Background: an optimization exercise with open tools, aiming at small area, a short achievable clock period and few clock cycles per item. Do not read the settings as production practice.
Where RTL was checked, it was by simulation tests only, not by an equivalence proof against the original.
Some runs may be left out. An edit can pass the tests and still lose a function that they never use.
Only the layout flow was run in runs 1, 2, 11 and 12; the RTL was not checked for function there.

==> flow/config.mk <==
export PLATFORM = sky130hd
export DESIGN_NAME = CONV
export DESIGN_NICKNAME = CONV
export VERILOG_FILES = /design/flow/design.v
export SDC_FILE = /design/flow/constraint.sdc
export NUM_CORES = 4
export LEC_CHECK = 0
export CAP_MARGIN = 20
export CORE_MARGIN = 2
export CORE_UTILIZATION = 60
export PLACE_DENSITY = 0.75
export SETUP_SLACK_MARGIN = 4.6
export SLEW_MARGIN = 20
==> flow/constraint.sdc <==
create_clock -name core_clock -period 8.0 [get_ports {clk}]
set_input_delay 1.6000 -clock core_clock [delete_from_list [all_inputs] [get_ports {clk}]]
set_output_delay 1.6000 -clock core_clock [all_outputs]
set_load 0.01 [all_outputs]
==> flow/design.v <==
module  CONV(
	input				clk,
	input				rst_n,
	input 				mode,
	input       		in_valid,
	output reg			out_valid,
	output 		[13:0] 	AWADDR,
	output		 [7:0] 	AWLEN,
	output 				AWVALID,
	input 				AWREADY,
	output reg  [31:0]	WDATA,
	output 				WVALID,
	input 				WREADY,
	output 		[13:0] 	ARADDR,
	output 		 [7:0] 	ARLEN,
	output 				ARVALID,
	input 				ARREADY,
	input		[31:0] 	RDATA,
	input 				RVALID,
	output reg			RREADY
);
reg			mode_r;
wire [5:0]	dd = mode_r ? 6'd2 : 6'd1;
reg			ar_on;
reg  [5:0]	ar_y, ar_c;
reg  [1:0]	ar_e;		 
reg  [13:0]	ar_a;
wire		ar_v0n = (ar_y == 6'd0) || (mode_r && ar_y == 6'd1);
wire		ar_v2  = !((ar_y == 6'd63) || (mode_r && ar_y == 6'd62));
wire		ar_v3  = ar_y[0] && ar_c[0];
wire [5:0]	ar_y1 = ar_y + 6'd1;
wire		ar_nv0n = (ar_y1 == 6'd0) || (mode_r && ar_y1 == 6'd1);
wire		ar_newcol = (ar_e == 2'd3) || (ar_e == 2'd2 && !ar_v3) || (ar_e == 2'd1 && !ar_v2 && !ar_v3);
reg  [5:0]	an_y, an_c;
reg  [1:0]	an_e;
reg			an_on;
always @(*) begin
	an_y = ar_y; an_c = ar_c; an_e = ar_e; an_on = ar_on;
	if (ar_newcol) begin
		if (ar_c == 6'd63) begin
			an_c = 6'd0;
			if (ar_y == 6'd63) an_on = 1'b0;
			else begin an_y = ar_y1; an_e = ar_nv0n ? 2'd1 : 2'd0; end
		end else begin
			an_c = ar_c + 6'd1;
			an_e = ar_v0n ? 2'd1 : 2'd0;
		end
	end else if (ar_e == 2'd0) an_e = 2'd1;
	else if (ar_e == 2'd1 && ar_v2) an_e = 2'd2;
	else an_e = 2'd3;
end
wire [5:0]	an_row = (an_e == 2'd0) ? an_y - dd : (an_e == 2'd2) ? an_y + dd : an_y;
wire [13:0]	an_a = (an_e == 2'd3) ? {4'b1000, an_y[5:1], an_c[5:1]} : {2'b00, an_row, an_c};
assign ARADDR = ar_a;
assign ARLEN = 8'd0;
assign ARVALID = ar_on;
always @(posedge clk or negedge rst_n) begin
	if (!rst_n) begin
		ar_on <= 1'b0; ar_y <= 6'd0; ar_c <= 6'd0; ar_e <= 2'd1; ar_a <= 14'd0;
	end else if (in_valid) begin
		ar_on <= 1'b1; ar_y <= 6'd0; ar_c <= 6'd0; ar_e <= 2'd1; ar_a <= 14'd0;
	end else if (ar_on && ARREADY) begin
		ar_on <= an_on; ar_y <= an_y; ar_c <= an_c; ar_e <= an_e; ar_a <= an_a;
	end
end
reg			rs_on;
reg  [5:0]	rs_y, rs_c;
reg  [1:0]	rs_e;
wire		rs_v0n = (rs_y == 6'd0) || (mode_r && rs_y == 6'd1);
wire		rs_v2  = !((rs_y == 6'd63) || (mode_r && rs_y == 6'd62));
wire		rs_v3  = rs_y[0] && rs_c[0];
wire [5:0]	rs_y1 = rs_y + 6'd1;
wire		rs_nv0n = (rs_y1 == 6'd0) || (mode_r && rs_y1 == 6'd1);
wire		rs_newcol = (rs_e == 2'd3) || (rs_e == 2'd2 && !rs_v3) || (rs_e == 2'd1 && !rs_v2 && !rs_v3);
wire		rs_colend = (rs_e == 2'd2) || (rs_e == 2'd1 && !rs_v2);
reg  [5:0]	rn_y, rn_c;
reg  [1:0]	rn_e;
reg			rn_on;
always @(*) begin
	rn_y = rs_y; rn_c = rs_c; rn_e = rs_e; rn_on = rs_on;
	if (rs_newcol) begin
		if (rs_c == 6'd63) begin
			rn_c = 6'd0;
			if (rs_y == 6'd63) rn_on = 1'b0;
			else begin rn_y = rs_y1; rn_e = rs_nv0n ? 2'd1 : 2'd0; end
		end else begin
			rn_c = rs_c + 6'd1;
			rn_e = rs_v0n ? 2'd1 : 2'd0;
		end
	end else if (rs_e == 2'd0) rn_e = 2'd1;
	else if (rs_e == 2'd1 && rs_v2) rn_e = 2'd2;
	else rn_e = 2'd3;
end
reg			c5f;		 
reg			f3, f4;		 
reg  [11:0]	p_n;		 
wire		p_oddeven = p_n[6] && !p_n[0];
reg  [1:0]	tmpf;		 
reg  [31:0]	tmp0, tmp1;
wire		p_tf = p_n[1] ? tmpf[1] : tmpf[0];
wire [31:0]	p_tmp = p_n[1] ? tmp1 : tmp0;
reg  [287:0] win;		 
wire		r_acc = RVALID && RREADY;
wire		r_pix = r_acc && (rs_e != 2'd3);
always @(posedge clk or negedge rst_n) begin
	if (!rst_n) begin
		rs_on <= 1'b0; rs_y <= 6'd0; rs_c <= 6'd0; rs_e <= 2'd1;
	end else if (in_valid) begin
		rs_on <= 1'b1; rs_y <= 6'd0; rs_c <= 6'd0; rs_e <= 2'd1;
	end else if (r_acc) begin
		rs_on <= rn_on; rs_y <= rn_y; rs_c <= rn_c; rs_e <= rn_e;
	end
end
always @(posedge clk) begin
	if (r_acc && rs_e == 2'd3 && !rs_c[1]) tmp0 <= RDATA;
	if (r_acc && rs_e == 2'd3 && rs_c[1]) tmp1 <= RDATA;
end
reg  [1:0]	pc;			 
reg  [1:0]	ph;			 
reg			act;		 
reg  [1:0]	j;			 
reg  [11:0]	e_n;		 
reg  [1:0]	rmask, cmask;	 
reg			v0, v1;
reg  [1:0]	j0, j1;
reg			f1, l1;		 
reg  [3:0]	n1;			 
reg  [35:0]	dgr;
reg  [26-1:0] ts, tc;
reg  [36:0]	acc;
reg			rv;			 
reg			wv, pm, wm, fin;
wire		can_push_r = !pm && !wv && !(p_oddeven && !p_tf);
wire		frz = rv && v1 && f1 && !can_push_r;
wire [1:0]	pc_need = mode_r ? 2'd2 : 2'd1;
wire		pc_done = (pc == pc_need);
wire		col_rdy = mode_r ? c5f : f3;
wire		q_empty = !c5f && (mode_r || (!f3 && !f4));
wire		phantom = !rs_on && q_empty && (ph != pc_need) && pc_done;
wire		shift = !frz && (col_rdy || phantom) && (!act || j == 2'd0);
wire		start_out = shift && pc_done;
wire		mv3 = !mode_r && f4 && (!f3 || shift);
wire		mv4 = !mode_r && c5f && (!f4 || mv3);
wire		en3 = mode_r ? shift : mv3;
wire		en4 = mode_r ? shift : mv4;
wire [11:0]	e_n1 = e_n + 12'd1;
wire		push;
reg			c5f_n;
reg  [1:0]	tmpf_n;
always @(*) begin
	c5f_n = c5f;
	if (en4) c5f_n = 1'b0;
	else if (r_pix && rs_colend) c5f_n = 1'b1;
	tmpf_n = tmpf;
	if (push && p_oddeven) tmpf_n[p_n[1]] = 1'b0;
	if (r_acc && rs_e == 2'd3) tmpf_n[rs_c[1]] = 1'b1;
end
wire		f4_n = mv4 ? 1'b1 : (mv3 ? 1'b0 : f4);
wire		act_n = frz ? act : (act ? ((j == 2'd0) ? start_out : 1'b1) : start_out);
wire [1:0]	j_n = frz ? j : (start_out ? 2'd3 : (act ? j - 2'd1 : j));
wire		rv_n = (!frz && v1 && l1) ? 1'b1 : (push ? 1'b0 : rv);
wire		c5go_n = mode_r ? ((!act_n || j_n == 2'd0) && !rv_n) : !f4_n;
wire		c5free_n = !c5f_n || c5go_n;
wire		rr_n = rn_on && ((rn_e == 2'd3) ? !(rn_c[1] ? tmpf_n[1] : tmpf_n[0]) : c5free_n);
wire		rr_keep = rs_on && ((rs_e == 2'd3) ? !(rs_c[1] ? tmpf_n[1] : tmpf_n[0]) : c5free_n);
always @(posedge clk or negedge rst_n) begin
	if (!rst_n) begin
		c5f <= 1'b0; tmpf <= 2'b00; RREADY <= 1'b0; f3 <= 1'b0; f4 <= 1'b0;
	end else if (in_valid) begin
		c5f <= 1'b0; tmpf <= 2'b00; RREADY <= 1'b0; f3 <= 1'b0; f4 <= 1'b0;
	end else begin
		c5f <= c5f_n; tmpf <= tmpf_n;
		f3 <= mv3 ? 1'b1 : (shift ? 1'b0 : f3);
		f4 <= mv4 ? 1'b1 : (mv3 ? 1'b0 : f4);
		RREADY <= r_acc ? rr_n : rr_keep;
	end
end
always @(posedge clk) begin
	if (shift) win[143:0] <= win[191:48];
	if (en3) win[191:144] <= win[239:192];
	if (en4) win[239:192] <= win[287:240];
	if (r_pix && rs_e == 2'd0) win[255:240] <= RDATA[31:16];
	if (r_pix && rs_e == 2'd1) win[271:256] <= RDATA[31:16];
	if (r_pix && rs_e == 2'd2) win[287:272] <= RDATA[31:16];
end
always @(posedge clk or negedge rst_n) begin
	if (!rst_n) begin
		pc <= 2'd0; ph <= 2'd0; act <= 1'b0; j <= 2'd3; e_n <= 12'hfff;
		rmask <= 2'd0; cmask <= 2'd0; v0 <= 1'b0; v1 <= 1'b0; j0 <= 2'd0; j1 <= 2'd0;
	end else if (in_valid) begin
		pc <= 2'd0; ph <= 2'd0; act <= 1'b0; j <= 2'd3; e_n <= 12'hfff; v0 <= 1'b0; v1 <= 1'b0;
	end else if (!frz) begin
		if (shift && !pc_done) pc <= pc + 2'd1;
		if (shift && phantom) ph <= ph + 2'd1;
		v0 <= act; j0 <= j;
		v1 <= v0; j1 <= j0;
		f1 <= (j0 == 2'd3); l1 <= (j0 == 2'd0);
		n1 <= (j0 == 2'd3) ? 4'd5 : (j0 == 2'd2) ? 4'd5 : (j0 == 2'd1) ? 4'd5 : 4'd0;
		if (act) begin
			j <= j - 2'd1;
			if (j == 2'd0) act <= start_out;
		end else if (start_out) begin
			act <= 1'b1;
		end
		if (start_out) begin
			j <= 2'd3;
			e_n <= e_n1;
			rmask[0] <= (e_n1[11:6] == 6'd0) || (mode_r && e_n1[11:6] == 6'd1);
			rmask[1] <= (e_n1[11:6] == 6'd63) || (mode_r && e_n1[11:6] == 6'd62);
			cmask[0] <= (e_n1[5:0] == 6'd0) || (mode_r && e_n1[5:0] == 6'd1);
			cmask[1] <= (e_n1[5:0] == 6'd63) || (mode_r && e_n1[5:0] == 6'd62);
		end
	end
end
wire [15:0] p0 = win[16*(0*3+0) +: 16];
wire [15:0] p1 = mode_r ? win[16*(2*3+0) +: 16] : win[16*(1*3+0) +: 16];
wire [15:0] p2 = mode_r ? win[16*(4*3+0) +: 16] : win[16*(2*3+0) +: 16];
wire [15:0] p3 = win[16*(0*3+1) +: 16];
wire [15:0] p4 = mode_r ? win[16*(2*3+1) +: 16] : win[16*(1*3+1) +: 16];
wire [15:0] p5 = mode_r ? win[16*(4*3+1) +: 16] : win[16*(2*3+1) +: 16];
wire [15:0] p6 = win[16*(0*3+2) +: 16];
wire [15:0] p7 = mode_r ? win[16*(2*3+2) +: 16] : win[16*(1*3+2) +: 16];
wire [15:0] p8 = mode_r ? win[16*(4*3+2) +: 16] : win[16*(2*3+2) +: 16];
wire m0 = rmask[0] | cmask[0], m1 = rmask[0], m2 = rmask[0] | cmask[1];
wire m3 = cmask[0], m5 = cmask[1];
wire m6 = rmask[1] | cmask[0], m7 = rmask[1], m8 = rmask[1] | cmask[1];
function [3:0] dig;
	input [15:0] p;
	input [1:0] jj;
	input mm;
	begin
		case (jj)
			2'd3: dig = mm ? 4'b1000 : {~p[15], p[14:12]};
			2'd2: dig = mm ? 4'b0000 : p[11:8];
			2'd1: dig = mm ? 4'b0000 : p[7:4];
			default: dig = mm ? 4'b0000 : p[3:0];
		endcase
	end
endfunction
wire [3:0] dn0 = dig(p0, j, m0), dn1 = dig(p1, j, m1), dn2 = dig(p2, j, m2);
wire [3:0] dn3 = dig(p3, j, m3), dn4 = dig(p4, j, 1'b0), dn5 = dig(p5, j, m5);
wire [3:0] dn6 = dig(p6, j, m6), dn7 = dig(p7, j, m7), dn8 = dig(p8, j, m8);
wire s1 = ~dn0[3] ^ dn1[3];
wire c2 = ~dn0[3] & dn1[3];
wire s3 = ~dn0[0] ^ dn1[2];
wire c4 = ~dn0[0] & dn1[2];
wire s5 = ~dn0[2] ^ ~dn0[0];
wire c6 = ~dn0[2] & ~dn0[0];
wire s7 = ~dn0[3] ^ ~dn0[1];
wire c8 = ~dn0[3] & ~dn0[1];
wire s9 = ~dn0[2] ^ ~dn0[0];
wire c10 = ~dn0[2] & ~dn0[0];
wire s11 = ~dn0[3] ^ ~dn0[1] ^ ~dn1[3];
wire c12 = (~dn0[3] & ~dn0[1]) | (~dn0[3] & ~dn1[3]) | (~dn0[1] & ~dn1[3]);
wire s13 = ~dn1[1] ^ ~dn2[3];
wire c14 = ~dn1[1] & ~dn2[3];
wire [13:0] q1_n = {c14, s13, c12, s11, c10, s9, c8, s7, c6, s5, c4, s3, c2, s1};
reg  [14-1:0] q1;
always @(posedge clk) begin
	if (!frz && act) begin
		dgr <= {dn8, dn7, dn6, dn5, dn4, dn3, dn2, dn1, dn0};
		q1 <= q1_n;
	end
end
wire [3:0] dg0 = dgr[3:0], dg1 = dgr[7:4], dg2 = dgr[11:8];
wire [3:0] dg3 = dgr[15:12], dg4 = dgr[19:16], dg5 = dgr[23:20];
wire [3:0] dg6 = dgr[27:24], dg7 = dgr[31:28], dg8 = dgr[35:32];
wire s15 = ~dg0[1] ^ ~dg1[0];
wire c16 = ~dg0[1] & ~dg1[0];
wire s17 = ~dg0[2] ^ dg0[0] ^ ~dg1[1];
wire c18 = (~dg0[2] & dg0[0]) | (~dg0[2] & ~dg1[1]) | (dg0[0] & ~dg1[1]);
wire s19 = ~dg2[0] ^ ~dg3[3];
wire c20 = ~dg2[0] & ~dg3[3];
wire s21 = ~dg0[3] ^ dg0[1] ^ ~dg1[2];
wire c22 = (~dg0[3] & dg0[1]) | (~dg0[3] & ~dg1[2]) | (dg0[1] & ~dg1[2]);
wire s23 = ~dg2[1] ^ dg3[2] ^ dg4[3];
wire c24 = (~dg2[1] & dg3[2]) | (~dg2[1] & dg4[3]) | (dg3[2] & dg4[3]);
wire s25 = dg4[1] ^ dg5[3];
wire c26 = dg4[1] & dg5[3];
wire s27 = dg0[2] ^ ~dg1[3] ^ ~dg1[0];
wire c28 = (dg0[2] & ~dg1[3]) | (dg0[2] & ~dg1[0]) | (~dg1[3] & ~dg1[0]);
wire s29 = ~dg2[2] ^ dg3[3] ^ dg3[0];
wire c30 = (~dg2[2] & dg3[3]) | (~dg2[2] & dg3[0]) | (dg3[3] & dg3[0]);
wire s31 = dg4[2] ^ ~dg5[1] ^ dg6[3];
wire c32 = (dg4[2] & ~dg5[1]) | (dg4[2] & dg6[3]) | (~dg5[1] & dg6[3]);
wire s33 = dg0[3] ^ ~dg1[1] ^ ~dg2[3];
wire c34 = (dg0[3] & ~dg1[1]) | (dg0[3] & ~dg2[3]) | (~dg1[1] & ~dg2[3]);
wire s35 = ~dg2[0] ^ dg3[1] ^ dg4[3];
wire c36 = (~dg2[0] & dg3[1]) | (~dg2[0] & dg4[3]) | (dg3[1] & dg4[3]);
wire s37 = ~dg4[0] ^ ~dg5[2];
wire c38 = ~dg4[0] & ~dg5[2];
wire s39 = ~dg0[0] ^ ~dg1[2] ^ dg1[0];
wire c40 = (~dg0[0] & ~dg1[2]) | (~dg0[0] & dg1[0]) | (~dg1[2] & dg1[0]);
wire s41 = ~dg2[1] ^ dg3[2] ^ dg3[0];
wire c42 = (~dg2[1] & dg3[2]) | (~dg2[1] & dg3[0]) | (dg3[2] & dg3[0]);
wire s43 = ~dg4[1] ^ ~dg5[3] ^ dg5[0];
wire c44 = (~dg4[1] & ~dg5[3]) | (~dg4[1] & dg5[0]) | (~dg5[3] & dg5[0]);
wire s45 = ~dg0[1] ^ ~dg1[3] ^ dg1[1];
wire c46 = (~dg0[1] & ~dg1[3]) | (~dg0[1] & dg1[1]) | (~dg1[3] & dg1[1]);
wire s47 = ~dg2[2] ^ ~dg2[0] ^ dg3[3];
wire c48 = (~dg2[2] & ~dg2[0]) | (~dg2[2] & dg3[3]) | (~dg2[0] & dg3[3]);
wire s49 = dg3[1] ^ ~dg4[2] ^ ~dg4[0];
wire c50 = (dg3[1] & ~dg4[2]) | (dg3[1] & ~dg4[0]) | (~dg4[2] & ~dg4[0]);
wire s51 = dg5[1] ^ dg6[3];
wire c52 = dg5[1] & dg6[3];
wire s53 = ~dg0[2] ^ dg1[2] ^ dg1[0];
wire c54 = (~dg0[2] & dg1[2]) | (~dg0[2] & dg1[0]) | (dg1[2] & dg1[0]);
wire s55 = ~dg2[3] ^ ~dg2[1] ^ dg3[2];
wire c56 = (~dg2[3] & ~dg2[1]) | (~dg2[3] & dg3[2]) | (~dg2[1] & dg3[2]);
wire s57 = dg3[0] ^ ~dg4[3] ^ ~dg4[1];
wire c58 = (dg3[0] & ~dg4[3]) | (dg3[0] & ~dg4[1]) | (~dg4[3] & ~dg4[1]);
wire s59 = dg5[2] ^ dg5[0] ^ dg6[2];
wire c60 = (dg5[2] & dg5[0]) | (dg5[2] & dg6[2]) | (dg5[0] & dg6[2]);
wire s61 = q1[0] ^ dg1[1] ^ ~dg2[2];
wire c62 = (q1[0] & dg1[1]) | (q1[0] & ~dg2[2]) | (dg1[1] & ~dg2[2]);
wire s63 = dg3[3] ^ dg3[1] ^ ~dg4[2];
wire c64 = (dg3[3] & dg3[1]) | (dg3[3] & ~dg4[2]) | (dg3[1] & ~dg4[2]);
wire s65 = dg4[0] ^ dg5[3] ^ dg5[1];
wire c66 = (dg4[0] & dg5[3]) | (dg4[0] & dg5[1]) | (dg5[3] & dg5[1]);
wire s67 = dg6[3] ^ dg6[0] ^ ~dg7[0];
wire c68 = (dg6[3] & dg6[0]) | (dg6[3] & ~dg7[0]) | (dg6[0] & ~dg7[0]);
wire s69 = q1[1] ^ q1[2] ^ dg1[0];
wire c70 = (q1[1] & q1[2]) | (q1[1] & dg1[0]) | (q1[2] & dg1[0]);
wire s71 = ~dg2[3] ^ dg3[2] ^ dg3[0];
wire c72 = (~dg2[3] & dg3[2]) | (~dg2[3] & dg3[0]) | (dg3[2] & dg3[0]);
wire s73 = ~dg4[3] ^ dg4[1] ^ dg5[2];
wire c74 = (~dg4[3] & dg4[1]) | (~dg4[3] & dg5[2]) | (dg4[1] & dg5[2]);
wire s75 = dg6[1] ^ ~dg7[1] ^ ~dg8[3];
wire c76 = (dg6[1] & ~dg7[1]) | (dg6[1] & ~dg8[3]) | (~dg7[1] & ~dg8[3]);
wire s77 = q1[3] ^ ~dg0[1] ^ dg1[3];
wire c78 = (q1[3] & ~dg0[1]) | (q1[3] & dg1[3]) | (~dg0[1] & dg1[3]);
wire s79 = dg1[1] ^ dg3[3] ^ dg3[1];
wire c80 = (dg1[1] & dg3[3]) | (dg1[1] & dg3[1]) | (dg3[3] & dg3[1]);
wire s81 = dg4[2] ^ dg5[3] ^ dg5[0];
wire c82 = (dg4[2] & dg5[3]) | (dg4[2] & dg5[0]) | (dg5[3] & dg5[0]);
wire s83 = dg6[2] ^ ~dg7[2];
wire c84 = dg6[2] & ~dg7[2];
wire s85 = q1[4] ^ dg1[2] ^ ~dg1[0];
wire c86 = (q1[4] & dg1[2]) | (q1[4] & ~dg1[0]) | (dg1[2] & ~dg1[0]);
wire s87 = ~dg2[0] ^ dg3[2] ^ dg4[3];
wire c88 = (~dg2[0] & dg3[2]) | (~dg2[0] & dg4[3]) | (dg3[2] & dg4[3]);
wire s89 = ~dg4[0] ^ dg5[1] ^ dg6[3];
wire c90 = (~dg4[0] & dg5[1]) | (~dg4[0] & dg6[3]) | (dg5[1] & dg6[3]);
wire s91 = dg6[0] ^ ~dg7[3] ^ ~dg8[2];
wire c92 = (dg6[0] & ~dg7[3]) | (dg6[0] & ~dg8[2]) | (~dg7[3] & ~dg8[2]);
wire s93 = q1[5] ^ q1[6] ^ dg1[3];
wire c94 = (q1[5] & q1[6]) | (q1[5] & dg1[3]) | (q1[6] & dg1[3]);
wire s95 = ~dg1[1] ^ ~dg2[1] ^ dg3[3];
wire c96 = (~dg1[1] & ~dg2[1]) | (~dg1[1] & dg3[3]) | (~dg2[1] & dg3[3]);
wire s97 = ~dg3[0] ^ ~dg4[1] ^ dg5[2];
wire c98 = (~dg3[0] & ~dg4[1]) | (~dg3[0] & dg5[2]) | (~dg4[1] & dg5[2]);
wire s99 = dg5[0] ^ dg6[1] ^ ~dg8[3];
wire c100 = (dg5[0] & dg6[1]) | (dg5[0] & ~dg8[3]) | (dg6[1] & ~dg8[3]);
wire s101 = q1[7] ^ q1[8] ^ ~dg1[2];
wire c102 = (q1[7] & q1[8]) | (q1[7] & ~dg1[2]) | (q1[8] & ~dg1[2]);
wire s103 = ~dg1[0] ^ ~dg2[2] ^ ~dg2[0];
wire c104 = (~dg1[0] & ~dg2[2]) | (~dg1[0] & ~dg2[0]) | (~dg2[2] & ~dg2[0]);
wire s105 = ~dg3[1] ^ ~dg4[2] ^ dg5[3];
wire c106 = (~dg3[1] & ~dg4[2]) | (~dg3[1] & dg5[3]) | (~dg4[2] & dg5[3]);
wire s107 = dg5[1] ^ dg6[2] ^ dg6[0];
wire c108 = (dg5[1] & dg6[2]) | (dg5[1] & dg6[0]) | (dg6[2] & dg6[0]);
wire s109 = q1[9] ^ q1[10] ^ q1[12];
wire c110 = (q1[9] & q1[10]) | (q1[9] & q1[12]) | (q1[10] & q1[12]);
wire s111 = ~dg2[1] ^ ~dg3[2] ^ ~dg4[3];
wire c112 = (~dg2[1] & ~dg3[2]) | (~dg2[1] & ~dg4[3]) | (~dg3[2] & ~dg4[3]);
wire s113 = dg4[0] ^ dg5[2] ^ ~dg5[0];
wire c114 = (dg4[0] & dg5[2]) | (dg4[0] & ~dg5[0]) | (dg5[2] & ~dg5[0]);
wire s115 = dg6[3] ^ dg6[1] ^ dg7[0];
wire c116 = (dg6[3] & dg6[1]) | (dg6[3] & dg7[0]) | (dg6[1] & dg7[0]);
wire s117 = q1[11] ^ q1[13] ^ ~dg0[2];
wire c118 = (q1[11] & q1[13]) | (q1[11] & ~dg0[2]) | (q1[13] & ~dg0[2]);
wire s119 = ~dg1[2] ^ ~dg2[2] ^ ~dg3[3];
wire c120 = (~dg1[2] & ~dg2[2]) | (~dg1[2] & ~dg3[3]) | (~dg2[2] & ~dg3[3]);
wire s121 = dg4[1] ^ dg5[3] ^ ~dg5[1];
wire c122 = (dg4[1] & dg5[3]) | (dg4[1] & ~dg5[1]) | (dg5[3] & ~dg5[1]);
wire s123 = ~dg0[3] ^ ~dg1[3];
wire c124 = ~dg0[3] & ~dg1[3];
wire s125 = ~dg0[1] ^ dg1[1] ^ dg2[0];
wire c126 = (~dg0[1] & dg1[1]) | (~dg0[1] & dg2[0]) | (dg1[1] & dg2[0]);
wire s127 = ~dg0[2] ^ dg1[2] ^ dg2[1];
wire c128 = (~dg0[2] & dg1[2]) | (~dg0[2] & dg2[1]) | (dg1[2] & dg2[1]);
wire s129 = ~dg3[0] ^ ~dg5[3] ^ ~dg5[1];
wire c130 = (~dg3[0] & ~dg5[3]) | (~dg3[0] & ~dg5[1]) | (~dg5[3] & ~dg5[1]);
wire s131 = ~dg0[3] ^ ~dg0[0] ^ dg1[3];
wire c132 = (~dg0[3] & ~dg0[0]) | (~dg0[3] & dg1[3]) | (~dg0[0] & dg1[3]);
wire s133 = dg2[2] ^ ~dg3[1] ^ dg4[0];
wire c134 = (dg2[2] & ~dg3[1]) | (dg2[2] & dg4[0]) | (~dg3[1] & dg4[0]);
wire s135 = ~dg5[2] ^ dg5[0];
wire c136 = ~dg5[2] & dg5[0];
wire s137 = s15 ^ dg2[3] ^ ~dg3[2];
wire c138 = (s15 & dg2[3]) | (s15 & ~dg3[2]) | (dg2[3] & ~dg3[2]);
wire s139 = dg3[0] ^ dg4[1] ^ ~dg5[3];
wire c140 = (dg3[0] & dg4[1]) | (dg3[0] & ~dg5[3]) | (dg4[1] & ~dg5[3]);
wire s141 = dg5[1] ^ dg6[0] ^ dg8[3];
wire c142 = (dg5[1] & dg6[0]) | (dg5[1] & dg8[3]) | (dg6[0] & dg8[3]);
wire s143 = c16 ^ s17 ^ s19;
wire c144 = (c16 & s17) | (c16 & s19) | (s17 & s19);
wire s145 = dg3[1] ^ dg4[2] ^ dg4[0];
wire c146 = (dg3[1] & dg4[2]) | (dg3[1] & dg4[0]) | (dg4[2] & dg4[0]);
wire s147 = dg5[2] ^ dg6[1] ^ ~dg7[0];
wire c148 = (dg5[2] & dg6[1]) | (dg5[2] & ~dg7[0]) | (dg6[1] & ~dg7[0]);
wire s149 = c18 ^ c20 ^ s21;
wire c150 = (c18 & c20) | (c18 & s21) | (c20 & s21);
wire s151 = s23 ^ s25 ^ ~dg5[0];
wire c152 = (s23 & s25) | (s23 & ~dg5[0]) | (s25 & ~dg5[0]);
wire s153 = dg6[2] ^ ~dg7[1] ^ dg8[0];
wire c154 = (dg6[2] & ~dg7[1]) | (dg6[2] & dg8[0]) | (~dg7[1] & dg8[0]);
wire s155 = c22 ^ c24 ^ c26;
wire c156 = (c22 & c24) | (c22 & c26) | (c24 & c26);
wire s157 = s27 ^ s29 ^ s31;
wire c158 = (s27 & s29) | (s27 & s31) | (s29 & s31);
wire s159 = dg6[0] ^ ~dg7[2] ^ dg8[1];
wire c160 = (dg6[0] & ~dg7[2]) | (dg6[0] & dg8[1]) | (~dg7[2] & dg8[1]);
wire s161 = c28 ^ c30 ^ c32;
wire c162 = (c28 & c30) | (c28 & c32) | (c30 & c32);
wire s163 = s33 ^ s35 ^ s37;
wire c164 = (s33 & s35) | (s33 & s37) | (s35 & s37);
wire s165 = dg6[1] ^ ~dg7[3] ^ dg8[2];
wire c166 = (dg6[1] & ~dg7[3]) | (dg6[1] & dg8[2]) | (~dg7[3] & dg8[2]);
wire s167 = c34 ^ c36 ^ c38;
wire c168 = (c34 & c36) | (c34 & c38) | (c36 & c38);
wire s169 = s39 ^ s41 ^ s43;
wire c170 = (s39 & s41) | (s39 & s43) | (s41 & s43);
wire s171 = dg6[2] ^ dg6[0] ^ dg8[3];
wire c172 = (dg6[2] & dg6[0]) | (dg6[2] & dg8[3]) | (dg6[0] & dg8[3]);
wire s173 = c40 ^ c42 ^ c44;
wire c174 = (c40 & c42) | (c40 & c44) | (c42 & c44);
wire s175 = s45 ^ s47 ^ s49;
wire c176 = (s45 & s47) | (s45 & s49) | (s47 & s49);
wire s177 = s51 ^ dg6[1] ^ ~dg8[0];
wire c178 = (s51 & dg6[1]) | (s51 & ~dg8[0]) | (dg6[1] & ~dg8[0]);
wire s179 = c46 ^ c48 ^ c50;
wire c180 = (c46 & c48) | (c46 & c50) | (c48 & c50);
wire s181 = c52 ^ s53 ^ s55;
wire c182 = (c52 & s53) | (c52 & s55) | (s53 & s55);
wire s183 = s57 ^ s59 ^ ~dg8[1];
wire c184 = (s57 & s59) | (s57 & ~dg8[1]) | (s59 & ~dg8[1]);
wire s185 = c54 ^ c56 ^ c58;
wire c186 = (c54 & c56) | (c54 & c58) | (c56 & c58);
wire s187 = c60 ^ s61 ^ s63;
wire c188 = (c60 & s61) | (c60 & s63) | (s61 & s63);
wire s189 = s65 ^ s67 ^ ~dg8[2];
wire c190 = (s65 & s67) | (s65 & ~dg8[2]) | (s67 & ~dg8[2]);
wire s191 = c62 ^ c64 ^ c66;
wire c192 = (c62 & c64) | (c62 & c66) | (c64 & c66);
wire s193 = c68 ^ s69 ^ s71;
wire c194 = (c68 & s69) | (c68 & s71) | (s69 & s71);
wire s195 = s73 ^ s75 ^ ~dg8[0];
wire c196 = (s73 & s75) | (s73 & ~dg8[0]) | (s75 & ~dg8[0]);
wire s197 = c70 ^ c72 ^ c74;
wire c198 = (c70 & c72) | (c70 & c74) | (c72 & c74);
wire s199 = c76 ^ s77 ^ s79;
wire c200 = (c76 & s77) | (c76 & s79) | (s77 & s79);
wire s201 = s81 ^ s83 ^ ~dg8[1];
wire c202 = (s81 & s83) | (s81 & ~dg8[1]) | (s83 & ~dg8[1]);
wire s203 = c78 ^ c80 ^ c82;
wire c204 = (c78 & c80) | (c78 & c82) | (c80 & c82);
wire s205 = c84 ^ s85 ^ s87;
wire c206 = (c84 & s85) | (c84 & s87) | (s85 & s87);
wire s207 = s89 ^ s91 ^ ~dg8[0];
wire c208 = (s89 & s91) | (s89 & ~dg8[0]) | (s91 & ~dg8[0]);
wire s209 = c86 ^ c88 ^ c90;
wire c210 = (c86 & c88) | (c86 & c90) | (c88 & c90);
wire s211 = c92 ^ s93 ^ s95;
wire c212 = (c92 & s93) | (c92 & s95) | (s93 & s95);
wire s213 = s97 ^ s99 ^ ~dg8[1];
wire c214 = (s97 & s99) | (s97 & ~dg8[1]) | (s99 & ~dg8[1]);
wire s215 = c94 ^ c96 ^ c98;
wire c216 = (c94 & c96) | (c94 & c98) | (c96 & c98);
wire s217 = c100 ^ s101 ^ s103;
wire c218 = (c100 & s101) | (c100 & s103) | (s101 & s103);
wire s219 = s105 ^ s107 ^ ~dg8[2];
wire c220 = (s105 & s107) | (s105 & ~dg8[2]) | (s107 & ~dg8[2]);
wire s221 = c102 ^ c104 ^ c106;
wire c222 = (c102 & c104) | (c102 & c106) | (c104 & c106);
wire s223 = c108 ^ s109 ^ s111;
wire c224 = (c108 & s109) | (c108 & s111) | (s109 & s111);
wire s225 = s113 ^ s115 ^ ~dg8[3];
wire c226 = (s113 & s115) | (s113 & ~dg8[3]) | (s115 & ~dg8[3]);
wire s227 = c110 ^ c112 ^ c114;
wire c228 = (c110 & c112) | (c110 & c114) | (c112 & c114);
wire s229 = c116 ^ s117 ^ s119;
wire c230 = (c116 & s117) | (c116 & s119) | (s117 & s119);
wire s231 = s121 ^ dg6[2] ^ dg7[1];
wire c232 = (s121 & dg6[2]) | (s121 & dg7[1]) | (dg6[2] & dg7[1]);
wire s233 = c118 ^ c120 ^ c122;
wire c234 = (c118 & c120) | (c118 & c122) | (c120 & c122);
wire s235 = s123 ^ ~dg2[3] ^ dg4[2];
wire c236 = (s123 & ~dg2[3]) | (s123 & dg4[2]) | (~dg2[3] & dg4[2]);
wire s237 = ~dg5[2] ^ dg6[3] ^ dg7[2];
wire c238 = (~dg5[2] & dg6[3]) | (~dg5[2] & dg7[2]) | (dg6[3] & dg7[2]);
wire s239 = c124 ^ dg4[3];
wire c240 = c124 & dg4[3];
wire s241 = ~dg0[0] ^ dg1[0];
wire c242 = ~dg0[0] & dg1[0];
wire s243 = s125 ^ ~dg5[2] ^ ~dg5[0];
wire c244 = (s125 & ~dg5[2]) | (s125 & ~dg5[0]) | (~dg5[2] & ~dg5[0]);
wire s245 = ~dg6[2] ^ dg8[2];
wire c246 = ~dg6[2] & dg8[2];
wire s247 = c126 ^ s127 ^ s129;
wire c248 = (c126 & s127) | (c126 & s129) | (s127 & s129);
wire s249 = ~dg6[3] ^ dg8[3] ^ dg8[1];
wire c250 = (~dg6[3] & dg8[3]) | (~dg6[3] & dg8[1]) | (dg8[3] & dg8[1]);
wire s251 = c128 ^ c130 ^ s131;
wire c252 = (c128 & c130) | (c128 & s131) | (c130 & s131);
wire s253 = s133 ^ s135 ^ dg8[2];
wire c254 = (s133 & s135) | (s133 & dg8[2]) | (s135 & dg8[2]);
wire s255 = c132 ^ c134 ^ c136;
wire c256 = (c132 & c134) | (c132 & c136) | (c134 & c136);
wire s257 = s137 ^ s139 ^ s141;
wire c258 = (s137 & s139) | (s137 & s141) | (s139 & s141);
wire s259 = c138 ^ c140 ^ c142;
wire c260 = (c138 & c140) | (c138 & c142) | (c140 & c142);
wire s261 = s143 ^ s145 ^ s147;
wire c262 = (s143 & s145) | (s143 & s147) | (s145 & s147);
wire s263 = c144 ^ c146 ^ c148;
wire c264 = (c144 & c146) | (c144 & c148) | (c146 & c148);
wire s265 = s149 ^ s151 ^ s153;
wire c266 = (s149 & s151) | (s149 & s153) | (s151 & s153);
wire s267 = c150 ^ c152 ^ c154;
wire c268 = (c150 & c152) | (c150 & c154) | (c152 & c154);
wire s269 = s155 ^ s157 ^ s159;
wire c270 = (s155 & s157) | (s155 & s159) | (s157 & s159);
wire s271 = c156 ^ c158 ^ c160;
wire c272 = (c156 & c158) | (c156 & c160) | (c158 & c160);
wire s273 = s161 ^ s163 ^ s165;
wire c274 = (s161 & s163) | (s161 & s165) | (s163 & s165);
wire s275 = c162 ^ c164 ^ c166;
wire c276 = (c162 & c164) | (c162 & c166) | (c164 & c166);
wire s277 = s167 ^ s169 ^ s171;
wire c278 = (s167 & s169) | (s167 & s171) | (s169 & s171);
wire s279 = c168 ^ c170 ^ c172;
wire c280 = (c168 & c170) | (c168 & c172) | (c170 & c172);
wire s281 = s173 ^ s175 ^ s177;
wire c282 = (s173 & s175) | (s173 & s177) | (s175 & s177);
wire s283 = c174 ^ c176 ^ c178;
wire c284 = (c174 & c176) | (c174 & c178) | (c176 & c178);
wire s285 = s179 ^ s181 ^ s183;
wire c286 = (s179 & s181) | (s179 & s183) | (s181 & s183);
wire s287 = c180 ^ c182 ^ c184;
wire c288 = (c180 & c182) | (c180 & c184) | (c182 & c184);
wire s289 = s185 ^ s187 ^ s189;
wire c290 = (s185 & s187) | (s185 & s189) | (s187 & s189);
wire s291 = c186 ^ c188 ^ c190;
wire c292 = (c186 & c188) | (c186 & c190) | (c188 & c190);
wire s293 = s191 ^ s193 ^ s195;
wire c294 = (s191 & s193) | (s191 & s195) | (s193 & s195);
wire s295 = c192 ^ c194 ^ c196;
wire c296 = (c192 & c194) | (c192 & c196) | (c194 & c196);
wire s297 = s197 ^ s199 ^ s201;
wire c298 = (s197 & s199) | (s197 & s201) | (s199 & s201);
wire s299 = c198 ^ c200 ^ c202;
wire c300 = (c198 & c200) | (c198 & c202) | (c200 & c202);
wire s301 = s203 ^ s205 ^ s207;
wire c302 = (s203 & s205) | (s203 & s207) | (s205 & s207);
wire s303 = c204 ^ c206 ^ c208;
wire c304 = (c204 & c206) | (c204 & c208) | (c206 & c208);
wire s305 = s209 ^ s211 ^ s213;
wire c306 = (s209 & s211) | (s209 & s213) | (s211 & s213);
wire s307 = c210 ^ c212 ^ c214;
wire c308 = (c210 & c212) | (c210 & c214) | (c212 & c214);
wire s309 = s215 ^ s217 ^ s219;
wire c310 = (s215 & s217) | (s215 & s219) | (s217 & s219);
wire s311 = c216 ^ c218 ^ c220;
wire c312 = (c216 & c218) | (c216 & c220) | (c218 & c220);
wire s313 = s221 ^ s223 ^ s225;
wire c314 = (s221 & s223) | (s221 & s225) | (s223 & s225);
wire s315 = c222 ^ c224 ^ c226;
wire c316 = (c222 & c224) | (c222 & c226) | (c224 & c226);
wire s317 = s227 ^ s229 ^ s231;
wire c318 = (s227 & s229) | (s227 & s231) | (s229 & s231);
wire s319 = c228 ^ c230 ^ c232;
wire c320 = (c228 & c230) | (c228 & c232) | (c230 & c232);
wire s321 = s233 ^ s235 ^ s237;
wire c322 = (s233 & s235) | (s233 & s237) | (s235 & s237);
wire s323 = c234 ^ c236 ^ c238;
wire c324 = (c234 & c236) | (c234 & c238) | (c236 & c238);
wire s325 = s239 ^ ~dg5[3] ^ dg7[3];
wire c326 = (s239 & ~dg5[3]) | (s239 & dg7[3]) | (~dg5[3] & dg7[3]);
wire s327 = s241 ^ ~dg5[1];
wire c328 = s241 & ~dg5[1];
wire s329 = c242 ^ s243 ^ s245;
wire c330 = (c242 & s243) | (c242 & s245) | (s243 & s245);
wire s331 = c244 ^ c246 ^ s247;
wire c332 = (c244 & c246) | (c244 & s247) | (c246 & s247);
wire s333 = c248 ^ c250 ^ s251;
wire c334 = (c248 & c250) | (c248 & s251) | (c250 & s251);
wire s335 = c252 ^ c254 ^ s255;
wire c336 = (c252 & c254) | (c252 & s255) | (c254 & s255);
wire s337 = c256 ^ c258 ^ s259;
wire c338 = (c256 & c258) | (c256 & s259) | (c258 & s259);
wire s339 = c260 ^ c262 ^ s263;
wire c340 = (c260 & c262) | (c260 & s263) | (c262 & s263);
wire s341 = c264 ^ c266 ^ s267;
wire c342 = (c264 & c266) | (c264 & s267) | (c266 & s267);
wire s343 = c268 ^ c270 ^ s271;
wire c344 = (c268 & c270) | (c268 & s271) | (c270 & s271);
wire s345 = c272 ^ c274 ^ s275;
wire c346 = (c272 & c274) | (c272 & s275) | (c274 & s275);
wire s347 = c276 ^ c278 ^ s279;
wire c348 = (c276 & c278) | (c276 & s279) | (c278 & s279);
wire s349 = c280 ^ c282 ^ s283;
wire c350 = (c280 & c282) | (c280 & s283) | (c282 & s283);
wire s351 = c284 ^ c286 ^ s287;
wire c352 = (c284 & c286) | (c284 & s287) | (c286 & s287);
wire s353 = c288 ^ c290 ^ s291;
wire c354 = (c288 & c290) | (c288 & s291) | (c290 & s291);
wire s355 = c292 ^ c294 ^ s295;
wire c356 = (c292 & c294) | (c292 & s295) | (c294 & s295);
wire s357 = c296 ^ c298 ^ s299;
wire c358 = (c296 & c298) | (c296 & s299) | (c298 & s299);
wire s359 = c300 ^ c302 ^ s303;
wire c360 = (c300 & c302) | (c300 & s303) | (c302 & s303);
wire s361 = c304 ^ c306 ^ s307;
wire c362 = (c304 & c306) | (c304 & s307) | (c306 & s307);
wire s363 = c308 ^ c310 ^ s311;
wire c364 = (c308 & c310) | (c308 & s311) | (c310 & s311);
wire s365 = c312 ^ c314 ^ s315;
wire c366 = (c312 & c314) | (c312 & s315) | (c314 & s315);
wire s367 = c316 ^ c318 ^ s319;
wire c368 = (c316 & c318) | (c316 & s319) | (c318 & s319);
wire s369 = c320 ^ c322 ^ s323;
wire c370 = (c320 & c322) | (c320 & s323) | (c322 & s323);
wire s371 = c324 ^ c326;
wire c372 = c324 & c326;
wire s373 = ~dg5[0] ^ ~dg6[0];
wire c374 = ~dg5[0] & ~dg6[0];
wire s375 = s327 ^ ~dg6[1] ^ dg8[1];
wire c376 = (s327 & ~dg6[1]) | (s327 & dg8[1]) | (~dg6[1] & dg8[1]);
wire s377 = c328 ^ s329 ^ dg8[0];
wire c378 = (c328 & s329) | (c328 & dg8[0]) | (s329 & dg8[0]);
wire s379 = c330 ^ s331 ^ s249;
wire c380 = (c330 & s331) | (c330 & s249) | (s331 & s249);
wire s381 = c332 ^ s333 ^ s253;
wire c382 = (c332 & s333) | (c332 & s253) | (s333 & s253);
wire s383 = c334 ^ s335 ^ s257;
wire c384 = (c334 & s335) | (c334 & s257) | (s335 & s257);
wire s385 = c336 ^ s337 ^ s261;
wire c386 = (c336 & s337) | (c336 & s261) | (s337 & s261);
wire s387 = c338 ^ s339 ^ s265;
wire c388 = (c338 & s339) | (c338 & s265) | (s339 & s265);
wire s389 = c340 ^ s341 ^ s269;
wire c390 = (c340 & s341) | (c340 & s269) | (s341 & s269);
wire s391 = c342 ^ s343 ^ s273;
wire c392 = (c342 & s343) | (c342 & s273) | (s343 & s273);
wire s393 = c344 ^ s345 ^ s277;
wire c394 = (c344 & s345) | (c344 & s277) | (s345 & s277);
wire s395 = c346 ^ s347 ^ s281;
wire c396 = (c346 & s347) | (c346 & s281) | (s347 & s281);
wire s397 = c348 ^ s349 ^ s285;
wire c398 = (c348 & s349) | (c348 & s285) | (s349 & s285);
wire s399 = c350 ^ s351 ^ s289;
wire c400 = (c350 & s351) | (c350 & s289) | (s351 & s289);
wire s401 = c352 ^ s353 ^ s293;
wire c402 = (c352 & s353) | (c352 & s293) | (s353 & s293);
wire s403 = c354 ^ s355 ^ s297;
wire c404 = (c354 & s355) | (c354 & s297) | (s355 & s297);
wire s405 = c356 ^ s357 ^ s301;
wire c406 = (c356 & s357) | (c356 & s301) | (s357 & s301);
wire s407 = c358 ^ s359 ^ s305;
wire c408 = (c358 & s359) | (c358 & s305) | (s359 & s305);
wire s409 = c360 ^ s361 ^ s309;
wire c410 = (c360 & s361) | (c360 & s309) | (s361 & s309);
wire s411 = c362 ^ s363 ^ s313;
wire c412 = (c362 & s363) | (c362 & s313) | (s363 & s313);
wire s413 = c364 ^ s365 ^ s317;
wire c414 = (c364 & s365) | (c364 & s317) | (s365 & s317);
wire s415 = c366 ^ s367 ^ s321;
wire c416 = (c366 & s367) | (c366 & s321) | (s367 & s321);
wire s417 = c368 ^ s369 ^ s325;
wire c418 = (c368 & s369) | (c368 & s325) | (s369 & s325);
wire s419 = c370 ^ s371 ^ c240;
wire c420 = (c370 & s371) | (c370 & c240) | (s371 & c240);
wire [25:0] tree_s = {1'b0, c420, c418, c416, c414, c412, c410, c408, c406, c404, c402, c400, c398, c396, c394, c392, c390, c388, c386, c384, c382, c380, c378, c376, c374, s373};
wire [25:0] tree_c = {1'b0, c372, s419, s417, s415, s413, s411, s409, s407, s405, s403, s401, s399, s397, s395, s393, s391, s389, s387, s385, s383, s381, s379, s377, s375, dg8[0]};
always @(posedge clk) begin
	if (!frz && v0) begin ts <= tree_s; tc <= tree_c; end
end
wire [36:0]	acc_base = {f1 ? 33'd384326 : acc[32:0], n1};
always @(posedge clk) begin
	if (!frz && v1) acc <= acc_base + {{(37-26){1'b0}}, ts} + {{(37-26){1'b0}}, tc};
end
reg  [31:0]	mx;
wire [31:0]	relu = acc[36] ? 32'd0 : acc[31:0];
wire		can_push = !pm && (!wv || WREADY) && !(p_oddeven && !p_tf);
assign		push = rv && can_push;
wire [31:0]	other = p_n[0] ? mx : p_tmp;
wire		o_gt = acc[36] || (other > acc[31:0]);
wire [31:0]	cmpv = o_gt ? other : acc[31:0];
wire [31:0]	mx_new = (p_n[0] || p_n[6]) ? cmpv : relu;
always @(posedge clk or negedge rst_n) begin
	if (!rst_n) rv <= 1'b0;
	else if (in_valid) rv <= 1'b0;
	else if (!frz && v1 && l1) rv <= 1'b1;
	else if (push) rv <= 1'b0;
end
always @(posedge clk) begin
	if (push) begin
		WDATA <= relu;
		mx <= mx_new;
	end else if (wv && WREADY && pm) WDATA <= mx;
end
always @(posedge clk or negedge rst_n) begin
	if (!rst_n) begin
		wv <= 1'b0; pm <= 1'b0; wm <= 1'b0; fin <= 1'b0; p_n <= 12'd0; out_valid <= 1'b0;
	end else begin
		out_valid <= wv && WREADY && wm && fin;
		if (in_valid) begin
			wv <= 1'b0; pm <= 1'b0; wm <= 1'b0; fin <= 1'b0; p_n <= 12'd0;
		end else if (push) begin
			wv <= 1'b1; wm <= 1'b0; pm <= p_n[0]; p_n <= p_n + 12'd1;
			if (p_n == 12'd4095) fin <= 1'b1;
		end else if (wv && WREADY) begin
			if (pm) begin pm <= 1'b0; wm <= 1'b1; end
			else wv <= 1'b0;
		end
	end
end
assign WVALID = wv;
reg			aw_on, aw_l1;
reg  [11:0]	aw_n;
reg  [13:0]	aw_a;
assign AWVALID = aw_on;
assign AWLEN = 8'd0;
assign AWADDR = aw_a;
wire [11:0]	aw_n1 = aw_n + 12'd1;
always @(posedge clk or negedge rst_n) begin
	if (!rst_n) begin
		aw_on <= 1'b0; aw_l1 <= 1'b0; aw_n <= 12'd0; aw_a <= 14'd0;
	end else if (in_valid) begin
		aw_on <= 1'b1; aw_l1 <= 1'b0; aw_n <= 12'd0; aw_a <= 14'h1000;
	end else if (aw_on && AWREADY) begin
		if (!aw_l1 && aw_n[0]) begin
			aw_l1 <= 1'b1;
			aw_a <= {4'b1000, aw_n[11:7], aw_n[5:1]};
		end else begin
			aw_l1 <= 1'b0;
			aw_n <= aw_n1;
			aw_a <= {2'b01, aw_n1};
			if (aw_n == 12'd4095) aw_on <= 1'b0;
		end
	end
end
always @(posedge clk or negedge rst_n) begin
	if (!rst_n) mode_r <= 1'b0;
	else if (in_valid) mode_r <= mode;
end
endmodule
==> flow/run.sh <==
#!/bin/bash
# synth_recipe.tcl (not shown) runs the flow's synth.tcl, then flattens the netlist and writes it again
# the make line also repeats each setting of config.mk as NAME=value (left out here)
make -C /OpenROAD-flow-scripts/flow DESIGN_CONFIG=/design/flow/config.mk WORK_HOME=/design/flow/orfs CLKGATE_MAP_FILE= SYNTH_SCRIPT=/design/flow/synth_recipe.tcl finish
**Run 1: cells by drive strength**

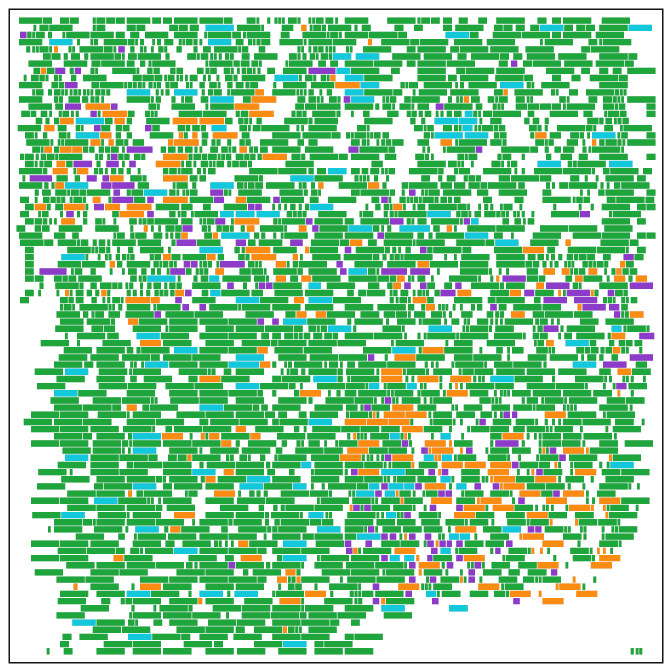
[orange] x2 | cells: 244 | share: 8.0%
[cyan] x6 and larger | cells: 123 | share: 4.0%
[green] x1 and smaller | cells: 2519 | share: 83%
[purple] x3 and x4 | cells: 159 | share: 5.2%

**Run 1: routing congestion**

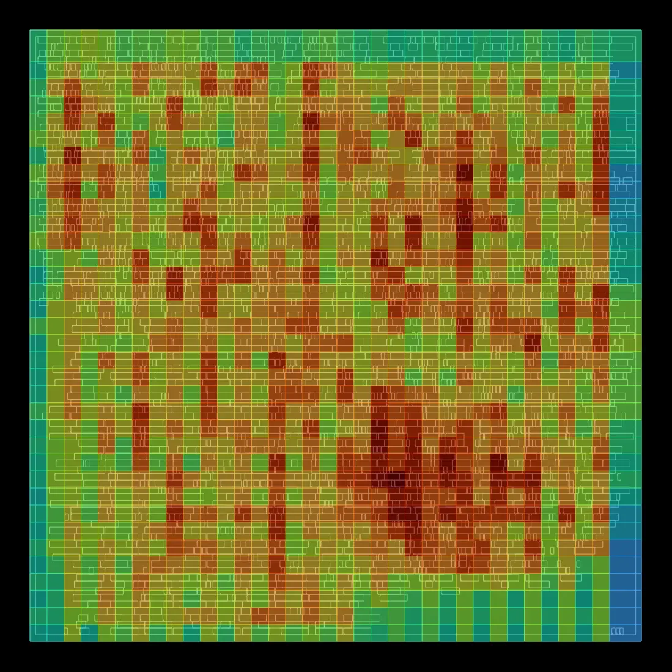
M1 GR Usage: 37.9%
GR Util met2: 45.5%

**Run 1: clock wiring as the flow saved it**

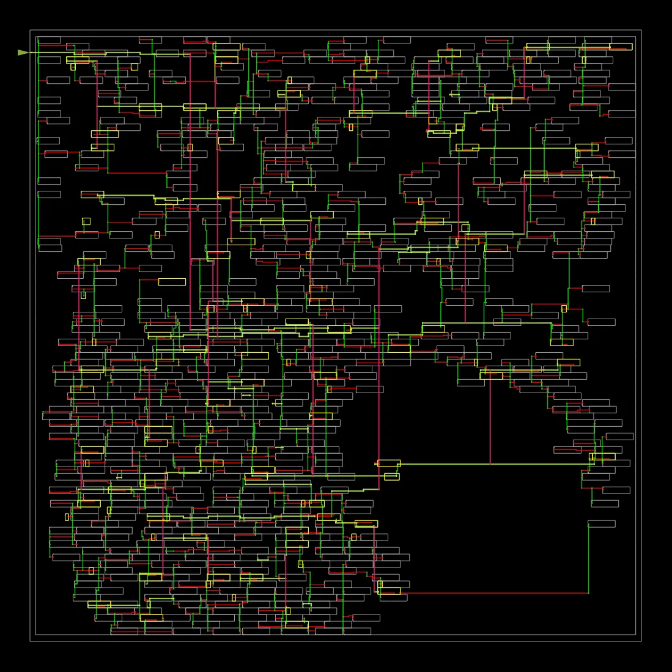
later-pin clock latency in the skew report: 630 ps
clock buffers: 85
clock skew: 25.8 ps

==> run notes, run 1 <==
most frequent cell after synthesis=edfxtp_1; worst hold start=win[241]; Syn Inst Count=2808; Critical Path RT=8350 ps; hold_buf cts=0; outcome=no timing/DRC/antenna violations; Initial Utilization=60.5%; Top cell by count, worst path=a211oi_2; Starting DRT DRC Count=2113; Final HPWL DP=56700 um; number of global-route vias before repair=22876; fin crit period=3590 ps; worst setup margin=4410 ps; buffers added on ports=103; ys flop type=edfxtp_1; placed cell areas=0.0374 mm^2; WS Path Type=reg -> reg; root buf cell=clkbuf_16; Hold WC Path Type=reg -> reg; largest area contributor in the netlist=edfxtp_1; clock buffer count from CTS=71; fmax=0.278 GHz; Synth top cells by count=edfxtp_1, inv_1, fa_1; Synth Area per Inst=12.7 um^2; top sig layer=met5; Synth Cell Area=0.0356 mm^2; worst hold margin=410 ps; largest net degree at the start of global routing=105; Worst Tran Pin Value=1090 ps; gpl congestion=0.960; Place WS=3180 ps; Total GRT Usage=27.9%; Synth Warn #=1; Critical Path Max Stage Delay=520 ps; row cnt=89; Vias=22458; share of the synthesized area in the top cell type=46.5%; CTS tree=built; Ports=121; number of max-cap violations=0; vias per std cell=5.88; H-Tree Depth=3; Post-Layout Inst Area=0.0412 mm^2; final wirelength=83800 um; number of synthesized flops with an enable pin=551; relative slew slack=27.1%; Top delay family on crit path=compound AO/OA/AOI/OAI gates; CP startpoint kind=flop; Slew Limit Fails=0; crit end category=flop; Detailed Routing Iterations Pass 1=5; Std-Cell Core Area=0.0588 mm^2; non-filler instance count after layout=3820; crit-path max FO=3; Die Y=247 um; Syn-to-layout area delta=15.9%; cell count of the worst reg-to-reg path=12; final count of hold timing violations=0; largest cells by area after synthesis=edfxtp_1, fa_1, dfrtp_1, inv_1, ha_1; Finish-stage setup viols=0; RSZ-0062 raised after global routing=true; worst reg2reg setup slack=4410 ps; Longest Clk Path Bufs=3; critical path cell sequence=fa_1, fa_2, a211oi_2, o211ai_1, a22oi_2, a21oi_4, buf_4, buf_6, a221o_1, a211oi_2, o21ai_1, xor2_1; initial antenna violation count=2; Worst Path Buf+Inv=2; dpl cells=3586; WL met3=5580 um; ANT nets after route=0; Yosys cell types=103; per-cell routed wire length=21.9 um; Clock Pin Slew Worst Setup and Hold Paths=60 ps; DIE AREA=0.0613 mm^2; met2 WL=41000 um; grt total ovfl=0; layout cells sized above 1=17.3%; first-pass GRT wire length=129000 um; x dimension of the die=247 um; Arr. time, crit path=3950 ps; RR Endpoint=acc[19]; Post-synth ARST share=18.1%; period utilization=44.9%; hold path endpoint=win[193]; DRC Markers=0; met1 wire length=34300 um; setup_tns=0 ps; Reg-to-Reg Start=n1[0]; CP max stage cell=fa_1; nets=3357; hold depth=0; Util after Layout=70.1%; register area share after synthesis=55.2%; count of state elements after synthesis=673; Num Clock Sinks=673
run 1: cell type report:
class | instances | area, um^2
antenna | 2 | 5.00
clock buffer | 85 | 1840
clock inverter | 41 | 399
fill | 4033 | 17600
inverter | 389 | 1520
multi-input combinational | 1619 | 14500
sequential | 673 | 19600
tap | 773 | 967
timing repair buffer | 238 | 2330
run 1: kinds of logic (layout without fill, tap and decap cells):
logic type | after synthesis | after routing | share of synthesized area [%]
other | 1 | 19 | 0.0105
buffers and inverters | 532 | 753 | 5.91
multiplexers | 88 | 88 | 2.92
adder cells (fa/ha/maj) | 326 | 326 | 16.0
flip-flops | 673 | 673 | 55.2
XOR/XNOR | 83 | 83 | 2.04
AO/OA/AOI/OAI | 462 | 462 | 9.35
AND/OR/NAND/NOR | 643 | 643 | 8.60
run 1: repair_timing:
action	CTS	global route
pin swaps	64	63
cloned	2	0
setup buffers	76	28
resized for setup	121	104
setup endpoints to repair	336	107
run 1: layout by cell type, fill, tap and decap left out, types with 35 or more instances in the layout:
master,instances
o21ai_0,69
fa_2,61
mux2i_1,49
a21oi_1,97
xor2_1,47
clkbuf_16,71
nor2_1,186
dfrtp_1,99
o31ai_1,37
ha_1,94
nand3_1,38
xnor2_1,35
inv_1,332
edfxtp_1,551
buf_4,99
fa_1,155
nand2_1,196
inv_2,44
clkdlybuf4s50_1,100
run 1: worst max-delay path by stage:
stage                      start       end  slack, ps  cells after the start
final                      n1[0]   acc[19]       4410                     12
after global routing          f1   acc[19]       4290                     14
after CTS                  tc[2]   acc[27]       4440                     10
after detailed placement  WREADY   p_n[11]       3180                     10
after global placement    WREADY    p_n[7]       3250                     10
after floorplan           mode_r  win[192]       1760                      6
run 1: per-layer routing:
layer	global-route usage, %	vias up
li1	-	10191
met1	37.9	11277
met2	45.5	824
met3	4.94	164
met4	10.0	2
met5	0	-
run 1: flip-flops by register name, summed over array words and instances, names as in the netlist, 13 cells and up:
name,count
ar_a,13
tc,25
acc,34
ts,25
aw_a,13
mx,32
WDATA,32
tmp0,32
tmp1,32
dgr,36
win,288
==> run 1 -> run 2 <==
--- a/flow/config.mk
+++ b/flow/config.mk
@@ -8,6 +8,5 @@
 export CAP_MARGIN = 20
 export CORE_MARGIN = 2
-export CORE_UTILIZATION = 60
-export PLACE_DENSITY = 0.75
-export SETUP_SLACK_MARGIN = 4.6
+export CORE_UTILIZATION = 40
+export SETUP_SLACK_MARGIN = 4.3
 export SLEW_MARGIN = 20
**Run 2: cells by drive strength**

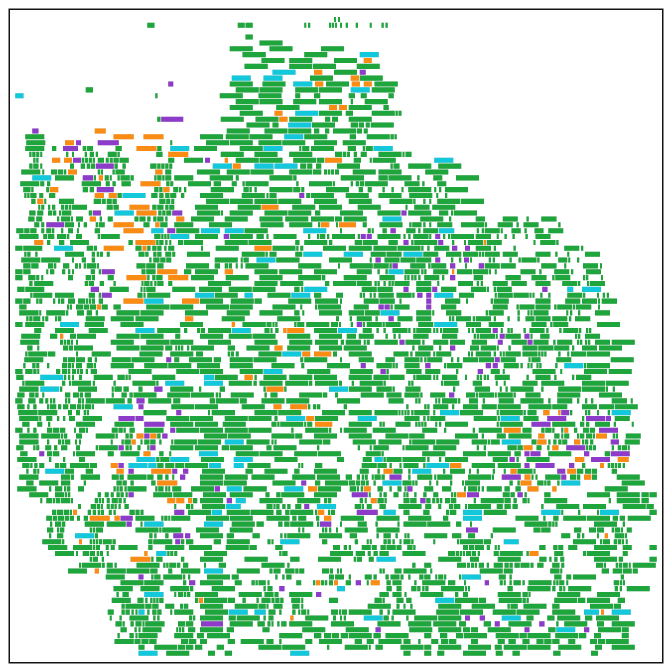
[orange] x2 | cells: 122 | share: 4.0%
[green] x1 and smaller | cells: 2646 | share: 88%
[cyan] x6 and larger | cells: 111 | share: 3.7%
[purple] x3 and x4 | cells: 136 | share: 4.5%

**Run 2: routing congestion**

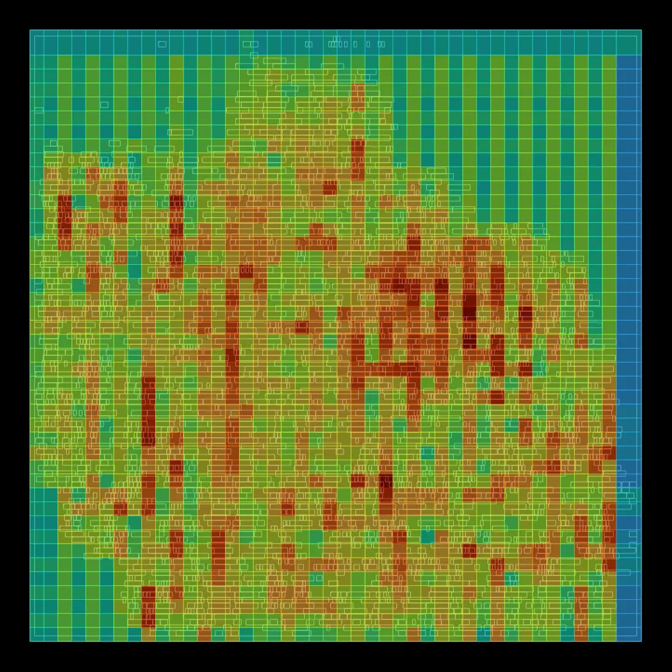
M1 GR Usage: 25.1%
GR Util met2: 30.2%

**Run 2: routed metal, one color a layer**

Scale bar: 100 um. Only two layers are drawn.
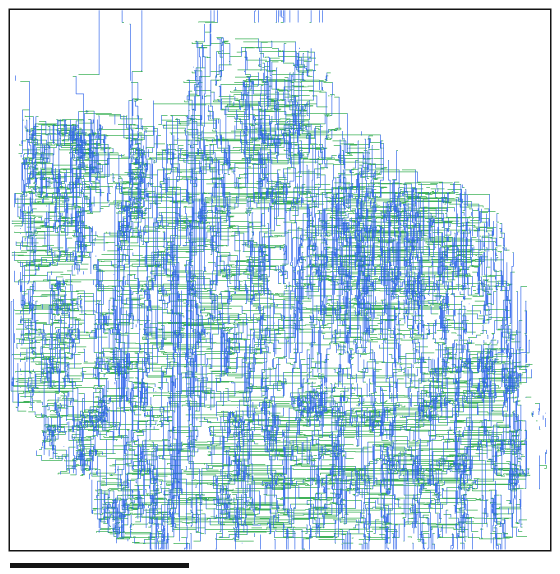
[blue] M2 | wire length: 41.1 mm
[green] M1 | wire length: 37.3 mm

==> run notes, run 2 <==
outcome=no timing/DRC/antenna violations; setup_tns=0 ps (unchanged); Critical Path Max Stage Delay=570 ps (+50 ps); Synth Area per Inst=12.7 um^2 (unchanged); gpl congestion=0.902 (-6.0%); Worst setup startpoint=n1[0]; commonest non-fill, non-tap cell in the layout=edfxtp_1; number of synthesized flops with an enable pin=551 (unchanged); largest area contributor in the netlist=edfxtp_1; Worst Tran Pin Value=921 ps (-172 ps); crit-path max FO=4 (+1); non-filler instance count after layout=4180 (+9.4%); Die Y=302 um (+22%); vias per std cell=5.22 (-11%); Detailed Routing Iterations Pass 1=6 (+1); Vias=21827 (-2.8%); Finish-stage setup viols=0 (unchanged); Biggest register=win; Critical Path RT=8370 ps (+20 ps); Starting DRT DRC Count=1666 (-21%); clock buffer count from CTS=76 (+7.0%); layout cells sized above 1=12.2% (-5.0 points); DIE AREA=0.0913 mm^2 (+49%); x dimension of the die=302 um (+22%); Longest Clk Path Bufs=3 (unchanged); final count of hold timing violations=0 (unchanged); hold depth=0 (unchanged); nets=3320 (-1.1%); fmax=0.267 GHz (-3.9%); number of global-route vias before repair=22318 (-2.4%); Clock Pin Slew Worst Setup and Hold Paths=60 ps (about the same); max reg flops=288 (unchanged); count of state elements after synthesis=673 (unchanged); Reg-to-Reg Start=n1[0]; Syn-to-layout area delta=16.1%; postcts setup bufs=24 (-68%); Initial Utilization=40.3% (-20 points); grt total ovfl=0 (unchanged); fin crit period=3740 ps (+144 ps); number of max-cap violations=0 (unchanged); final wirelength=84900 um (+1.3%); per-cell routed wire length=20.3 um (-7.4%); root buf cell=clkbuf_16; Antenna Cells=0 (-2); # fillers=7862 (+95%); largest cells by area after synthesis=edfxtp_1, fa_1, dfrtp_1, inv_1, ha_1; hold_buf cts=0 (unchanged); clock skew=44.9 ps (+19.1 ps); Worst path depth=10 (-2); worst reg2reg setup slack=4260 ps (-140 ps); ANT nets after route=0 (unchanged); Total GRT Usage=18.5% (-9.3 points); Std-Cell Core Area=0.0882 mm^2 (+50%); Worst Path Buf+Inv=0 (-2); dpl cells=3981 (+11%); Top Registers=win (288), dgr (36), acc (34); buffers added on ports=103 (unchanged); crit path to=acc[31]; CTS tree=built; Hold WC Path Type=reg -> reg; Syn Inst Count=2808 (unchanged); RR Endpoint=acc[31]; Synth Cell Area=0.0356 mm^2 (unchanged); Synth top cells by count=edfxtp_1, inv_1, fa_1; H-Tree Depth=3 (unchanged); initial antenna violation count=0 (-2); Arr. time, crit path=4110 ps (+160 ps); Top delay family on crit path=compound AO/OA/AOI/OAI gates; later-pin clock latency in the skew report=640 ps (about the same); DRC Markers=0 (unchanged); register area share after synthesis=55.2% (unchanged); ys flop type=edfxtp_1; Yosys cell types=103 (unchanged); row cnt=109 (+22%); critical path cell sequence=fa_1, fa_2, a211oi_2, o211ai_1, a22oi_2, a21oi_2, a21bo_4, a2111oi_4, nor4_2, mux2_1; first-pass GRT wire length=130000 um (+1.2%); worst setup margin=4260 ps (-144 ps); most frequent cell after synthesis=edfxtp_1; Synth Warn #=1 (unchanged); period utilization=46.7% (+1.8 points); WS Path Type=reg -> reg; cell count of the worst reg-to-reg path=10 (-2); relative slew slack=38.6% (+11 points); Place WS=3490 ps (+308 ps); Post-synth ARST share=18.1% (unchanged); Slew Limit Fails=0 (unchanged); commonest cells after routing, fill and taps aside=edfxtp_1, inv_1, fa_1; Ports=121 (unchanged); CP max stage cell=fa_1; crit end category=flop; Post-CTS Resized=22 (-82%); share of the synthesized area in the top cell type=46.5% (unchanged); CP startpoint kind=flop; Num Clock Sinks=673 (unchanged); Final HPWL DP=58900 um (+4.0%); RSZ-0062 raised after global routing=true; largest net degree at the start of global routing=79 (-25%)
[run 2: cell count changes in the layout (fill, tap and decap cells not counted), sizes merged, moves of 4 or more]
cell / before / now
buf: 135 / 91
clkbuf: 85 / 98
clkinv: 34 / 28
inv: 382 / 386
bufinv: 5 / 9
[run 2: worst min path at each step]
stage	startpoint	slack, ps	end
6_report	win[277]	410	win[229]
4_1_cts	win[277]	400	win[229]
3_5_place_dp	win[148]	400	win[100]
5_1_grt	win[164]	420	win[116]
2_1_floorplan	win[148]	400	win[100]
3_3_place_gp	win[153]	400	win[105]
[run 2: cell families (layout without fill, tap and decap cells)]
group,Yosys count,count (layout),share of synthesized area (%)
AO/OA/AOI/OAI,462,462,9.35
buffers and inverters,532,723,5.91
multiplexers,88,88,2.92
XOR/XNOR,83,83,2.04
AND/OR/NAND/NOR,643,643,8.60
adder cells (fa/ha/maj),326,326,16.0
flip-flops,673,673,55.2
other,1,17,0.0105
[run 2: layout make-up]
type,count,area (um^2),area share (%)
clock inverters,44,532,1.29
multi-input cells,1619,14300,34.6
repair buffers,196,1860,4.51
well taps,1165,1460,3.53
clock buffers,94,2020,4.89
flip-flops and latches,673,19600,47.5
inverters,389,1480,3.59
[run 2: stage by stage]
stage | instance area [um^2] | hold WS [ps] | utilization (%)
2_1_floorplan | 35700 | 400 | -
3_3_place_gp | 37800 | 400 | 42.8
3_5_place_dp | 37800 | 405 | 42.8
4_1_cts | 40600 | 404 | 46.0
5_1_grt | 41300 | 420 | 46.8
6_report | 41300 | 408 | 46.8
[run 2: layer usage]
metal  up-vias  global-route usage (%)  share of wire, %  routed length (um)
met5         -                       0                 0                   0
met4         0                    6.32               2.9                2430
met3       128                    3.24               4.8                4050
met2       521                    30.2                48               41100
met1     11075                    25.1                44               37300
li1      10103                       -                 -                   -
==> run 2 -> run 3 <==
--- a/flow/design.v
+++ b/flow/design.v
@@ -28,5 +28,5 @@
 wire		ar_v0n = (ar_y == 6'd0) || (mode_r && ar_y == 6'd1);
 wire		ar_v2  = !((ar_y == 6'd63) || (mode_r && ar_y == 6'd62));
-wire		ar_v3  = ar_y[0] && ar_c[0];
+wire		ar_v3  = ar_y[0] && ((!ar_c[0] && ar_c != 6'd0) || ar_c == 6'd63);
 wire [5:0]	ar_y1 = ar_y + 6'd1;
 wire		ar_nv0n = (ar_y1 == 6'd0) || (mode_r && ar_y1 == 6'd1);
@@ -51,5 +51,5 @@
 end
 wire [5:0]	an_row = (an_e == 2'd0) ? an_y - dd : (an_e == 2'd2) ? an_y + dd : an_y;
-wire [13:0]	an_a = (an_e == 2'd3) ? {4'b1000, an_y[5:1], an_c[5:1]} : {2'b00, an_row, an_c};
+wire [13:0]	an_a = (an_e == 2'd3) ? {4'b1000, an_y[5:1], an_c[0] ? 5'd31 : an_c[5:1] - 5'd1} : {2'b00, an_row, an_c};
 assign ARADDR = ar_a;
 assign ARLEN = 8'd0;
@@ -69,5 +69,5 @@
 wire		rs_v0n = (rs_y == 6'd0) || (mode_r && rs_y == 6'd1);
 wire		rs_v2  = !((rs_y == 6'd63) || (mode_r && rs_y == 6'd62));
-wire		rs_v3  = rs_y[0] && rs_c[0];
+wire		rs_v3  = rs_y[0] && ((!rs_c[0] && rs_c != 6'd0) || rs_c == 6'd63);
 wire [5:0]	rs_y1 = rs_y + 6'd1;
 wire		rs_nv0n = (rs_y1 == 6'd0) || (mode_r && rs_y1 == 6'd1);
@@ -96,8 +96,8 @@
 reg  [11:0]	p_n;		 
 wire		p_oddeven = p_n[6] && !p_n[0];
-reg  [1:0]	tmpf;		 
-reg  [31:0]	tmp0, tmp1;
-wire		p_tf = p_n[1] ? tmpf[1] : tmpf[0];
-wire [31:0]	p_tmp = p_n[1] ? tmp1 : tmp0;
+reg			tmpf;		 
+reg  [31:0]	tmp;
+wire		p_tf = tmpf;
+wire [31:0]	p_tmp = tmp;
 reg  [287:0] win;		 
 wire		r_acc = RVALID && RREADY;
@@ -113,6 +113,5 @@
 end
 always @(posedge clk) begin
-	if (r_acc && rs_e == 2'd3 && !rs_c[1]) tmp0 <= RDATA;
-	if (r_acc && rs_e == 2'd3 && rs_c[1]) tmp1 <= RDATA;
+	if (r_acc && rs_e == 2'd3) tmp <= RDATA;
 end
 reg  [1:0]	pc;			 
@@ -131,6 +130,6 @@
 reg			rv;			 
 reg			wv, pm, wm, fin;
-wire		can_push_r = !pm && !wv && !(p_oddeven && !p_tf);
-wire		frz = rv && v1 && f1 && !can_push_r;
+wire		can_push = !pm && (!wv || WREADY) && !(p_oddeven && !p_tf);
+wire		frz = rv && v1 && f1 && !can_push;
 wire [1:0]	pc_need = mode_r ? 2'd2 : 2'd1;
 wire		pc_done = (pc == pc_need);
@@ -147,5 +146,5 @@
 wire		push;
 reg			c5f_n;
-reg  [1:0]	tmpf_n;
+reg			tmpf_n;
 always @(*) begin
 	c5f_n = c5f;
@@ -153,6 +152,6 @@
 	else if (r_pix && rs_colend) c5f_n = 1'b1;
 	tmpf_n = tmpf;
-	if (push && p_oddeven) tmpf_n[p_n[1]] = 1'b0;
-	if (r_acc && rs_e == 2'd3) tmpf_n[rs_c[1]] = 1'b1;
+	if (push && p_oddeven) tmpf_n = 1'b0;
+	if (r_acc && rs_e == 2'd3) tmpf_n = 1'b1;
 end
 wire		f4_n = mv4 ? 1'b1 : (mv3 ? 1'b0 : f4);
@@ -162,11 +161,11 @@
 wire		c5go_n = mode_r ? ((!act_n || j_n == 2'd0) && !rv_n) : !f4_n;
 wire		c5free_n = !c5f_n || c5go_n;
-wire		rr_n = rn_on && ((rn_e == 2'd3) ? !(rn_c[1] ? tmpf_n[1] : tmpf_n[0]) : c5free_n);
-wire		rr_keep = rs_on && ((rs_e == 2'd3) ? !(rs_c[1] ? tmpf_n[1] : tmpf_n[0]) : c5free_n);
+wire		rr_n = rn_on && ((rn_e == 2'd3) ? !tmpf_n : c5free_n);
+wire		rr_keep = rs_on && ((rs_e == 2'd3) ? !tmpf_n : c5free_n);
 always @(posedge clk or negedge rst_n) begin
 	if (!rst_n) begin
-		c5f <= 1'b0; tmpf <= 2'b00; RREADY <= 1'b0; f3 <= 1'b0; f4 <= 1'b0;
+		c5f <= 1'b0; tmpf <= 1'b0; RREADY <= 1'b0; f3 <= 1'b0; f4 <= 1'b0;
 	end else if (in_valid) begin
-		c5f <= 1'b0; tmpf <= 2'b00; RREADY <= 1'b0; f3 <= 1'b0; f4 <= 1'b0;
+		c5f <= 1'b0; tmpf <= 1'b0; RREADY <= 1'b0; f3 <= 1'b0; f4 <= 1'b0;
 	end else begin
 		c5f <= c5f_n; tmpf <= tmpf_n;
@@ -683,5 +682,4 @@
 reg  [31:0]	mx;
 wire [31:0]	relu = acc[36] ? 32'd0 : acc[31:0];
-wire		can_push = !pm && (!wv || WREADY) && !(p_oddeven && !p_tf);
 assign		push = rv && can_push;
 wire [31:0]	other = p_n[0] ? mx : p_tmp;
--- a/flow/config.mk
+++ b/flow/config.mk
@@ -6,7 +6,9 @@
 export NUM_CORES = 4
 export LEC_CHECK = 0
+export ABC_AREA = 1
 export CAP_MARGIN = 20
 export CORE_MARGIN = 2
 export CORE_UTILIZATION = 40
-export SETUP_SLACK_MARGIN = 4.3
+export CTS_BUF_LIST = sky130_fd_sc_hd__clkbuf_4
+export SETUP_SLACK_MARGIN = 4.6
 export SLEW_MARGIN = 20
**Run 3: supply network**

Scale bar: 100 um. Pins as bars on the die edge.
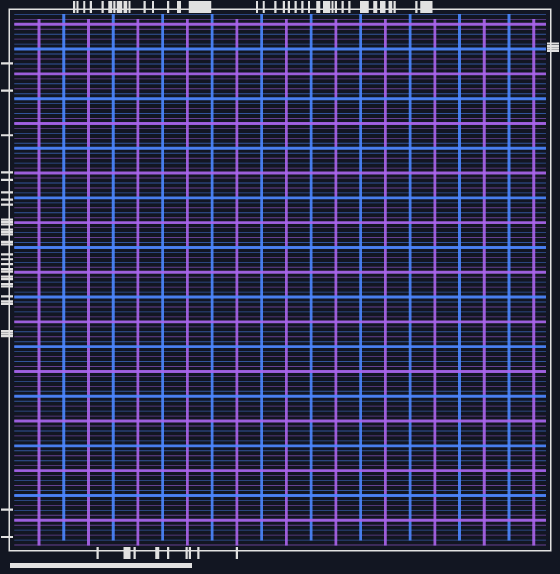
[blue] VDD
[purple] VSS
rows: 107
met4 straps: 21

**Run 3: routed metal, one color a layer**

Scale bar: 100 um. Only two layers are drawn.
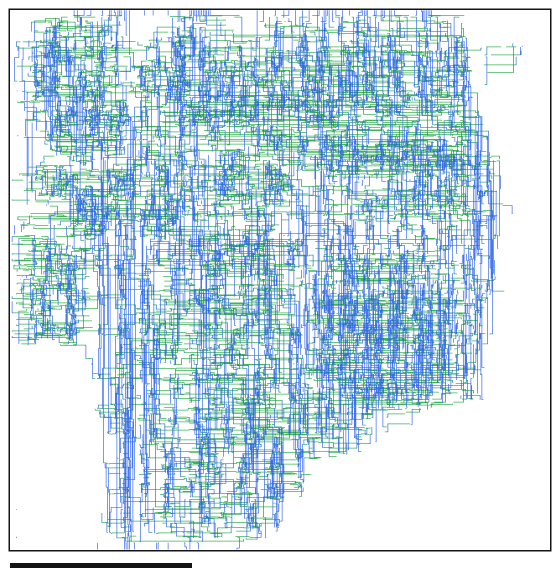
[blue] M2 | wire length: 41.7 mm
[green] M1 | wire length: 37.0 mm

**Run 3: placement by cell class**

Fill, decap, tap and diode cells in gray.
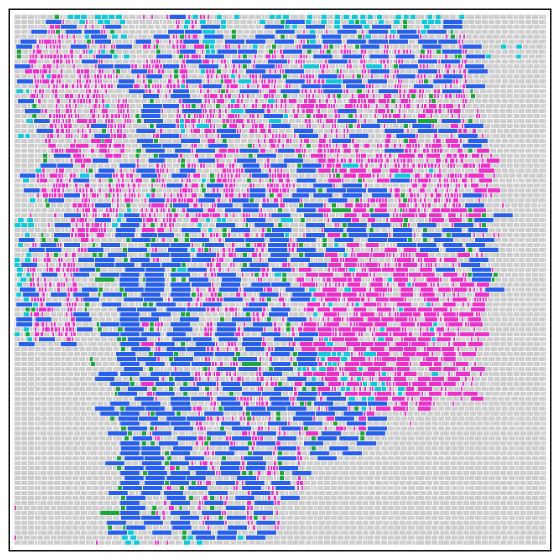
[magenta] remaining logic cells | cells: 2469 | share of their area: 41%
[blue] registers | cells: 640 | share of their area: 48%
[cyan] remaining buffers and delay cells | cells: 204 | share of their area: 5.2%
[green] clock drivers and dummy loads | cells: 303 | share of their area: 5.9%

==> run notes, run 3 <==
worst setup margin=4480 ps (+224 ps); outcome=no timing/DRC/antenna violations; Critical Path RT=8700 ps (+330 ps); Biggest register=win; Slew Limit Fails=0 (unchanged); Starting DRT DRC Count=1732 (+4.0%); Finish-stage setup viols=0 (unchanged); fmax=0.284 GHz (+6.4%); number of max-cap violations=0 (unchanged); most frequent cell after synthesis=nand2_1; largest cells by area after synthesis=edfxtp_1, fa_1, dfrtp_1, nand2_1, inv_1; fin crit period=3520 ps (-224 ps); crit end category=flop; relative slew slack=30.0% (-8.5 points); Longest Clk Path Bufs=3 (unchanged); adder-cell area share of the yosys netlist=16.8% (+0.75 points); CTS tree=built; area occupied by multi-input gates=0.0135 mm^2 (-5.3%); Clock Pin Slew Worst Setup and Hold Paths=60 ps (about the same); Final HPWL DP=58600 um (-0.51%); dpl cells=4371 (+9.8%); per-cell routed wire length=17.8 um (-12%); period utilization=43.9% (-2.8 points); setup_tns=0 ps (unchanged); final count of hold timing violations=0 (unchanged); Num Clock Sinks=640 (-4.9%); Std-Cell Core Area=0.0849 mm^2 (-3.8%); largest family of logic cells by synthesized area=adder cells; Syn-to-layout area delta=17.5%; crit-path max FO=6 (+2); vias per std cell=4.91 (-5.9%); grt total ovfl=0 (unchanged); initial antenna violation count=3 (+3); gpl congestion=0.910 (+0.91%); Total GRT Usage=19.4% (+0.92 points); Top Registers=win (288), dgr (36), acc (34); Synth Area per Inst=10.7 um^2 (-15%); ANT nets after route=0 (unchanged); Place WS=3180 ps (-314 ps); first-pass GRT wire length=130000 um (about the same); Synth Cell Area=0.0341 mm^2 (-4.0%); Die Y=296 um (-2.0%); Synth Warn #=1 (unchanged); Post-synth ARST share=18.9% (+0.78 points); placed cell areas=0.0365 mm^2 (-3.5%); CP startpoint kind=flop; Synth top cells by count=nand2_1, inv_1, edfxtp_1; Hold WC Path Type=reg -> reg; RSZ-0062 raised after global routing=true; clock buffer count from CTS=169 (+120%); largest net degree at the start of global routing=75 (-5.1%); FF/Latch Area=0.0186 mm^2 (-5.1%); DRC Markers=0 (unchanged); Ports=121 (unchanged); # fillers=7966 (+1.3%); Initial Utilization=40.2% (-0.092 points); WS Path Type=reg -> reg; buffers added on ports=103 (unchanged); Util after Layout=47.3% (+0.46 points); number of synthesized flops with an enable pin=519 (-5.8%); commonest cells after routing, fill and taps aside=nand2_1, edfxtp_1, inv_1; count of state elements after synthesis=640 (-4.9%); compound-cell area share of the yosys netlist=7.51% (-1.8 points); worst hold margin=381 ps (-26.7 ps); H-Tree Depth=4 (+1); nets=3852 (+16%); register area share after synthesis=54.6% (-0.57 points); later-pin clock latency in the skew report=1010 ps (+370 ps)
Testbench counts for the RTL of run 3, summed over its fixed seeds: cycles 224,425, images 12.
[run 3: cell count changes after synthesis, moves of 27 or more]
cell | before | now
inv_1 | 388 | 554
a32o_1 | 31 | 0
nand3_1 | 38 | 123
nand2_1 | 200 | 620
edfxtp_1 | 551 | 519
a211oi_1 | 37 | 3
mux2i_1 | 51 | 0
nor2_1 | 200 | 231
o21ai_0 | 78 | 182
clkbuf_1 | 94 | 63
a222oi_1 | 27 | 0
a21oi_1 | 102 | 161
o31ai_1 | 38 | 6
[run 3: logic make-up (layout without fill, tap and decap cells)]
kind of cell / Yosys count / after routing
DFF: 640 / 640
other: 1 / 21
xor gates and xnor gates: 47 / 47
adders and majority gates: 328 / 328
buffers and inverters: 657 / 1074
AOI/OAI and AO/OA: 459 / 459
and+or+nand+nor: 1048 / 1051
[run 3: worst max-delay path: stages (launching register included)]
cell and delay (ps):
edfxtp_1 480, clkinvlp_4 160, buf_6 150, fa_1 530, inv_2 50, fa_2 520
inv_2 40, fa_2 340, fa_1 470, inv_1 80, fa_2 420
[run 3: final cells by class]
type | instances | share of cell area (%)
flip-flops and latches | 640 | 46.5
multi-input cells | 1902 | 33.8
inverters | 562 | 5.40
repair buffers | 204 | 5.03
clock buffers | 256 | 4.79
well taps | 1144 | 3.57
clock inverters | 47 | 0.886
repair inverters | 5 | 0.0780
diodes | 4 | 0.0250
[run 3: final timing paths]
path | from | endpoint | slack [ps] | cells past startpoint
worst max-delay path | dgr[22] | tc[13] | 4480 | 10
worst min-delay path | win[248] | win[200] | 380 | 0
worst max register to register | dgr[22] | tc[13] | 4480 | 10
worst min register to register | win[248] | win[200] | 380 | 0
max in group asynchronous | rst_n | mode_r | 6200 | 2
min in group asynchronous | rst_n | ar_c[3] | 580 | 1
[run 3: repair_timing]
item,in CTS,in global routing
pin swaps,52,47
cloned,1,12
buffers inserted,49,24
endpoints found under the hold margin,0,0
setup endpoints to repair,351,349
gates resized for setup,192,98
[run 3: per-layer routing]
metal / up-vias / GRT usage [%] / share of wire [%]
met4: 2 / 6.80 / 2.2
li1: 11157 / - / -
met1: 11458 / 25.7 / 44
met3: 123 / 3.78 / 5.2
met5: - / 0 / 0.015
met2: 657 / 32.0 / 49
==> run 3 -> run 4 <==
--- a/flow/config.mk
+++ b/flow/config.mk
@@ -6,9 +6,7 @@
 export NUM_CORES = 4
 export LEC_CHECK = 0
-export ABC_AREA = 1
 export CAP_MARGIN = 20
 export CORE_MARGIN = 2
 export CORE_UTILIZATION = 40
-export CTS_BUF_LIST = sky130_fd_sc_hd__clkbuf_4
 export SETUP_SLACK_MARGIN = 4.6
 export SLEW_MARGIN = 20
**Run 4: cells by drive strength**

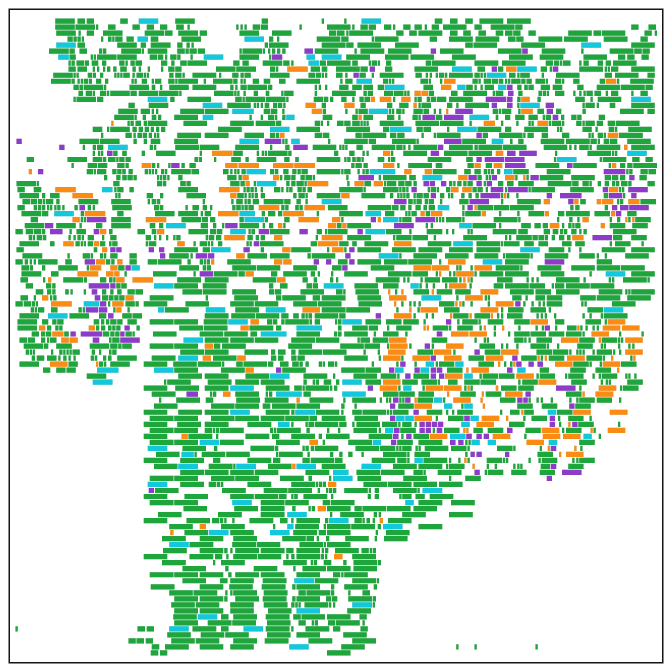
[purple] x3 and x4 | cells: 178 | share: 6.0%
[orange] x2 | cells: 254 | share: 8.6%
[green] x1 and smaller | cells: 2397 | share: 81%
[cyan] x6 and larger | cells: 137 | share: 4.6%

**Run 4: supply network**

Scale bar: 100 um. Pins as bars on the die edge.
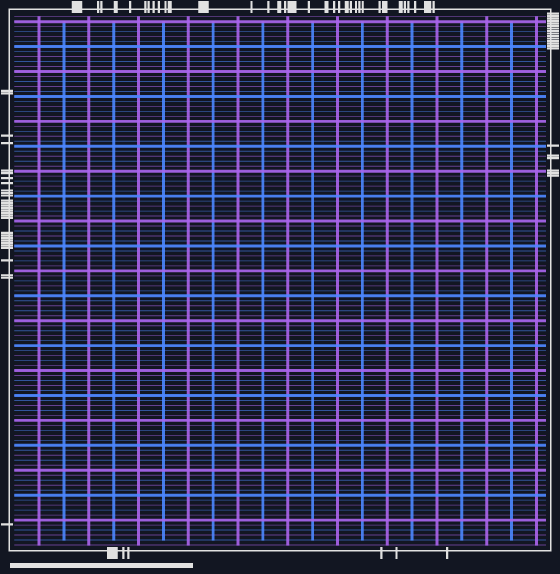
[blue] VDD
[purple] VSS
met1 rails: 107
met4 straps: 21
rows: 106
signal pins: 121
met5 straps: 21

**Run 4: placement by cell class**

Fill, decap, tap and diode cells in gray.
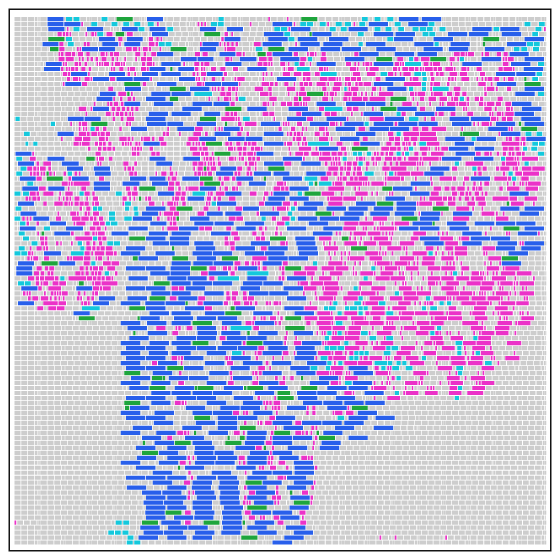
[blue] registers | cells: 640 | share of their area: 48%
[green] clock drivers and dummy loads | cells: 127 | share of their area: 5.8%
[magenta] remaining logic cells | cells: 1940 | share of their area: 40%
[cyan] remaining buffers and delay cells | cells: 259 | share of their area: 6.7%

==> run notes, run 4 <==
number of synthesized flops with an enable pin=519 (unchanged); dpl cells=3836 (-12%); fmax=0.281 GHz (-1.3%); Std-Cell Core Area=0.0837 mm^2 (-1.4%); Synth top cells by count=edfxtp_1, inv_1, fa_1; Worst setup startpoint=dgr[22]; Final HPWL DP=57100 um (-2.6%); crit-path max FO=4 (-2); fin crit period=3560 ps (+46.1 ps); CTS tree=built; critical path cell sequence=clkinvlp_4, fa_1, inv_2, fa_2, inv_2, fa_2, fa_2, inv_2, fa_2; hold_buf cts=0; worst hold margin=406 ps (+24.2 ps); Synth Cell Area=0.0338 mm^2 (-1.0%); Ports=121 (unchanged); number of max-cap violations=0 (unchanged); Longest Clk Path Bufs=3 (unchanged); RSZ-0062 raised after global routing=true; Biggest register=win; Top delay family on crit path=adder cells; Critical Path Max Stage Delay=570 ps (+40 ps); CP startpoint kind=flop; Total GRT Usage=19.1% (-0.35 points); Top Registers=win (288), dgr (36), acc (34); WS Path Type=reg -> reg; ANT nets after route=0 (unchanged); Detailed Routing Iterations Pass 1=8; Die Y=295 um (-0.49%); relative slew slack=34.2% (+4.2 points); clock buffer count from CTS=71 (-58%); worst setup margin=4440 ps (-46.1 ps); later-pin clock latency in the skew report=630 ps (-380 ps); largest area contributor in the netlist=edfxtp_1; most frequent cell after synthesis=edfxtp_1; Worst Tran Pin Value=987 ps; gpl congestion=0.927 (+1.8%); worst hold start=win[145]; commonest cells after routing, fill and taps aside=edfxtp_1, inv_1, nand2_1; per-cell routed wire length=20.2 um (+13%); ys flop type=edfxtp_1; Post-synth ARST share=18.9% (unchanged); commonest non-fill, non-tap cell in the layout=edfxtp_1; Initial Utilization=40.4% (+0.16 points); period utilization=44.5% (+0.58 points); count of state elements after synthesis=640 (unchanged); Synth Warn #=1 (unchanged); nets=3280 (-15%); DRC Markers=0 (unchanged); outcome=no timing/DRC/antenna violations; register area share after synthesis=55.1% (+0.55 points); # fillers=7321 (-8.1%); Top cell by count, worst path=fa_2; Finish-stage setup viols=0 (unchanged); Slew Limit Fails=0 (unchanged); Critical Path RT=8330 ps (-370 ps); Reg-to-Reg Start=dgr[22]; grt total ovfl=0 (unchanged); Clock Pin Slew Worst Setup and Hold Paths=60 ps (about the same); Syn-to-layout area delta=20.2%; Num Clock Sinks=640 (unchanged); setup_tns=0 ps (unchanged); buffers added on ports=103 (unchanged); largest net degree at the start of global routing=94 (+25%); final count of hold timing violations=0 (unchanged); Starting DRT DRC Count=1564 (-9.7%); area occupied by multi-input gates=0.0141 mm^2 (+4.0%); crit end category=flop; initial antenna violation count=6 (+3); FF/Latch Area=0.0186 mm^2 (about the same); Synth Area per Inst=12.6 um^2 (+17%); H-Tree Depth=3 (-1); vias per std cell=5.20 (+5.8%); CP max stage cell=fa_1; Place WS=3030 ps (-149 ps); Hold WC Path Type=reg -> reg; first-pass GRT wire length=127000 um (-2.3%); Worst Path Buf+Inv=4 (-1); largest cells by area after synthesis=edfxtp_1, fa_1, dfrtp_1, inv_1, ha_1
==> run 4: cell count changes in the layout (fill, tap and decap cells not counted), sizes merged, moves of 51 or more <==
| cell | before | now |
|---|---|---|
| buf | 98 | 151 |
| clkbuf | 261 | 99 |
| clkdlybuf4s50 | 38 | 99 |
| inv | 551 | 416 |
| mux2i | 0 | 51 |
| nand2 | 629 | 172 |
| nand3 | 126 | 40 |
| nor2 | 234 | 172 |
| o21ai | 195 | 93 |
==> run 4: layout make-up <==
cell class	count	area share (%)
flip-flops and latches	640	45.9
multi-input cells	1521	34.7
repair buffers	259	6.44
clock buffers	96	4.83
inverters	418	3.95
well taps	1134	3.49
clock inverters	31	0.724
repair inverters	1	0.0185
diodes	1	0.00616
==> run 4: path summary, 6_finish.rpt <==
path	endpoint	slack (ps)	cells past startpoint
worst min register to register	win[97]	410	0
max in group asynchronous	ar_y[0]	6050	2
worst max register to register	tc[20]	4440	9
worst max-delay path	tc[20]	4440	9
min in group asynchronous	rs_y[2]	910	1
worst min-delay path	win[97]	410	0
==> run 4: cells by family (layout without fill, tap and decap cells) <==
family	Yosys count	after routing	share of synthesized area, %
flops	640	640	55.1
simple gates	551	551	7.64
buf+inv	539	805	6.26
compound gates	468	472	9.67
fa+ha+maj	329	329	17.0
xor+xnor	79	79	2.05
mux	73	73	2.28
other cells	1	18	0.0111
==> run 4: repair_timing <==
item / 4_1_cts / 5_1_grt
pin swaps: 75 / 81
endpoints found under the setup margin: 390 / 124
gates resized for setup: 174 / 132
cloned: 9 / 4
hold endpoints to repair: 0 / 0
buffers inserted: 73 / 49
==> run 4: per-layer routing <==
layer  up-vias  GRT usage [%]  share of wire [%]
li1       9801              -                  -
met1     10837           24.8                 43
met2       536           33.2                 50
met3       124           3.20                4.7
met4        12           4.85                2.1
met5         -              0              0.095
==> run 4: stage by stage <==
| step | utilization, % | instance area, um^2 |
|---|---|---|
| floorplan | - | 34000 |
| global route | 48.6 | 40600 |
| finish | 48.6 | 40600 |
| detailed placement | 43.1 | 36100 |
| CTS | 47.4 | 39700 |
| global placement | 43.1 | 36100 |
==> run 4 -> run 5 <==
--- a/flow/config.mk
+++ b/flow/config.mk
@@ -9,4 +9,5 @@
 export CORE_MARGIN = 2
 export CORE_UTILIZATION = 40
+export CTS_BUF_LIST = sky130_fd_sc_hd__clkbuf_4 sky130_fd_sc_hd__clkbuf_8
 export SETUP_SLACK_MARGIN = 4.6
 export SLEW_MARGIN = 20
**Run 5: placement by cell class**

Fill, decap, tap and diode cells in gray.
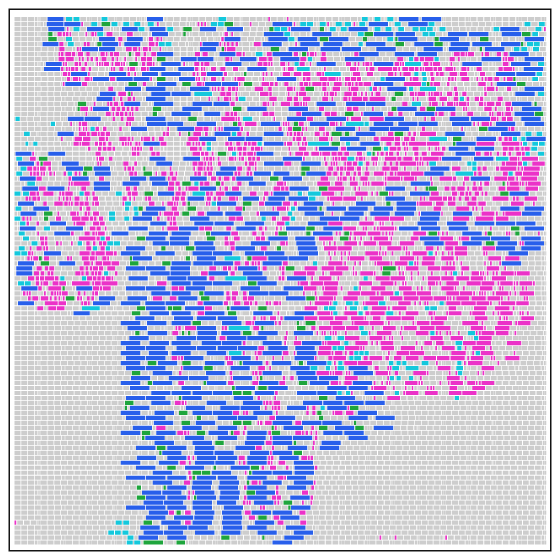
[green] clock drivers and dummy loads | cells: 201 | share of their area: 5.3%
[blue] registers | cells: 640 | share of their area: 48%
[cyan] remaining buffers and delay cells | cells: 243 | share of their area: 6.4%
[magenta] remaining logic cells | cells: 1941 | share of their area: 40%

**Run 5: clock wiring as the flow saved it**

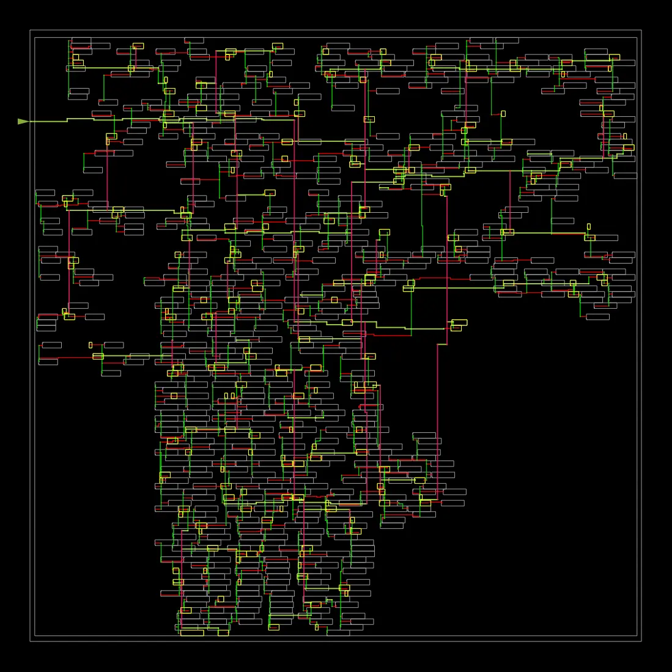
Num Clock Sinks: 640
clock buffers: 144
clock skew: 61.5 ps
later-pin clock latency in the skew report: 730 ps

**Run 5: routing congestion**

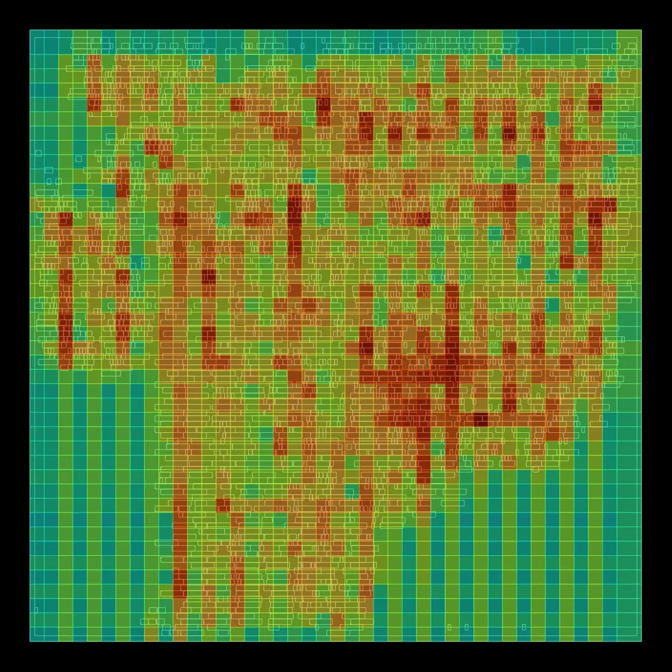
GRT busiest layer: met2
M1 GR Usage: 24.3%
GR Util met2: 33.2%
Total GRT Usage: 19.1%

==> run notes, run 5 <==
Critical Path RT=8420 ps (+90 ps); first-pass GRT wire length=127000 um (about the same); DIE AREA=0.0868 mm^2; Slew Limit Fails=0 (unchanged); WS Path Type=reg -> reg; per-cell routed wire length=20.1 um (-0.79%); DRC Markers=0 (unchanged); Signal buffers=243 (-6.2%); Worst Tran Pin Value=990 ps (+2.60 ps); ClkCell Share=5.14% (-0.42 points); dpl cells=3836 (unchanged); placed cell areas=0.0361 mm^2 (unchanged); row cnt=106; Std-Cell Core Area=0.0837 mm^2 (unchanged); RR Endpoint=acc[31]; signal buffers share of area=6.19% (-0.25 points); final count of hold timing violations=0 (unchanged); Yosys cell types=95; Synth Area per Inst=12.6 um^2 (unchanged); ANT nets after route=0 (unchanged); number of global-route vias before repair=22304; number of synthesized flops with an enable pin=519 (unchanged); commonest non-fill, non-tap cell in the layout=edfxtp_1; H-Tree Depth=3 (unchanged); Multi-In Gates=1522 (+0.066%); largest cells by area after synthesis=edfxtp_1, fa_1, dfrtp_1, inv_1, ha_1; largest class=registers; setup_tns=0 ps (unchanged); FF/Latch Area=0.0186 mm^2 (about the same); Die Y=295 um (unchanged); Synth Cell Area=0.0338 mm^2 (unchanged); period utilization=43.7% (-0.83 points); largest area contributor in the netlist=edfxtp_1; area occupied by multi-input gates=0.0141 mm^2 (+0.20%); initial antenna violation count=5 (-1); Synth top cells by count=edfxtp_1, inv_1, fa_1; final wirelength=83500 um; Synth Warn #=1 (unchanged); sequential share of cell area=46.2% (+0.32 points); x dimension of the die=295 um; outcome=no timing/DRC/antenna violations; Top Registers=win (288), dgr (36), acc (34); Reg-to-Reg Start=f1; crit-path max FO=17 (+13); Biggest register=win; well-tap cell count=1134 (unchanged); Worst setup startpoint=f1; register area share after synthesis=55.1% (unchanged); Hold WC Path Type=reg -> reg; Arr. time, crit path=3920 ps; Post-synth ARST share=18.9% (unchanged); Initial Utilization=40.4% (unchanged); worst reg2reg setup slack=4510 ps (+70 ps); fraction of area in multi-input gates=35.0% (+0.30 points); crit path to=acc[31]; Detailed Routing Iterations Pass 1=6 (-2); fmax=0.286 GHz (+1.9%); Seq cells=640 (unchanged); Ports=121 (unchanged); Vias=21500; Longest Clk Path Bufs=3 (unchanged); ys flop type=edfxtp_1; share of the synthesized area in the top cell type=46.1%; cell count of the worst reg-to-reg path=11 (+2); Final HPWL DP=57100 um (unchanged); number of max-cap violations=0 (unchanged); Syn Inst Count=2680; commonest cells after routing, fill and taps aside=edfxtp_1, inv_1, nand2_1; CP startpoint kind=flop; Finish-stage setup viols=0 (unchanged); gpl congestion=0.927 (unchanged); fin crit period=3490 ps (-66.5 ps); count of state elements after synthesis=640 (unchanged); non-filler instance count after layout=4160; Post-Layout Inst Area=0.0404 mm^2 (-0.66%); vias per std cell=5.17 (-0.54%); layout cells sized above 1=20.3%; Antenna Cells=1 (unchanged); nonclk inv count=419 (unchanged); grt total ovfl=0 (unchanged); Syn-to-layout area delta=19.4%; max reg flops=288; largest net degree at the start of global routing=94 (unchanged); root buf cell=clkbuf_8; # fillers=7337 (+0.22%); crit end category=flop; RSZ-0062 raised after global routing=true; relative slew slack=34.0% (-0.17 points); nets=3300 (+0.61%); most frequent cell after synthesis=edfxtp_1; buffers added on ports=103 (unchanged); clock buffer count from CTS=106 (+49%); Clock Pin Slew Worst Setup and Hold Paths=60 ps (about the same); Starting DRT DRC Count=1581 (+1.1%); CTS tree=built
[run 5: worst min path at each step]
stage,start,endpoint,slack [ps],depth (start not counted)
2_1_floorplan,win[148],win[100],400,0
3_3_place_gp,win[167],win[119],400,0
3_5_place_dp,win[159],win[111],400,0
4_1_cts,win[270],win[222],410,0
5_1_grt,win[188],win[140],420,0
6_report,win[270],win[222],410,0
[run 5: timing repair]
action	CTS	global route
buffers inserted	62	42
hold buffers	0	0
endpoints found under the setup margin	378	277
resized for setup	159	149
gates cloned	11	5
pin swaps	68	87
[run 5: worst max-delay path, stage by stage (launching register included)]
cell       delay [ps]
edfxtp_1          370
buf_6             160
bufbuf_16         290
nor2_1            150
fa_1              470
ha_4              310
nand4_1           160
or3_4             420
nor3_4            250
nor3_4             90
a211oi_2          230
mux2_2            350
[run 5: through the flow]
step / utilization, % / setup WS [ps] / hold WS (ps)
after CTS: 47.0 / 4470 / 411
final: 48.2 / 4510 / 409
after detailed placement: 43.1 / 3030 / 405
after global placement: 43.1 / 3110 / 402
after floorplan: - / 2040 / 400
after global routing: 48.2 / 4400 / 417
[run 5: kinds of logic (layout without fill, tap and decap cells)]
| group | after synthesis | count (layout) | share of synthesized area (%) |
|---|---|---|---|
| flip-flops | 640 | 640 | 55.1 |
| AND/OR/NAND/NOR | 551 | 551 | 7.64 |
| buffers and inverters | 539 | 863 | 6.26 |
| AO/OA/AOI/OAI | 468 | 473 | 9.67 |
| adder cells (fa/ha/maj) | 329 | 329 | 17.0 |
| XOR/XNOR | 79 | 79 | 2.05 |
| multiplexers | 73 | 73 | 2.28 |
| other | 1 | 18 | 0.0111 |
[run 5: layer usage]
layer  up-vias  part of all wire (%)  track usage (%)
li1       9874                     -                -
met1     10859                    42             24.3
met2       619                    50             33.2
met3       138                   5.4             3.76
met4        10                   2.3             4.90
met5         -                 0.078                0
==> run 5 -> run 6 <==
--- a/flow/config.mk
+++ b/flow/config.mk
@@ -8,6 +8,7 @@
 export CAP_MARGIN = 20
 export CORE_MARGIN = 2
-export CORE_UTILIZATION = 40
+export CORE_UTILIZATION = 60
 export CTS_BUF_LIST = sky130_fd_sc_hd__clkbuf_4 sky130_fd_sc_hd__clkbuf_8
+export PLACE_DENSITY = 0.75
 export SETUP_SLACK_MARGIN = 4.6
 export SLEW_MARGIN = 20
**Run 6: supply network**

Scale bar: 50 um. Pins as bars on the die edge.
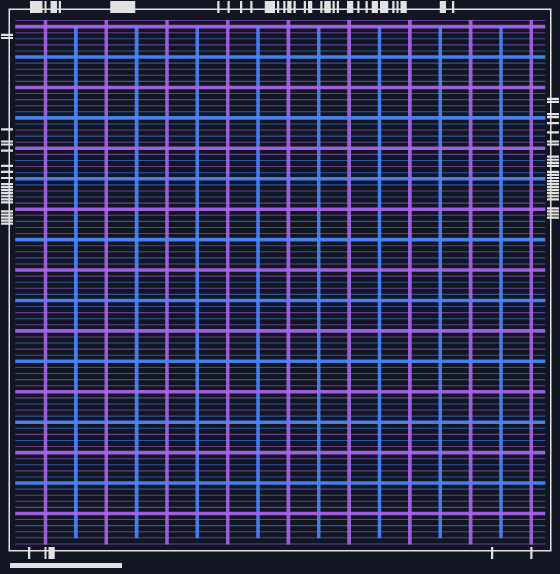
[purple] VSS
[blue] VDD
rows: 86
met5 straps: 17
signal pins: 121
met4 straps: 17
met1 rails: 87

**Run 6: routing congestion**

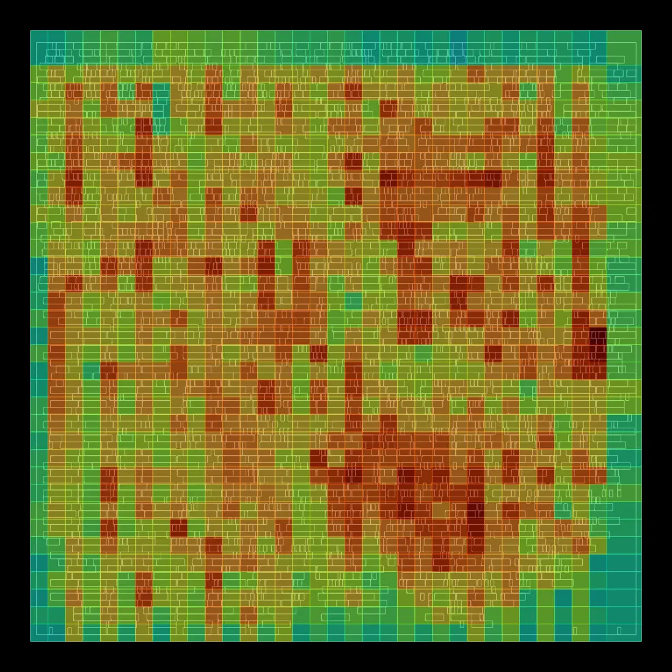
M1 GR Usage: 38.7%
GR Util met3: 4.31%
Util after Layout: 71.2%
GR Util met2: 46.5%
Total GRT Usage: 28.2%

**Run 6: cells by drive strength**

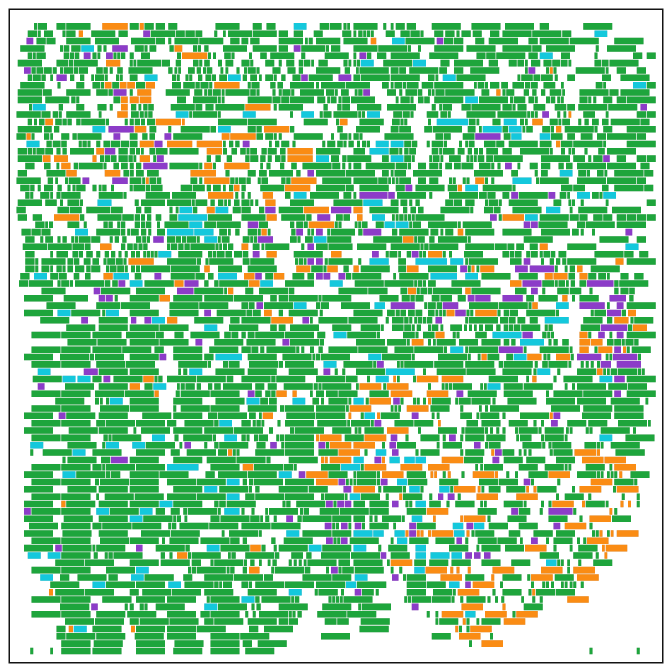
[purple] x3 and x4 | cells: 168 | share: 5.6%
[green] x1 and smaller | cells: 2412 | share: 81%
[orange] x2 | cells: 248 | share: 8.3%
[cyan] x6 and larger | cells: 160 | share: 5.4%

==> run notes, run 6 <==
root buf cell=clkbuf_8; Syn-to-layout area delta=16.7%; Worst Tran Pin Value=886 ps (-103 ps); Num Clock Sinks=640 (unchanged); worst setup margin=4420 ps (-88.2 ps); clock skew=71.8 ps (+10.3 ps); CP startpoint kind=flop; fmax=0.279 GHz (-2.5%); Starting DRT DRC Count=2218 (+40%); H-Tree Depth=3 (unchanged); DRC Markers=0 (unchanged); ys flop type=edfxtp_1; largest net degree at the start of global routing=69 (-27%); count of state elements after synthesis=640 (unchanged); # fillers=3751 (-49%); largest cells by area after synthesis=edfxtp_1, fa_1, dfrtp_1, inv_1, ha_1; synthesized-area fraction occupied by and/or/nand/nor cells=7.64% (unchanged); crit end category=flop; Slew Limit Fails=0 (unchanged); gpl congestion=0.942 (+1.6%); Initial Utilization=61.0% (+21 points); final wirelength=80500 um (-3.6%); Top Registers=win (288), dgr (36), acc (34); Detailed Routing Iterations Pass 1=6 (unchanged); Clock Pin Slew Worst Setup and Hold Paths=60 ps (about the same); grt total ovfl=0 (unchanged); Post-synth ARST share=18.9% (unchanged); crit-path max FO=5 (-12); ANT nets after route=0 (unchanged); post-synthesis xor/xnor area fraction=2.05% (unchanged); number of global-route vias before repair=21915 (-1.7%); Biggest register=win; Post-Layout Inst Area=0.0395 mm^2 (-2.3%); later-pin clock latency in the skew report=740 ps (about the same); Longest Clk Path Bufs=3 (unchanged); Vias=21630 (+0.60%); largest family of logic cells by synthesized area=adder cells; max reg flops=288 (unchanged); buffers added on ports=103 (unchanged); Die Y=241 um (-18%); mux contribution to synthesized area=2.28% (unchanged); clock buffer count from CTS=102 (-3.8%); worst hold margin=412 ps (+3.23 ps); outcome=no timing/DRC/antenna violations; DIE AREA=0.0582 mm^2 (-33%); share of the synthesized area in the top cell type=46.1% (unchanged); number of max-cap violations=0 (unchanged); Place WS=2960 ps (-64.0 ps); Synth Warn #=1 (unchanged); Synth Cell Area=0.0338 mm^2 (unchanged); compound-cell area share of the yosys netlist=9.67% (unchanged); per-cell routed wire length=21.5 um (+7.3%); Ports=121 (unchanged); x dimension of the die=241 um (-18%); placed cell areas=0.0356 mm^2 (-1.4%); register area share after synthesis=55.1% (unchanged); initial antenna violation count=1 (-4); commonest non-fill, non-tap cell in the layout=edfxtp_1; layout cells sized above 1=19.3% (-1.1 points); most frequent cell after synthesis=edfxtp_1; Hold WC Path Type=reg -> reg; final count of hold timing violations=0 (unchanged); CTS tree=built; nets=3271 (-0.88%); relative slew slack=40.9% (+6.9 points); largest area contributor in the netlist=edfxtp_1; Synth top cells by count=edfxtp_1, inv_1, fa_1; first-pass GRT wire length=123000 um (-3.1%); RSZ-0062 raised after global routing=true; period utilization=44.8% (+1.1 points); commonest cells after routing, fill and taps aside=edfxtp_1, inv_1, nand2_1; Synth Area per Inst=12.6 um^2 (unchanged); dpl cells=3447 (-10%); non-filler instance count after layout=3737 (-10%); setup_tns=0 ps (unchanged); Yosys cell types=95 (unchanged); adder-cell area share of the yosys netlist=17.0% (unchanged); Syn Inst Count=2680 (unchanged); Finish-stage setup viols=0 (unchanged); Final HPWL DP=55300 um (-3.1%); Arr. time, crit path=3990 ps (+70 ps); Critical Path RT=8410 ps (about the same); Std-Cell Core Area=0.0554 mm^2 (-34%); fin crit period=3580 ps (+88.2 ps); row cnt=86 (-19%); vias per std cell=5.79 (+12%); number of synthesized flops with an enable pin=519 (unchanged); WS Path Type=reg -> reg
==> run 6: cell types whose count changed in the layout (fill, tap and decap cells not counted), sizes merged <==
cell           before  now
a21oi             111  112
buf               135  114
clkdlybuf4s50      98   99
clkbuf            148  147
clkinv             51   38
o21a               11    8
dlymetal6s2s        2    1
==> run 6: final timing paths <==
check / slack, ps / cells past startpoint / endpoint / from
max in group asynchronous: 6000 / 2 / p_n[0] / rst_n
worst min register to register: 410 / 0 / win[214] / win[262]
worst max-delay path: 4420 / 9 / tc[15] / dgr[17]
worst min-delay path: 410 / 0 / win[214] / win[262]
worst max register to register: 4420 / 9 / tc[15] / dgr[17]
min in group asynchronous: 730 / 1 / ar_a[13] / rst_n
==> run 6: final cells by class <==
cell class	count	area (um^2)	share of cell area [%]
antenna	1	2.50	0.00634
clock inverter	44	344	0.872
tap	748	936	2.37
multi-input combinational	1520	13900	35.2
sequential	640	18600	47.3
timing repair buffer	220	2290	5.81
clock buffer	145	1740	4.41
inverter	418	1600	4.07
timing repair inverter	1	7.51	0.0190
==> run 6: what timing repair did <==
action / CTS / global route
gates resized for setup: 147 / 120
buffers inserted: 69 / 20
gates cloned: 7 / 2
endpoints found under the setup margin: 449 / 117
pin swaps: 71 / 65
hold buffers: 0 / 0
==> run 6: critical path, cell delays in order, from the launching register on <==
cell and delay, ps:
edfxtp_1 400, clkinvlp_4 230, fa_1 600, inv_2 50, fa_2 520, inv_2 40
fa_2 370, fa_2 540, inv_2 40, fa_2 480
==> run 6: logic make-up (layout without fill, tap and decap cells) <==
group           Yosys count  after routing
compound gates          468            471
xor+xnor                 79             79
fa+ha+maj               329            329
buf+inv                 539            828
flops                   640            640
mux                      73             73
other cells               1             18
simple gates            551            551
==> run 6: per-layer routing <==
metal	global-route usage (%)	routed length, um	share of wire [%]	vias up
li1	-	-	-	9791
met1	38.7	33400	41	10835
met2	46.5	39200	49	832
met3	4.31	5080	6.3	172
met4	9.84	2870	3.6	0
met5	0	0	0	-
==> run 6 -> run 7 <==
--- a/flow/config.mk
+++ b/flow/config.mk
@@ -8,7 +8,6 @@
 export CAP_MARGIN = 20
 export CORE_MARGIN = 2
-export CORE_UTILIZATION = 60
+export CORE_UTILIZATION = 40
 export CTS_BUF_LIST = sky130_fd_sc_hd__clkbuf_4 sky130_fd_sc_hd__clkbuf_8
-export PLACE_DENSITY = 0.75
-export SETUP_SLACK_MARGIN = 4.6
+export SETUP_SLACK_MARGIN = 4.8
 export SLEW_MARGIN = 20
**Run 7: cells by drive strength**

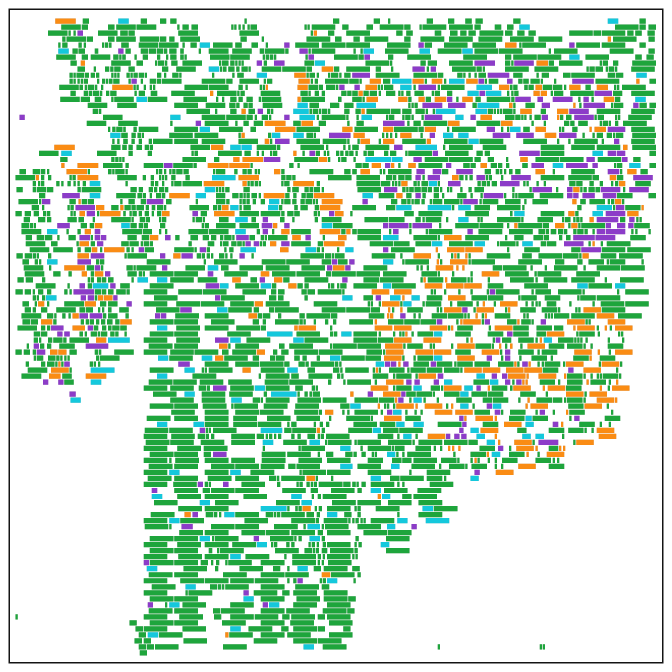
[green] x1 and smaller | cells: 2299 | share: 76%
[cyan] x6 and larger | cells: 183 | share: 6.0%
[purple] x3 and x4 | cells: 240 | share: 7.9%
[orange] x2 | cells: 321 | share: 11%

**Run 7: routed metal, one color a layer**

Scale bar: 100 um. Only two layers are drawn.
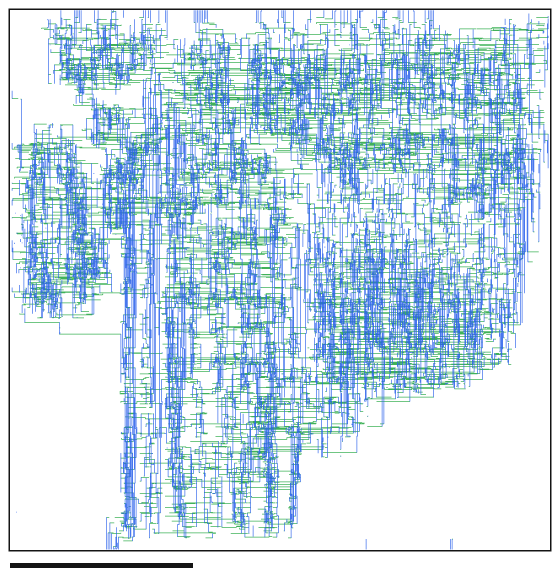
[blue] M2 | wire length: 41.7 mm
[green] M1 | wire length: 34.4 mm

**Run 7: clock wiring as the flow saved it**

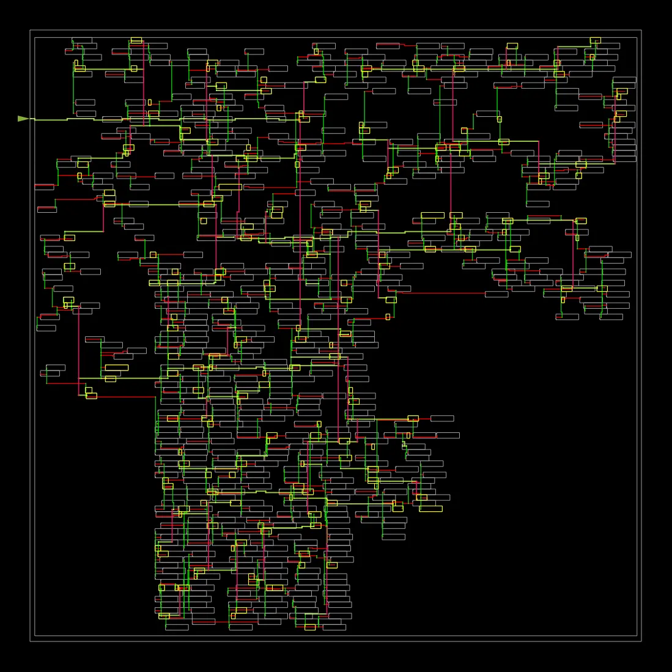
clock buffers: 137
Seq cells: 640
later-pin clock latency in the skew report: 720 ps

==> run notes, run 7 <==
Synth Cell Area=0.0338 mm^2 (unchanged); hold depth=0 (unchanged); max reg flops=288 (unchanged); Top cell by count, worst path=buf_12; Num Clock Sinks=640 (unchanged); crit end category=flop; Post-synth ARST share=18.9% (unchanged); worst setup margin=4480 ps (+67.6 ps); cell count of the worst reg-to-reg path=14 (+5); final wirelength=83200 um (+3.4%); Top Registers=win (288), dgr (36), acc (34); Initial Utilization=40.4% (-21 points); Reg-to-Reg Start=f1; DIE AREA=0.0868 mm^2 (+49%); Die Y=295 um (+22%); setup_tns=0 ps (unchanged); share of the synthesized area in the top cell type=46.1% (unchanged); Std-Cell Core Area=0.0837 mm^2 (+51%); ANT nets after route=0 (unchanged); number of max-cap violations=0 (unchanged); dpl cells=3836 (+11%); mux contribution to synthesized area=2.28% (unchanged); post-synthesis xor/xnor area fraction=2.05% (unchanged); ys flop type=edfxtp_1; synthesized-area fraction occupied by and/or/nand/nor cells=7.64% (unchanged); outcome=no timing/DRC/antenna violations; commonest non-fill, non-tap cell in the layout=edfxtp_1; met1 wire length=34400 um (+3.1%); adder-cell area share of the yosys netlist=17.0% (unchanged); register area share after synthesis=55.1% (unchanged); Final HPWL DP=56600 um (+2.4%); clock buffer count from CTS=105 (+2.9%); most frequent cell after synthesis=edfxtp_1; Hold WC Path Type=reg -> reg; period utilization=43.9% (-0.84 points); Finish-stage setup viols=0 (unchanged); Syn Inst Count=2680 (unchanged); Synth top cells by count=edfxtp_1, inv_1, fa_1; worst reg2reg setup slack=4480 ps (+70 ps); Antenna Cells=0 (-1); Worst setup startpoint=f1; largest family of logic cells by synthesized area=adder cells; fin crit period=3520 ps (-67.6 ps); Place WS=3040 ps (+78.7 ps); vias per std cell=5.14 (-11%); Critical Path RT=8430 ps (+20 ps); WS Path Type=reg -> reg; x dimension of the die=295 um (+22%); area occupied by multi-input gates=0.0147 mm^2 (+6.1%); Arr. time, crit path=3940 ps (-50 ps); worst hold start=win[284]; Slew Limit Fails=0 (unchanged); WL met3=4500 um (-11%); Synth Warn #=1 (unchanged); Worst Tran Pin Value=1050 ps (+168 ps); hold path endpoint=win[236]; met2 WL=41700 um (+6.4%); RSZ-0062 raised after global routing=true; CP max stage cell=fa_1; hold_buf cts=0 (unchanged); Ports=121 (unchanged); first-pass GRT wire length=126000 um (+2.3%); Detailed Routing Iterations Pass 1=8 (+2); Biggest register=win; root buf cell=clkbuf_8; Synth Area per Inst=12.6 um^2 (unchanged); initial antenna violation count=1 (unchanged); largest area contributor in the netlist=edfxtp_1; Clock Pin Slew Worst Setup and Hold Paths=60 ps (about the same); buffers added on ports=103 (unchanged); # fillers=7245 (+93%); Critical Path Max Stage Delay=470 ps (-130 ps); count of state elements after synthesis=640 (unchanged); FF/Latch Area=0.0186 mm^2 (about the same); gpl congestion=0.915 (-2.8%); largest net degree at the start of global routing=68 (-1.4%); largest cells by area after synthesis=edfxtp_1, fa_1, dfrtp_1, inv_1, ha_1; number of synthesized flops with an enable pin=519 (unchanged); crit-path max FO=8 (+3); Syn-to-layout area delta=22.0%; CTS tree=built; Yosys cell types=95 (unchanged); Vias=21464 (-0.77%); commonest cells after routing, fill and taps aside=edfxtp_1, inv_1, nand2_1; clock skew=47.1 ps (-24.8 ps); non-filler instance count after layout=4177 (+12%); final count of hold timing violations=0 (unchanged); row cnt=106 (+23%); H-Tree Depth=3 (unchanged); CP startpoint kind=flop; layout cells sized above 1=24.4% (+5.2 points); nets=3324 (+1.6%); top sig layer=met5; RR Endpoint=acc[23]; DRC Markers=0 (unchanged); grt total ovfl=0 (unchanged); Total GRT Usage=19.0% (-9.2 points); Starting DRT DRC Count=1508 (-32%); crit path to=acc[23]; relative slew slack=29.7% (-11 points); worst hold margin=413 ps (+0.744 ps); compound-cell area share of the yosys netlist=9.67% (unchanged); fmax=0.284 GHz (+1.9%); critical path cell sequence=buf_12, buf_12, nor2_1, fa_1, ha_4, a21o_1, a211o_4, o32ai_4, buf_12, nor3b_4, a31oi_4, o31ai_1, a21oi_1, xnor2_1; number of global-route vias before repair=22154 (+1.1%); Longest Clk Path Bufs=3 (unchanged); per-cell routed wire length=19.9 um (-7.5%)
run 7: cell types whose count changed in the layout (fill, tap and decap cells not counted), moves of 10 or more:
cell | previous run | this run
mux2i_1 | 51 | 32
inv_1 | 357 | 333
clkbuf_4 | 41 | 29
inv_2 | 50 | 72
o2bb2ai_1 | 33 | 6
clkdlybuf4s50_1 | 99 | 36
o2bb2ai_2 | 0 | 22
ha_4 | 8 | 21
dlygate4sd2_1 | 1 | 64
fa_1 | 149 | 134
buf_4 | 70 | 98
mux2i_4 | 0 | 10
fa_2 | 67 | 82
run 7: cells by family after synthesis:
family / count (synthesis)
other cells: 1
fa+ha+maj: 329
buf+inv: 539
mux: 73
flops: 640
simple gates: 551
xor+xnor: 79
compound gates: 468
run 7: what timing repair did:
action	4_1_cts	5_1_grt
gates resized for setup	226	215
endpoints found under the setup margin	451	180
gates cloned	13	5
pin swaps	67	105
buffers inserted	82	46
run 7: through the flow:
step                      utilization (%)  area, um^2
after global routing                 49.3       41200
after detailed placement             43.4       36300
after floorplan                         -       34300
final                                49.3       41200
after CTS                            47.6       39800
after global placement               43.4       36300
run 7: final cells by class:
| class | instances | share of cell area [%] |
|---|---|---|
| Clock buffer | 137 | 4.15 |
| Clock inverter | 57 | 0.989 |
| Inverter | 418 | 3.91 |
| Multi-Input combinational cell | 1525 | 35.7 |
| Sequential cell | 640 | 45.2 |
| Tap cell | 1134 | 3.44 |
| Timing Repair Buffer | 265 | 6.54 |
| Timing Repair inverter | 1 | 0.0182 |
run 7: metal layers:
metal  vias to the layer above  track usage, %
met5                         -               0
met4                         2            6.41
met3                       144            3.49
met2                       593            32.8
met1                     10795            24.1
li1                       9930               -
run 7: critical path, delay by kind of cell (launching register included):
kind / cells / cell delay, ps
flops: 1 / 420
simple gates: 2 / 200
compound gates: 6 / 1380
fa+ha+maj: 2 / 670
xor+xnor: 1 / 90
buf+inv: 3 / 480
==> run 7 -> run 8 <==
--- a/flow/config.mk
+++ b/flow/config.mk
@@ -6,8 +6,8 @@
 export NUM_CORES = 4
 export LEC_CHECK = 0
-export CAP_MARGIN = 20
+export CAP_MARGIN = 0
 export CORE_MARGIN = 2
 export CORE_UTILIZATION = 40
 export CTS_BUF_LIST = sky130_fd_sc_hd__clkbuf_4 sky130_fd_sc_hd__clkbuf_8
-export SETUP_SLACK_MARGIN = 4.8
-export SLEW_MARGIN = 20
+export SETUP_SLACK_MARGIN = 4.6
+export SLEW_MARGIN = 0
**Run 8: routed metal, one color a layer**

Scale bar: 100 um. Only two layers are drawn.
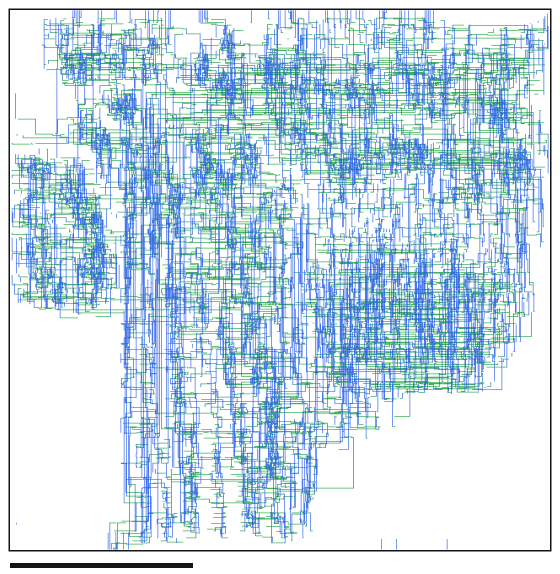
[green] M1 | wire length: 34.5 mm
[blue] M2 | wire length: 41.5 mm

**Run 8: placement by cell class**

Fill, decap, tap and diode cells in gray.
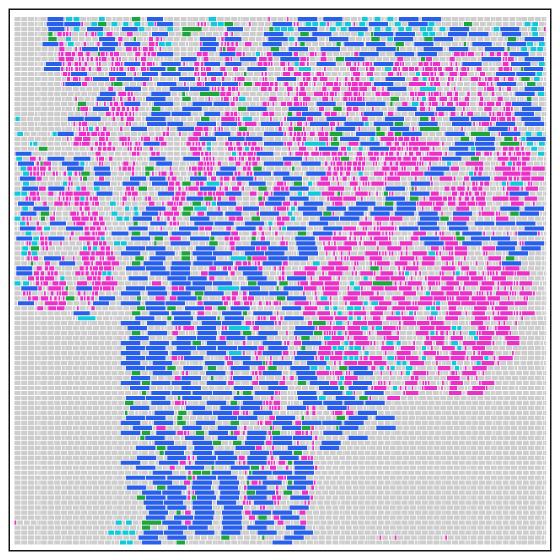
[blue] registers | cells: 640 | share of their area: 48%
[magenta] remaining logic cells | cells: 1941 | share of their area: 40%
[green] clock drivers and dummy loads | cells: 194 | share of their area: 5.8%
[cyan] remaining buffers and delay cells | cells: 233 | share of their area: 6.0%

**Run 8: cells by drive strength**

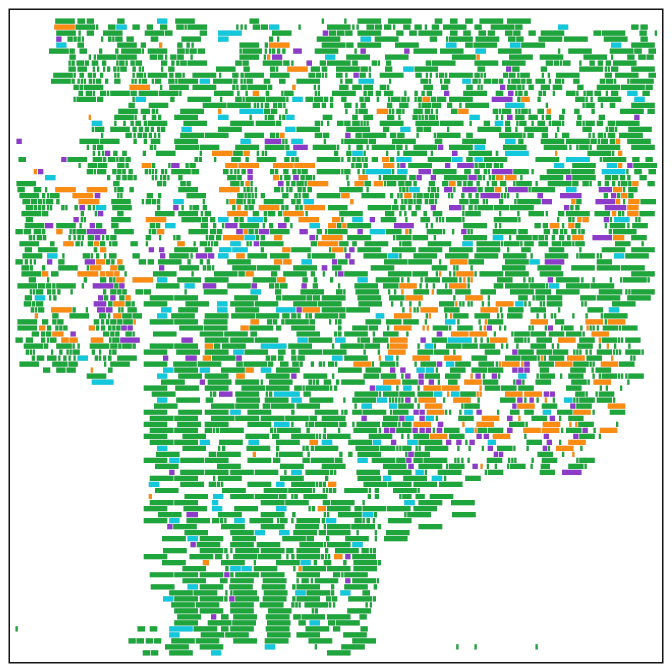
[orange] x2 | cells: 221 | share: 7.3%
[green] x1 and smaller | cells: 2440 | share: 81%
[cyan] x6 and larger | cells: 163 | share: 5.4%
[purple] x3 and x4 | cells: 184 | share: 6.1%

==> run notes, run 8 <==
layout cells sized above 1=18.9% (-5.6 points); Finish-stage setup viols=0 (unchanged); Synth Warn #=1 (unchanged); Syn Inst Count=2680 (unchanged); mux contribution to synthesized area=2.28% (unchanged); Place WS=3020 ps (-27.2 ps); max reg flops=288 (unchanged); DIE AREA=0.0868 mm^2 (unchanged); placed cell areas=0.0361 mm^2 (-0.70%); Top Registers=win (288), dgr (36), acc (34); RSZ-0062 raised after global routing=true; Synth Cell Area=0.0338 mm^2 (unchanged); Final HPWL DP=57100 um (+0.79%); fin crit period=3470 ps (-44.7 ps); register area share after synthesis=55.1% (unchanged); Vias=21398 (-0.31%); share of the synthesized area in the top cell type=46.1% (unchanged); nets=3291 (-0.99%); Synth Area per Inst=12.6 um^2 (unchanged); Worst Path Buf+Inv=3 (unchanged); clock buffer count from CTS=107 (+1.9%); Post-Layout Inst Area=0.0401 mm^2 (-2.8%); row cnt=106 (unchanged); initial antenna violation count=6 (+5); CP startpoint kind=flop; compound-cell area share of the yosys netlist=9.67% (unchanged); critical path cell sequence=buf_12, nor2_2, fa_1, inv_1, ha_1, a21o_1, a211o_4, o32ai_4, buf_12, nor3_4, nor3_4, a211oi_2, mux2_2; Starting DRT DRC Count=1569 (+4.0%); largest area contributor in the netlist=edfxtp_1; clock skew=81.2 ps (+34.1 ps); Die Y=295 um (unchanged); DRC Markers=0 (unchanged); grt total ovfl=0 (unchanged); Critical Path Max Stage Delay=420 ps (-50 ps); Arr. time, crit path=3930 ps (about the same); setup_tns=0 ps (unchanged); commonest non-fill, non-tap cell in the layout=edfxtp_1; Biggest register=win; crit end category=flop; hold_buf cts=0 (unchanged); number of synthesized flops with an enable pin=519 (unchanged); Synth top cells by count=edfxtp_1, inv_1, fa_1; period utilization=43.4% (-0.56 points); adder-cell area share of the yosys netlist=17.0% (unchanged); H-Tree Depth=3 (unchanged); CP max stage cell=edfxtp_1; largest cells by area after synthesis=edfxtp_1, fa_1, dfrtp_1, inv_1, ha_1; Critical Path RT=8460 ps (+30 ps); Detailed Routing Iterations Pass 1=7 (-1); Num Clock Sinks=640 (unchanged); final count of hold timing violations=0 (unchanged); Syn-to-layout area delta=18.6%; Longest Clk Path Bufs=3 (unchanged); Post-synth ARST share=18.9% (unchanged); Worst Tran Pin Value=1240 ps (+190 ps); first-pass GRT wire length=127000 um (+0.32%); final wirelength=82000 um (-1.4%); root buf cell=clkbuf_8; relative slew slack=17.1% (-13 points); Ports=121 (unchanged); outcome=no timing/DRC/antenna violations; most frequent cell after synthesis=edfxtp_1; Initial Utilization=40.4% (unchanged); Yosys cell types=95 (unchanged); per-cell routed wire length=19.8 um (-0.60%); Hold WC Path Type=reg -> reg; vias per std cell=5.17 (+0.53%); buffers added on ports=103 (unchanged); later-pin clock latency in the skew report=780 ps (+60 ps); post-synthesis xor/xnor area fraction=2.05% (unchanged); Antenna Cells=0 (unchanged); CTS tree=built; worst setup margin=4530 ps (+44.7 ps); number of max-cap violations=0 (unchanged); count of state elements after synthesis=640 (unchanged); WS Path Type=reg -> reg; Std-Cell Core Area=0.0837 mm^2 (unchanged); number of global-route vias before repair=22217 (+0.28%); largest net degree at the start of global routing=94 (+38%); Slew Limit Fails=0 (unchanged); fmax=0.288 GHz (+1.3%); gpl congestion=0.927 (+1.3%); ANT nets after route=0 (unchanged); Top delay family on crit path=compound AO/OA/AOI/OAI gates; Total GRT Usage=18.9% (-0.087 points); x dimension of the die=295 um (unchanged); crit-path max FO=17 (+9); synthesized-area fraction occupied by and/or/nand/nor cells=7.64% (unchanged); commonest cells after routing, fill and taps aside=edfxtp_1, inv_1, nand2_1; Clock Pin Slew Worst Setup and Hold Paths=60 ps (about the same); ys flop type=edfxtp_1; largest family of logic cells by synthesized area=adder cells
[run 8: cell counts after synthesis]
Identical to the previous run, type by type.
[run 8: timing repair]
| action | 4_1_cts | 5_1_grt |
|---|---|---|
| endpoints found under the hold margin | 0 | 0 |
| gates resized for setup | 140 | 110 |
| setup endpoints to repair | 367 | 247 |
| pin swaps | 50 | 43 |
| setup buffers | 73 | 27 |
| cloned | 9 | 3 |
[run 8: metrics by stage]
step	util [%]	instances	hold WS (ps)
4_1_cts	47.1	4112	405
6_report	47.9	4142	406
3_5_place_dp	43.1	3836	405
5_1_grt	47.9	4142	411
2_1_floorplan	-	2696	400
3_3_place_gp	43.1	3836	402
[run 8: path summary, 6_finish.rpt]
check	slack, ps	cells past startpoint	end	start
max in group asynchronous	6190	2	wv	rst_n
max reg2reg	4530	13	acc[31]	f1
max	4530	13	acc[31]	f1
min in group asynchronous	750	1	rs_y[2]	rst_n
min	410	0	win[96]	win[144]
min reg2reg	410	0	win[96]	win[144]
[run 8: kinds of logic (layout without fill, tap and decap cells)]
group	count (synthesis)	count (layout)
other	1	17
adder cells (fa/ha/maj)	329	329
buffers and inverters	539	846
XOR/XNOR	79	79
AND/OR/NAND/NOR	551	551
flip-flops	640	640
multiplexers	73	73
AO/OA/AOI/OAI	468	473
[run 8: cell type report]
type,instances,area [um^2]
fillers,7343,43600
flip-flops and latches,640,18600
multi-input cells,1522,13900
repair buffers,233,2300
clock buffers,144,1780
inverters,418,1610
well taps,1134,1420
clock inverters,50,455
repair inverters,1,7.51
[run 8: layer usage]
| metal | vias up | global-route usage, % | wire, um |
|---|---|---|---|
| met5 | - | 0 | 77 |
| met4 | 12 | 5.01 | 1860 |
| met3 | 129 | 3.40 | 4090 |
| met2 | 604 | 33.0 | 41500 |
| met1 | 10797 | 24.2 | 34500 |
| li1 | 9856 | - | - |
==> run 8 -> run 9 <==
--- a/flow/config.mk
+++ b/flow/config.mk
@@ -6,8 +6,8 @@
 export NUM_CORES = 4
 export LEC_CHECK = 0
-export CAP_MARGIN = 0
+export CAP_MARGIN = 5
 export CORE_MARGIN = 2
 export CORE_UTILIZATION = 40
 export CTS_BUF_LIST = sky130_fd_sc_hd__clkbuf_4 sky130_fd_sc_hd__clkbuf_8
 export SETUP_SLACK_MARGIN = 4.6
-export SLEW_MARGIN = 0
+export SLEW_MARGIN = 5
**Run 9: cells by drive strength**

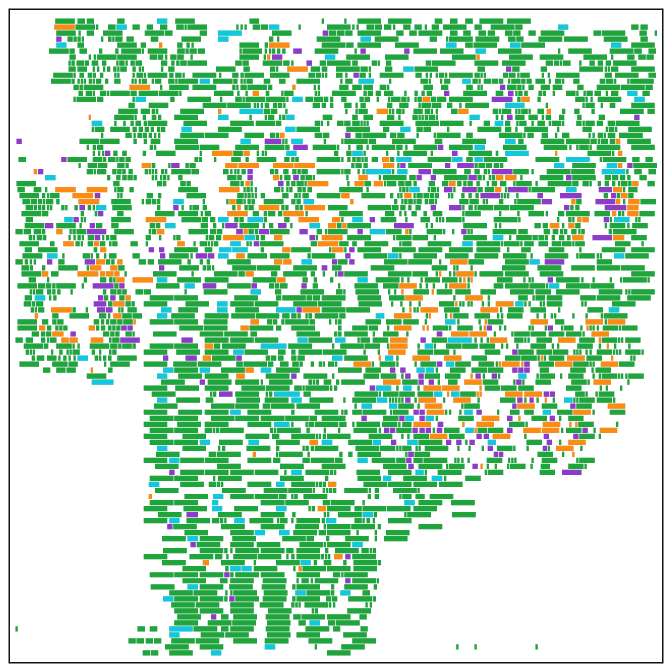
[purple] x3 and x4 | cells: 184 | share: 6.1%
[orange] x2 | cells: 221 | share: 7.3%
[cyan] x6 and larger | cells: 164 | share: 5.5%
[green] x1 and smaller | cells: 2440 | share: 81%

**Run 9: routed metal, one color a layer**

Scale bar: 100 um. Only two layers are drawn.
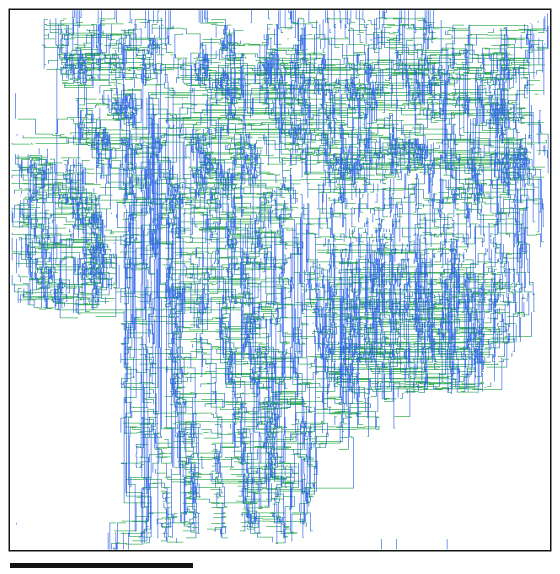
[blue] M2 | wire length: 41.6 mm
[green] M1 | wire length: 34.8 mm

**Run 9: clock wiring as the flow saved it**

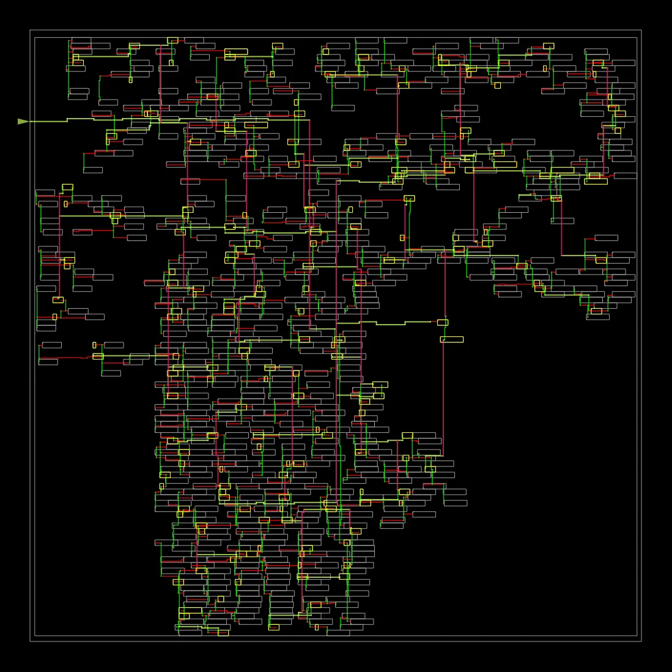
later-pin clock latency in the skew report: 780 ps
clock buffers: 144
clock skew: 82.2 ps
clock buffer count from CTS: 107

==> run notes, run 9 <==
outcome=no timing/DRC/antenna violations; Synth Warn #=1 (unchanged); Biggest register=win; commonest non-fill, non-tap cell in the layout=edfxtp_1; Top Registers=win (288), dgr (36), acc (34); Die Y=295 um (unchanged); number of max-cap violations=0 (unchanged); gpl congestion=0.927 (unchanged); number of synthesized flops with an enable pin=519 (unchanged); share of the synthesized area in the top cell type=46.1% (unchanged); Initial Utilization=40.4% (unchanged); CP max stage cell=edfxtp_1; Ports=121 (unchanged); register area share after synthesis=55.1% (unchanged); Total GRT Usage=18.9% (unchanged); WS Path Type=reg -> reg; ANT nets after route=0 (unchanged); # fillers=7342 (-0.014%); crit-path max FO=4 (-13); relative slew slack=22.6% (+5.5 points); Finish-stage setup viols=0 (unchanged); largest area contributor in the netlist=edfxtp_1; fmax=0.289 GHz (+0.19%); count of state elements after synthesis=640 (unchanged); period utilization=43.3% (-0.080 points); Synth top cells by count=edfxtp_1, inv_1, fa_1; final count of hold timing violations=0 (unchanged); vias per std cell=5.16 (-0.13%); grt total ovfl=0 (unchanged); critical path cell sequence=buf_6, fa_1, inv_1, fa_2, fa_1, inv_1, fa_1, inv_1, fa_2; CTS tree=built; dpl cells=3836 (unchanged); Slew Limit Fails=0 (unchanged); row cnt=106 (unchanged); commonest cells after routing, fill and taps aside=edfxtp_1, inv_1, nand2_1; Hold WC Path Type=reg -> reg; Post-Layout Inst Area=0.0401 mm^2 (about the same); Syn Inst Count=2680 (unchanged); root buf cell=clkbuf_8; setup_tns=0 ps (unchanged); RSZ-0062 raised after global routing=true; nets=3292 (+0.030%); non-filler instance count after layout=4143 (+0.024%); CP startpoint kind=flop; Critical Path Max Stage Delay=530 ps (+110 ps); number of global-route vias before repair=22217 (unchanged); Longest Clk Path Bufs=3 (unchanged); Num Clock Sinks=640 (unchanged); buffers added on ports=103 (unchanged); Worst Tran Pin Value=1160 ps (-86.0 ps); Antenna Cells=0 (unchanged); largest net degree at the start of global routing=94 (unchanged); first-pass GRT wire length=127000 um (unchanged); Std-Cell Core Area=0.0837 mm^2 (unchanged); Critical Path RT=8440 ps (-20 ps); hold_buf cts=0 (unchanged); placed cell areas=0.0361 mm^2 (unchanged); Arr. time, crit path=3900 ps (-30 ps)
-- run 9: cell counts after synthesis --
Identical to the previous run, type by type.
-- run 9: layer usage --
metal  share of wire, %  wire length (um)  vias to the layer above  track usage, %
li1                   -                 -                     9850               -
met1                 42             34800                    10841            24.2
met2                 51             41600                      543            33.0
met3                4.6              3820                      129            3.40
met4                2.2              1840                       12            5.01
met5              0.094                77                        -               0
-- run 9: layout make-up --
class                   instances  area [um^2]  area share [%]
repair buffers                234         2320            5.78
inverters                     418         1610            4.02
flip-flops and latches        640        18600            46.5
clock inverters                50          455            1.14
multi-input cells            1522        13900            34.6
clock buffers                 144         1780            4.44
well taps                    1134         1420            3.54
repair inverters                1         7.51          0.0187
-- run 9: what timing repair did --
action,4_1_cts,5_1_grt
gates cloned,9,3
endpoints found under the setup margin,367,247
pin swaps,50,43
setup buffers,73,27
resized for setup,140,110
-- run 9: cell families (layout without fill, tap and decap cells) --
| kind of cell | count (synthesis) | in the layout | share of synthesized area (%) |
|---|---|---|---|
| DFF | 640 | 640 | 55.1 |
| and+or+nand+nor | 551 | 551 | 7.64 |
| buffers and inverters | 539 | 847 | 6.26 |
| AOI/OAI and AO/OA | 468 | 473 | 9.67 |
| adders and majority gates | 329 | 329 | 17.0 |
| xor gates and xnor gates | 79 | 79 | 2.05 |
| muxes | 73 | 73 | 2.28 |
| other | 1 | 17 | 0.0111 |
-- run 9: final timing paths --
kind | from | cells after the start | slack (ps) | to
min in group asynchronous | rst_n | 1 | 750 | rs_y[2]
min reg2reg | win[144] | 0 | 400 | win[96]
min | win[144] | 0 | 400 | win[96]
max | dgr[8] | 9 | 4540 | tc[17]
max reg2reg | dgr[8] | 9 | 4540 | tc[17]
max in group asynchronous | rst_n | 2 | 6190 | wv
-- run 9: worst max-delay path: cells and delay by family (launching register included) --
family	cells	cell delay [ps]
fa+ha+maj	5	2330
buf+inv	4	330
flops	1	530
==> run 9 -> run 10 <==
--- a/flow/config.mk
+++ b/flow/config.mk
@@ -8,6 +8,7 @@
 export CAP_MARGIN = 5
 export CORE_MARGIN = 2
-export CORE_UTILIZATION = 40
+export CORE_UTILIZATION = 55
 export CTS_BUF_LIST = sky130_fd_sc_hd__clkbuf_4 sky130_fd_sc_hd__clkbuf_8
+export PLACE_DENSITY = 0.7
 export SETUP_SLACK_MARGIN = 4.6
 export SLEW_MARGIN = 5
**Run 10: clock wiring as the flow saved it**

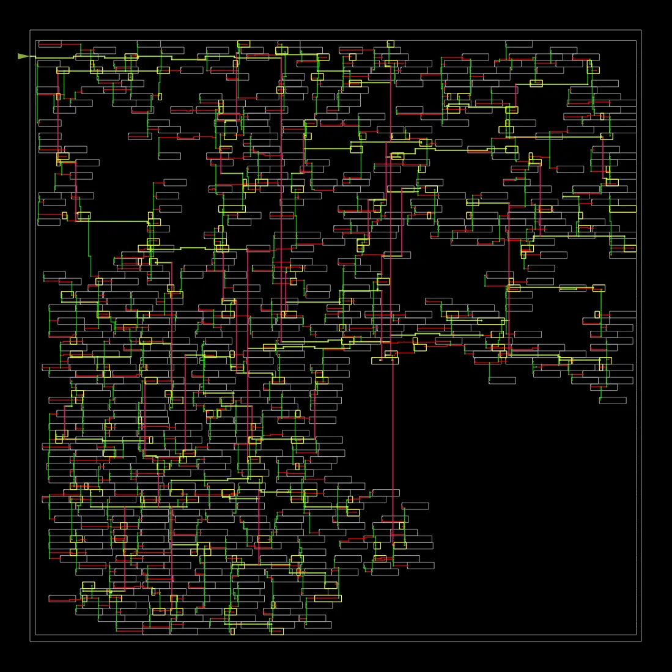
later-pin clock latency in the skew report: 750 ps

**Run 10: supply network**

Scale bar: 100 um. Pins as bars on the die edge.
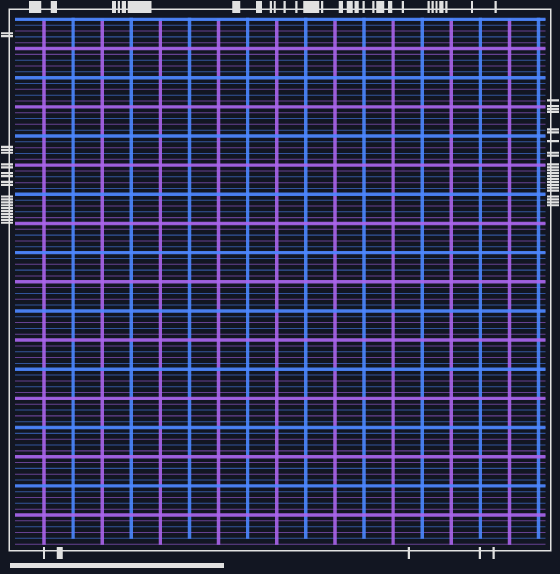
[blue] VDD
[purple] VSS
met5 straps: 18
signal pins: 121
met4 straps: 18
met1 rails: 91

**Run 10: routed metal, one color a layer**

Scale bar: 100 um. Only two layers are drawn.
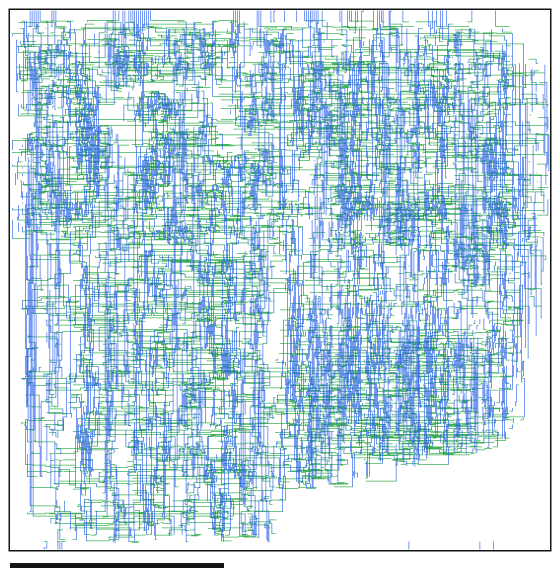
[green] M1 | wire length: 33.6 mm
[blue] M2 | wire length: 39.1 mm

==> run notes, run 10 <==
outcome=no timing/DRC/antenna violations; first-pass GRT wire length=124000 um (-2.5%); Clock Pin Slew Worst Setup and Hold Paths=70 ps; Top cell by count, worst path=fa_1; synthesized-area fraction occupied by and/or/nand/nor cells=7.64% (unchanged); largest family of logic cells by synthesized area=adder cells; Synth Cell Area=0.0338 mm^2; count of state elements after synthesis=640 (unchanged); clock skew=56.7 ps (-25.5 ps); row cnt=90 (-15%); largest cells by area after synthesis=edfxtp_1, fa_1, dfrtp_1, inv_1, ha_1; H-Tree Depth=3; root buf cell=clkbuf_8; M1 GR Usage=34.6% (+10 points); Longest Clk Path Bufs=3 (unchanged); number of max-cap violations=0 (unchanged); number of global-route vias before repair=21969 (-1.1%); worst hold margin=389 ps; share of the synthesized area in the top cell type=46.1% (unchanged); critical path cell sequence=buf_4, buf_6, fa_1, fa_2, fa_1, inv_1, fa_1, inv_1, fa_1; Critical Path Max Stage Delay=560 ps (+30 ps); ys flop type=edfxtp_1; Final HPWL DP=54100 um; fin crit period=3530 ps; WS Path Type=reg -> reg; Arr. time, crit path=3940 ps (+40 ps); GR Util met3=4.03% (+0.63 points); Top delay family on crit path=adder cells; Die Y=252 um (-15%); GRT busiest layer=met2; Syn-to-layout area delta=17.7%; RSZ-0062 raised after global routing=true; compound-cell area share of the yosys netlist=9.67% (unchanged); commonest cells after routing, fill and taps aside=edfxtp_1, inv_1, nand2_1; Top Registers=win (288), dgr (36), acc (34); Worst Path Buf+Inv=4 (unchanged); Std-Cell Core Area=0.0606 mm^2 (-28%); Synth top cells by count=edfxtp_1, inv_1, fa_1; clock buffer count from CTS=104 (-2.8%); final wirelength=80600 um; commonest non-fill, non-tap cell in the layout=edfxtp_1; Yosys cell types=95; DRC Markers=0; fmax=0.283 GHz (-2.0%); initial antenna violation count=1; DIE AREA=0.0635 mm^2; Critical Path RT=8410 ps (-30 ps); GR Util met2=42.3% (+9.3 points); Hold WC Path Type=reg -> reg; crit end category=flop; CTS tree=built; post-synthesis xor/xnor area fraction=2.05% (unchanged); gpl congestion=0.974 (+5.1%); CP max stage cell=fa_1; Synth Warn #=1 (unchanged); mux contribution to synthesized area=2.28% (unchanged); Detailed Routing Iterations Pass 1=8; per-cell routed wire length=21.2 um; CP startpoint kind=flop; adder-cell area share of the yosys netlist=17.0% (unchanged); Initial Utilization=55.8% (+15 points); Worst Tran Pin Value=1170 ps (+12.9 ps); largest area contributor in the netlist=edfxtp_1; Biggest register=win; final count of hold timing violations=0 (unchanged); hold_buf cts=0 (unchanged); Finish-stage setup viols=0 (unchanged); Starting DRT DRC Count=1924; Syn Inst Count=2680 (unchanged); vias per std cell=5.70 (+10%); setup_tns=0 ps (unchanged); largest net degree at the start of global routing=71 (-24%); grt total ovfl=0 (unchanged); number of synthesized flops with an enable pin=519 (unchanged); Ports=121 (unchanged); ANT nets after route=0 (unchanged); buffers added on ports=103 (unchanged); Total GRT Usage=25.5% (+6.5 points); most frequent cell after synthesis=edfxtp_1; relative slew slack=21.7% (-0.86 points); crit-path max FO=2 (-2); Slew Limit Fails=0 (unchanged); nets=3293 (+0.030%); register area share after synthesis=55.1% (unchanged); Num Clock Sinks=640 (unchanged); period utilization=44.2% (+0.87 points)
-- run 10: cell counts after synthesis --
Identical to the previous run, type by type.
-- run 10: final timing paths --
kind / start / endpoint / slack (ps) / depth (start not counted)
max in group asynchronous: rst_n / p_n[0] / 6030 / 2
max: dgr[22] / tc[18] / 4470 / 9
max reg2reg: dgr[22] / tc[18] / 4470 / 9
min: win[175] / win[127] / 390 / 0
min in group asynchronous: rst_n / ar_a[13] / 720 / 1
min reg2reg: win[175] / win[127] / 390 / 0
-- run 10: cell families after synthesis --
family,after synthesis
DFF,640
and+or+nand+nor,551
buffers and inverters,539
AOI/OAI and AO/OA,468
adders and majority gates,329
xor gates and xnor gates,79
muxes,73
other,1
-- run 10: per-stage QoR --
step / area, um^2 / cells / utilization (%) / setup WS, ps
after floorplan: 34000 / 2696 / - / 2040
after global placement: 35600 / 3483 / 58.8 / 3100
after detailed placement: 35600 / 3483 / 58.8 / 3030
after CTS: 39000 / 3757 / 64.5 / 4480
after global routing: 39800 / 3795 / 65.6 / 4420
final: 39800 / 3795 / 65.6 / 4470
-- run 10: repair_timing --
item | in CTS | in global routing
cloned | 6 | 5
pin swaps | 83 | 52
resized for setup | 161 | 106
setup endpoints to repair | 324 | 212
setup buffers | 75 | 32
-- run 10: cell type report --
class                           count  area [um^2]
Multi-Input combinational cell   1521        14000
Clock buffer                      138         1710
Timing Repair Buffer              239         2410
Tap cell                          782          978
Clock inverter                     55          410
Timing Repair inverter              1         7.51
Antenna cell                        1         2.50
Inverter                          418         1600
Fill cell                        4410        20800
Sequential cell                   640        18600
-- run 10: per-layer routing --
| layer | vias up | share of wire, % |
|---|---|---|
| met2 | 805 | 48 |
| met3 | 165 | 6.8 |
| met4 | 0 | 3.1 |
| met1 | 10794 | 42 |
| met5 | - | 0 |
| li1 | 9850 | - |
-- run 10: worst reg2reg max path: cells and delay by family (launching register included) --
kind | cells | cell delay [ps]
adders and majority gates | 5 | 2320
buffers and inverters | 4 | 430
DFF | 1 | 490
==> run 10 -> run 11 <==
--- a/flow/design.v
+++ b/flow/design.v
@@ -718,22 +718,19 @@
 reg			aw_on, aw_l1;
 reg  [11:0]	aw_n;
-reg  [13:0]	aw_a;
 assign AWVALID = aw_on;
 assign AWLEN = 8'd0;
-assign AWADDR = aw_a;
+assign AWADDR = aw_l1 ? {4'b1000, aw_n[11:7], aw_n[5:1]} : {2'b01, aw_n};
 wire [11:0]	aw_n1 = aw_n + 12'd1;
 always @(posedge clk or negedge rst_n) begin
 	if (!rst_n) begin
-		aw_on <= 1'b0; aw_l1 <= 1'b0; aw_n <= 12'd0; aw_a <= 14'd0;
+		aw_on <= 1'b0; aw_l1 <= 1'b0; aw_n <= 12'd0;
 	end else if (in_valid) begin
-		aw_on <= 1'b1; aw_l1 <= 1'b0; aw_n <= 12'd0; aw_a <= 14'h1000;
+		aw_on <= 1'b1; aw_l1 <= 1'b0; aw_n <= 12'd0;
 	end else if (aw_on && AWREADY) begin
 		if (!aw_l1 && aw_n[0]) begin
 			aw_l1 <= 1'b1;
-			aw_a <= {4'b1000, aw_n[11:7], aw_n[5:1]};
 		end else begin
 			aw_l1 <= 1'b0;
 			aw_n <= aw_n1;
-			aw_a <= {2'b01, aw_n1};
 			if (aw_n == 12'd4095) aw_on <= 1'b0;
 		end
--- a/flow/config.mk
+++ b/flow/config.mk
@@ -6,9 +6,8 @@
 export NUM_CORES = 4
 export LEC_CHECK = 0
-export CAP_MARGIN = 5
+export CAP_MARGIN = 20
 export CORE_MARGIN = 2
-export CORE_UTILIZATION = 55
+export CORE_UTILIZATION = 40
 export CTS_BUF_LIST = sky130_fd_sc_hd__clkbuf_4 sky130_fd_sc_hd__clkbuf_8
-export PLACE_DENSITY = 0.7
 export SETUP_SLACK_MARGIN = 4.6
-export SLEW_MARGIN = 5
+export SLEW_MARGIN = 20
**Run 11: routing congestion**

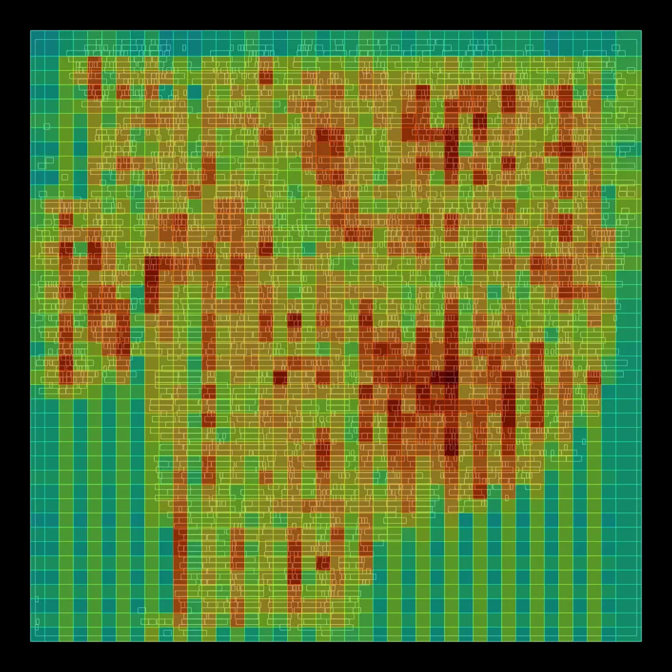
M1 GR Usage: 25.6%
per-cell routed wire length: 20.2 um

**Run 11: cells by drive strength**

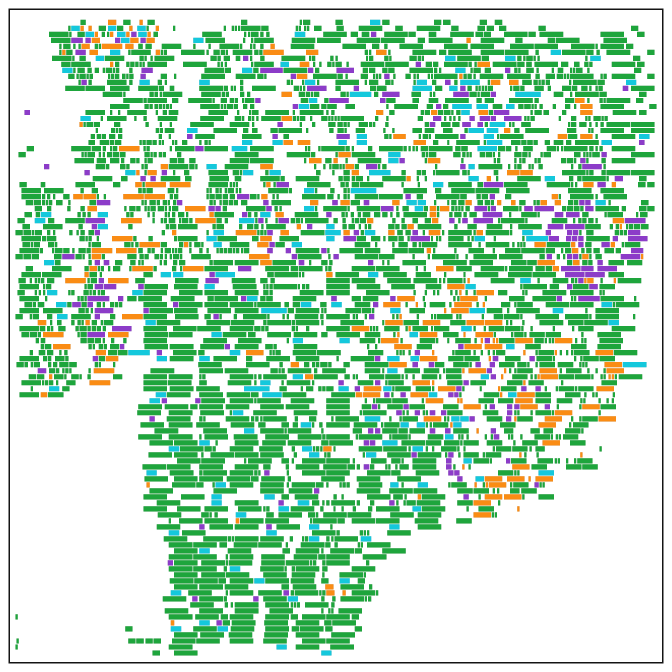
[cyan] x6 and larger | cells: 183 | share: 5.8%
[purple] x3 and x4 | cells: 240 | share: 7.6%
[green] x1 and smaller | cells: 2472 | share: 79%
[orange] x2 | cells: 252 | share: 8.0%

**Run 11: routed metal, one color a layer**

Scale bar: 100 um. Only two layers are drawn.
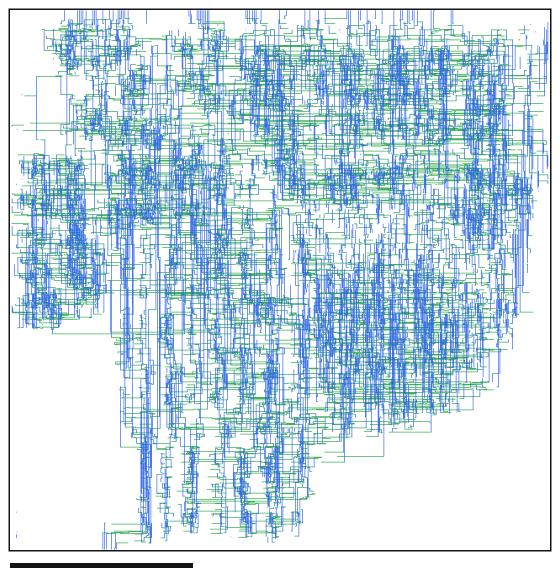
[green] M1 | wire length: 35.9 mm
[blue] M2 | wire length: 42.5 mm

==> run notes, run 11 <==
Biggest register=win; number of global-route vias before repair=22892 (+4.2%); Ports=121 (unchanged); Die Y=295 um (+17%); period utilization=45.3% (+1.1 points); Top Registers=win (288), dgr (36), acc (34); CP max stage cell=fa_1; nets=3430 (+4.2%); Critical Path Max Stage Delay=550 ps (about the same); share of the synthesized area in the top cell type=45.9% (-0.20 points); DRC Markers=0 (unchanged); crit end category=flop; clock buffer count from CTS=105 (+0.96%); crit-path max FO=5 (+3); Top cell by count, worst path=fa_2; Clock Pin Slew Worst Setup and Hold Paths=60 ps (about the same); Finish-stage setup viols=0 (unchanged); Util after Layout=48.9% (-17 points); Std-Cell Core Area=0.0838 mm^2 (+38%); max reg flops=288; later-pin clock latency in the skew report=730 ps (-20 ps); RR Endpoint=tc[13]; Arr. time, crit path=4030 ps (+90 ps); non-filler instance count after layout=4281 (+13%); commonest non-fill, non-tap cell in the layout=edfxtp_1; commonest cells after routing, fill and taps aside=edfxtp_1, inv_1, nor2_1; Vias=22380; RSZ-0062 raised after global routing=true; Final HPWL DP=57900 um (+7.0%); Place WS=2840 ps (-181 ps); worst hold start=win[261]; WS Path Type=reg -> reg; count of state elements after synthesis=627 (-2.0%); H-Tree Depth=3 (unchanged); worst setup margin=4370 ps (-91.7 ps); Longest Clk Path Bufs=3 (unchanged); DIE AREA=0.0872 mm^2 (+37%); Initial Utilization=40.5% (-15 points); Synth Warn #=1 (unchanged); row cnt=106 (+18%); Synth top cells by count=edfxtp_1, inv_1, nor2_1; first-pass GRT wire length=132000 um (+6.6%); buffers added on ports=103 (unchanged); Total GRT Usage=19.6% (-5.8 points); final wirelength=86600 um (+7.4%); number of synthesized flops with an enable pin=519 (unchanged); x dimension of the die=295 um; CTS tree=built; Synth Cell Area=0.0339 mm^2 (+0.43%); cell count of the worst reg-to-reg path=9 (unchanged); Antenna Cells=0 (-1); grt total ovfl=0 (unchanged); critical path cell sequence=clkinvlp_4, fa_1, inv_1, fa_2, inv_2, fa_2, fa_1, inv_2, fa_2; layout cells sized above 1=21.4%; Hold WC Path Type=reg -> reg; Syn-to-layout area delta=20.7%; worst reg2reg setup slack=4370 ps (-90 ps); dpl cells=3933 (+13%); clock skew=68.3 ps (+11.6 ps); Yosys cell types=88 (-7.4%); number of max-cap violations=0 (unchanged); fmax=0.276 GHz (-2.5%); largest area contributor in the netlist=edfxtp_1; vias per std cell=5.23 (-8.2%); initial antenna violation count=1 (unchanged); Critical Path RT=8400 ps (about the same); hold path endpoint=win[213]; largest net degree at the start of global routing=92 (+30%); gpl congestion=0.930 (-4.4%); ys flop type=edfxtp_1; Syn Inst Count=2790 (+4.1%); setup_tns=0 ps (unchanged); fin crit period=3630 ps (+91.7 ps); hold_buf cts=0 (unchanged); ANT nets after route=0 (unchanged); largest cells by area after synthesis=edfxtp_1, fa_1, dfrtp_1, inv_1, ha_1; final count of hold timing violations=0 (unchanged); most frequent cell after synthesis=edfxtp_1; Synth Area per Inst=12.2 um^2; Starting DRT DRC Count=1826 (-5.1%); root buf cell=clkbuf_8; hold depth=0 (unchanged); outcome=no timing/DRC/antenna violations; relative slew slack=37.9% (+16 points); Reg-to-Reg Start=dgr[22]; register area share after synthesis=53.9% (-1.2 points); Post-synth ARST share=17.2%; Slew Limit Fails=0 (unchanged); Worst Tran Pin Value=919 ps (-252 ps); Num Clock Sinks=627 (-2.0%); CP startpoint kind=flop; worst hold margin=389 ps (+0.0360 ps); Detailed Routing Iterations Pass 1=8 (unchanged)
[run 11: cell type report]
class / instances / area (um^2)
fillers: 7395 / 42800
flip-flops and latches: 627 / 18300
multi-input cells: 1619 / 14600
repair buffers: 281 / 2870
clock buffers: 154 / 1880
inverters: 425 / 1630
well taps: 1134 / 1420
clock inverters: 38 / 244
repair inverters: 3 / 22.5
[run 11: cell families after synthesis]
logic type / synth area share, %
xor+xnor: 1.81
buf+inv: 6.46
flops: 53.9
fa+ha+maj: 16.9
compound gates: 9.88
simple gates: 8.65
other cells: 0.0110
mux: 2.36
[run 11: worst max-delay path by stage]
stage	startpoint	endpoint	slack, ps	depth (start not counted)
global route	dgr[22]	tc[13]	4320	9
finish	dgr[22]	tc[13]	4370	9
floorplan	WREADY	win[144]	4220	6
global placement	WREADY	e_n[10]	2920	10
detailed placement	WREADY	e_n[10]	2840	10
CTS	dgr[22]	tc[13]	4370	9
[run 11: per-layer routing]
layer / track usage (%) / vias up / share of wire (%)
li1: - / 10237 / -
met1: 25.6 / 11190 / 41
met2: 33.3 / 790 / 49
met3: 3.56 / 163 / 6.6
met4: 6.20 / 0 / 2.9
met5: 0 / - / 0
[run 11: per-stage QoR]
stage / instance area (um^2)
6_report: 41000
3_5_place_dp: 36300
3_3_place_gp: 36300
4_1_cts: 39800
2_1_floorplan: 34300
5_1_grt: 41000
[run 11: repair_timing]
item	CTS	global route
buffers inserted	99	40
pin swaps	63	63
endpoints found under the setup margin	398	91
resized for setup	224	154
cloned	9	6
[run 11: worst max-delay path: cells and delay by family (launching register included)]
family | cells | cell delay (ps)
adders and majority gates | 5 | 2400
buffers and inverters | 4 | 410
DFF | 1 | 520
--- run 12 (changed files replaced; the others as in run 11) ---
==> flow/design.v <==
module  CONV(
	input				clk,
	input				rst_n,
	input 				mode,
	input       		in_valid,
	output reg			out_valid,
	output 		[13:0] 	AWADDR,
	output		 [7:0] 	AWLEN,
	output 				AWVALID,
	input 				AWREADY,
	output reg  [31:0]	WDATA,
	output 				WVALID,
	input 				WREADY,
	output 		[13:0] 	ARADDR,
	output 		 [7:0] 	ARLEN,
	output 				ARVALID,
	input 				ARREADY,
	input		[31:0] 	RDATA,
	input 				RVALID,
	output reg			RREADY
);
reg			mode_r;
wire [5:0]	dd = mode_r ? 6'd2 : 6'd1;
reg			ar_on;
reg  [5:0]	ar_y, ar_c;
reg  [1:0]	ar_e;		 
reg  [13:0]	ar_a;
wire		ar_v0n = (ar_y == 6'd0) || (mode_r && ar_y == 6'd1);
wire		ar_v2  = !((ar_y == 6'd63) || (mode_r && ar_y == 6'd62));
wire		ar_v3  = ar_y[0] && ((!ar_c[0] && ar_c != 6'd0) || ar_c == 6'd63);
wire [5:0]	ar_y1 = ar_y + 6'd1;
wire		ar_nv0n = (ar_y1 == 6'd0) || (mode_r && ar_y1 == 6'd1);
wire		ar_newcol = (ar_e == 2'd3) || (ar_e == 2'd2 && !ar_v3) || (ar_e == 2'd1 && !ar_v2 && !ar_v3);
reg  [5:0]	an_y, an_c;
reg  [1:0]	an_e;
reg			an_on;
always @(*) begin
	an_y = ar_y; an_c = ar_c; an_e = ar_e; an_on = ar_on;
	if (ar_newcol) begin
		if (ar_c == 6'd63) begin
			an_c = 6'd0;
			if (ar_y == 6'd63) an_on = 1'b0;
			else begin an_y = ar_y1; an_e = ar_nv0n ? 2'd1 : 2'd0; end
		end else begin
			an_c = ar_c + 6'd1;
			an_e = ar_v0n ? 2'd1 : 2'd0;
		end
	end else if (ar_e == 2'd0) an_e = 2'd1;
	else if (ar_e == 2'd1 && ar_v2) an_e = 2'd2;
	else an_e = 2'd3;
end
wire [5:0]	an_row = (an_e == 2'd0) ? an_y - dd : (an_e == 2'd2) ? an_y + dd : an_y;
wire [13:0]	an_a = (an_e == 2'd3) ? {4'b1000, an_y[5:1], an_c[0] ? 5'd31 : an_c[5:1] - 5'd1} : {2'b00, an_row, an_c};
assign ARADDR = ar_a;
assign ARLEN = 8'd0;
assign ARVALID = ar_on;
always @(posedge clk or negedge rst_n) begin
	if (!rst_n) begin
		ar_on <= 1'b0; ar_y <= 6'd0; ar_c <= 6'd0; ar_e <= 2'd1; ar_a <= 14'd0;
	end else if (in_valid) begin
		ar_on <= 1'b1; ar_y <= 6'd0; ar_c <= 6'd0; ar_e <= 2'd1; ar_a <= 14'd0;
	end else if (ar_on && ARREADY) begin
		ar_on <= an_on; ar_y <= an_y; ar_c <= an_c; ar_e <= an_e; ar_a <= an_a;
	end
end
reg			rs_on;
reg  [5:0]	rs_y, rs_c;
reg  [1:0]	rs_e;
wire		rs_v0n = (rs_y == 6'd0) || (mode_r && rs_y == 6'd1);
wire		rs_v2  = !((rs_y == 6'd63) || (mode_r && rs_y == 6'd62));
wire		rs_v3  = rs_y[0] && ((!rs_c[0] && rs_c != 6'd0) || rs_c == 6'd63);
wire [5:0]	rs_y1 = rs_y + 6'd1;
wire		rs_nv0n = (rs_y1 == 6'd0) || (mode_r && rs_y1 == 6'd1);
wire		rs_newcol = (rs_e == 2'd3) || (rs_e == 2'd2 && !rs_v3) || (rs_e == 2'd1 && !rs_v2 && !rs_v3);
wire		rs_colend = (rs_e == 2'd2) || (rs_e == 2'd1 && !rs_v2);
reg  [5:0]	rn_y, rn_c;
reg  [1:0]	rn_e;
reg			rn_on;
always @(*) begin
	rn_y = rs_y; rn_c = rs_c; rn_e = rs_e; rn_on = rs_on;
	if (rs_newcol) begin
		if (rs_c == 6'd63) begin
			rn_c = 6'd0;
			if (rs_y == 6'd63) rn_on = 1'b0;
			else begin rn_y = rs_y1; rn_e = rs_nv0n ? 2'd1 : 2'd0; end
		end else begin
			rn_c = rs_c + 6'd1;
			rn_e = rs_v0n ? 2'd1 : 2'd0;
		end
	end else if (rs_e == 2'd0) rn_e = 2'd1;
	else if (rs_e == 2'd1 && rs_v2) rn_e = 2'd2;
	else rn_e = 2'd3;
end
reg			c5f;		 
reg			f3, f4;		 
reg  [11:0]	p_n;		 
wire		p_oddeven = p_n[6] && !p_n[0];
reg			tmpf;		 
reg  [31:0]	tmp;
wire		p_tf = tmpf;
wire [31:0]	p_tmp = tmp;
reg  [287:0] win;		 
wire		r_acc = RVALID && RREADY;
wire		r_pix = r_acc && (rs_e != 2'd3);
always @(posedge clk or negedge rst_n) begin
	if (!rst_n) begin
		rs_on <= 1'b0; rs_y <= 6'd0; rs_c <= 6'd0; rs_e <= 2'd1;
	end else if (in_valid) begin
		rs_on <= 1'b1; rs_y <= 6'd0; rs_c <= 6'd0; rs_e <= 2'd1;
	end else if (r_acc) begin
		rs_on <= rn_on; rs_y <= rn_y; rs_c <= rn_c; rs_e <= rn_e;
	end
end
always @(posedge clk) begin
	if (r_acc && rs_e == 2'd3) tmp <= RDATA;
end
reg  [1:0]	pc;			 
reg  [1:0]	ph;			 
reg			act;		 
reg  [1:0]	j;			 
reg  [11:0]	e_n;		 
reg  [1:0]	rmask, cmask;	 
reg			v0, v1;
reg  [1:0]	j0, j1;
reg			f1, l1;		 
reg  [3:0]	n1;			 
reg  [35:0]	dgr;
reg  [26-1:0] ts, tc;
reg  [36:0]	as_, ac_;	 
reg			s3v;		 
reg  [31:0]	res;		 
reg			rv;			 
reg			wv, pm, wm, fin;
wire		can_push = !pm && (!wv || WREADY) && !(p_oddeven && !p_tf);
wire		frz = s3v && rv && !can_push;
wire [1:0]	pc_need = mode_r ? 2'd2 : 2'd1;
wire		pc_done = (pc == pc_need);
wire		col_rdy = mode_r ? c5f : f3;
wire		q_empty = !c5f && (mode_r || (!f3 && !f4));
wire		phantom = !rs_on && q_empty && (ph != pc_need) && pc_done;
wire		shift = !frz && (col_rdy || phantom) && (!act || j == 2'd0);
wire		start_out = shift && pc_done;
wire		mv3 = !mode_r && f4 && (!f3 || shift);
wire		mv4 = !mode_r && c5f && (!f4 || mv3);
wire		en3 = mode_r ? shift : mv3;
wire		en4 = mode_r ? shift : mv4;
wire [11:0]	e_n1 = e_n + 12'd1;
wire		push;
reg			c5f_n;
reg			tmpf_n;
always @(*) begin
	c5f_n = c5f;
	if (en4) c5f_n = 1'b0;
	else if (r_pix && rs_colend) c5f_n = 1'b1;
	tmpf_n = tmpf;
	if (push && p_oddeven) tmpf_n = 1'b0;
	if (r_acc && rs_e == 2'd3) tmpf_n = 1'b1;
end
wire		f4_n = mv4 ? 1'b1 : (mv3 ? 1'b0 : f4);
wire		act_n = frz ? act : (act ? ((j == 2'd0) ? start_out : 1'b1) : start_out);
wire [1:0]	j_n = frz ? j : (start_out ? 2'd3 : (act ? j - 2'd1 : j));
wire		rv_n = (!frz && s3v) ? 1'b1 : (push ? 1'b0 : rv);
wire		c5go_n = mode_r ? ((!act_n || j_n == 2'd0) && !rv_n) : !f4_n;
wire		c5free_n = !c5f_n || c5go_n;
wire		rr_n = rn_on && ((rn_e == 2'd3) ? !tmpf_n : c5free_n);
wire		rr_keep = rs_on && ((rs_e == 2'd3) ? !tmpf_n : c5free_n);
always @(posedge clk or negedge rst_n) begin
	if (!rst_n) begin
		c5f <= 1'b0; tmpf <= 1'b0; RREADY <= 1'b0; f3 <= 1'b0; f4 <= 1'b0;
	end else if (in_valid) begin
		c5f <= 1'b0; tmpf <= 1'b0; RREADY <= 1'b0; f3 <= 1'b0; f4 <= 1'b0;
	end else begin
		c5f <= c5f_n; tmpf <= tmpf_n;
		f3 <= mv3 ? 1'b1 : (shift ? 1'b0 : f3);
		f4 <= mv4 ? 1'b1 : (mv3 ? 1'b0 : f4);
		RREADY <= r_acc ? rr_n : rr_keep;
	end
end
always @(posedge clk) begin
	if (shift) win[143:0] <= win[191:48];
	if (en3) win[191:144] <= win[239:192];
	if (en4) win[239:192] <= win[287:240];
	if (r_pix && rs_e == 2'd0) win[255:240] <= RDATA[31:16];
	if (r_pix && rs_e == 2'd1) win[271:256] <= RDATA[31:16];
	if (r_pix && rs_e == 2'd2) win[287:272] <= RDATA[31:16];
end
always @(posedge clk or negedge rst_n) begin
	if (!rst_n) begin
		pc <= 2'd0; ph <= 2'd0; act <= 1'b0; j <= 2'd3; e_n <= 12'hfff;
		rmask <= 2'd0; cmask <= 2'd0; v0 <= 1'b0; v1 <= 1'b0; j0 <= 2'd0; j1 <= 2'd0;
	end else if (in_valid) begin
		pc <= 2'd0; ph <= 2'd0; act <= 1'b0; j <= 2'd3; e_n <= 12'hfff; v0 <= 1'b0; v1 <= 1'b0;
	end else if (!frz) begin
		if (shift && !pc_done) pc <= pc + 2'd1;
		if (shift && phantom) ph <= ph + 2'd1;
		v0 <= act; j0 <= j;
		v1 <= v0; j1 <= j0;
		f1 <= (j0 == 2'd3); l1 <= (j0 == 2'd0);
		n1 <= (j0 == 2'd3) ? 4'd5 : (j0 == 2'd2) ? 4'd5 : (j0 == 2'd1) ? 4'd5 : 4'd0;
		if (act) begin
			j <= j - 2'd1;
			if (j == 2'd0) act <= start_out;
		end else if (start_out) begin
			act <= 1'b1;
		end
		if (start_out) begin
			j <= 2'd3;
			e_n <= e_n1;
			rmask[0] <= (e_n1[11:6] == 6'd0) || (mode_r && e_n1[11:6] == 6'd1);
			rmask[1] <= (e_n1[11:6] == 6'd63) || (mode_r && e_n1[11:6] == 6'd62);
			cmask[0] <= (e_n1[5:0] == 6'd0) || (mode_r && e_n1[5:0] == 6'd1);
			cmask[1] <= (e_n1[5:0] == 6'd63) || (mode_r && e_n1[5:0] == 6'd62);
		end
	end
end
wire [15:0] p0 = win[16*(0*3+0) +: 16];
wire [15:0] p1 = mode_r ? win[16*(2*3+0) +: 16] : win[16*(1*3+0) +: 16];
wire [15:0] p2 = mode_r ? win[16*(4*3+0) +: 16] : win[16*(2*3+0) +: 16];
wire [15:0] p3 = win[16*(0*3+1) +: 16];
wire [15:0] p4 = mode_r ? win[16*(2*3+1) +: 16] : win[16*(1*3+1) +: 16];
wire [15:0] p5 = mode_r ? win[16*(4*3+1) +: 16] : win[16*(2*3+1) +: 16];
wire [15:0] p6 = win[16*(0*3+2) +: 16];
wire [15:0] p7 = mode_r ? win[16*(2*3+2) +: 16] : win[16*(1*3+2) +: 16];
wire [15:0] p8 = mode_r ? win[16*(4*3+2) +: 16] : win[16*(2*3+2) +: 16];
wire m0 = rmask[0] | cmask[0], m1 = rmask[0], m2 = rmask[0] | cmask[1];
wire m3 = cmask[0], m5 = cmask[1];
wire m6 = rmask[1] | cmask[0], m7 = rmask[1], m8 = rmask[1] | cmask[1];
function [3:0] dig;
	input [15:0] p;
	input [1:0] jj;
	input mm;
	begin
		case (jj)
			2'd3: dig = mm ? 4'b1000 : {~p[15], p[14:12]};
			2'd2: dig = mm ? 4'b0000 : p[11:8];
			2'd1: dig = mm ? 4'b0000 : p[7:4];
			default: dig = mm ? 4'b0000 : p[3:0];
		endcase
	end
endfunction
wire [3:0] dn0 = dig(p0, j, m0), dn1 = dig(p1, j, m1), dn2 = dig(p2, j, m2);
wire [3:0] dn3 = dig(p3, j, m3), dn4 = dig(p4, j, 1'b0), dn5 = dig(p5, j, m5);
wire [3:0] dn6 = dig(p6, j, m6), dn7 = dig(p7, j, m7), dn8 = dig(p8, j, m8);
wire s1 = ~dn0[3] ^ dn1[3];
wire c2 = ~dn0[3] & dn1[3];
wire s3 = ~dn0[0] ^ dn1[2];
wire c4 = ~dn0[0] & dn1[2];
wire s5 = ~dn0[2] ^ ~dn0[0];
wire c6 = ~dn0[2] & ~dn0[0];
wire s7 = ~dn0[3] ^ ~dn0[1];
wire c8 = ~dn0[3] & ~dn0[1];
wire s9 = ~dn0[2] ^ ~dn0[0];
wire c10 = ~dn0[2] & ~dn0[0];
wire s11 = ~dn0[3] ^ ~dn0[1] ^ ~dn1[3];
wire c12 = (~dn0[3] & ~dn0[1]) | (~dn0[3] & ~dn1[3]) | (~dn0[1] & ~dn1[3]);
wire s13 = ~dn1[1] ^ ~dn2[3];
wire c14 = ~dn1[1] & ~dn2[3];
wire s15 = ~dn0[1] ^ ~dn1[0];
wire c16 = ~dn0[1] & ~dn1[0];
wire s17 = ~dn0[2] ^ dn0[0] ^ ~dn1[1];
wire c18 = (~dn0[2] & dn0[0]) | (~dn0[2] & ~dn1[1]) | (dn0[0] & ~dn1[1]);
wire s19 = ~dn2[0] ^ ~dn3[3];
wire c20 = ~dn2[0] & ~dn3[3];
wire s21 = ~dn0[3] ^ dn0[1] ^ ~dn1[2];
wire c22 = (~dn0[3] & dn0[1]) | (~dn0[3] & ~dn1[2]) | (dn0[1] & ~dn1[2]);
wire s23 = ~dn2[1] ^ dn3[2] ^ dn4[3];
wire c24 = (~dn2[1] & dn3[2]) | (~dn2[1] & dn4[3]) | (dn3[2] & dn4[3]);
wire s25 = dn4[1] ^ dn5[3];
wire c26 = dn4[1] & dn5[3];
wire s27 = dn0[2] ^ ~dn1[3] ^ ~dn1[0];
wire c28 = (dn0[2] & ~dn1[3]) | (dn0[2] & ~dn1[0]) | (~dn1[3] & ~dn1[0]);
wire s29 = ~dn2[2] ^ dn3[3] ^ dn3[0];
wire c30 = (~dn2[2] & dn3[3]) | (~dn2[2] & dn3[0]) | (dn3[3] & dn3[0]);
wire s31 = dn4[2] ^ ~dn5[1] ^ dn6[3];
wire c32 = (dn4[2] & ~dn5[1]) | (dn4[2] & dn6[3]) | (~dn5[1] & dn6[3]);
wire s33 = dn0[3] ^ ~dn1[1] ^ ~dn2[3];
wire c34 = (dn0[3] & ~dn1[1]) | (dn0[3] & ~dn2[3]) | (~dn1[1] & ~dn2[3]);
wire s35 = ~dn2[0] ^ dn3[1] ^ dn4[3];
wire c36 = (~dn2[0] & dn3[1]) | (~dn2[0] & dn4[3]) | (dn3[1] & dn4[3]);
wire s37 = ~dn4[0] ^ ~dn5[2];
wire c38 = ~dn4[0] & ~dn5[2];
wire s39 = ~dn0[0] ^ ~dn1[2] ^ dn1[0];
wire c40 = (~dn0[0] & ~dn1[2]) | (~dn0[0] & dn1[0]) | (~dn1[2] & dn1[0]);
wire s41 = ~dn2[1] ^ dn3[2] ^ dn3[0];
wire c42 = (~dn2[1] & dn3[2]) | (~dn2[1] & dn3[0]) | (dn3[2] & dn3[0]);
wire s43 = ~dn4[1] ^ ~dn5[3] ^ dn5[0];
wire c44 = (~dn4[1] & ~dn5[3]) | (~dn4[1] & dn5[0]) | (~dn5[3] & dn5[0]);
wire s45 = ~dn0[1] ^ ~dn1[3] ^ dn1[1];
wire c46 = (~dn0[1] & ~dn1[3]) | (~dn0[1] & dn1[1]) | (~dn1[3] & dn1[1]);
wire s47 = ~dn2[2] ^ ~dn2[0] ^ dn3[3];
wire c48 = (~dn2[2] & ~dn2[0]) | (~dn2[2] & dn3[3]) | (~dn2[0] & dn3[3]);
wire s49 = dn3[1] ^ ~dn4[2] ^ ~dn4[0];
wire c50 = (dn3[1] & ~dn4[2]) | (dn3[1] & ~dn4[0]) | (~dn4[2] & ~dn4[0]);
wire s51 = dn5[1] ^ dn6[3];
wire c52 = dn5[1] & dn6[3];
wire s53 = ~dn0[2] ^ dn1[2] ^ dn1[0];
wire c54 = (~dn0[2] & dn1[2]) | (~dn0[2] & dn1[0]) | (dn1[2] & dn1[0]);
wire s55 = ~dn2[3] ^ ~dn2[1] ^ dn3[2];
wire c56 = (~dn2[3] & ~dn2[1]) | (~dn2[3] & dn3[2]) | (~dn2[1] & dn3[2]);
wire s57 = dn3[0] ^ ~dn4[3] ^ ~dn4[1];
wire c58 = (dn3[0] & ~dn4[3]) | (dn3[0] & ~dn4[1]) | (~dn4[3] & ~dn4[1]);
wire s59 = dn5[2] ^ dn5[0] ^ dn6[2];
wire c60 = (dn5[2] & dn5[0]) | (dn5[2] & dn6[2]) | (dn5[0] & dn6[2]);
wire s61 = s1 ^ dn1[1] ^ ~dn2[2];
wire c62 = (s1 & dn1[1]) | (s1 & ~dn2[2]) | (dn1[1] & ~dn2[2]);
wire s63 = dn3[3] ^ dn3[1] ^ ~dn4[2];
wire c64 = (dn3[3] & dn3[1]) | (dn3[3] & ~dn4[2]) | (dn3[1] & ~dn4[2]);
wire s65 = dn4[0] ^ dn5[3] ^ dn5[1];
wire c66 = (dn4[0] & dn5[3]) | (dn4[0] & dn5[1]) | (dn5[3] & dn5[1]);
wire s67 = dn6[3] ^ dn6[0] ^ ~dn7[0];
wire c68 = (dn6[3] & dn6[0]) | (dn6[3] & ~dn7[0]) | (dn6[0] & ~dn7[0]);
wire s69 = c2 ^ s3 ^ dn1[0];
wire c70 = (c2 & s3) | (c2 & dn1[0]) | (s3 & dn1[0]);
wire s71 = ~dn2[3] ^ dn3[2] ^ dn3[0];
wire c72 = (~dn2[3] & dn3[2]) | (~dn2[3] & dn3[0]) | (dn3[2] & dn3[0]);
wire s73 = ~dn4[3] ^ dn4[1] ^ dn5[2];
wire c74 = (~dn4[3] & dn4[1]) | (~dn4[3] & dn5[2]) | (dn4[1] & dn5[2]);
wire s75 = dn6[1] ^ ~dn7[1] ^ ~dn8[3];
wire c76 = (dn6[1] & ~dn7[1]) | (dn6[1] & ~dn8[3]) | (~dn7[1] & ~dn8[3]);
wire s77 = c4 ^ ~dn0[1] ^ dn1[3];
wire c78 = (c4 & ~dn0[1]) | (c4 & dn1[3]) | (~dn0[1] & dn1[3]);
wire s79 = dn1[1] ^ dn3[3] ^ dn3[1];
wire c80 = (dn1[1] & dn3[3]) | (dn1[1] & dn3[1]) | (dn3[3] & dn3[1]);
wire s81 = dn4[2] ^ dn5[3] ^ dn5[0];
wire c82 = (dn4[2] & dn5[3]) | (dn4[2] & dn5[0]) | (dn5[3] & dn5[0]);
wire s83 = dn6[2] ^ ~dn7[2];
wire c84 = dn6[2] & ~dn7[2];
wire s85 = s5 ^ dn1[2] ^ ~dn1[0];
wire c86 = (s5 & dn1[2]) | (s5 & ~dn1[0]) | (dn1[2] & ~dn1[0]);
wire s87 = ~dn2[0] ^ dn3[2] ^ dn4[3];
wire c88 = (~dn2[0] & dn3[2]) | (~dn2[0] & dn4[3]) | (dn3[2] & dn4[3]);
wire s89 = ~dn4[0] ^ dn5[1] ^ dn6[3];
wire c90 = (~dn4[0] & dn5[1]) | (~dn4[0] & dn6[3]) | (dn5[1] & dn6[3]);
wire s91 = dn6[0] ^ ~dn7[3] ^ ~dn8[2];
wire c92 = (dn6[0] & ~dn7[3]) | (dn6[0] & ~dn8[2]) | (~dn7[3] & ~dn8[2]);
wire s93 = c6 ^ s7 ^ dn1[3];
wire c94 = (c6 & s7) | (c6 & dn1[3]) | (s7 & dn1[3]);
wire s95 = ~dn1[1] ^ ~dn2[1] ^ dn3[3];
wire c96 = (~dn1[1] & ~dn2[1]) | (~dn1[1] & dn3[3]) | (~dn2[1] & dn3[3]);
wire s97 = ~dn3[0] ^ ~dn4[1] ^ dn5[2];
wire c98 = (~dn3[0] & ~dn4[1]) | (~dn3[0] & dn5[2]) | (~dn4[1] & dn5[2]);
wire s99 = dn5[0] ^ dn6[1] ^ ~dn8[3];
wire c100 = (dn5[0] & dn6[1]) | (dn5[0] & ~dn8[3]) | (dn6[1] & ~dn8[3]);
wire s101 = c8 ^ s9 ^ ~dn1[2];
wire c102 = (c8 & s9) | (c8 & ~dn1[2]) | (s9 & ~dn1[2]);
wire s103 = ~dn1[0] ^ ~dn2[2] ^ ~dn2[0];
wire c104 = (~dn1[0] & ~dn2[2]) | (~dn1[0] & ~dn2[0]) | (~dn2[2] & ~dn2[0]);
wire s105 = ~dn3[1] ^ ~dn4[2] ^ dn5[3];
wire c106 = (~dn3[1] & ~dn4[2]) | (~dn3[1] & dn5[3]) | (~dn4[2] & dn5[3]);
wire s107 = dn5[1] ^ dn6[2] ^ dn6[0];
wire c108 = (dn5[1] & dn6[2]) | (dn5[1] & dn6[0]) | (dn6[2] & dn6[0]);
wire s109 = c10 ^ s11 ^ s13;
wire c110 = (c10 & s11) | (c10 & s13) | (s11 & s13);
wire s111 = ~dn2[1] ^ ~dn3[2] ^ ~dn4[3];
wire c112 = (~dn2[1] & ~dn3[2]) | (~dn2[1] & ~dn4[3]) | (~dn3[2] & ~dn4[3]);
wire s113 = dn4[0] ^ dn5[2] ^ ~dn5[0];
wire c114 = (dn4[0] & dn5[2]) | (dn4[0] & ~dn5[0]) | (dn5[2] & ~dn5[0]);
wire s115 = dn6[3] ^ dn6[1] ^ dn7[0];
wire c116 = (dn6[3] & dn6[1]) | (dn6[3] & dn7[0]) | (dn6[1] & dn7[0]);
wire s117 = c12 ^ c14 ^ ~dn0[2];
wire c118 = (c12 & c14) | (c12 & ~dn0[2]) | (c14 & ~dn0[2]);
wire s119 = ~dn1[2] ^ ~dn2[2] ^ ~dn3[3];
wire c120 = (~dn1[2] & ~dn2[2]) | (~dn1[2] & ~dn3[3]) | (~dn2[2] & ~dn3[3]);
wire s121 = dn4[1] ^ dn5[3] ^ ~dn5[1];
wire c122 = (dn4[1] & dn5[3]) | (dn4[1] & ~dn5[1]) | (dn5[3] & ~dn5[1]);
wire s123 = ~dn0[3] ^ ~dn1[3];
wire c124 = ~dn0[3] & ~dn1[3];
wire [109:0] q1_n = {c124, s123, c122, c120, c118, s121, s119, s117, c116, c114, c112, c110, s115, s113, s111, s109, c108, c106, c104, c102, s107, s105, s103, s101, c100, c98, c96, c94, s99, s97, s95, s93, c92, c90, c88, c86, s91, s89, s87, s85, c84, c82, c80, c78, s83, s81, s79, s77, c76, c74, c72, c70, s75, s73, s71, s69, c68, c66, c64, c62, s67, s65, s63, s61, c60, c58, c56, c54, s59, s57, s55, s53, c52, c50, c48, c46, s51, s49, s47, s45, c44, c42, c40, s43, s41, s39, c38, c36, c34, s37, s35, s33, c32, c30, c28, s31, s29, s27, c26, c24, c22, s25, s23, s21, c20, c18, s19, s17, c16, s15};
reg  [110-1:0] q1;
always @(posedge clk) begin
	if (!frz && act) begin
		dgr <= {dn8, dn7, dn6, dn5, dn4, dn3, dn2, dn1, dn0};
		q1 <= q1_n;
	end
end
wire [3:0] dg0 = dgr[3:0], dg1 = dgr[7:4], dg2 = dgr[11:8];
wire [3:0] dg3 = dgr[15:12], dg4 = dgr[19:16], dg5 = dgr[23:20];
wire [3:0] dg6 = dgr[27:24], dg7 = dgr[31:28], dg8 = dgr[35:32];
wire s125 = ~dg0[1] ^ dg1[1] ^ dg2[0];
wire c126 = (~dg0[1] & dg1[1]) | (~dg0[1] & dg2[0]) | (dg1[1] & dg2[0]);
wire s127 = ~dg0[2] ^ dg1[2] ^ dg2[1];
wire c128 = (~dg0[2] & dg1[2]) | (~dg0[2] & dg2[1]) | (dg1[2] & dg2[1]);
wire s129 = ~dg3[0] ^ ~dg5[3] ^ ~dg5[1];
wire c130 = (~dg3[0] & ~dg5[3]) | (~dg3[0] & ~dg5[1]) | (~dg5[3] & ~dg5[1]);
wire s131 = ~dg0[3] ^ ~dg0[0] ^ dg1[3];
wire c132 = (~dg0[3] & ~dg0[0]) | (~dg0[3] & dg1[3]) | (~dg0[0] & dg1[3]);
wire s133 = dg2[2] ^ ~dg3[1] ^ dg4[0];
wire c134 = (dg2[2] & ~dg3[1]) | (dg2[2] & dg4[0]) | (~dg3[1] & dg4[0]);
wire s135 = ~dg5[2] ^ dg5[0];
wire c136 = ~dg5[2] & dg5[0];
wire s137 = q1[0] ^ dg2[3] ^ ~dg3[2];
wire c138 = (q1[0] & dg2[3]) | (q1[0] & ~dg3[2]) | (dg2[3] & ~dg3[2]);
wire s139 = dg3[0] ^ dg4[1] ^ ~dg5[3];
wire c140 = (dg3[0] & dg4[1]) | (dg3[0] & ~dg5[3]) | (dg4[1] & ~dg5[3]);
wire s141 = dg5[1] ^ dg6[0] ^ dg8[3];
wire c142 = (dg5[1] & dg6[0]) | (dg5[1] & dg8[3]) | (dg6[0] & dg8[3]);
wire s143 = q1[1] ^ q1[2] ^ q1[3];
wire c144 = (q1[1] & q1[2]) | (q1[1] & q1[3]) | (q1[2] & q1[3]);
wire s145 = dg3[1] ^ dg4[2] ^ dg4[0];
wire c146 = (dg3[1] & dg4[2]) | (dg3[1] & dg4[0]) | (dg4[2] & dg4[0]);
wire s147 = dg5[2] ^ dg6[1] ^ ~dg7[0];
wire c148 = (dg5[2] & dg6[1]) | (dg5[2] & ~dg7[0]) | (dg6[1] & ~dg7[0]);
wire s149 = q1[4] ^ q1[5] ^ q1[6];
wire c150 = (q1[4] & q1[5]) | (q1[4] & q1[6]) | (q1[5] & q1[6]);
wire s151 = q1[7] ^ q1[8] ^ ~dg5[0];
wire c152 = (q1[7] & q1[8]) | (q1[7] & ~dg5[0]) | (q1[8] & ~dg5[0]);
wire s153 = dg6[2] ^ ~dg7[1] ^ dg8[0];
wire c154 = (dg6[2] & ~dg7[1]) | (dg6[2] & dg8[0]) | (~dg7[1] & dg8[0]);
wire s155 = q1[9] ^ q1[10] ^ q1[11];
wire c156 = (q1[9] & q1[10]) | (q1[9] & q1[11]) | (q1[10] & q1[11]);
wire s157 = q1[12] ^ q1[13] ^ q1[14];
wire c158 = (q1[12] & q1[13]) | (q1[12] & q1[14]) | (q1[13] & q1[14]);
wire s159 = dg6[0] ^ ~dg7[2] ^ dg8[1];
wire c160 = (dg6[0] & ~dg7[2]) | (dg6[0] & dg8[1]) | (~dg7[2] & dg8[1]);
wire s161 = q1[15] ^ q1[16] ^ q1[17];
wire c162 = (q1[15] & q1[16]) | (q1[15] & q1[17]) | (q1[16] & q1[17]);
wire s163 = q1[18] ^ q1[19] ^ q1[20];
wire c164 = (q1[18] & q1[19]) | (q1[18] & q1[20]) | (q1[19] & q1[20]);
wire s165 = dg6[1] ^ ~dg7[3] ^ dg8[2];
wire c166 = (dg6[1] & ~dg7[3]) | (dg6[1] & dg8[2]) | (~dg7[3] & dg8[2]);
wire s167 = q1[21] ^ q1[22] ^ q1[23];
wire c168 = (q1[21] & q1[22]) | (q1[21] & q1[23]) | (q1[22] & q1[23]);
wire s169 = q1[24] ^ q1[25] ^ q1[26];
wire c170 = (q1[24] & q1[25]) | (q1[24] & q1[26]) | (q1[25] & q1[26]);
wire s171 = dg6[2] ^ dg6[0] ^ dg8[3];
wire c172 = (dg6[2] & dg6[0]) | (dg6[2] & dg8[3]) | (dg6[0] & dg8[3]);
wire s173 = q1[27] ^ q1[28] ^ q1[29];
wire c174 = (q1[27] & q1[28]) | (q1[27] & q1[29]) | (q1[28] & q1[29]);
wire s175 = q1[30] ^ q1[31] ^ q1[32];
wire c176 = (q1[30] & q1[31]) | (q1[30] & q1[32]) | (q1[31] & q1[32]);
wire s177 = q1[33] ^ dg6[1] ^ ~dg8[0];
wire c178 = (q1[33] & dg6[1]) | (q1[33] & ~dg8[0]) | (dg6[1] & ~dg8[0]);
wire s179 = q1[34] ^ q1[35] ^ q1[36];
wire c180 = (q1[34] & q1[35]) | (q1[34] & q1[36]) | (q1[35] & q1[36]);
wire s181 = q1[37] ^ q1[38] ^ q1[39];
wire c182 = (q1[37] & q1[38]) | (q1[37] & q1[39]) | (q1[38] & q1[39]);
wire s183 = q1[40] ^ q1[41] ^ ~dg8[1];
wire c184 = (q1[40] & q1[41]) | (q1[40] & ~dg8[1]) | (q1[41] & ~dg8[1]);
wire s185 = q1[42] ^ q1[43] ^ q1[44];
wire c186 = (q1[42] & q1[43]) | (q1[42] & q1[44]) | (q1[43] & q1[44]);
wire s187 = q1[45] ^ q1[46] ^ q1[47];
wire c188 = (q1[45] & q1[46]) | (q1[45] & q1[47]) | (q1[46] & q1[47]);
wire s189 = q1[48] ^ q1[49] ^ ~dg8[2];
wire c190 = (q1[48] & q1[49]) | (q1[48] & ~dg8[2]) | (q1[49] & ~dg8[2]);
wire s191 = q1[50] ^ q1[51] ^ q1[52];
wire c192 = (q1[50] & q1[51]) | (q1[50] & q1[52]) | (q1[51] & q1[52]);
wire s193 = q1[53] ^ q1[54] ^ q1[55];
wire c194 = (q1[53] & q1[54]) | (q1[53] & q1[55]) | (q1[54] & q1[55]);
wire s195 = q1[56] ^ q1[57] ^ ~dg8[0];
wire c196 = (q1[56] & q1[57]) | (q1[56] & ~dg8[0]) | (q1[57] & ~dg8[0]);
wire s197 = q1[58] ^ q1[59] ^ q1[60];
wire c198 = (q1[58] & q1[59]) | (q1[58] & q1[60]) | (q1[59] & q1[60]);
wire s199 = q1[61] ^ q1[62] ^ q1[63];
wire c200 = (q1[61] & q1[62]) | (q1[61] & q1[63]) | (q1[62] & q1[63]);
wire s201 = q1[64] ^ q1[65] ^ ~dg8[1];
wire c202 = (q1[64] & q1[65]) | (q1[64] & ~dg8[1]) | (q1[65] & ~dg8[1]);
wire s203 = q1[66] ^ q1[67] ^ q1[68];
wire c204 = (q1[66] & q1[67]) | (q1[66] & q1[68]) | (q1[67] & q1[68]);
wire s205 = q1[69] ^ q1[70] ^ q1[71];
wire c206 = (q1[69] & q1[70]) | (q1[69] & q1[71]) | (q1[70] & q1[71]);
wire s207 = q1[72] ^ q1[73] ^ ~dg8[0];
wire c208 = (q1[72] & q1[73]) | (q1[72] & ~dg8[0]) | (q1[73] & ~dg8[0]);
wire s209 = q1[74] ^ q1[75] ^ q1[76];
wire c210 = (q1[74] & q1[75]) | (q1[74] & q1[76]) | (q1[75] & q1[76]);
wire s211 = q1[77] ^ q1[78] ^ q1[79];
wire c212 = (q1[77] & q1[78]) | (q1[77] & q1[79]) | (q1[78] & q1[79]);
wire s213 = q1[80] ^ q1[81] ^ ~dg8[1];
wire c214 = (q1[80] & q1[81]) | (q1[80] & ~dg8[1]) | (q1[81] & ~dg8[1]);
wire s215 = q1[82] ^ q1[83] ^ q1[84];
wire c216 = (q1[82] & q1[83]) | (q1[82] & q1[84]) | (q1[83] & q1[84]);
wire s217 = q1[85] ^ q1[86] ^ q1[87];
wire c218 = (q1[85] & q1[86]) | (q1[85] & q1[87]) | (q1[86] & q1[87]);
wire s219 = q1[88] ^ q1[89] ^ ~dg8[2];
wire c220 = (q1[88] & q1[89]) | (q1[88] & ~dg8[2]) | (q1[89] & ~dg8[2]);
wire s221 = q1[90] ^ q1[91] ^ q1[92];
wire c222 = (q1[90] & q1[91]) | (q1[90] & q1[92]) | (q1[91] & q1[92]);
wire s223 = q1[93] ^ q1[94] ^ q1[95];
wire c224 = (q1[93] & q1[94]) | (q1[93] & q1[95]) | (q1[94] & q1[95]);
wire s225 = q1[96] ^ q1[97] ^ ~dg8[3];
wire c226 = (q1[96] & q1[97]) | (q1[96] & ~dg8[3]) | (q1[97] & ~dg8[3]);
wire s227 = q1[98] ^ q1[99] ^ q1[100];
wire c228 = (q1[98] & q1[99]) | (q1[98] & q1[100]) | (q1[99] & q1[100]);
wire s229 = q1[101] ^ q1[102] ^ q1[103];
wire c230 = (q1[101] & q1[102]) | (q1[101] & q1[103]) | (q1[102] & q1[103]);
wire s231 = q1[104] ^ dg6[2] ^ dg7[1];
wire c232 = (q1[104] & dg6[2]) | (q1[104] & dg7[1]) | (dg6[2] & dg7[1]);
wire s233 = q1[105] ^ q1[106] ^ q1[107];
wire c234 = (q1[105] & q1[106]) | (q1[105] & q1[107]) | (q1[106] & q1[107]);
wire s235 = q1[108] ^ ~dg2[3] ^ dg4[2];
wire c236 = (q1[108] & ~dg2[3]) | (q1[108] & dg4[2]) | (~dg2[3] & dg4[2]);
wire s237 = ~dg5[2] ^ dg6[3] ^ dg7[2];
wire c238 = (~dg5[2] & dg6[3]) | (~dg5[2] & dg7[2]) | (dg6[3] & dg7[2]);
wire s239 = q1[109] ^ dg4[3];
wire c240 = q1[109] & dg4[3];
wire s241 = ~dg0[0] ^ dg1[0];
wire c242 = ~dg0[0] & dg1[0];
wire s243 = s125 ^ ~dg5[2] ^ ~dg5[0];
wire c244 = (s125 & ~dg5[2]) | (s125 & ~dg5[0]) | (~dg5[2] & ~dg5[0]);
wire s245 = ~dg6[2] ^ dg8[2];
wire c246 = ~dg6[2] & dg8[2];
wire s247 = c126 ^ s127 ^ s129;
wire c248 = (c126 & s127) | (c126 & s129) | (s127 & s129);
wire s249 = ~dg6[3] ^ dg8[3] ^ dg8[1];
wire c250 = (~dg6[3] & dg8[3]) | (~dg6[3] & dg8[1]) | (dg8[3] & dg8[1]);
wire s251 = c128 ^ c130 ^ s131;
wire c252 = (c128 & c130) | (c128 & s131) | (c130 & s131);
wire s253 = s133 ^ s135 ^ dg8[2];
wire c254 = (s133 & s135) | (s133 & dg8[2]) | (s135 & dg8[2]);
wire s255 = c132 ^ c134 ^ c136;
wire c256 = (c132 & c134) | (c132 & c136) | (c134 & c136);
wire s257 = s137 ^ s139 ^ s141;
wire c258 = (s137 & s139) | (s137 & s141) | (s139 & s141);
wire s259 = c138 ^ c140 ^ c142;
wire c260 = (c138 & c140) | (c138 & c142) | (c140 & c142);
wire s261 = s143 ^ s145 ^ s147;
wire c262 = (s143 & s145) | (s143 & s147) | (s145 & s147);
wire s263 = c144 ^ c146 ^ c148;
wire c264 = (c144 & c146) | (c144 & c148) | (c146 & c148);
wire s265 = s149 ^ s151 ^ s153;
wire c266 = (s149 & s151) | (s149 & s153) | (s151 & s153);
wire s267 = c150 ^ c152 ^ c154;
wire c268 = (c150 & c152) | (c150 & c154) | (c152 & c154);
wire s269 = s155 ^ s157 ^ s159;
wire c270 = (s155 & s157) | (s155 & s159) | (s157 & s159);
wire s271 = c156 ^ c158 ^ c160;
wire c272 = (c156 & c158) | (c156 & c160) | (c158 & c160);
wire s273 = s161 ^ s163 ^ s165;
wire c274 = (s161 & s163) | (s161 & s165) | (s163 & s165);
wire s275 = c162 ^ c164 ^ c166;
wire c276 = (c162 & c164) | (c162 & c166) | (c164 & c166);
wire s277 = s167 ^ s169 ^ s171;
wire c278 = (s167 & s169) | (s167 & s171) | (s169 & s171);
wire s279 = c168 ^ c170 ^ c172;
wire c280 = (c168 & c170) | (c168 & c172) | (c170 & c172);
wire s281 = s173 ^ s175 ^ s177;
wire c282 = (s173 & s175) | (s173 & s177) | (s175 & s177);
wire s283 = c174 ^ c176 ^ c178;
wire c284 = (c174 & c176) | (c174 & c178) | (c176 & c178);
wire s285 = s179 ^ s181 ^ s183;
wire c286 = (s179 & s181) | (s179 & s183) | (s181 & s183);
wire s287 = c180 ^ c182 ^ c184;
wire c288 = (c180 & c182) | (c180 & c184) | (c182 & c184);
wire s289 = s185 ^ s187 ^ s189;
wire c290 = (s185 & s187) | (s185 & s189) | (s187 & s189);
wire s291 = c186 ^ c188 ^ c190;
wire c292 = (c186 & c188) | (c186 & c190) | (c188 & c190);
wire s293 = s191 ^ s193 ^ s195;
wire c294 = (s191 & s193) | (s191 & s195) | (s193 & s195);
wire s295 = c192 ^ c194 ^ c196;
wire c296 = (c192 & c194) | (c192 & c196) | (c194 & c196);
wire s297 = s197 ^ s199 ^ s201;
wire c298 = (s197 & s199) | (s197 & s201) | (s199 & s201);
wire s299 = c198 ^ c200 ^ c202;
wire c300 = (c198 & c200) | (c198 & c202) | (c200 & c202);
wire s301 = s203 ^ s205 ^ s207;
wire c302 = (s203 & s205) | (s203 & s207) | (s205 & s207);
wire s303 = c204 ^ c206 ^ c208;
wire c304 = (c204 & c206) | (c204 & c208) | (c206 & c208);
wire s305 = s209 ^ s211 ^ s213;
wire c306 = (s209 & s211) | (s209 & s213) | (s211 & s213);
wire s307 = c210 ^ c212 ^ c214;
wire c308 = (c210 & c212) | (c210 & c214) | (c212 & c214);
wire s309 = s215 ^ s217 ^ s219;
wire c310 = (s215 & s217) | (s215 & s219) | (s217 & s219);
wire s311 = c216 ^ c218 ^ c220;
wire c312 = (c216 & c218) | (c216 & c220) | (c218 & c220);
wire s313 = s221 ^ s223 ^ s225;
wire c314 = (s221 & s223) | (s221 & s225) | (s223 & s225);
wire s315 = c222 ^ c224 ^ c226;
wire c316 = (c222 & c224) | (c222 & c226) | (c224 & c226);
wire s317 = s227 ^ s229 ^ s231;
wire c318 = (s227 & s229) | (s227 & s231) | (s229 & s231);
wire s319 = c228 ^ c230 ^ c232;
wire c320 = (c228 & c230) | (c228 & c232) | (c230 & c232);
wire s321 = s233 ^ s235 ^ s237;
wire c322 = (s233 & s235) | (s233 & s237) | (s235 & s237);
wire s323 = c234 ^ c236 ^ c238;
wire c324 = (c234 & c236) | (c234 & c238) | (c236 & c238);
wire s325 = s239 ^ ~dg5[3] ^ dg7[3];
wire c326 = (s239 & ~dg5[3]) | (s239 & dg7[3]) | (~dg5[3] & dg7[3]);
wire s327 = s241 ^ ~dg5[1];
wire c328 = s241 & ~dg5[1];
wire s329 = c242 ^ s243 ^ s245;
wire c330 = (c242 & s243) | (c242 & s245) | (s243 & s245);
wire s331 = c244 ^ c246 ^ s247;
wire c332 = (c244 & c246) | (c244 & s247) | (c246 & s247);
wire s333 = c248 ^ c250 ^ s251;
wire c334 = (c248 & c250) | (c248 & s251) | (c250 & s251);
wire s335 = c252 ^ c254 ^ s255;
wire c336 = (c252 & c254) | (c252 & s255) | (c254 & s255);
wire s337 = c256 ^ c258 ^ s259;
wire c338 = (c256 & c258) | (c256 & s259) | (c258 & s259);
wire s339 = c260 ^ c262 ^ s263;
wire c340 = (c260 & c262) | (c260 & s263) | (c262 & s263);
wire s341 = c264 ^ c266 ^ s267;
wire c342 = (c264 & c266) | (c264 & s267) | (c266 & s267);
wire s343 = c268 ^ c270 ^ s271;
wire c344 = (c268 & c270) | (c268 & s271) | (c270 & s271);
wire s345 = c272 ^ c274 ^ s275;
wire c346 = (c272 & c274) | (c272 & s275) | (c274 & s275);
wire s347 = c276 ^ c278 ^ s279;
wire c348 = (c276 & c278) | (c276 & s279) | (c278 & s279);
wire s349 = c280 ^ c282 ^ s283;
wire c350 = (c280 & c282) | (c280 & s283) | (c282 & s283);
wire s351 = c284 ^ c286 ^ s287;
wire c352 = (c284 & c286) | (c284 & s287) | (c286 & s287);
wire s353 = c288 ^ c290 ^ s291;
wire c354 = (c288 & c290) | (c288 & s291) | (c290 & s291);
wire s355 = c292 ^ c294 ^ s295;
wire c356 = (c292 & c294) | (c292 & s295) | (c294 & s295);
wire s357 = c296 ^ c298 ^ s299;
wire c358 = (c296 & c298) | (c296 & s299) | (c298 & s299);
wire s359 = c300 ^ c302 ^ s303;
wire c360 = (c300 & c302) | (c300 & s303) | (c302 & s303);
wire s361 = c304 ^ c306 ^ s307;
wire c362 = (c304 & c306) | (c304 & s307) | (c306 & s307);
wire s363 = c308 ^ c310 ^ s311;
wire c364 = (c308 & c310) | (c308 & s311) | (c310 & s311);
wire s365 = c312 ^ c314 ^ s315;
wire c366 = (c312 & c314) | (c312 & s315) | (c314 & s315);
wire s367 = c316 ^ c318 ^ s319;
wire c368 = (c316 & c318) | (c316 & s319) | (c318 & s319);
wire s369 = c320 ^ c322 ^ s323;
wire c370 = (c320 & c322) | (c320 & s323) | (c322 & s323);
wire s371 = c324 ^ c326;
wire c372 = c324 & c326;
wire s373 = ~dg5[0] ^ ~dg6[0];
wire c374 = ~dg5[0] & ~dg6[0];
wire s375 = s327 ^ ~dg6[1] ^ dg8[1];
wire c376 = (s327 & ~dg6[1]) | (s327 & dg8[1]) | (~dg6[1] & dg8[1]);
wire s377 = c328 ^ s329 ^ dg8[0];
wire c378 = (c328 & s329) | (c328 & dg8[0]) | (s329 & dg8[0]);
wire s379 = c330 ^ s331 ^ s249;
wire c380 = (c330 & s331) | (c330 & s249) | (s331 & s249);
wire s381 = c332 ^ s333 ^ s253;
wire c382 = (c332 & s333) | (c332 & s253) | (s333 & s253);
wire s383 = c334 ^ s335 ^ s257;
wire c384 = (c334 & s335) | (c334 & s257) | (s335 & s257);
wire s385 = c336 ^ s337 ^ s261;
wire c386 = (c336 & s337) | (c336 & s261) | (s337 & s261);
wire s387 = c338 ^ s339 ^ s265;
wire c388 = (c338 & s339) | (c338 & s265) | (s339 & s265);
wire s389 = c340 ^ s341 ^ s269;
wire c390 = (c340 & s341) | (c340 & s269) | (s341 & s269);
wire s391 = c342 ^ s343 ^ s273;
wire c392 = (c342 & s343) | (c342 & s273) | (s343 & s273);
wire s393 = c344 ^ s345 ^ s277;
wire c394 = (c344 & s345) | (c344 & s277) | (s345 & s277);
wire s395 = c346 ^ s347 ^ s281;
wire c396 = (c346 & s347) | (c346 & s281) | (s347 & s281);
wire s397 = c348 ^ s349 ^ s285;
wire c398 = (c348 & s349) | (c348 & s285) | (s349 & s285);
wire s399 = c350 ^ s351 ^ s289;
wire c400 = (c350 & s351) | (c350 & s289) | (s351 & s289);
wire s401 = c352 ^ s353 ^ s293;
wire c402 = (c352 & s353) | (c352 & s293) | (s353 & s293);
wire s403 = c354 ^ s355 ^ s297;
wire c404 = (c354 & s355) | (c354 & s297) | (s355 & s297);
wire s405 = c356 ^ s357 ^ s301;
wire c406 = (c356 & s357) | (c356 & s301) | (s357 & s301);
wire s407 = c358 ^ s359 ^ s305;
wire c408 = (c358 & s359) | (c358 & s305) | (s359 & s305);
wire s409 = c360 ^ s361 ^ s309;
wire c410 = (c360 & s361) | (c360 & s309) | (s361 & s309);
wire s411 = c362 ^ s363 ^ s313;
wire c412 = (c362 & s363) | (c362 & s313) | (s363 & s313);
wire s413 = c364 ^ s365 ^ s317;
wire c414 = (c364 & s365) | (c364 & s317) | (s365 & s317);
wire s415 = c366 ^ s367 ^ s321;
wire c416 = (c366 & s367) | (c366 & s321) | (s367 & s321);
wire s417 = c368 ^ s369 ^ s325;
wire c418 = (c368 & s369) | (c368 & s325) | (s369 & s325);
wire s419 = c370 ^ s371 ^ c240;
wire c420 = (c370 & s371) | (c370 & c240) | (s371 & c240);
wire [25:0] tree_s = {1'b0, c420, c418, c416, c414, c412, c410, c408, c406, c404, c402, c400, c398, c396, c394, c392, c390, c388, c386, c384, c382, c380, c378, c376, c374, s373};
wire [25:0] tree_c = {1'b0, c372, s419, s417, s415, s413, s411, s409, s407, s405, s403, s401, s399, s397, s395, s393, s391, s389, s387, s385, s383, s381, s379, s377, s375, dg8[0]};
always @(posedge clk) begin
	if (!frz && v0) begin ts <= tree_s; tc <= tree_c; end
end
wire [36:0]	b_s = {f1 ? 33'd384326 : as_[32:0], n1};
wire [36:0]	b_c = f1 ? 37'd0 : {ac_[32:0], 4'b0000};
wire [36:0]	e_s = {{(37-26){1'b0}}, ts};
wire [36:0]	e_c = {{(37-26){1'b0}}, tc};
wire [36:0]	x1 = b_s ^ b_c ^ e_s;
wire [36:0]	k1 = {(b_s[35:0] & b_c[35:0]) | (b_s[35:0] & e_s[35:0]) | (b_c[35:0] & e_s[35:0]), 1'b0};
wire [36:0]	x2 = x1 ^ k1 ^ e_c;
wire [36:0]	k2 = {(x1[35:0] & k1[35:0]) | (x1[35:0] & e_c[35:0]) | (k1[35:0] & e_c[35:0]), 1'b0};
always @(posedge clk) begin
	if (!frz && v1) begin as_ <= x2; ac_ <= k2; end
end
wire [36:0]	sum = as_ + ac_;
always @(posedge clk) begin
	if (!frz && s3v) res <= sum[36] ? 32'd0 : sum[31:0];
end
always @(posedge clk or negedge rst_n) begin
	if (!rst_n) s3v <= 1'b0;
	else if (in_valid) s3v <= 1'b0;
	else if (!frz) s3v <= v1 && l1;
end
reg  [31:0]	mx;
wire [31:0]	relu = res;
assign		push = rv && can_push;
wire [31:0]	other = p_n[0] ? mx : p_tmp;
wire [31:0]	cmpv = (other > res) ? other : res;
wire [31:0]	mx_new = (p_n[0] || p_n[6]) ? cmpv : relu;
always @(posedge clk or negedge rst_n) begin
	if (!rst_n) rv <= 1'b0;
	else if (in_valid) rv <= 1'b0;
	else if (!frz && s3v) rv <= 1'b1;
	else if (push) rv <= 1'b0;
end
always @(posedge clk) begin
	if (push) begin
		WDATA <= relu;
		mx <= mx_new;
	end else if (wv && WREADY && pm) WDATA <= mx;
end
always @(posedge clk or negedge rst_n) begin
	if (!rst_n) begin
		wv <= 1'b0; pm <= 1'b0; wm <= 1'b0; fin <= 1'b0; p_n <= 12'd0; out_valid <= 1'b0;
	end else begin
		out_valid <= wv && WREADY && wm && fin;
		if (in_valid) begin
			wv <= 1'b0; pm <= 1'b0; wm <= 1'b0; fin <= 1'b0; p_n <= 12'd0;
		end else if (push) begin
			wv <= 1'b1; wm <= 1'b0; pm <= p_n[0]; p_n <= p_n + 12'd1;
			if (p_n == 12'd4095) fin <= 1'b1;
		end else if (wv && WREADY) begin
			if (pm) begin pm <= 1'b0; wm <= 1'b1; end
			else wv <= 1'b0;
		end
	end
end
assign WVALID = wv;
reg			aw_on, aw_l1;
reg  [11:0]	aw_n;
reg  [13:0]	aw_a;
assign AWVALID = aw_on;
assign AWLEN = 8'd0;
assign AWADDR = aw_a;
wire [11:0]	aw_n1 = aw_n + 12'd1;
always @(posedge clk or negedge rst_n) begin
	if (!rst_n) begin
		aw_on <= 1'b0; aw_l1 <= 1'b0; aw_n <= 12'd0; aw_a <= 14'd0;
	end else if (in_valid) begin
		aw_on <= 1'b1; aw_l1 <= 1'b0; aw_n <= 12'd0; aw_a <= 14'h1000;
	end else if (aw_on && AWREADY) begin
		if (!aw_l1 && aw_n[0]) begin
			aw_l1 <= 1'b1;
			aw_a <= {4'b1000, aw_n[11:7], aw_n[5:1]};
		end else begin
			aw_l1 <= 1'b0;
			aw_n <= aw_n1;
			aw_a <= {2'b01, aw_n1};
			if (aw_n == 12'd4095) aw_on <= 1'b0;
		end
	end
end
always @(posedge clk or negedge rst_n) begin
	if (!rst_n) mode_r <= 1'b0;
	else if (in_valid) mode_r <= mode;
end
endmodule
==> flow/config.mk <==
export PLATFORM = sky130hd
export DESIGN_NAME = CONV
export DESIGN_NICKNAME = CONV
export VERILOG_FILES = /design/flow/design.v
export SDC_FILE = /design/flow/constraint.sdc
export NUM_CORES = 4
export LEC_CHECK = 0
export CAP_MARGIN = 20
export CORE_MARGIN = 2
export CORE_UTILIZATION = 40
export SETUP_SLACK_MARGIN = 4.6
export SLEW_MARGIN = 20
**Run 12: routed metal, one color a layer**

Scale bar: 100 um. Only two layers are drawn.
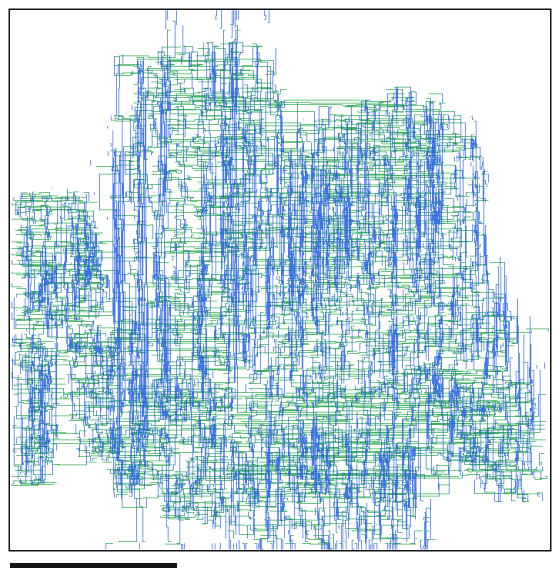
[blue] M2 | wire length: 45.0 mm
[green] M1 | wire length: 40.2 mm

**Run 12: supply network**

Scale bar: 100 um. Pins as bars on the die edge.
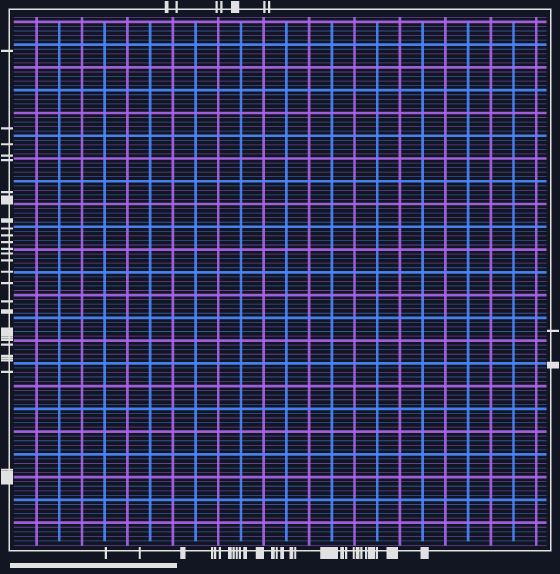
[purple] VSS
[blue] VDD
met5 straps: 23
rows: 116

**Run 12: routing congestion**

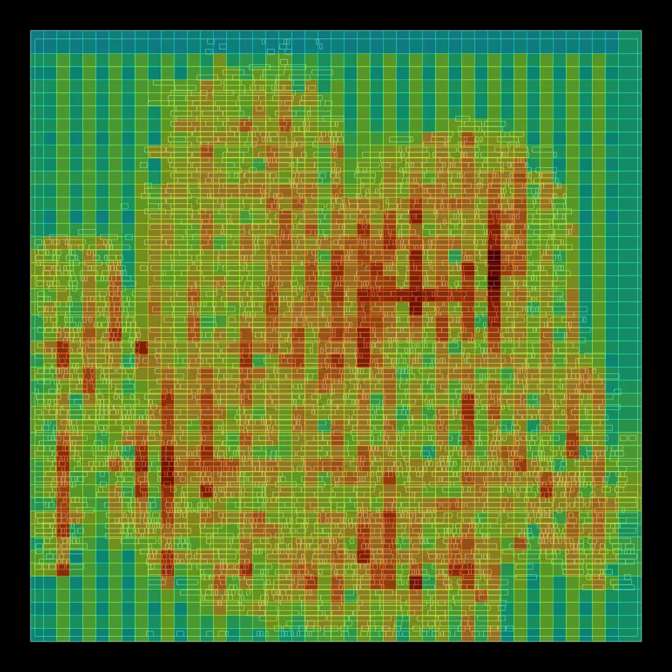
GR Util met2: 29.3%
Total GRT Usage: 17.7%
Util after Layout: 46.7%
per-cell routed wire length: 20.0 um
GR Util met3: 3.32%

==> run notes, run 12 <==
outcome=no timing/DRC/antenna violations; Synth Cell Area=0.0406 mm^2 (+20%); H-Tree Depth=3 (unchanged); clock buffer count from CTS=87 (-17%); commonest cells after routing, fill and taps aside=edfxtp_1, inv_1, fa_1; Biggest register=win; crit-path max FO=10 (+5); Initial Utilization=40.4% (-0.058 points); worst setup margin=4620 ps (+244 ps); register area share after synthesis=58.3% (+4.4 points); Yosys cell types=81 (-8.0%); Synth Area per Inst=13.3 um^2 (+9.6%); hold path endpoint=win[129]; setup_tns=0 ps (unchanged); cell count of the worst reg-to-reg path=13 (+4); worst hold start=win[177]; Arr. time, crit path=3770 ps (-260 ps); ys flop type=edfxtp_1; most frequent cell after synthesis=edfxtp_1; count of state elements after synthesis=808 (+29%); Place WS=2930 ps (+83.6 ps); WL met3=4710 um (-17%); # fillers=8958 (+21%); Slew Limit Fails=0 (unchanged); Vias=23308 (+4.1%); DRC Markers=0 (unchanged); ANT nets after route=0 (unchanged); Clock Pin Slew Worst Setup and Hold Paths=60 ps (about the same); largest area contributor in the netlist=edfxtp_1; RSZ-0062 raised after global routing=true; Critical Path RT=8390 ps (about the same); Syn-to-layout area delta=15.5%; first-pass GRT wire length=139000 um (+5.8%); Post-synth ARST share=15.1% (-2.1 points); fmax=0.296 GHz (+7.2%); buffers added on ports=103 (unchanged); root buf cell=clkbuf_16; relative slew slack=32.5% (-5.4 points); share of the synthesized area in the top cell type=50.7% (+4.8 points); DIE AREA=0.104 mm^2 (+19%); nets=3626 (+5.7%); Starting DRT DRC Count=1773 (-2.9%); Top Registers=win (288), q1 (109), as_ (37); grt total ovfl=0 (unchanged); Std-Cell Core Area=0.100 mm^2 (+20%); final wirelength=92500 um (+6.9%); number of global-route vias before repair=23555 (+2.9%); initial antenna violation count=7 (+6); final count of hold timing violations=0 (unchanged); met1 wire length=40200 um (+12%); commonest non-fill, non-tap cell in the layout=edfxtp_1; row cnt=116 (+9.4%); period utilization=42.3% (-3.1 points); worst reg2reg setup slack=4620 ps (+240 ps); WS Path Type=reg -> reg; Syn Inst Count=3047 (+9.2%); Num Clock Sinks=808 (+29%); gpl congestion=0.828 (-11%); Die Y=323 um (+9.3%); later-pin clock latency in the skew report=650 ps (-80 ps); largest cells by area after synthesis=edfxtp_1, fa_1, dfrtp_1, ha_1, inv_1; Hold WC Path Type=reg -> reg; RR Endpoint=mx[8]; crit end category=flop; clock skew=21.9 ps (-46.4 ps); vias per std cell=5.04 (-3.6%); Ports=121 (unchanged); Finish-stage setup viols=0 (unchanged); met2 WL=45000 um (+6.1%); top sig layer=met5; number of max-cap violations=0 (unchanged); CP startpoint kind=flop; Detailed Routing Iterations Pass 1=6 (-2); Worst Tran Pin Value=1010 ps (+91.2 ps); Reg-to-Reg Start=p_n[0]; M1 GR Usage=23.7% (-1.9 points); Final HPWL DP=64000 um (+11%); hold_buf cts=0 (unchanged); number of synthesized flops with an enable pin=686 (+32%); CTS tree=built; Synth top cells by count=edfxtp_1, inv_1, fa_1; GRT busiest layer=met2; layout cells sized above 1=12.1% (-9.4 points); x dimension of the die=323 um (+9.3%); largest net degree at the start of global routing=145 (+58%); max reg flops=288 (unchanged); Longest Clk Path Bufs=3 (unchanged); Synth Warn #=1 (unchanged); fin crit period=3380 ps (-244 ps); hold depth=0 (unchanged)
[run 12: layout make-up]
type	instances	area, um^2	share of cell area (%)
inverters	463	1780	3.79
clock inverters	48	531	1.13
multi-input cells	1675	15100	32.1
repair inverters	1	7.51	0.0160
flip-flops and latches	808	23700	50.5
repair buffers	166	1770	3.77
diodes	1	2.50	0.00534
well taps	1357	1700	3.62
clock buffers	108	2370	5.06
[run 12: through the flow]
stage                     hold WS [ps]  std cells  instance area (um^2)  util, %
after global routing               419       4626                 46900     46.7
after CTS                          415       4607                 46500     46.3
after detailed placement           405       4435                 43200     43.0
after global placement             401       4435                 43200     43.0
final                              415       4627                 46900     46.7
after floorplan                    400       3063                 40800        -
[run 12: cells by family after synthesis]
| kind of cell | after synthesis | synth area share (%) |
|---|---|---|
| AOI/OAI and AO/OA | 451 | 7.38 |
| xor gates and xnor gates | 72 | 1.55 |
| adders and majority gates | 385 | 16.2 |
| buffers and inverters | 583 | 5.59 |
| DFF | 808 | 58.3 |
| muxes | 112 | 3.38 |
| other | 1 | 0.00923 |
| and+or+nand+nor | 635 | 7.60 |
[run 12: worst max path at each step]
| stage | from | end | slack, ps |
|---|---|---|---|
| floorplan | WREADY | rmask[1] | 2200 |
| global placement | WREADY | p_n[8] | 2960 |
| detailed placement | WREADY | p_n[8] | 2930 |
| CTS | ac_[1] | res[27] | 4450 |
| global route | ac_[1] | res[27] | 4530 |
| finish | p_n[0] | mx[8] | 4620 |
[run 12: worst max-delay path, cell delays in order (launching register included)]
cell       delay, ps
dfrtp_2          420
buf_12           150
buf_8            140
buf_4            110
mux2_2           330
ha_1             280
nand4_1          150
nor2_2           210
nand4_1          150
or3_4            400
o22ai_4          130
buf_12           160
clkbuf_16        160
mux2_2           330
[run 12: what timing repair did]
| action | in CTS | in global routing |
|---|---|---|
| resized for setup | 55 | 51 |
| buffers inserted | 11 | 15 |
| pin swaps | 3 | 7 |
| endpoints found under the setup margin | 559 | 524 |
| cloned | 5 | 4 |

-- static timing again, ports no longer ideal --
No port has a modelled driver above. Below, the same layouts with a new extraction and two added sets of constraints. Step 1 assumes that a clkbuf_16 drives the clock port and a buf_2 every other input. Step 2 also shifts input and output timing later by t, the mid clock arrival at the registers, as if the neighbouring blocks saw the same clock. Slacks: ideal / step 1 / step 2; pairs: ideal / step 1.
| run | shift t [ns] | setup slack, ns | hold slack, ns | worst setup path after step 2 | pins driven straight from the clock port |
|---|---|---|---|---|---|
| run 1 | 0.680 | 4.405 / 4.405 / 4.181 | 0.410 / 0.410 / 0.410 | input to register | 1 |
| run 2 | 0.679 | 4.261 / 4.261 / 3.956 | 0.408 / 0.408 / 0.408 | input to register | 1 |
| run 3 | 1.033 | 4.485 / 4.485 / 3.545 | 0.381 / 0.381 / 0.381 | input to register | 1 |
| run 4 | 0.673 | 4.439 / 4.439 / 4.029 | 0.406 / 0.406 / 0.406 | input to register | 1 |
| run 5 | 0.768 | 4.505 / 4.505 / 4.130 | 0.409 / 0.409 / 0.409 | input to register | 1 |
| run 6 | 0.768 | 4.417 / 4.417 / 4.206 | 0.412 / 0.412 / 0.412 | input to register | 1 |
| run 7 | 0.760 | 4.485 / 4.485 / 4.029 | 0.413 / 0.413 / 0.413 | input to register | 1 |
| run 8 | 0.795 | 4.529 / 4.529 / 3.934 | 0.406 / 0.406 / 0.406 | input to register | 1 |
| run 9 | 0.793 | 4.536 / 4.536 / 3.950 | 0.405 / 0.405 / 0.405 | input to register | 1 |
| run 10 | 0.770 | 4.466 / 4.466 / 3.865 | 0.389 / 0.389 / 0.389 | input to register | 1 |
| run 11 | 0.764 | 4.375 / 4.375 / 3.966 | 0.389 / 0.389 / 0.389 | input to register | 1 |
| run 12 | 0.701 | 4.619 / 4.619 / 4.064 | 0.415 / 0.415 / 0.415 | input to register | 1 |
After both steps every run listed still meets setup and hold. For run 3, which loses most, drivers alone change the setup slack by 0.000 ns; drivers and shift together by -0.940 ns.
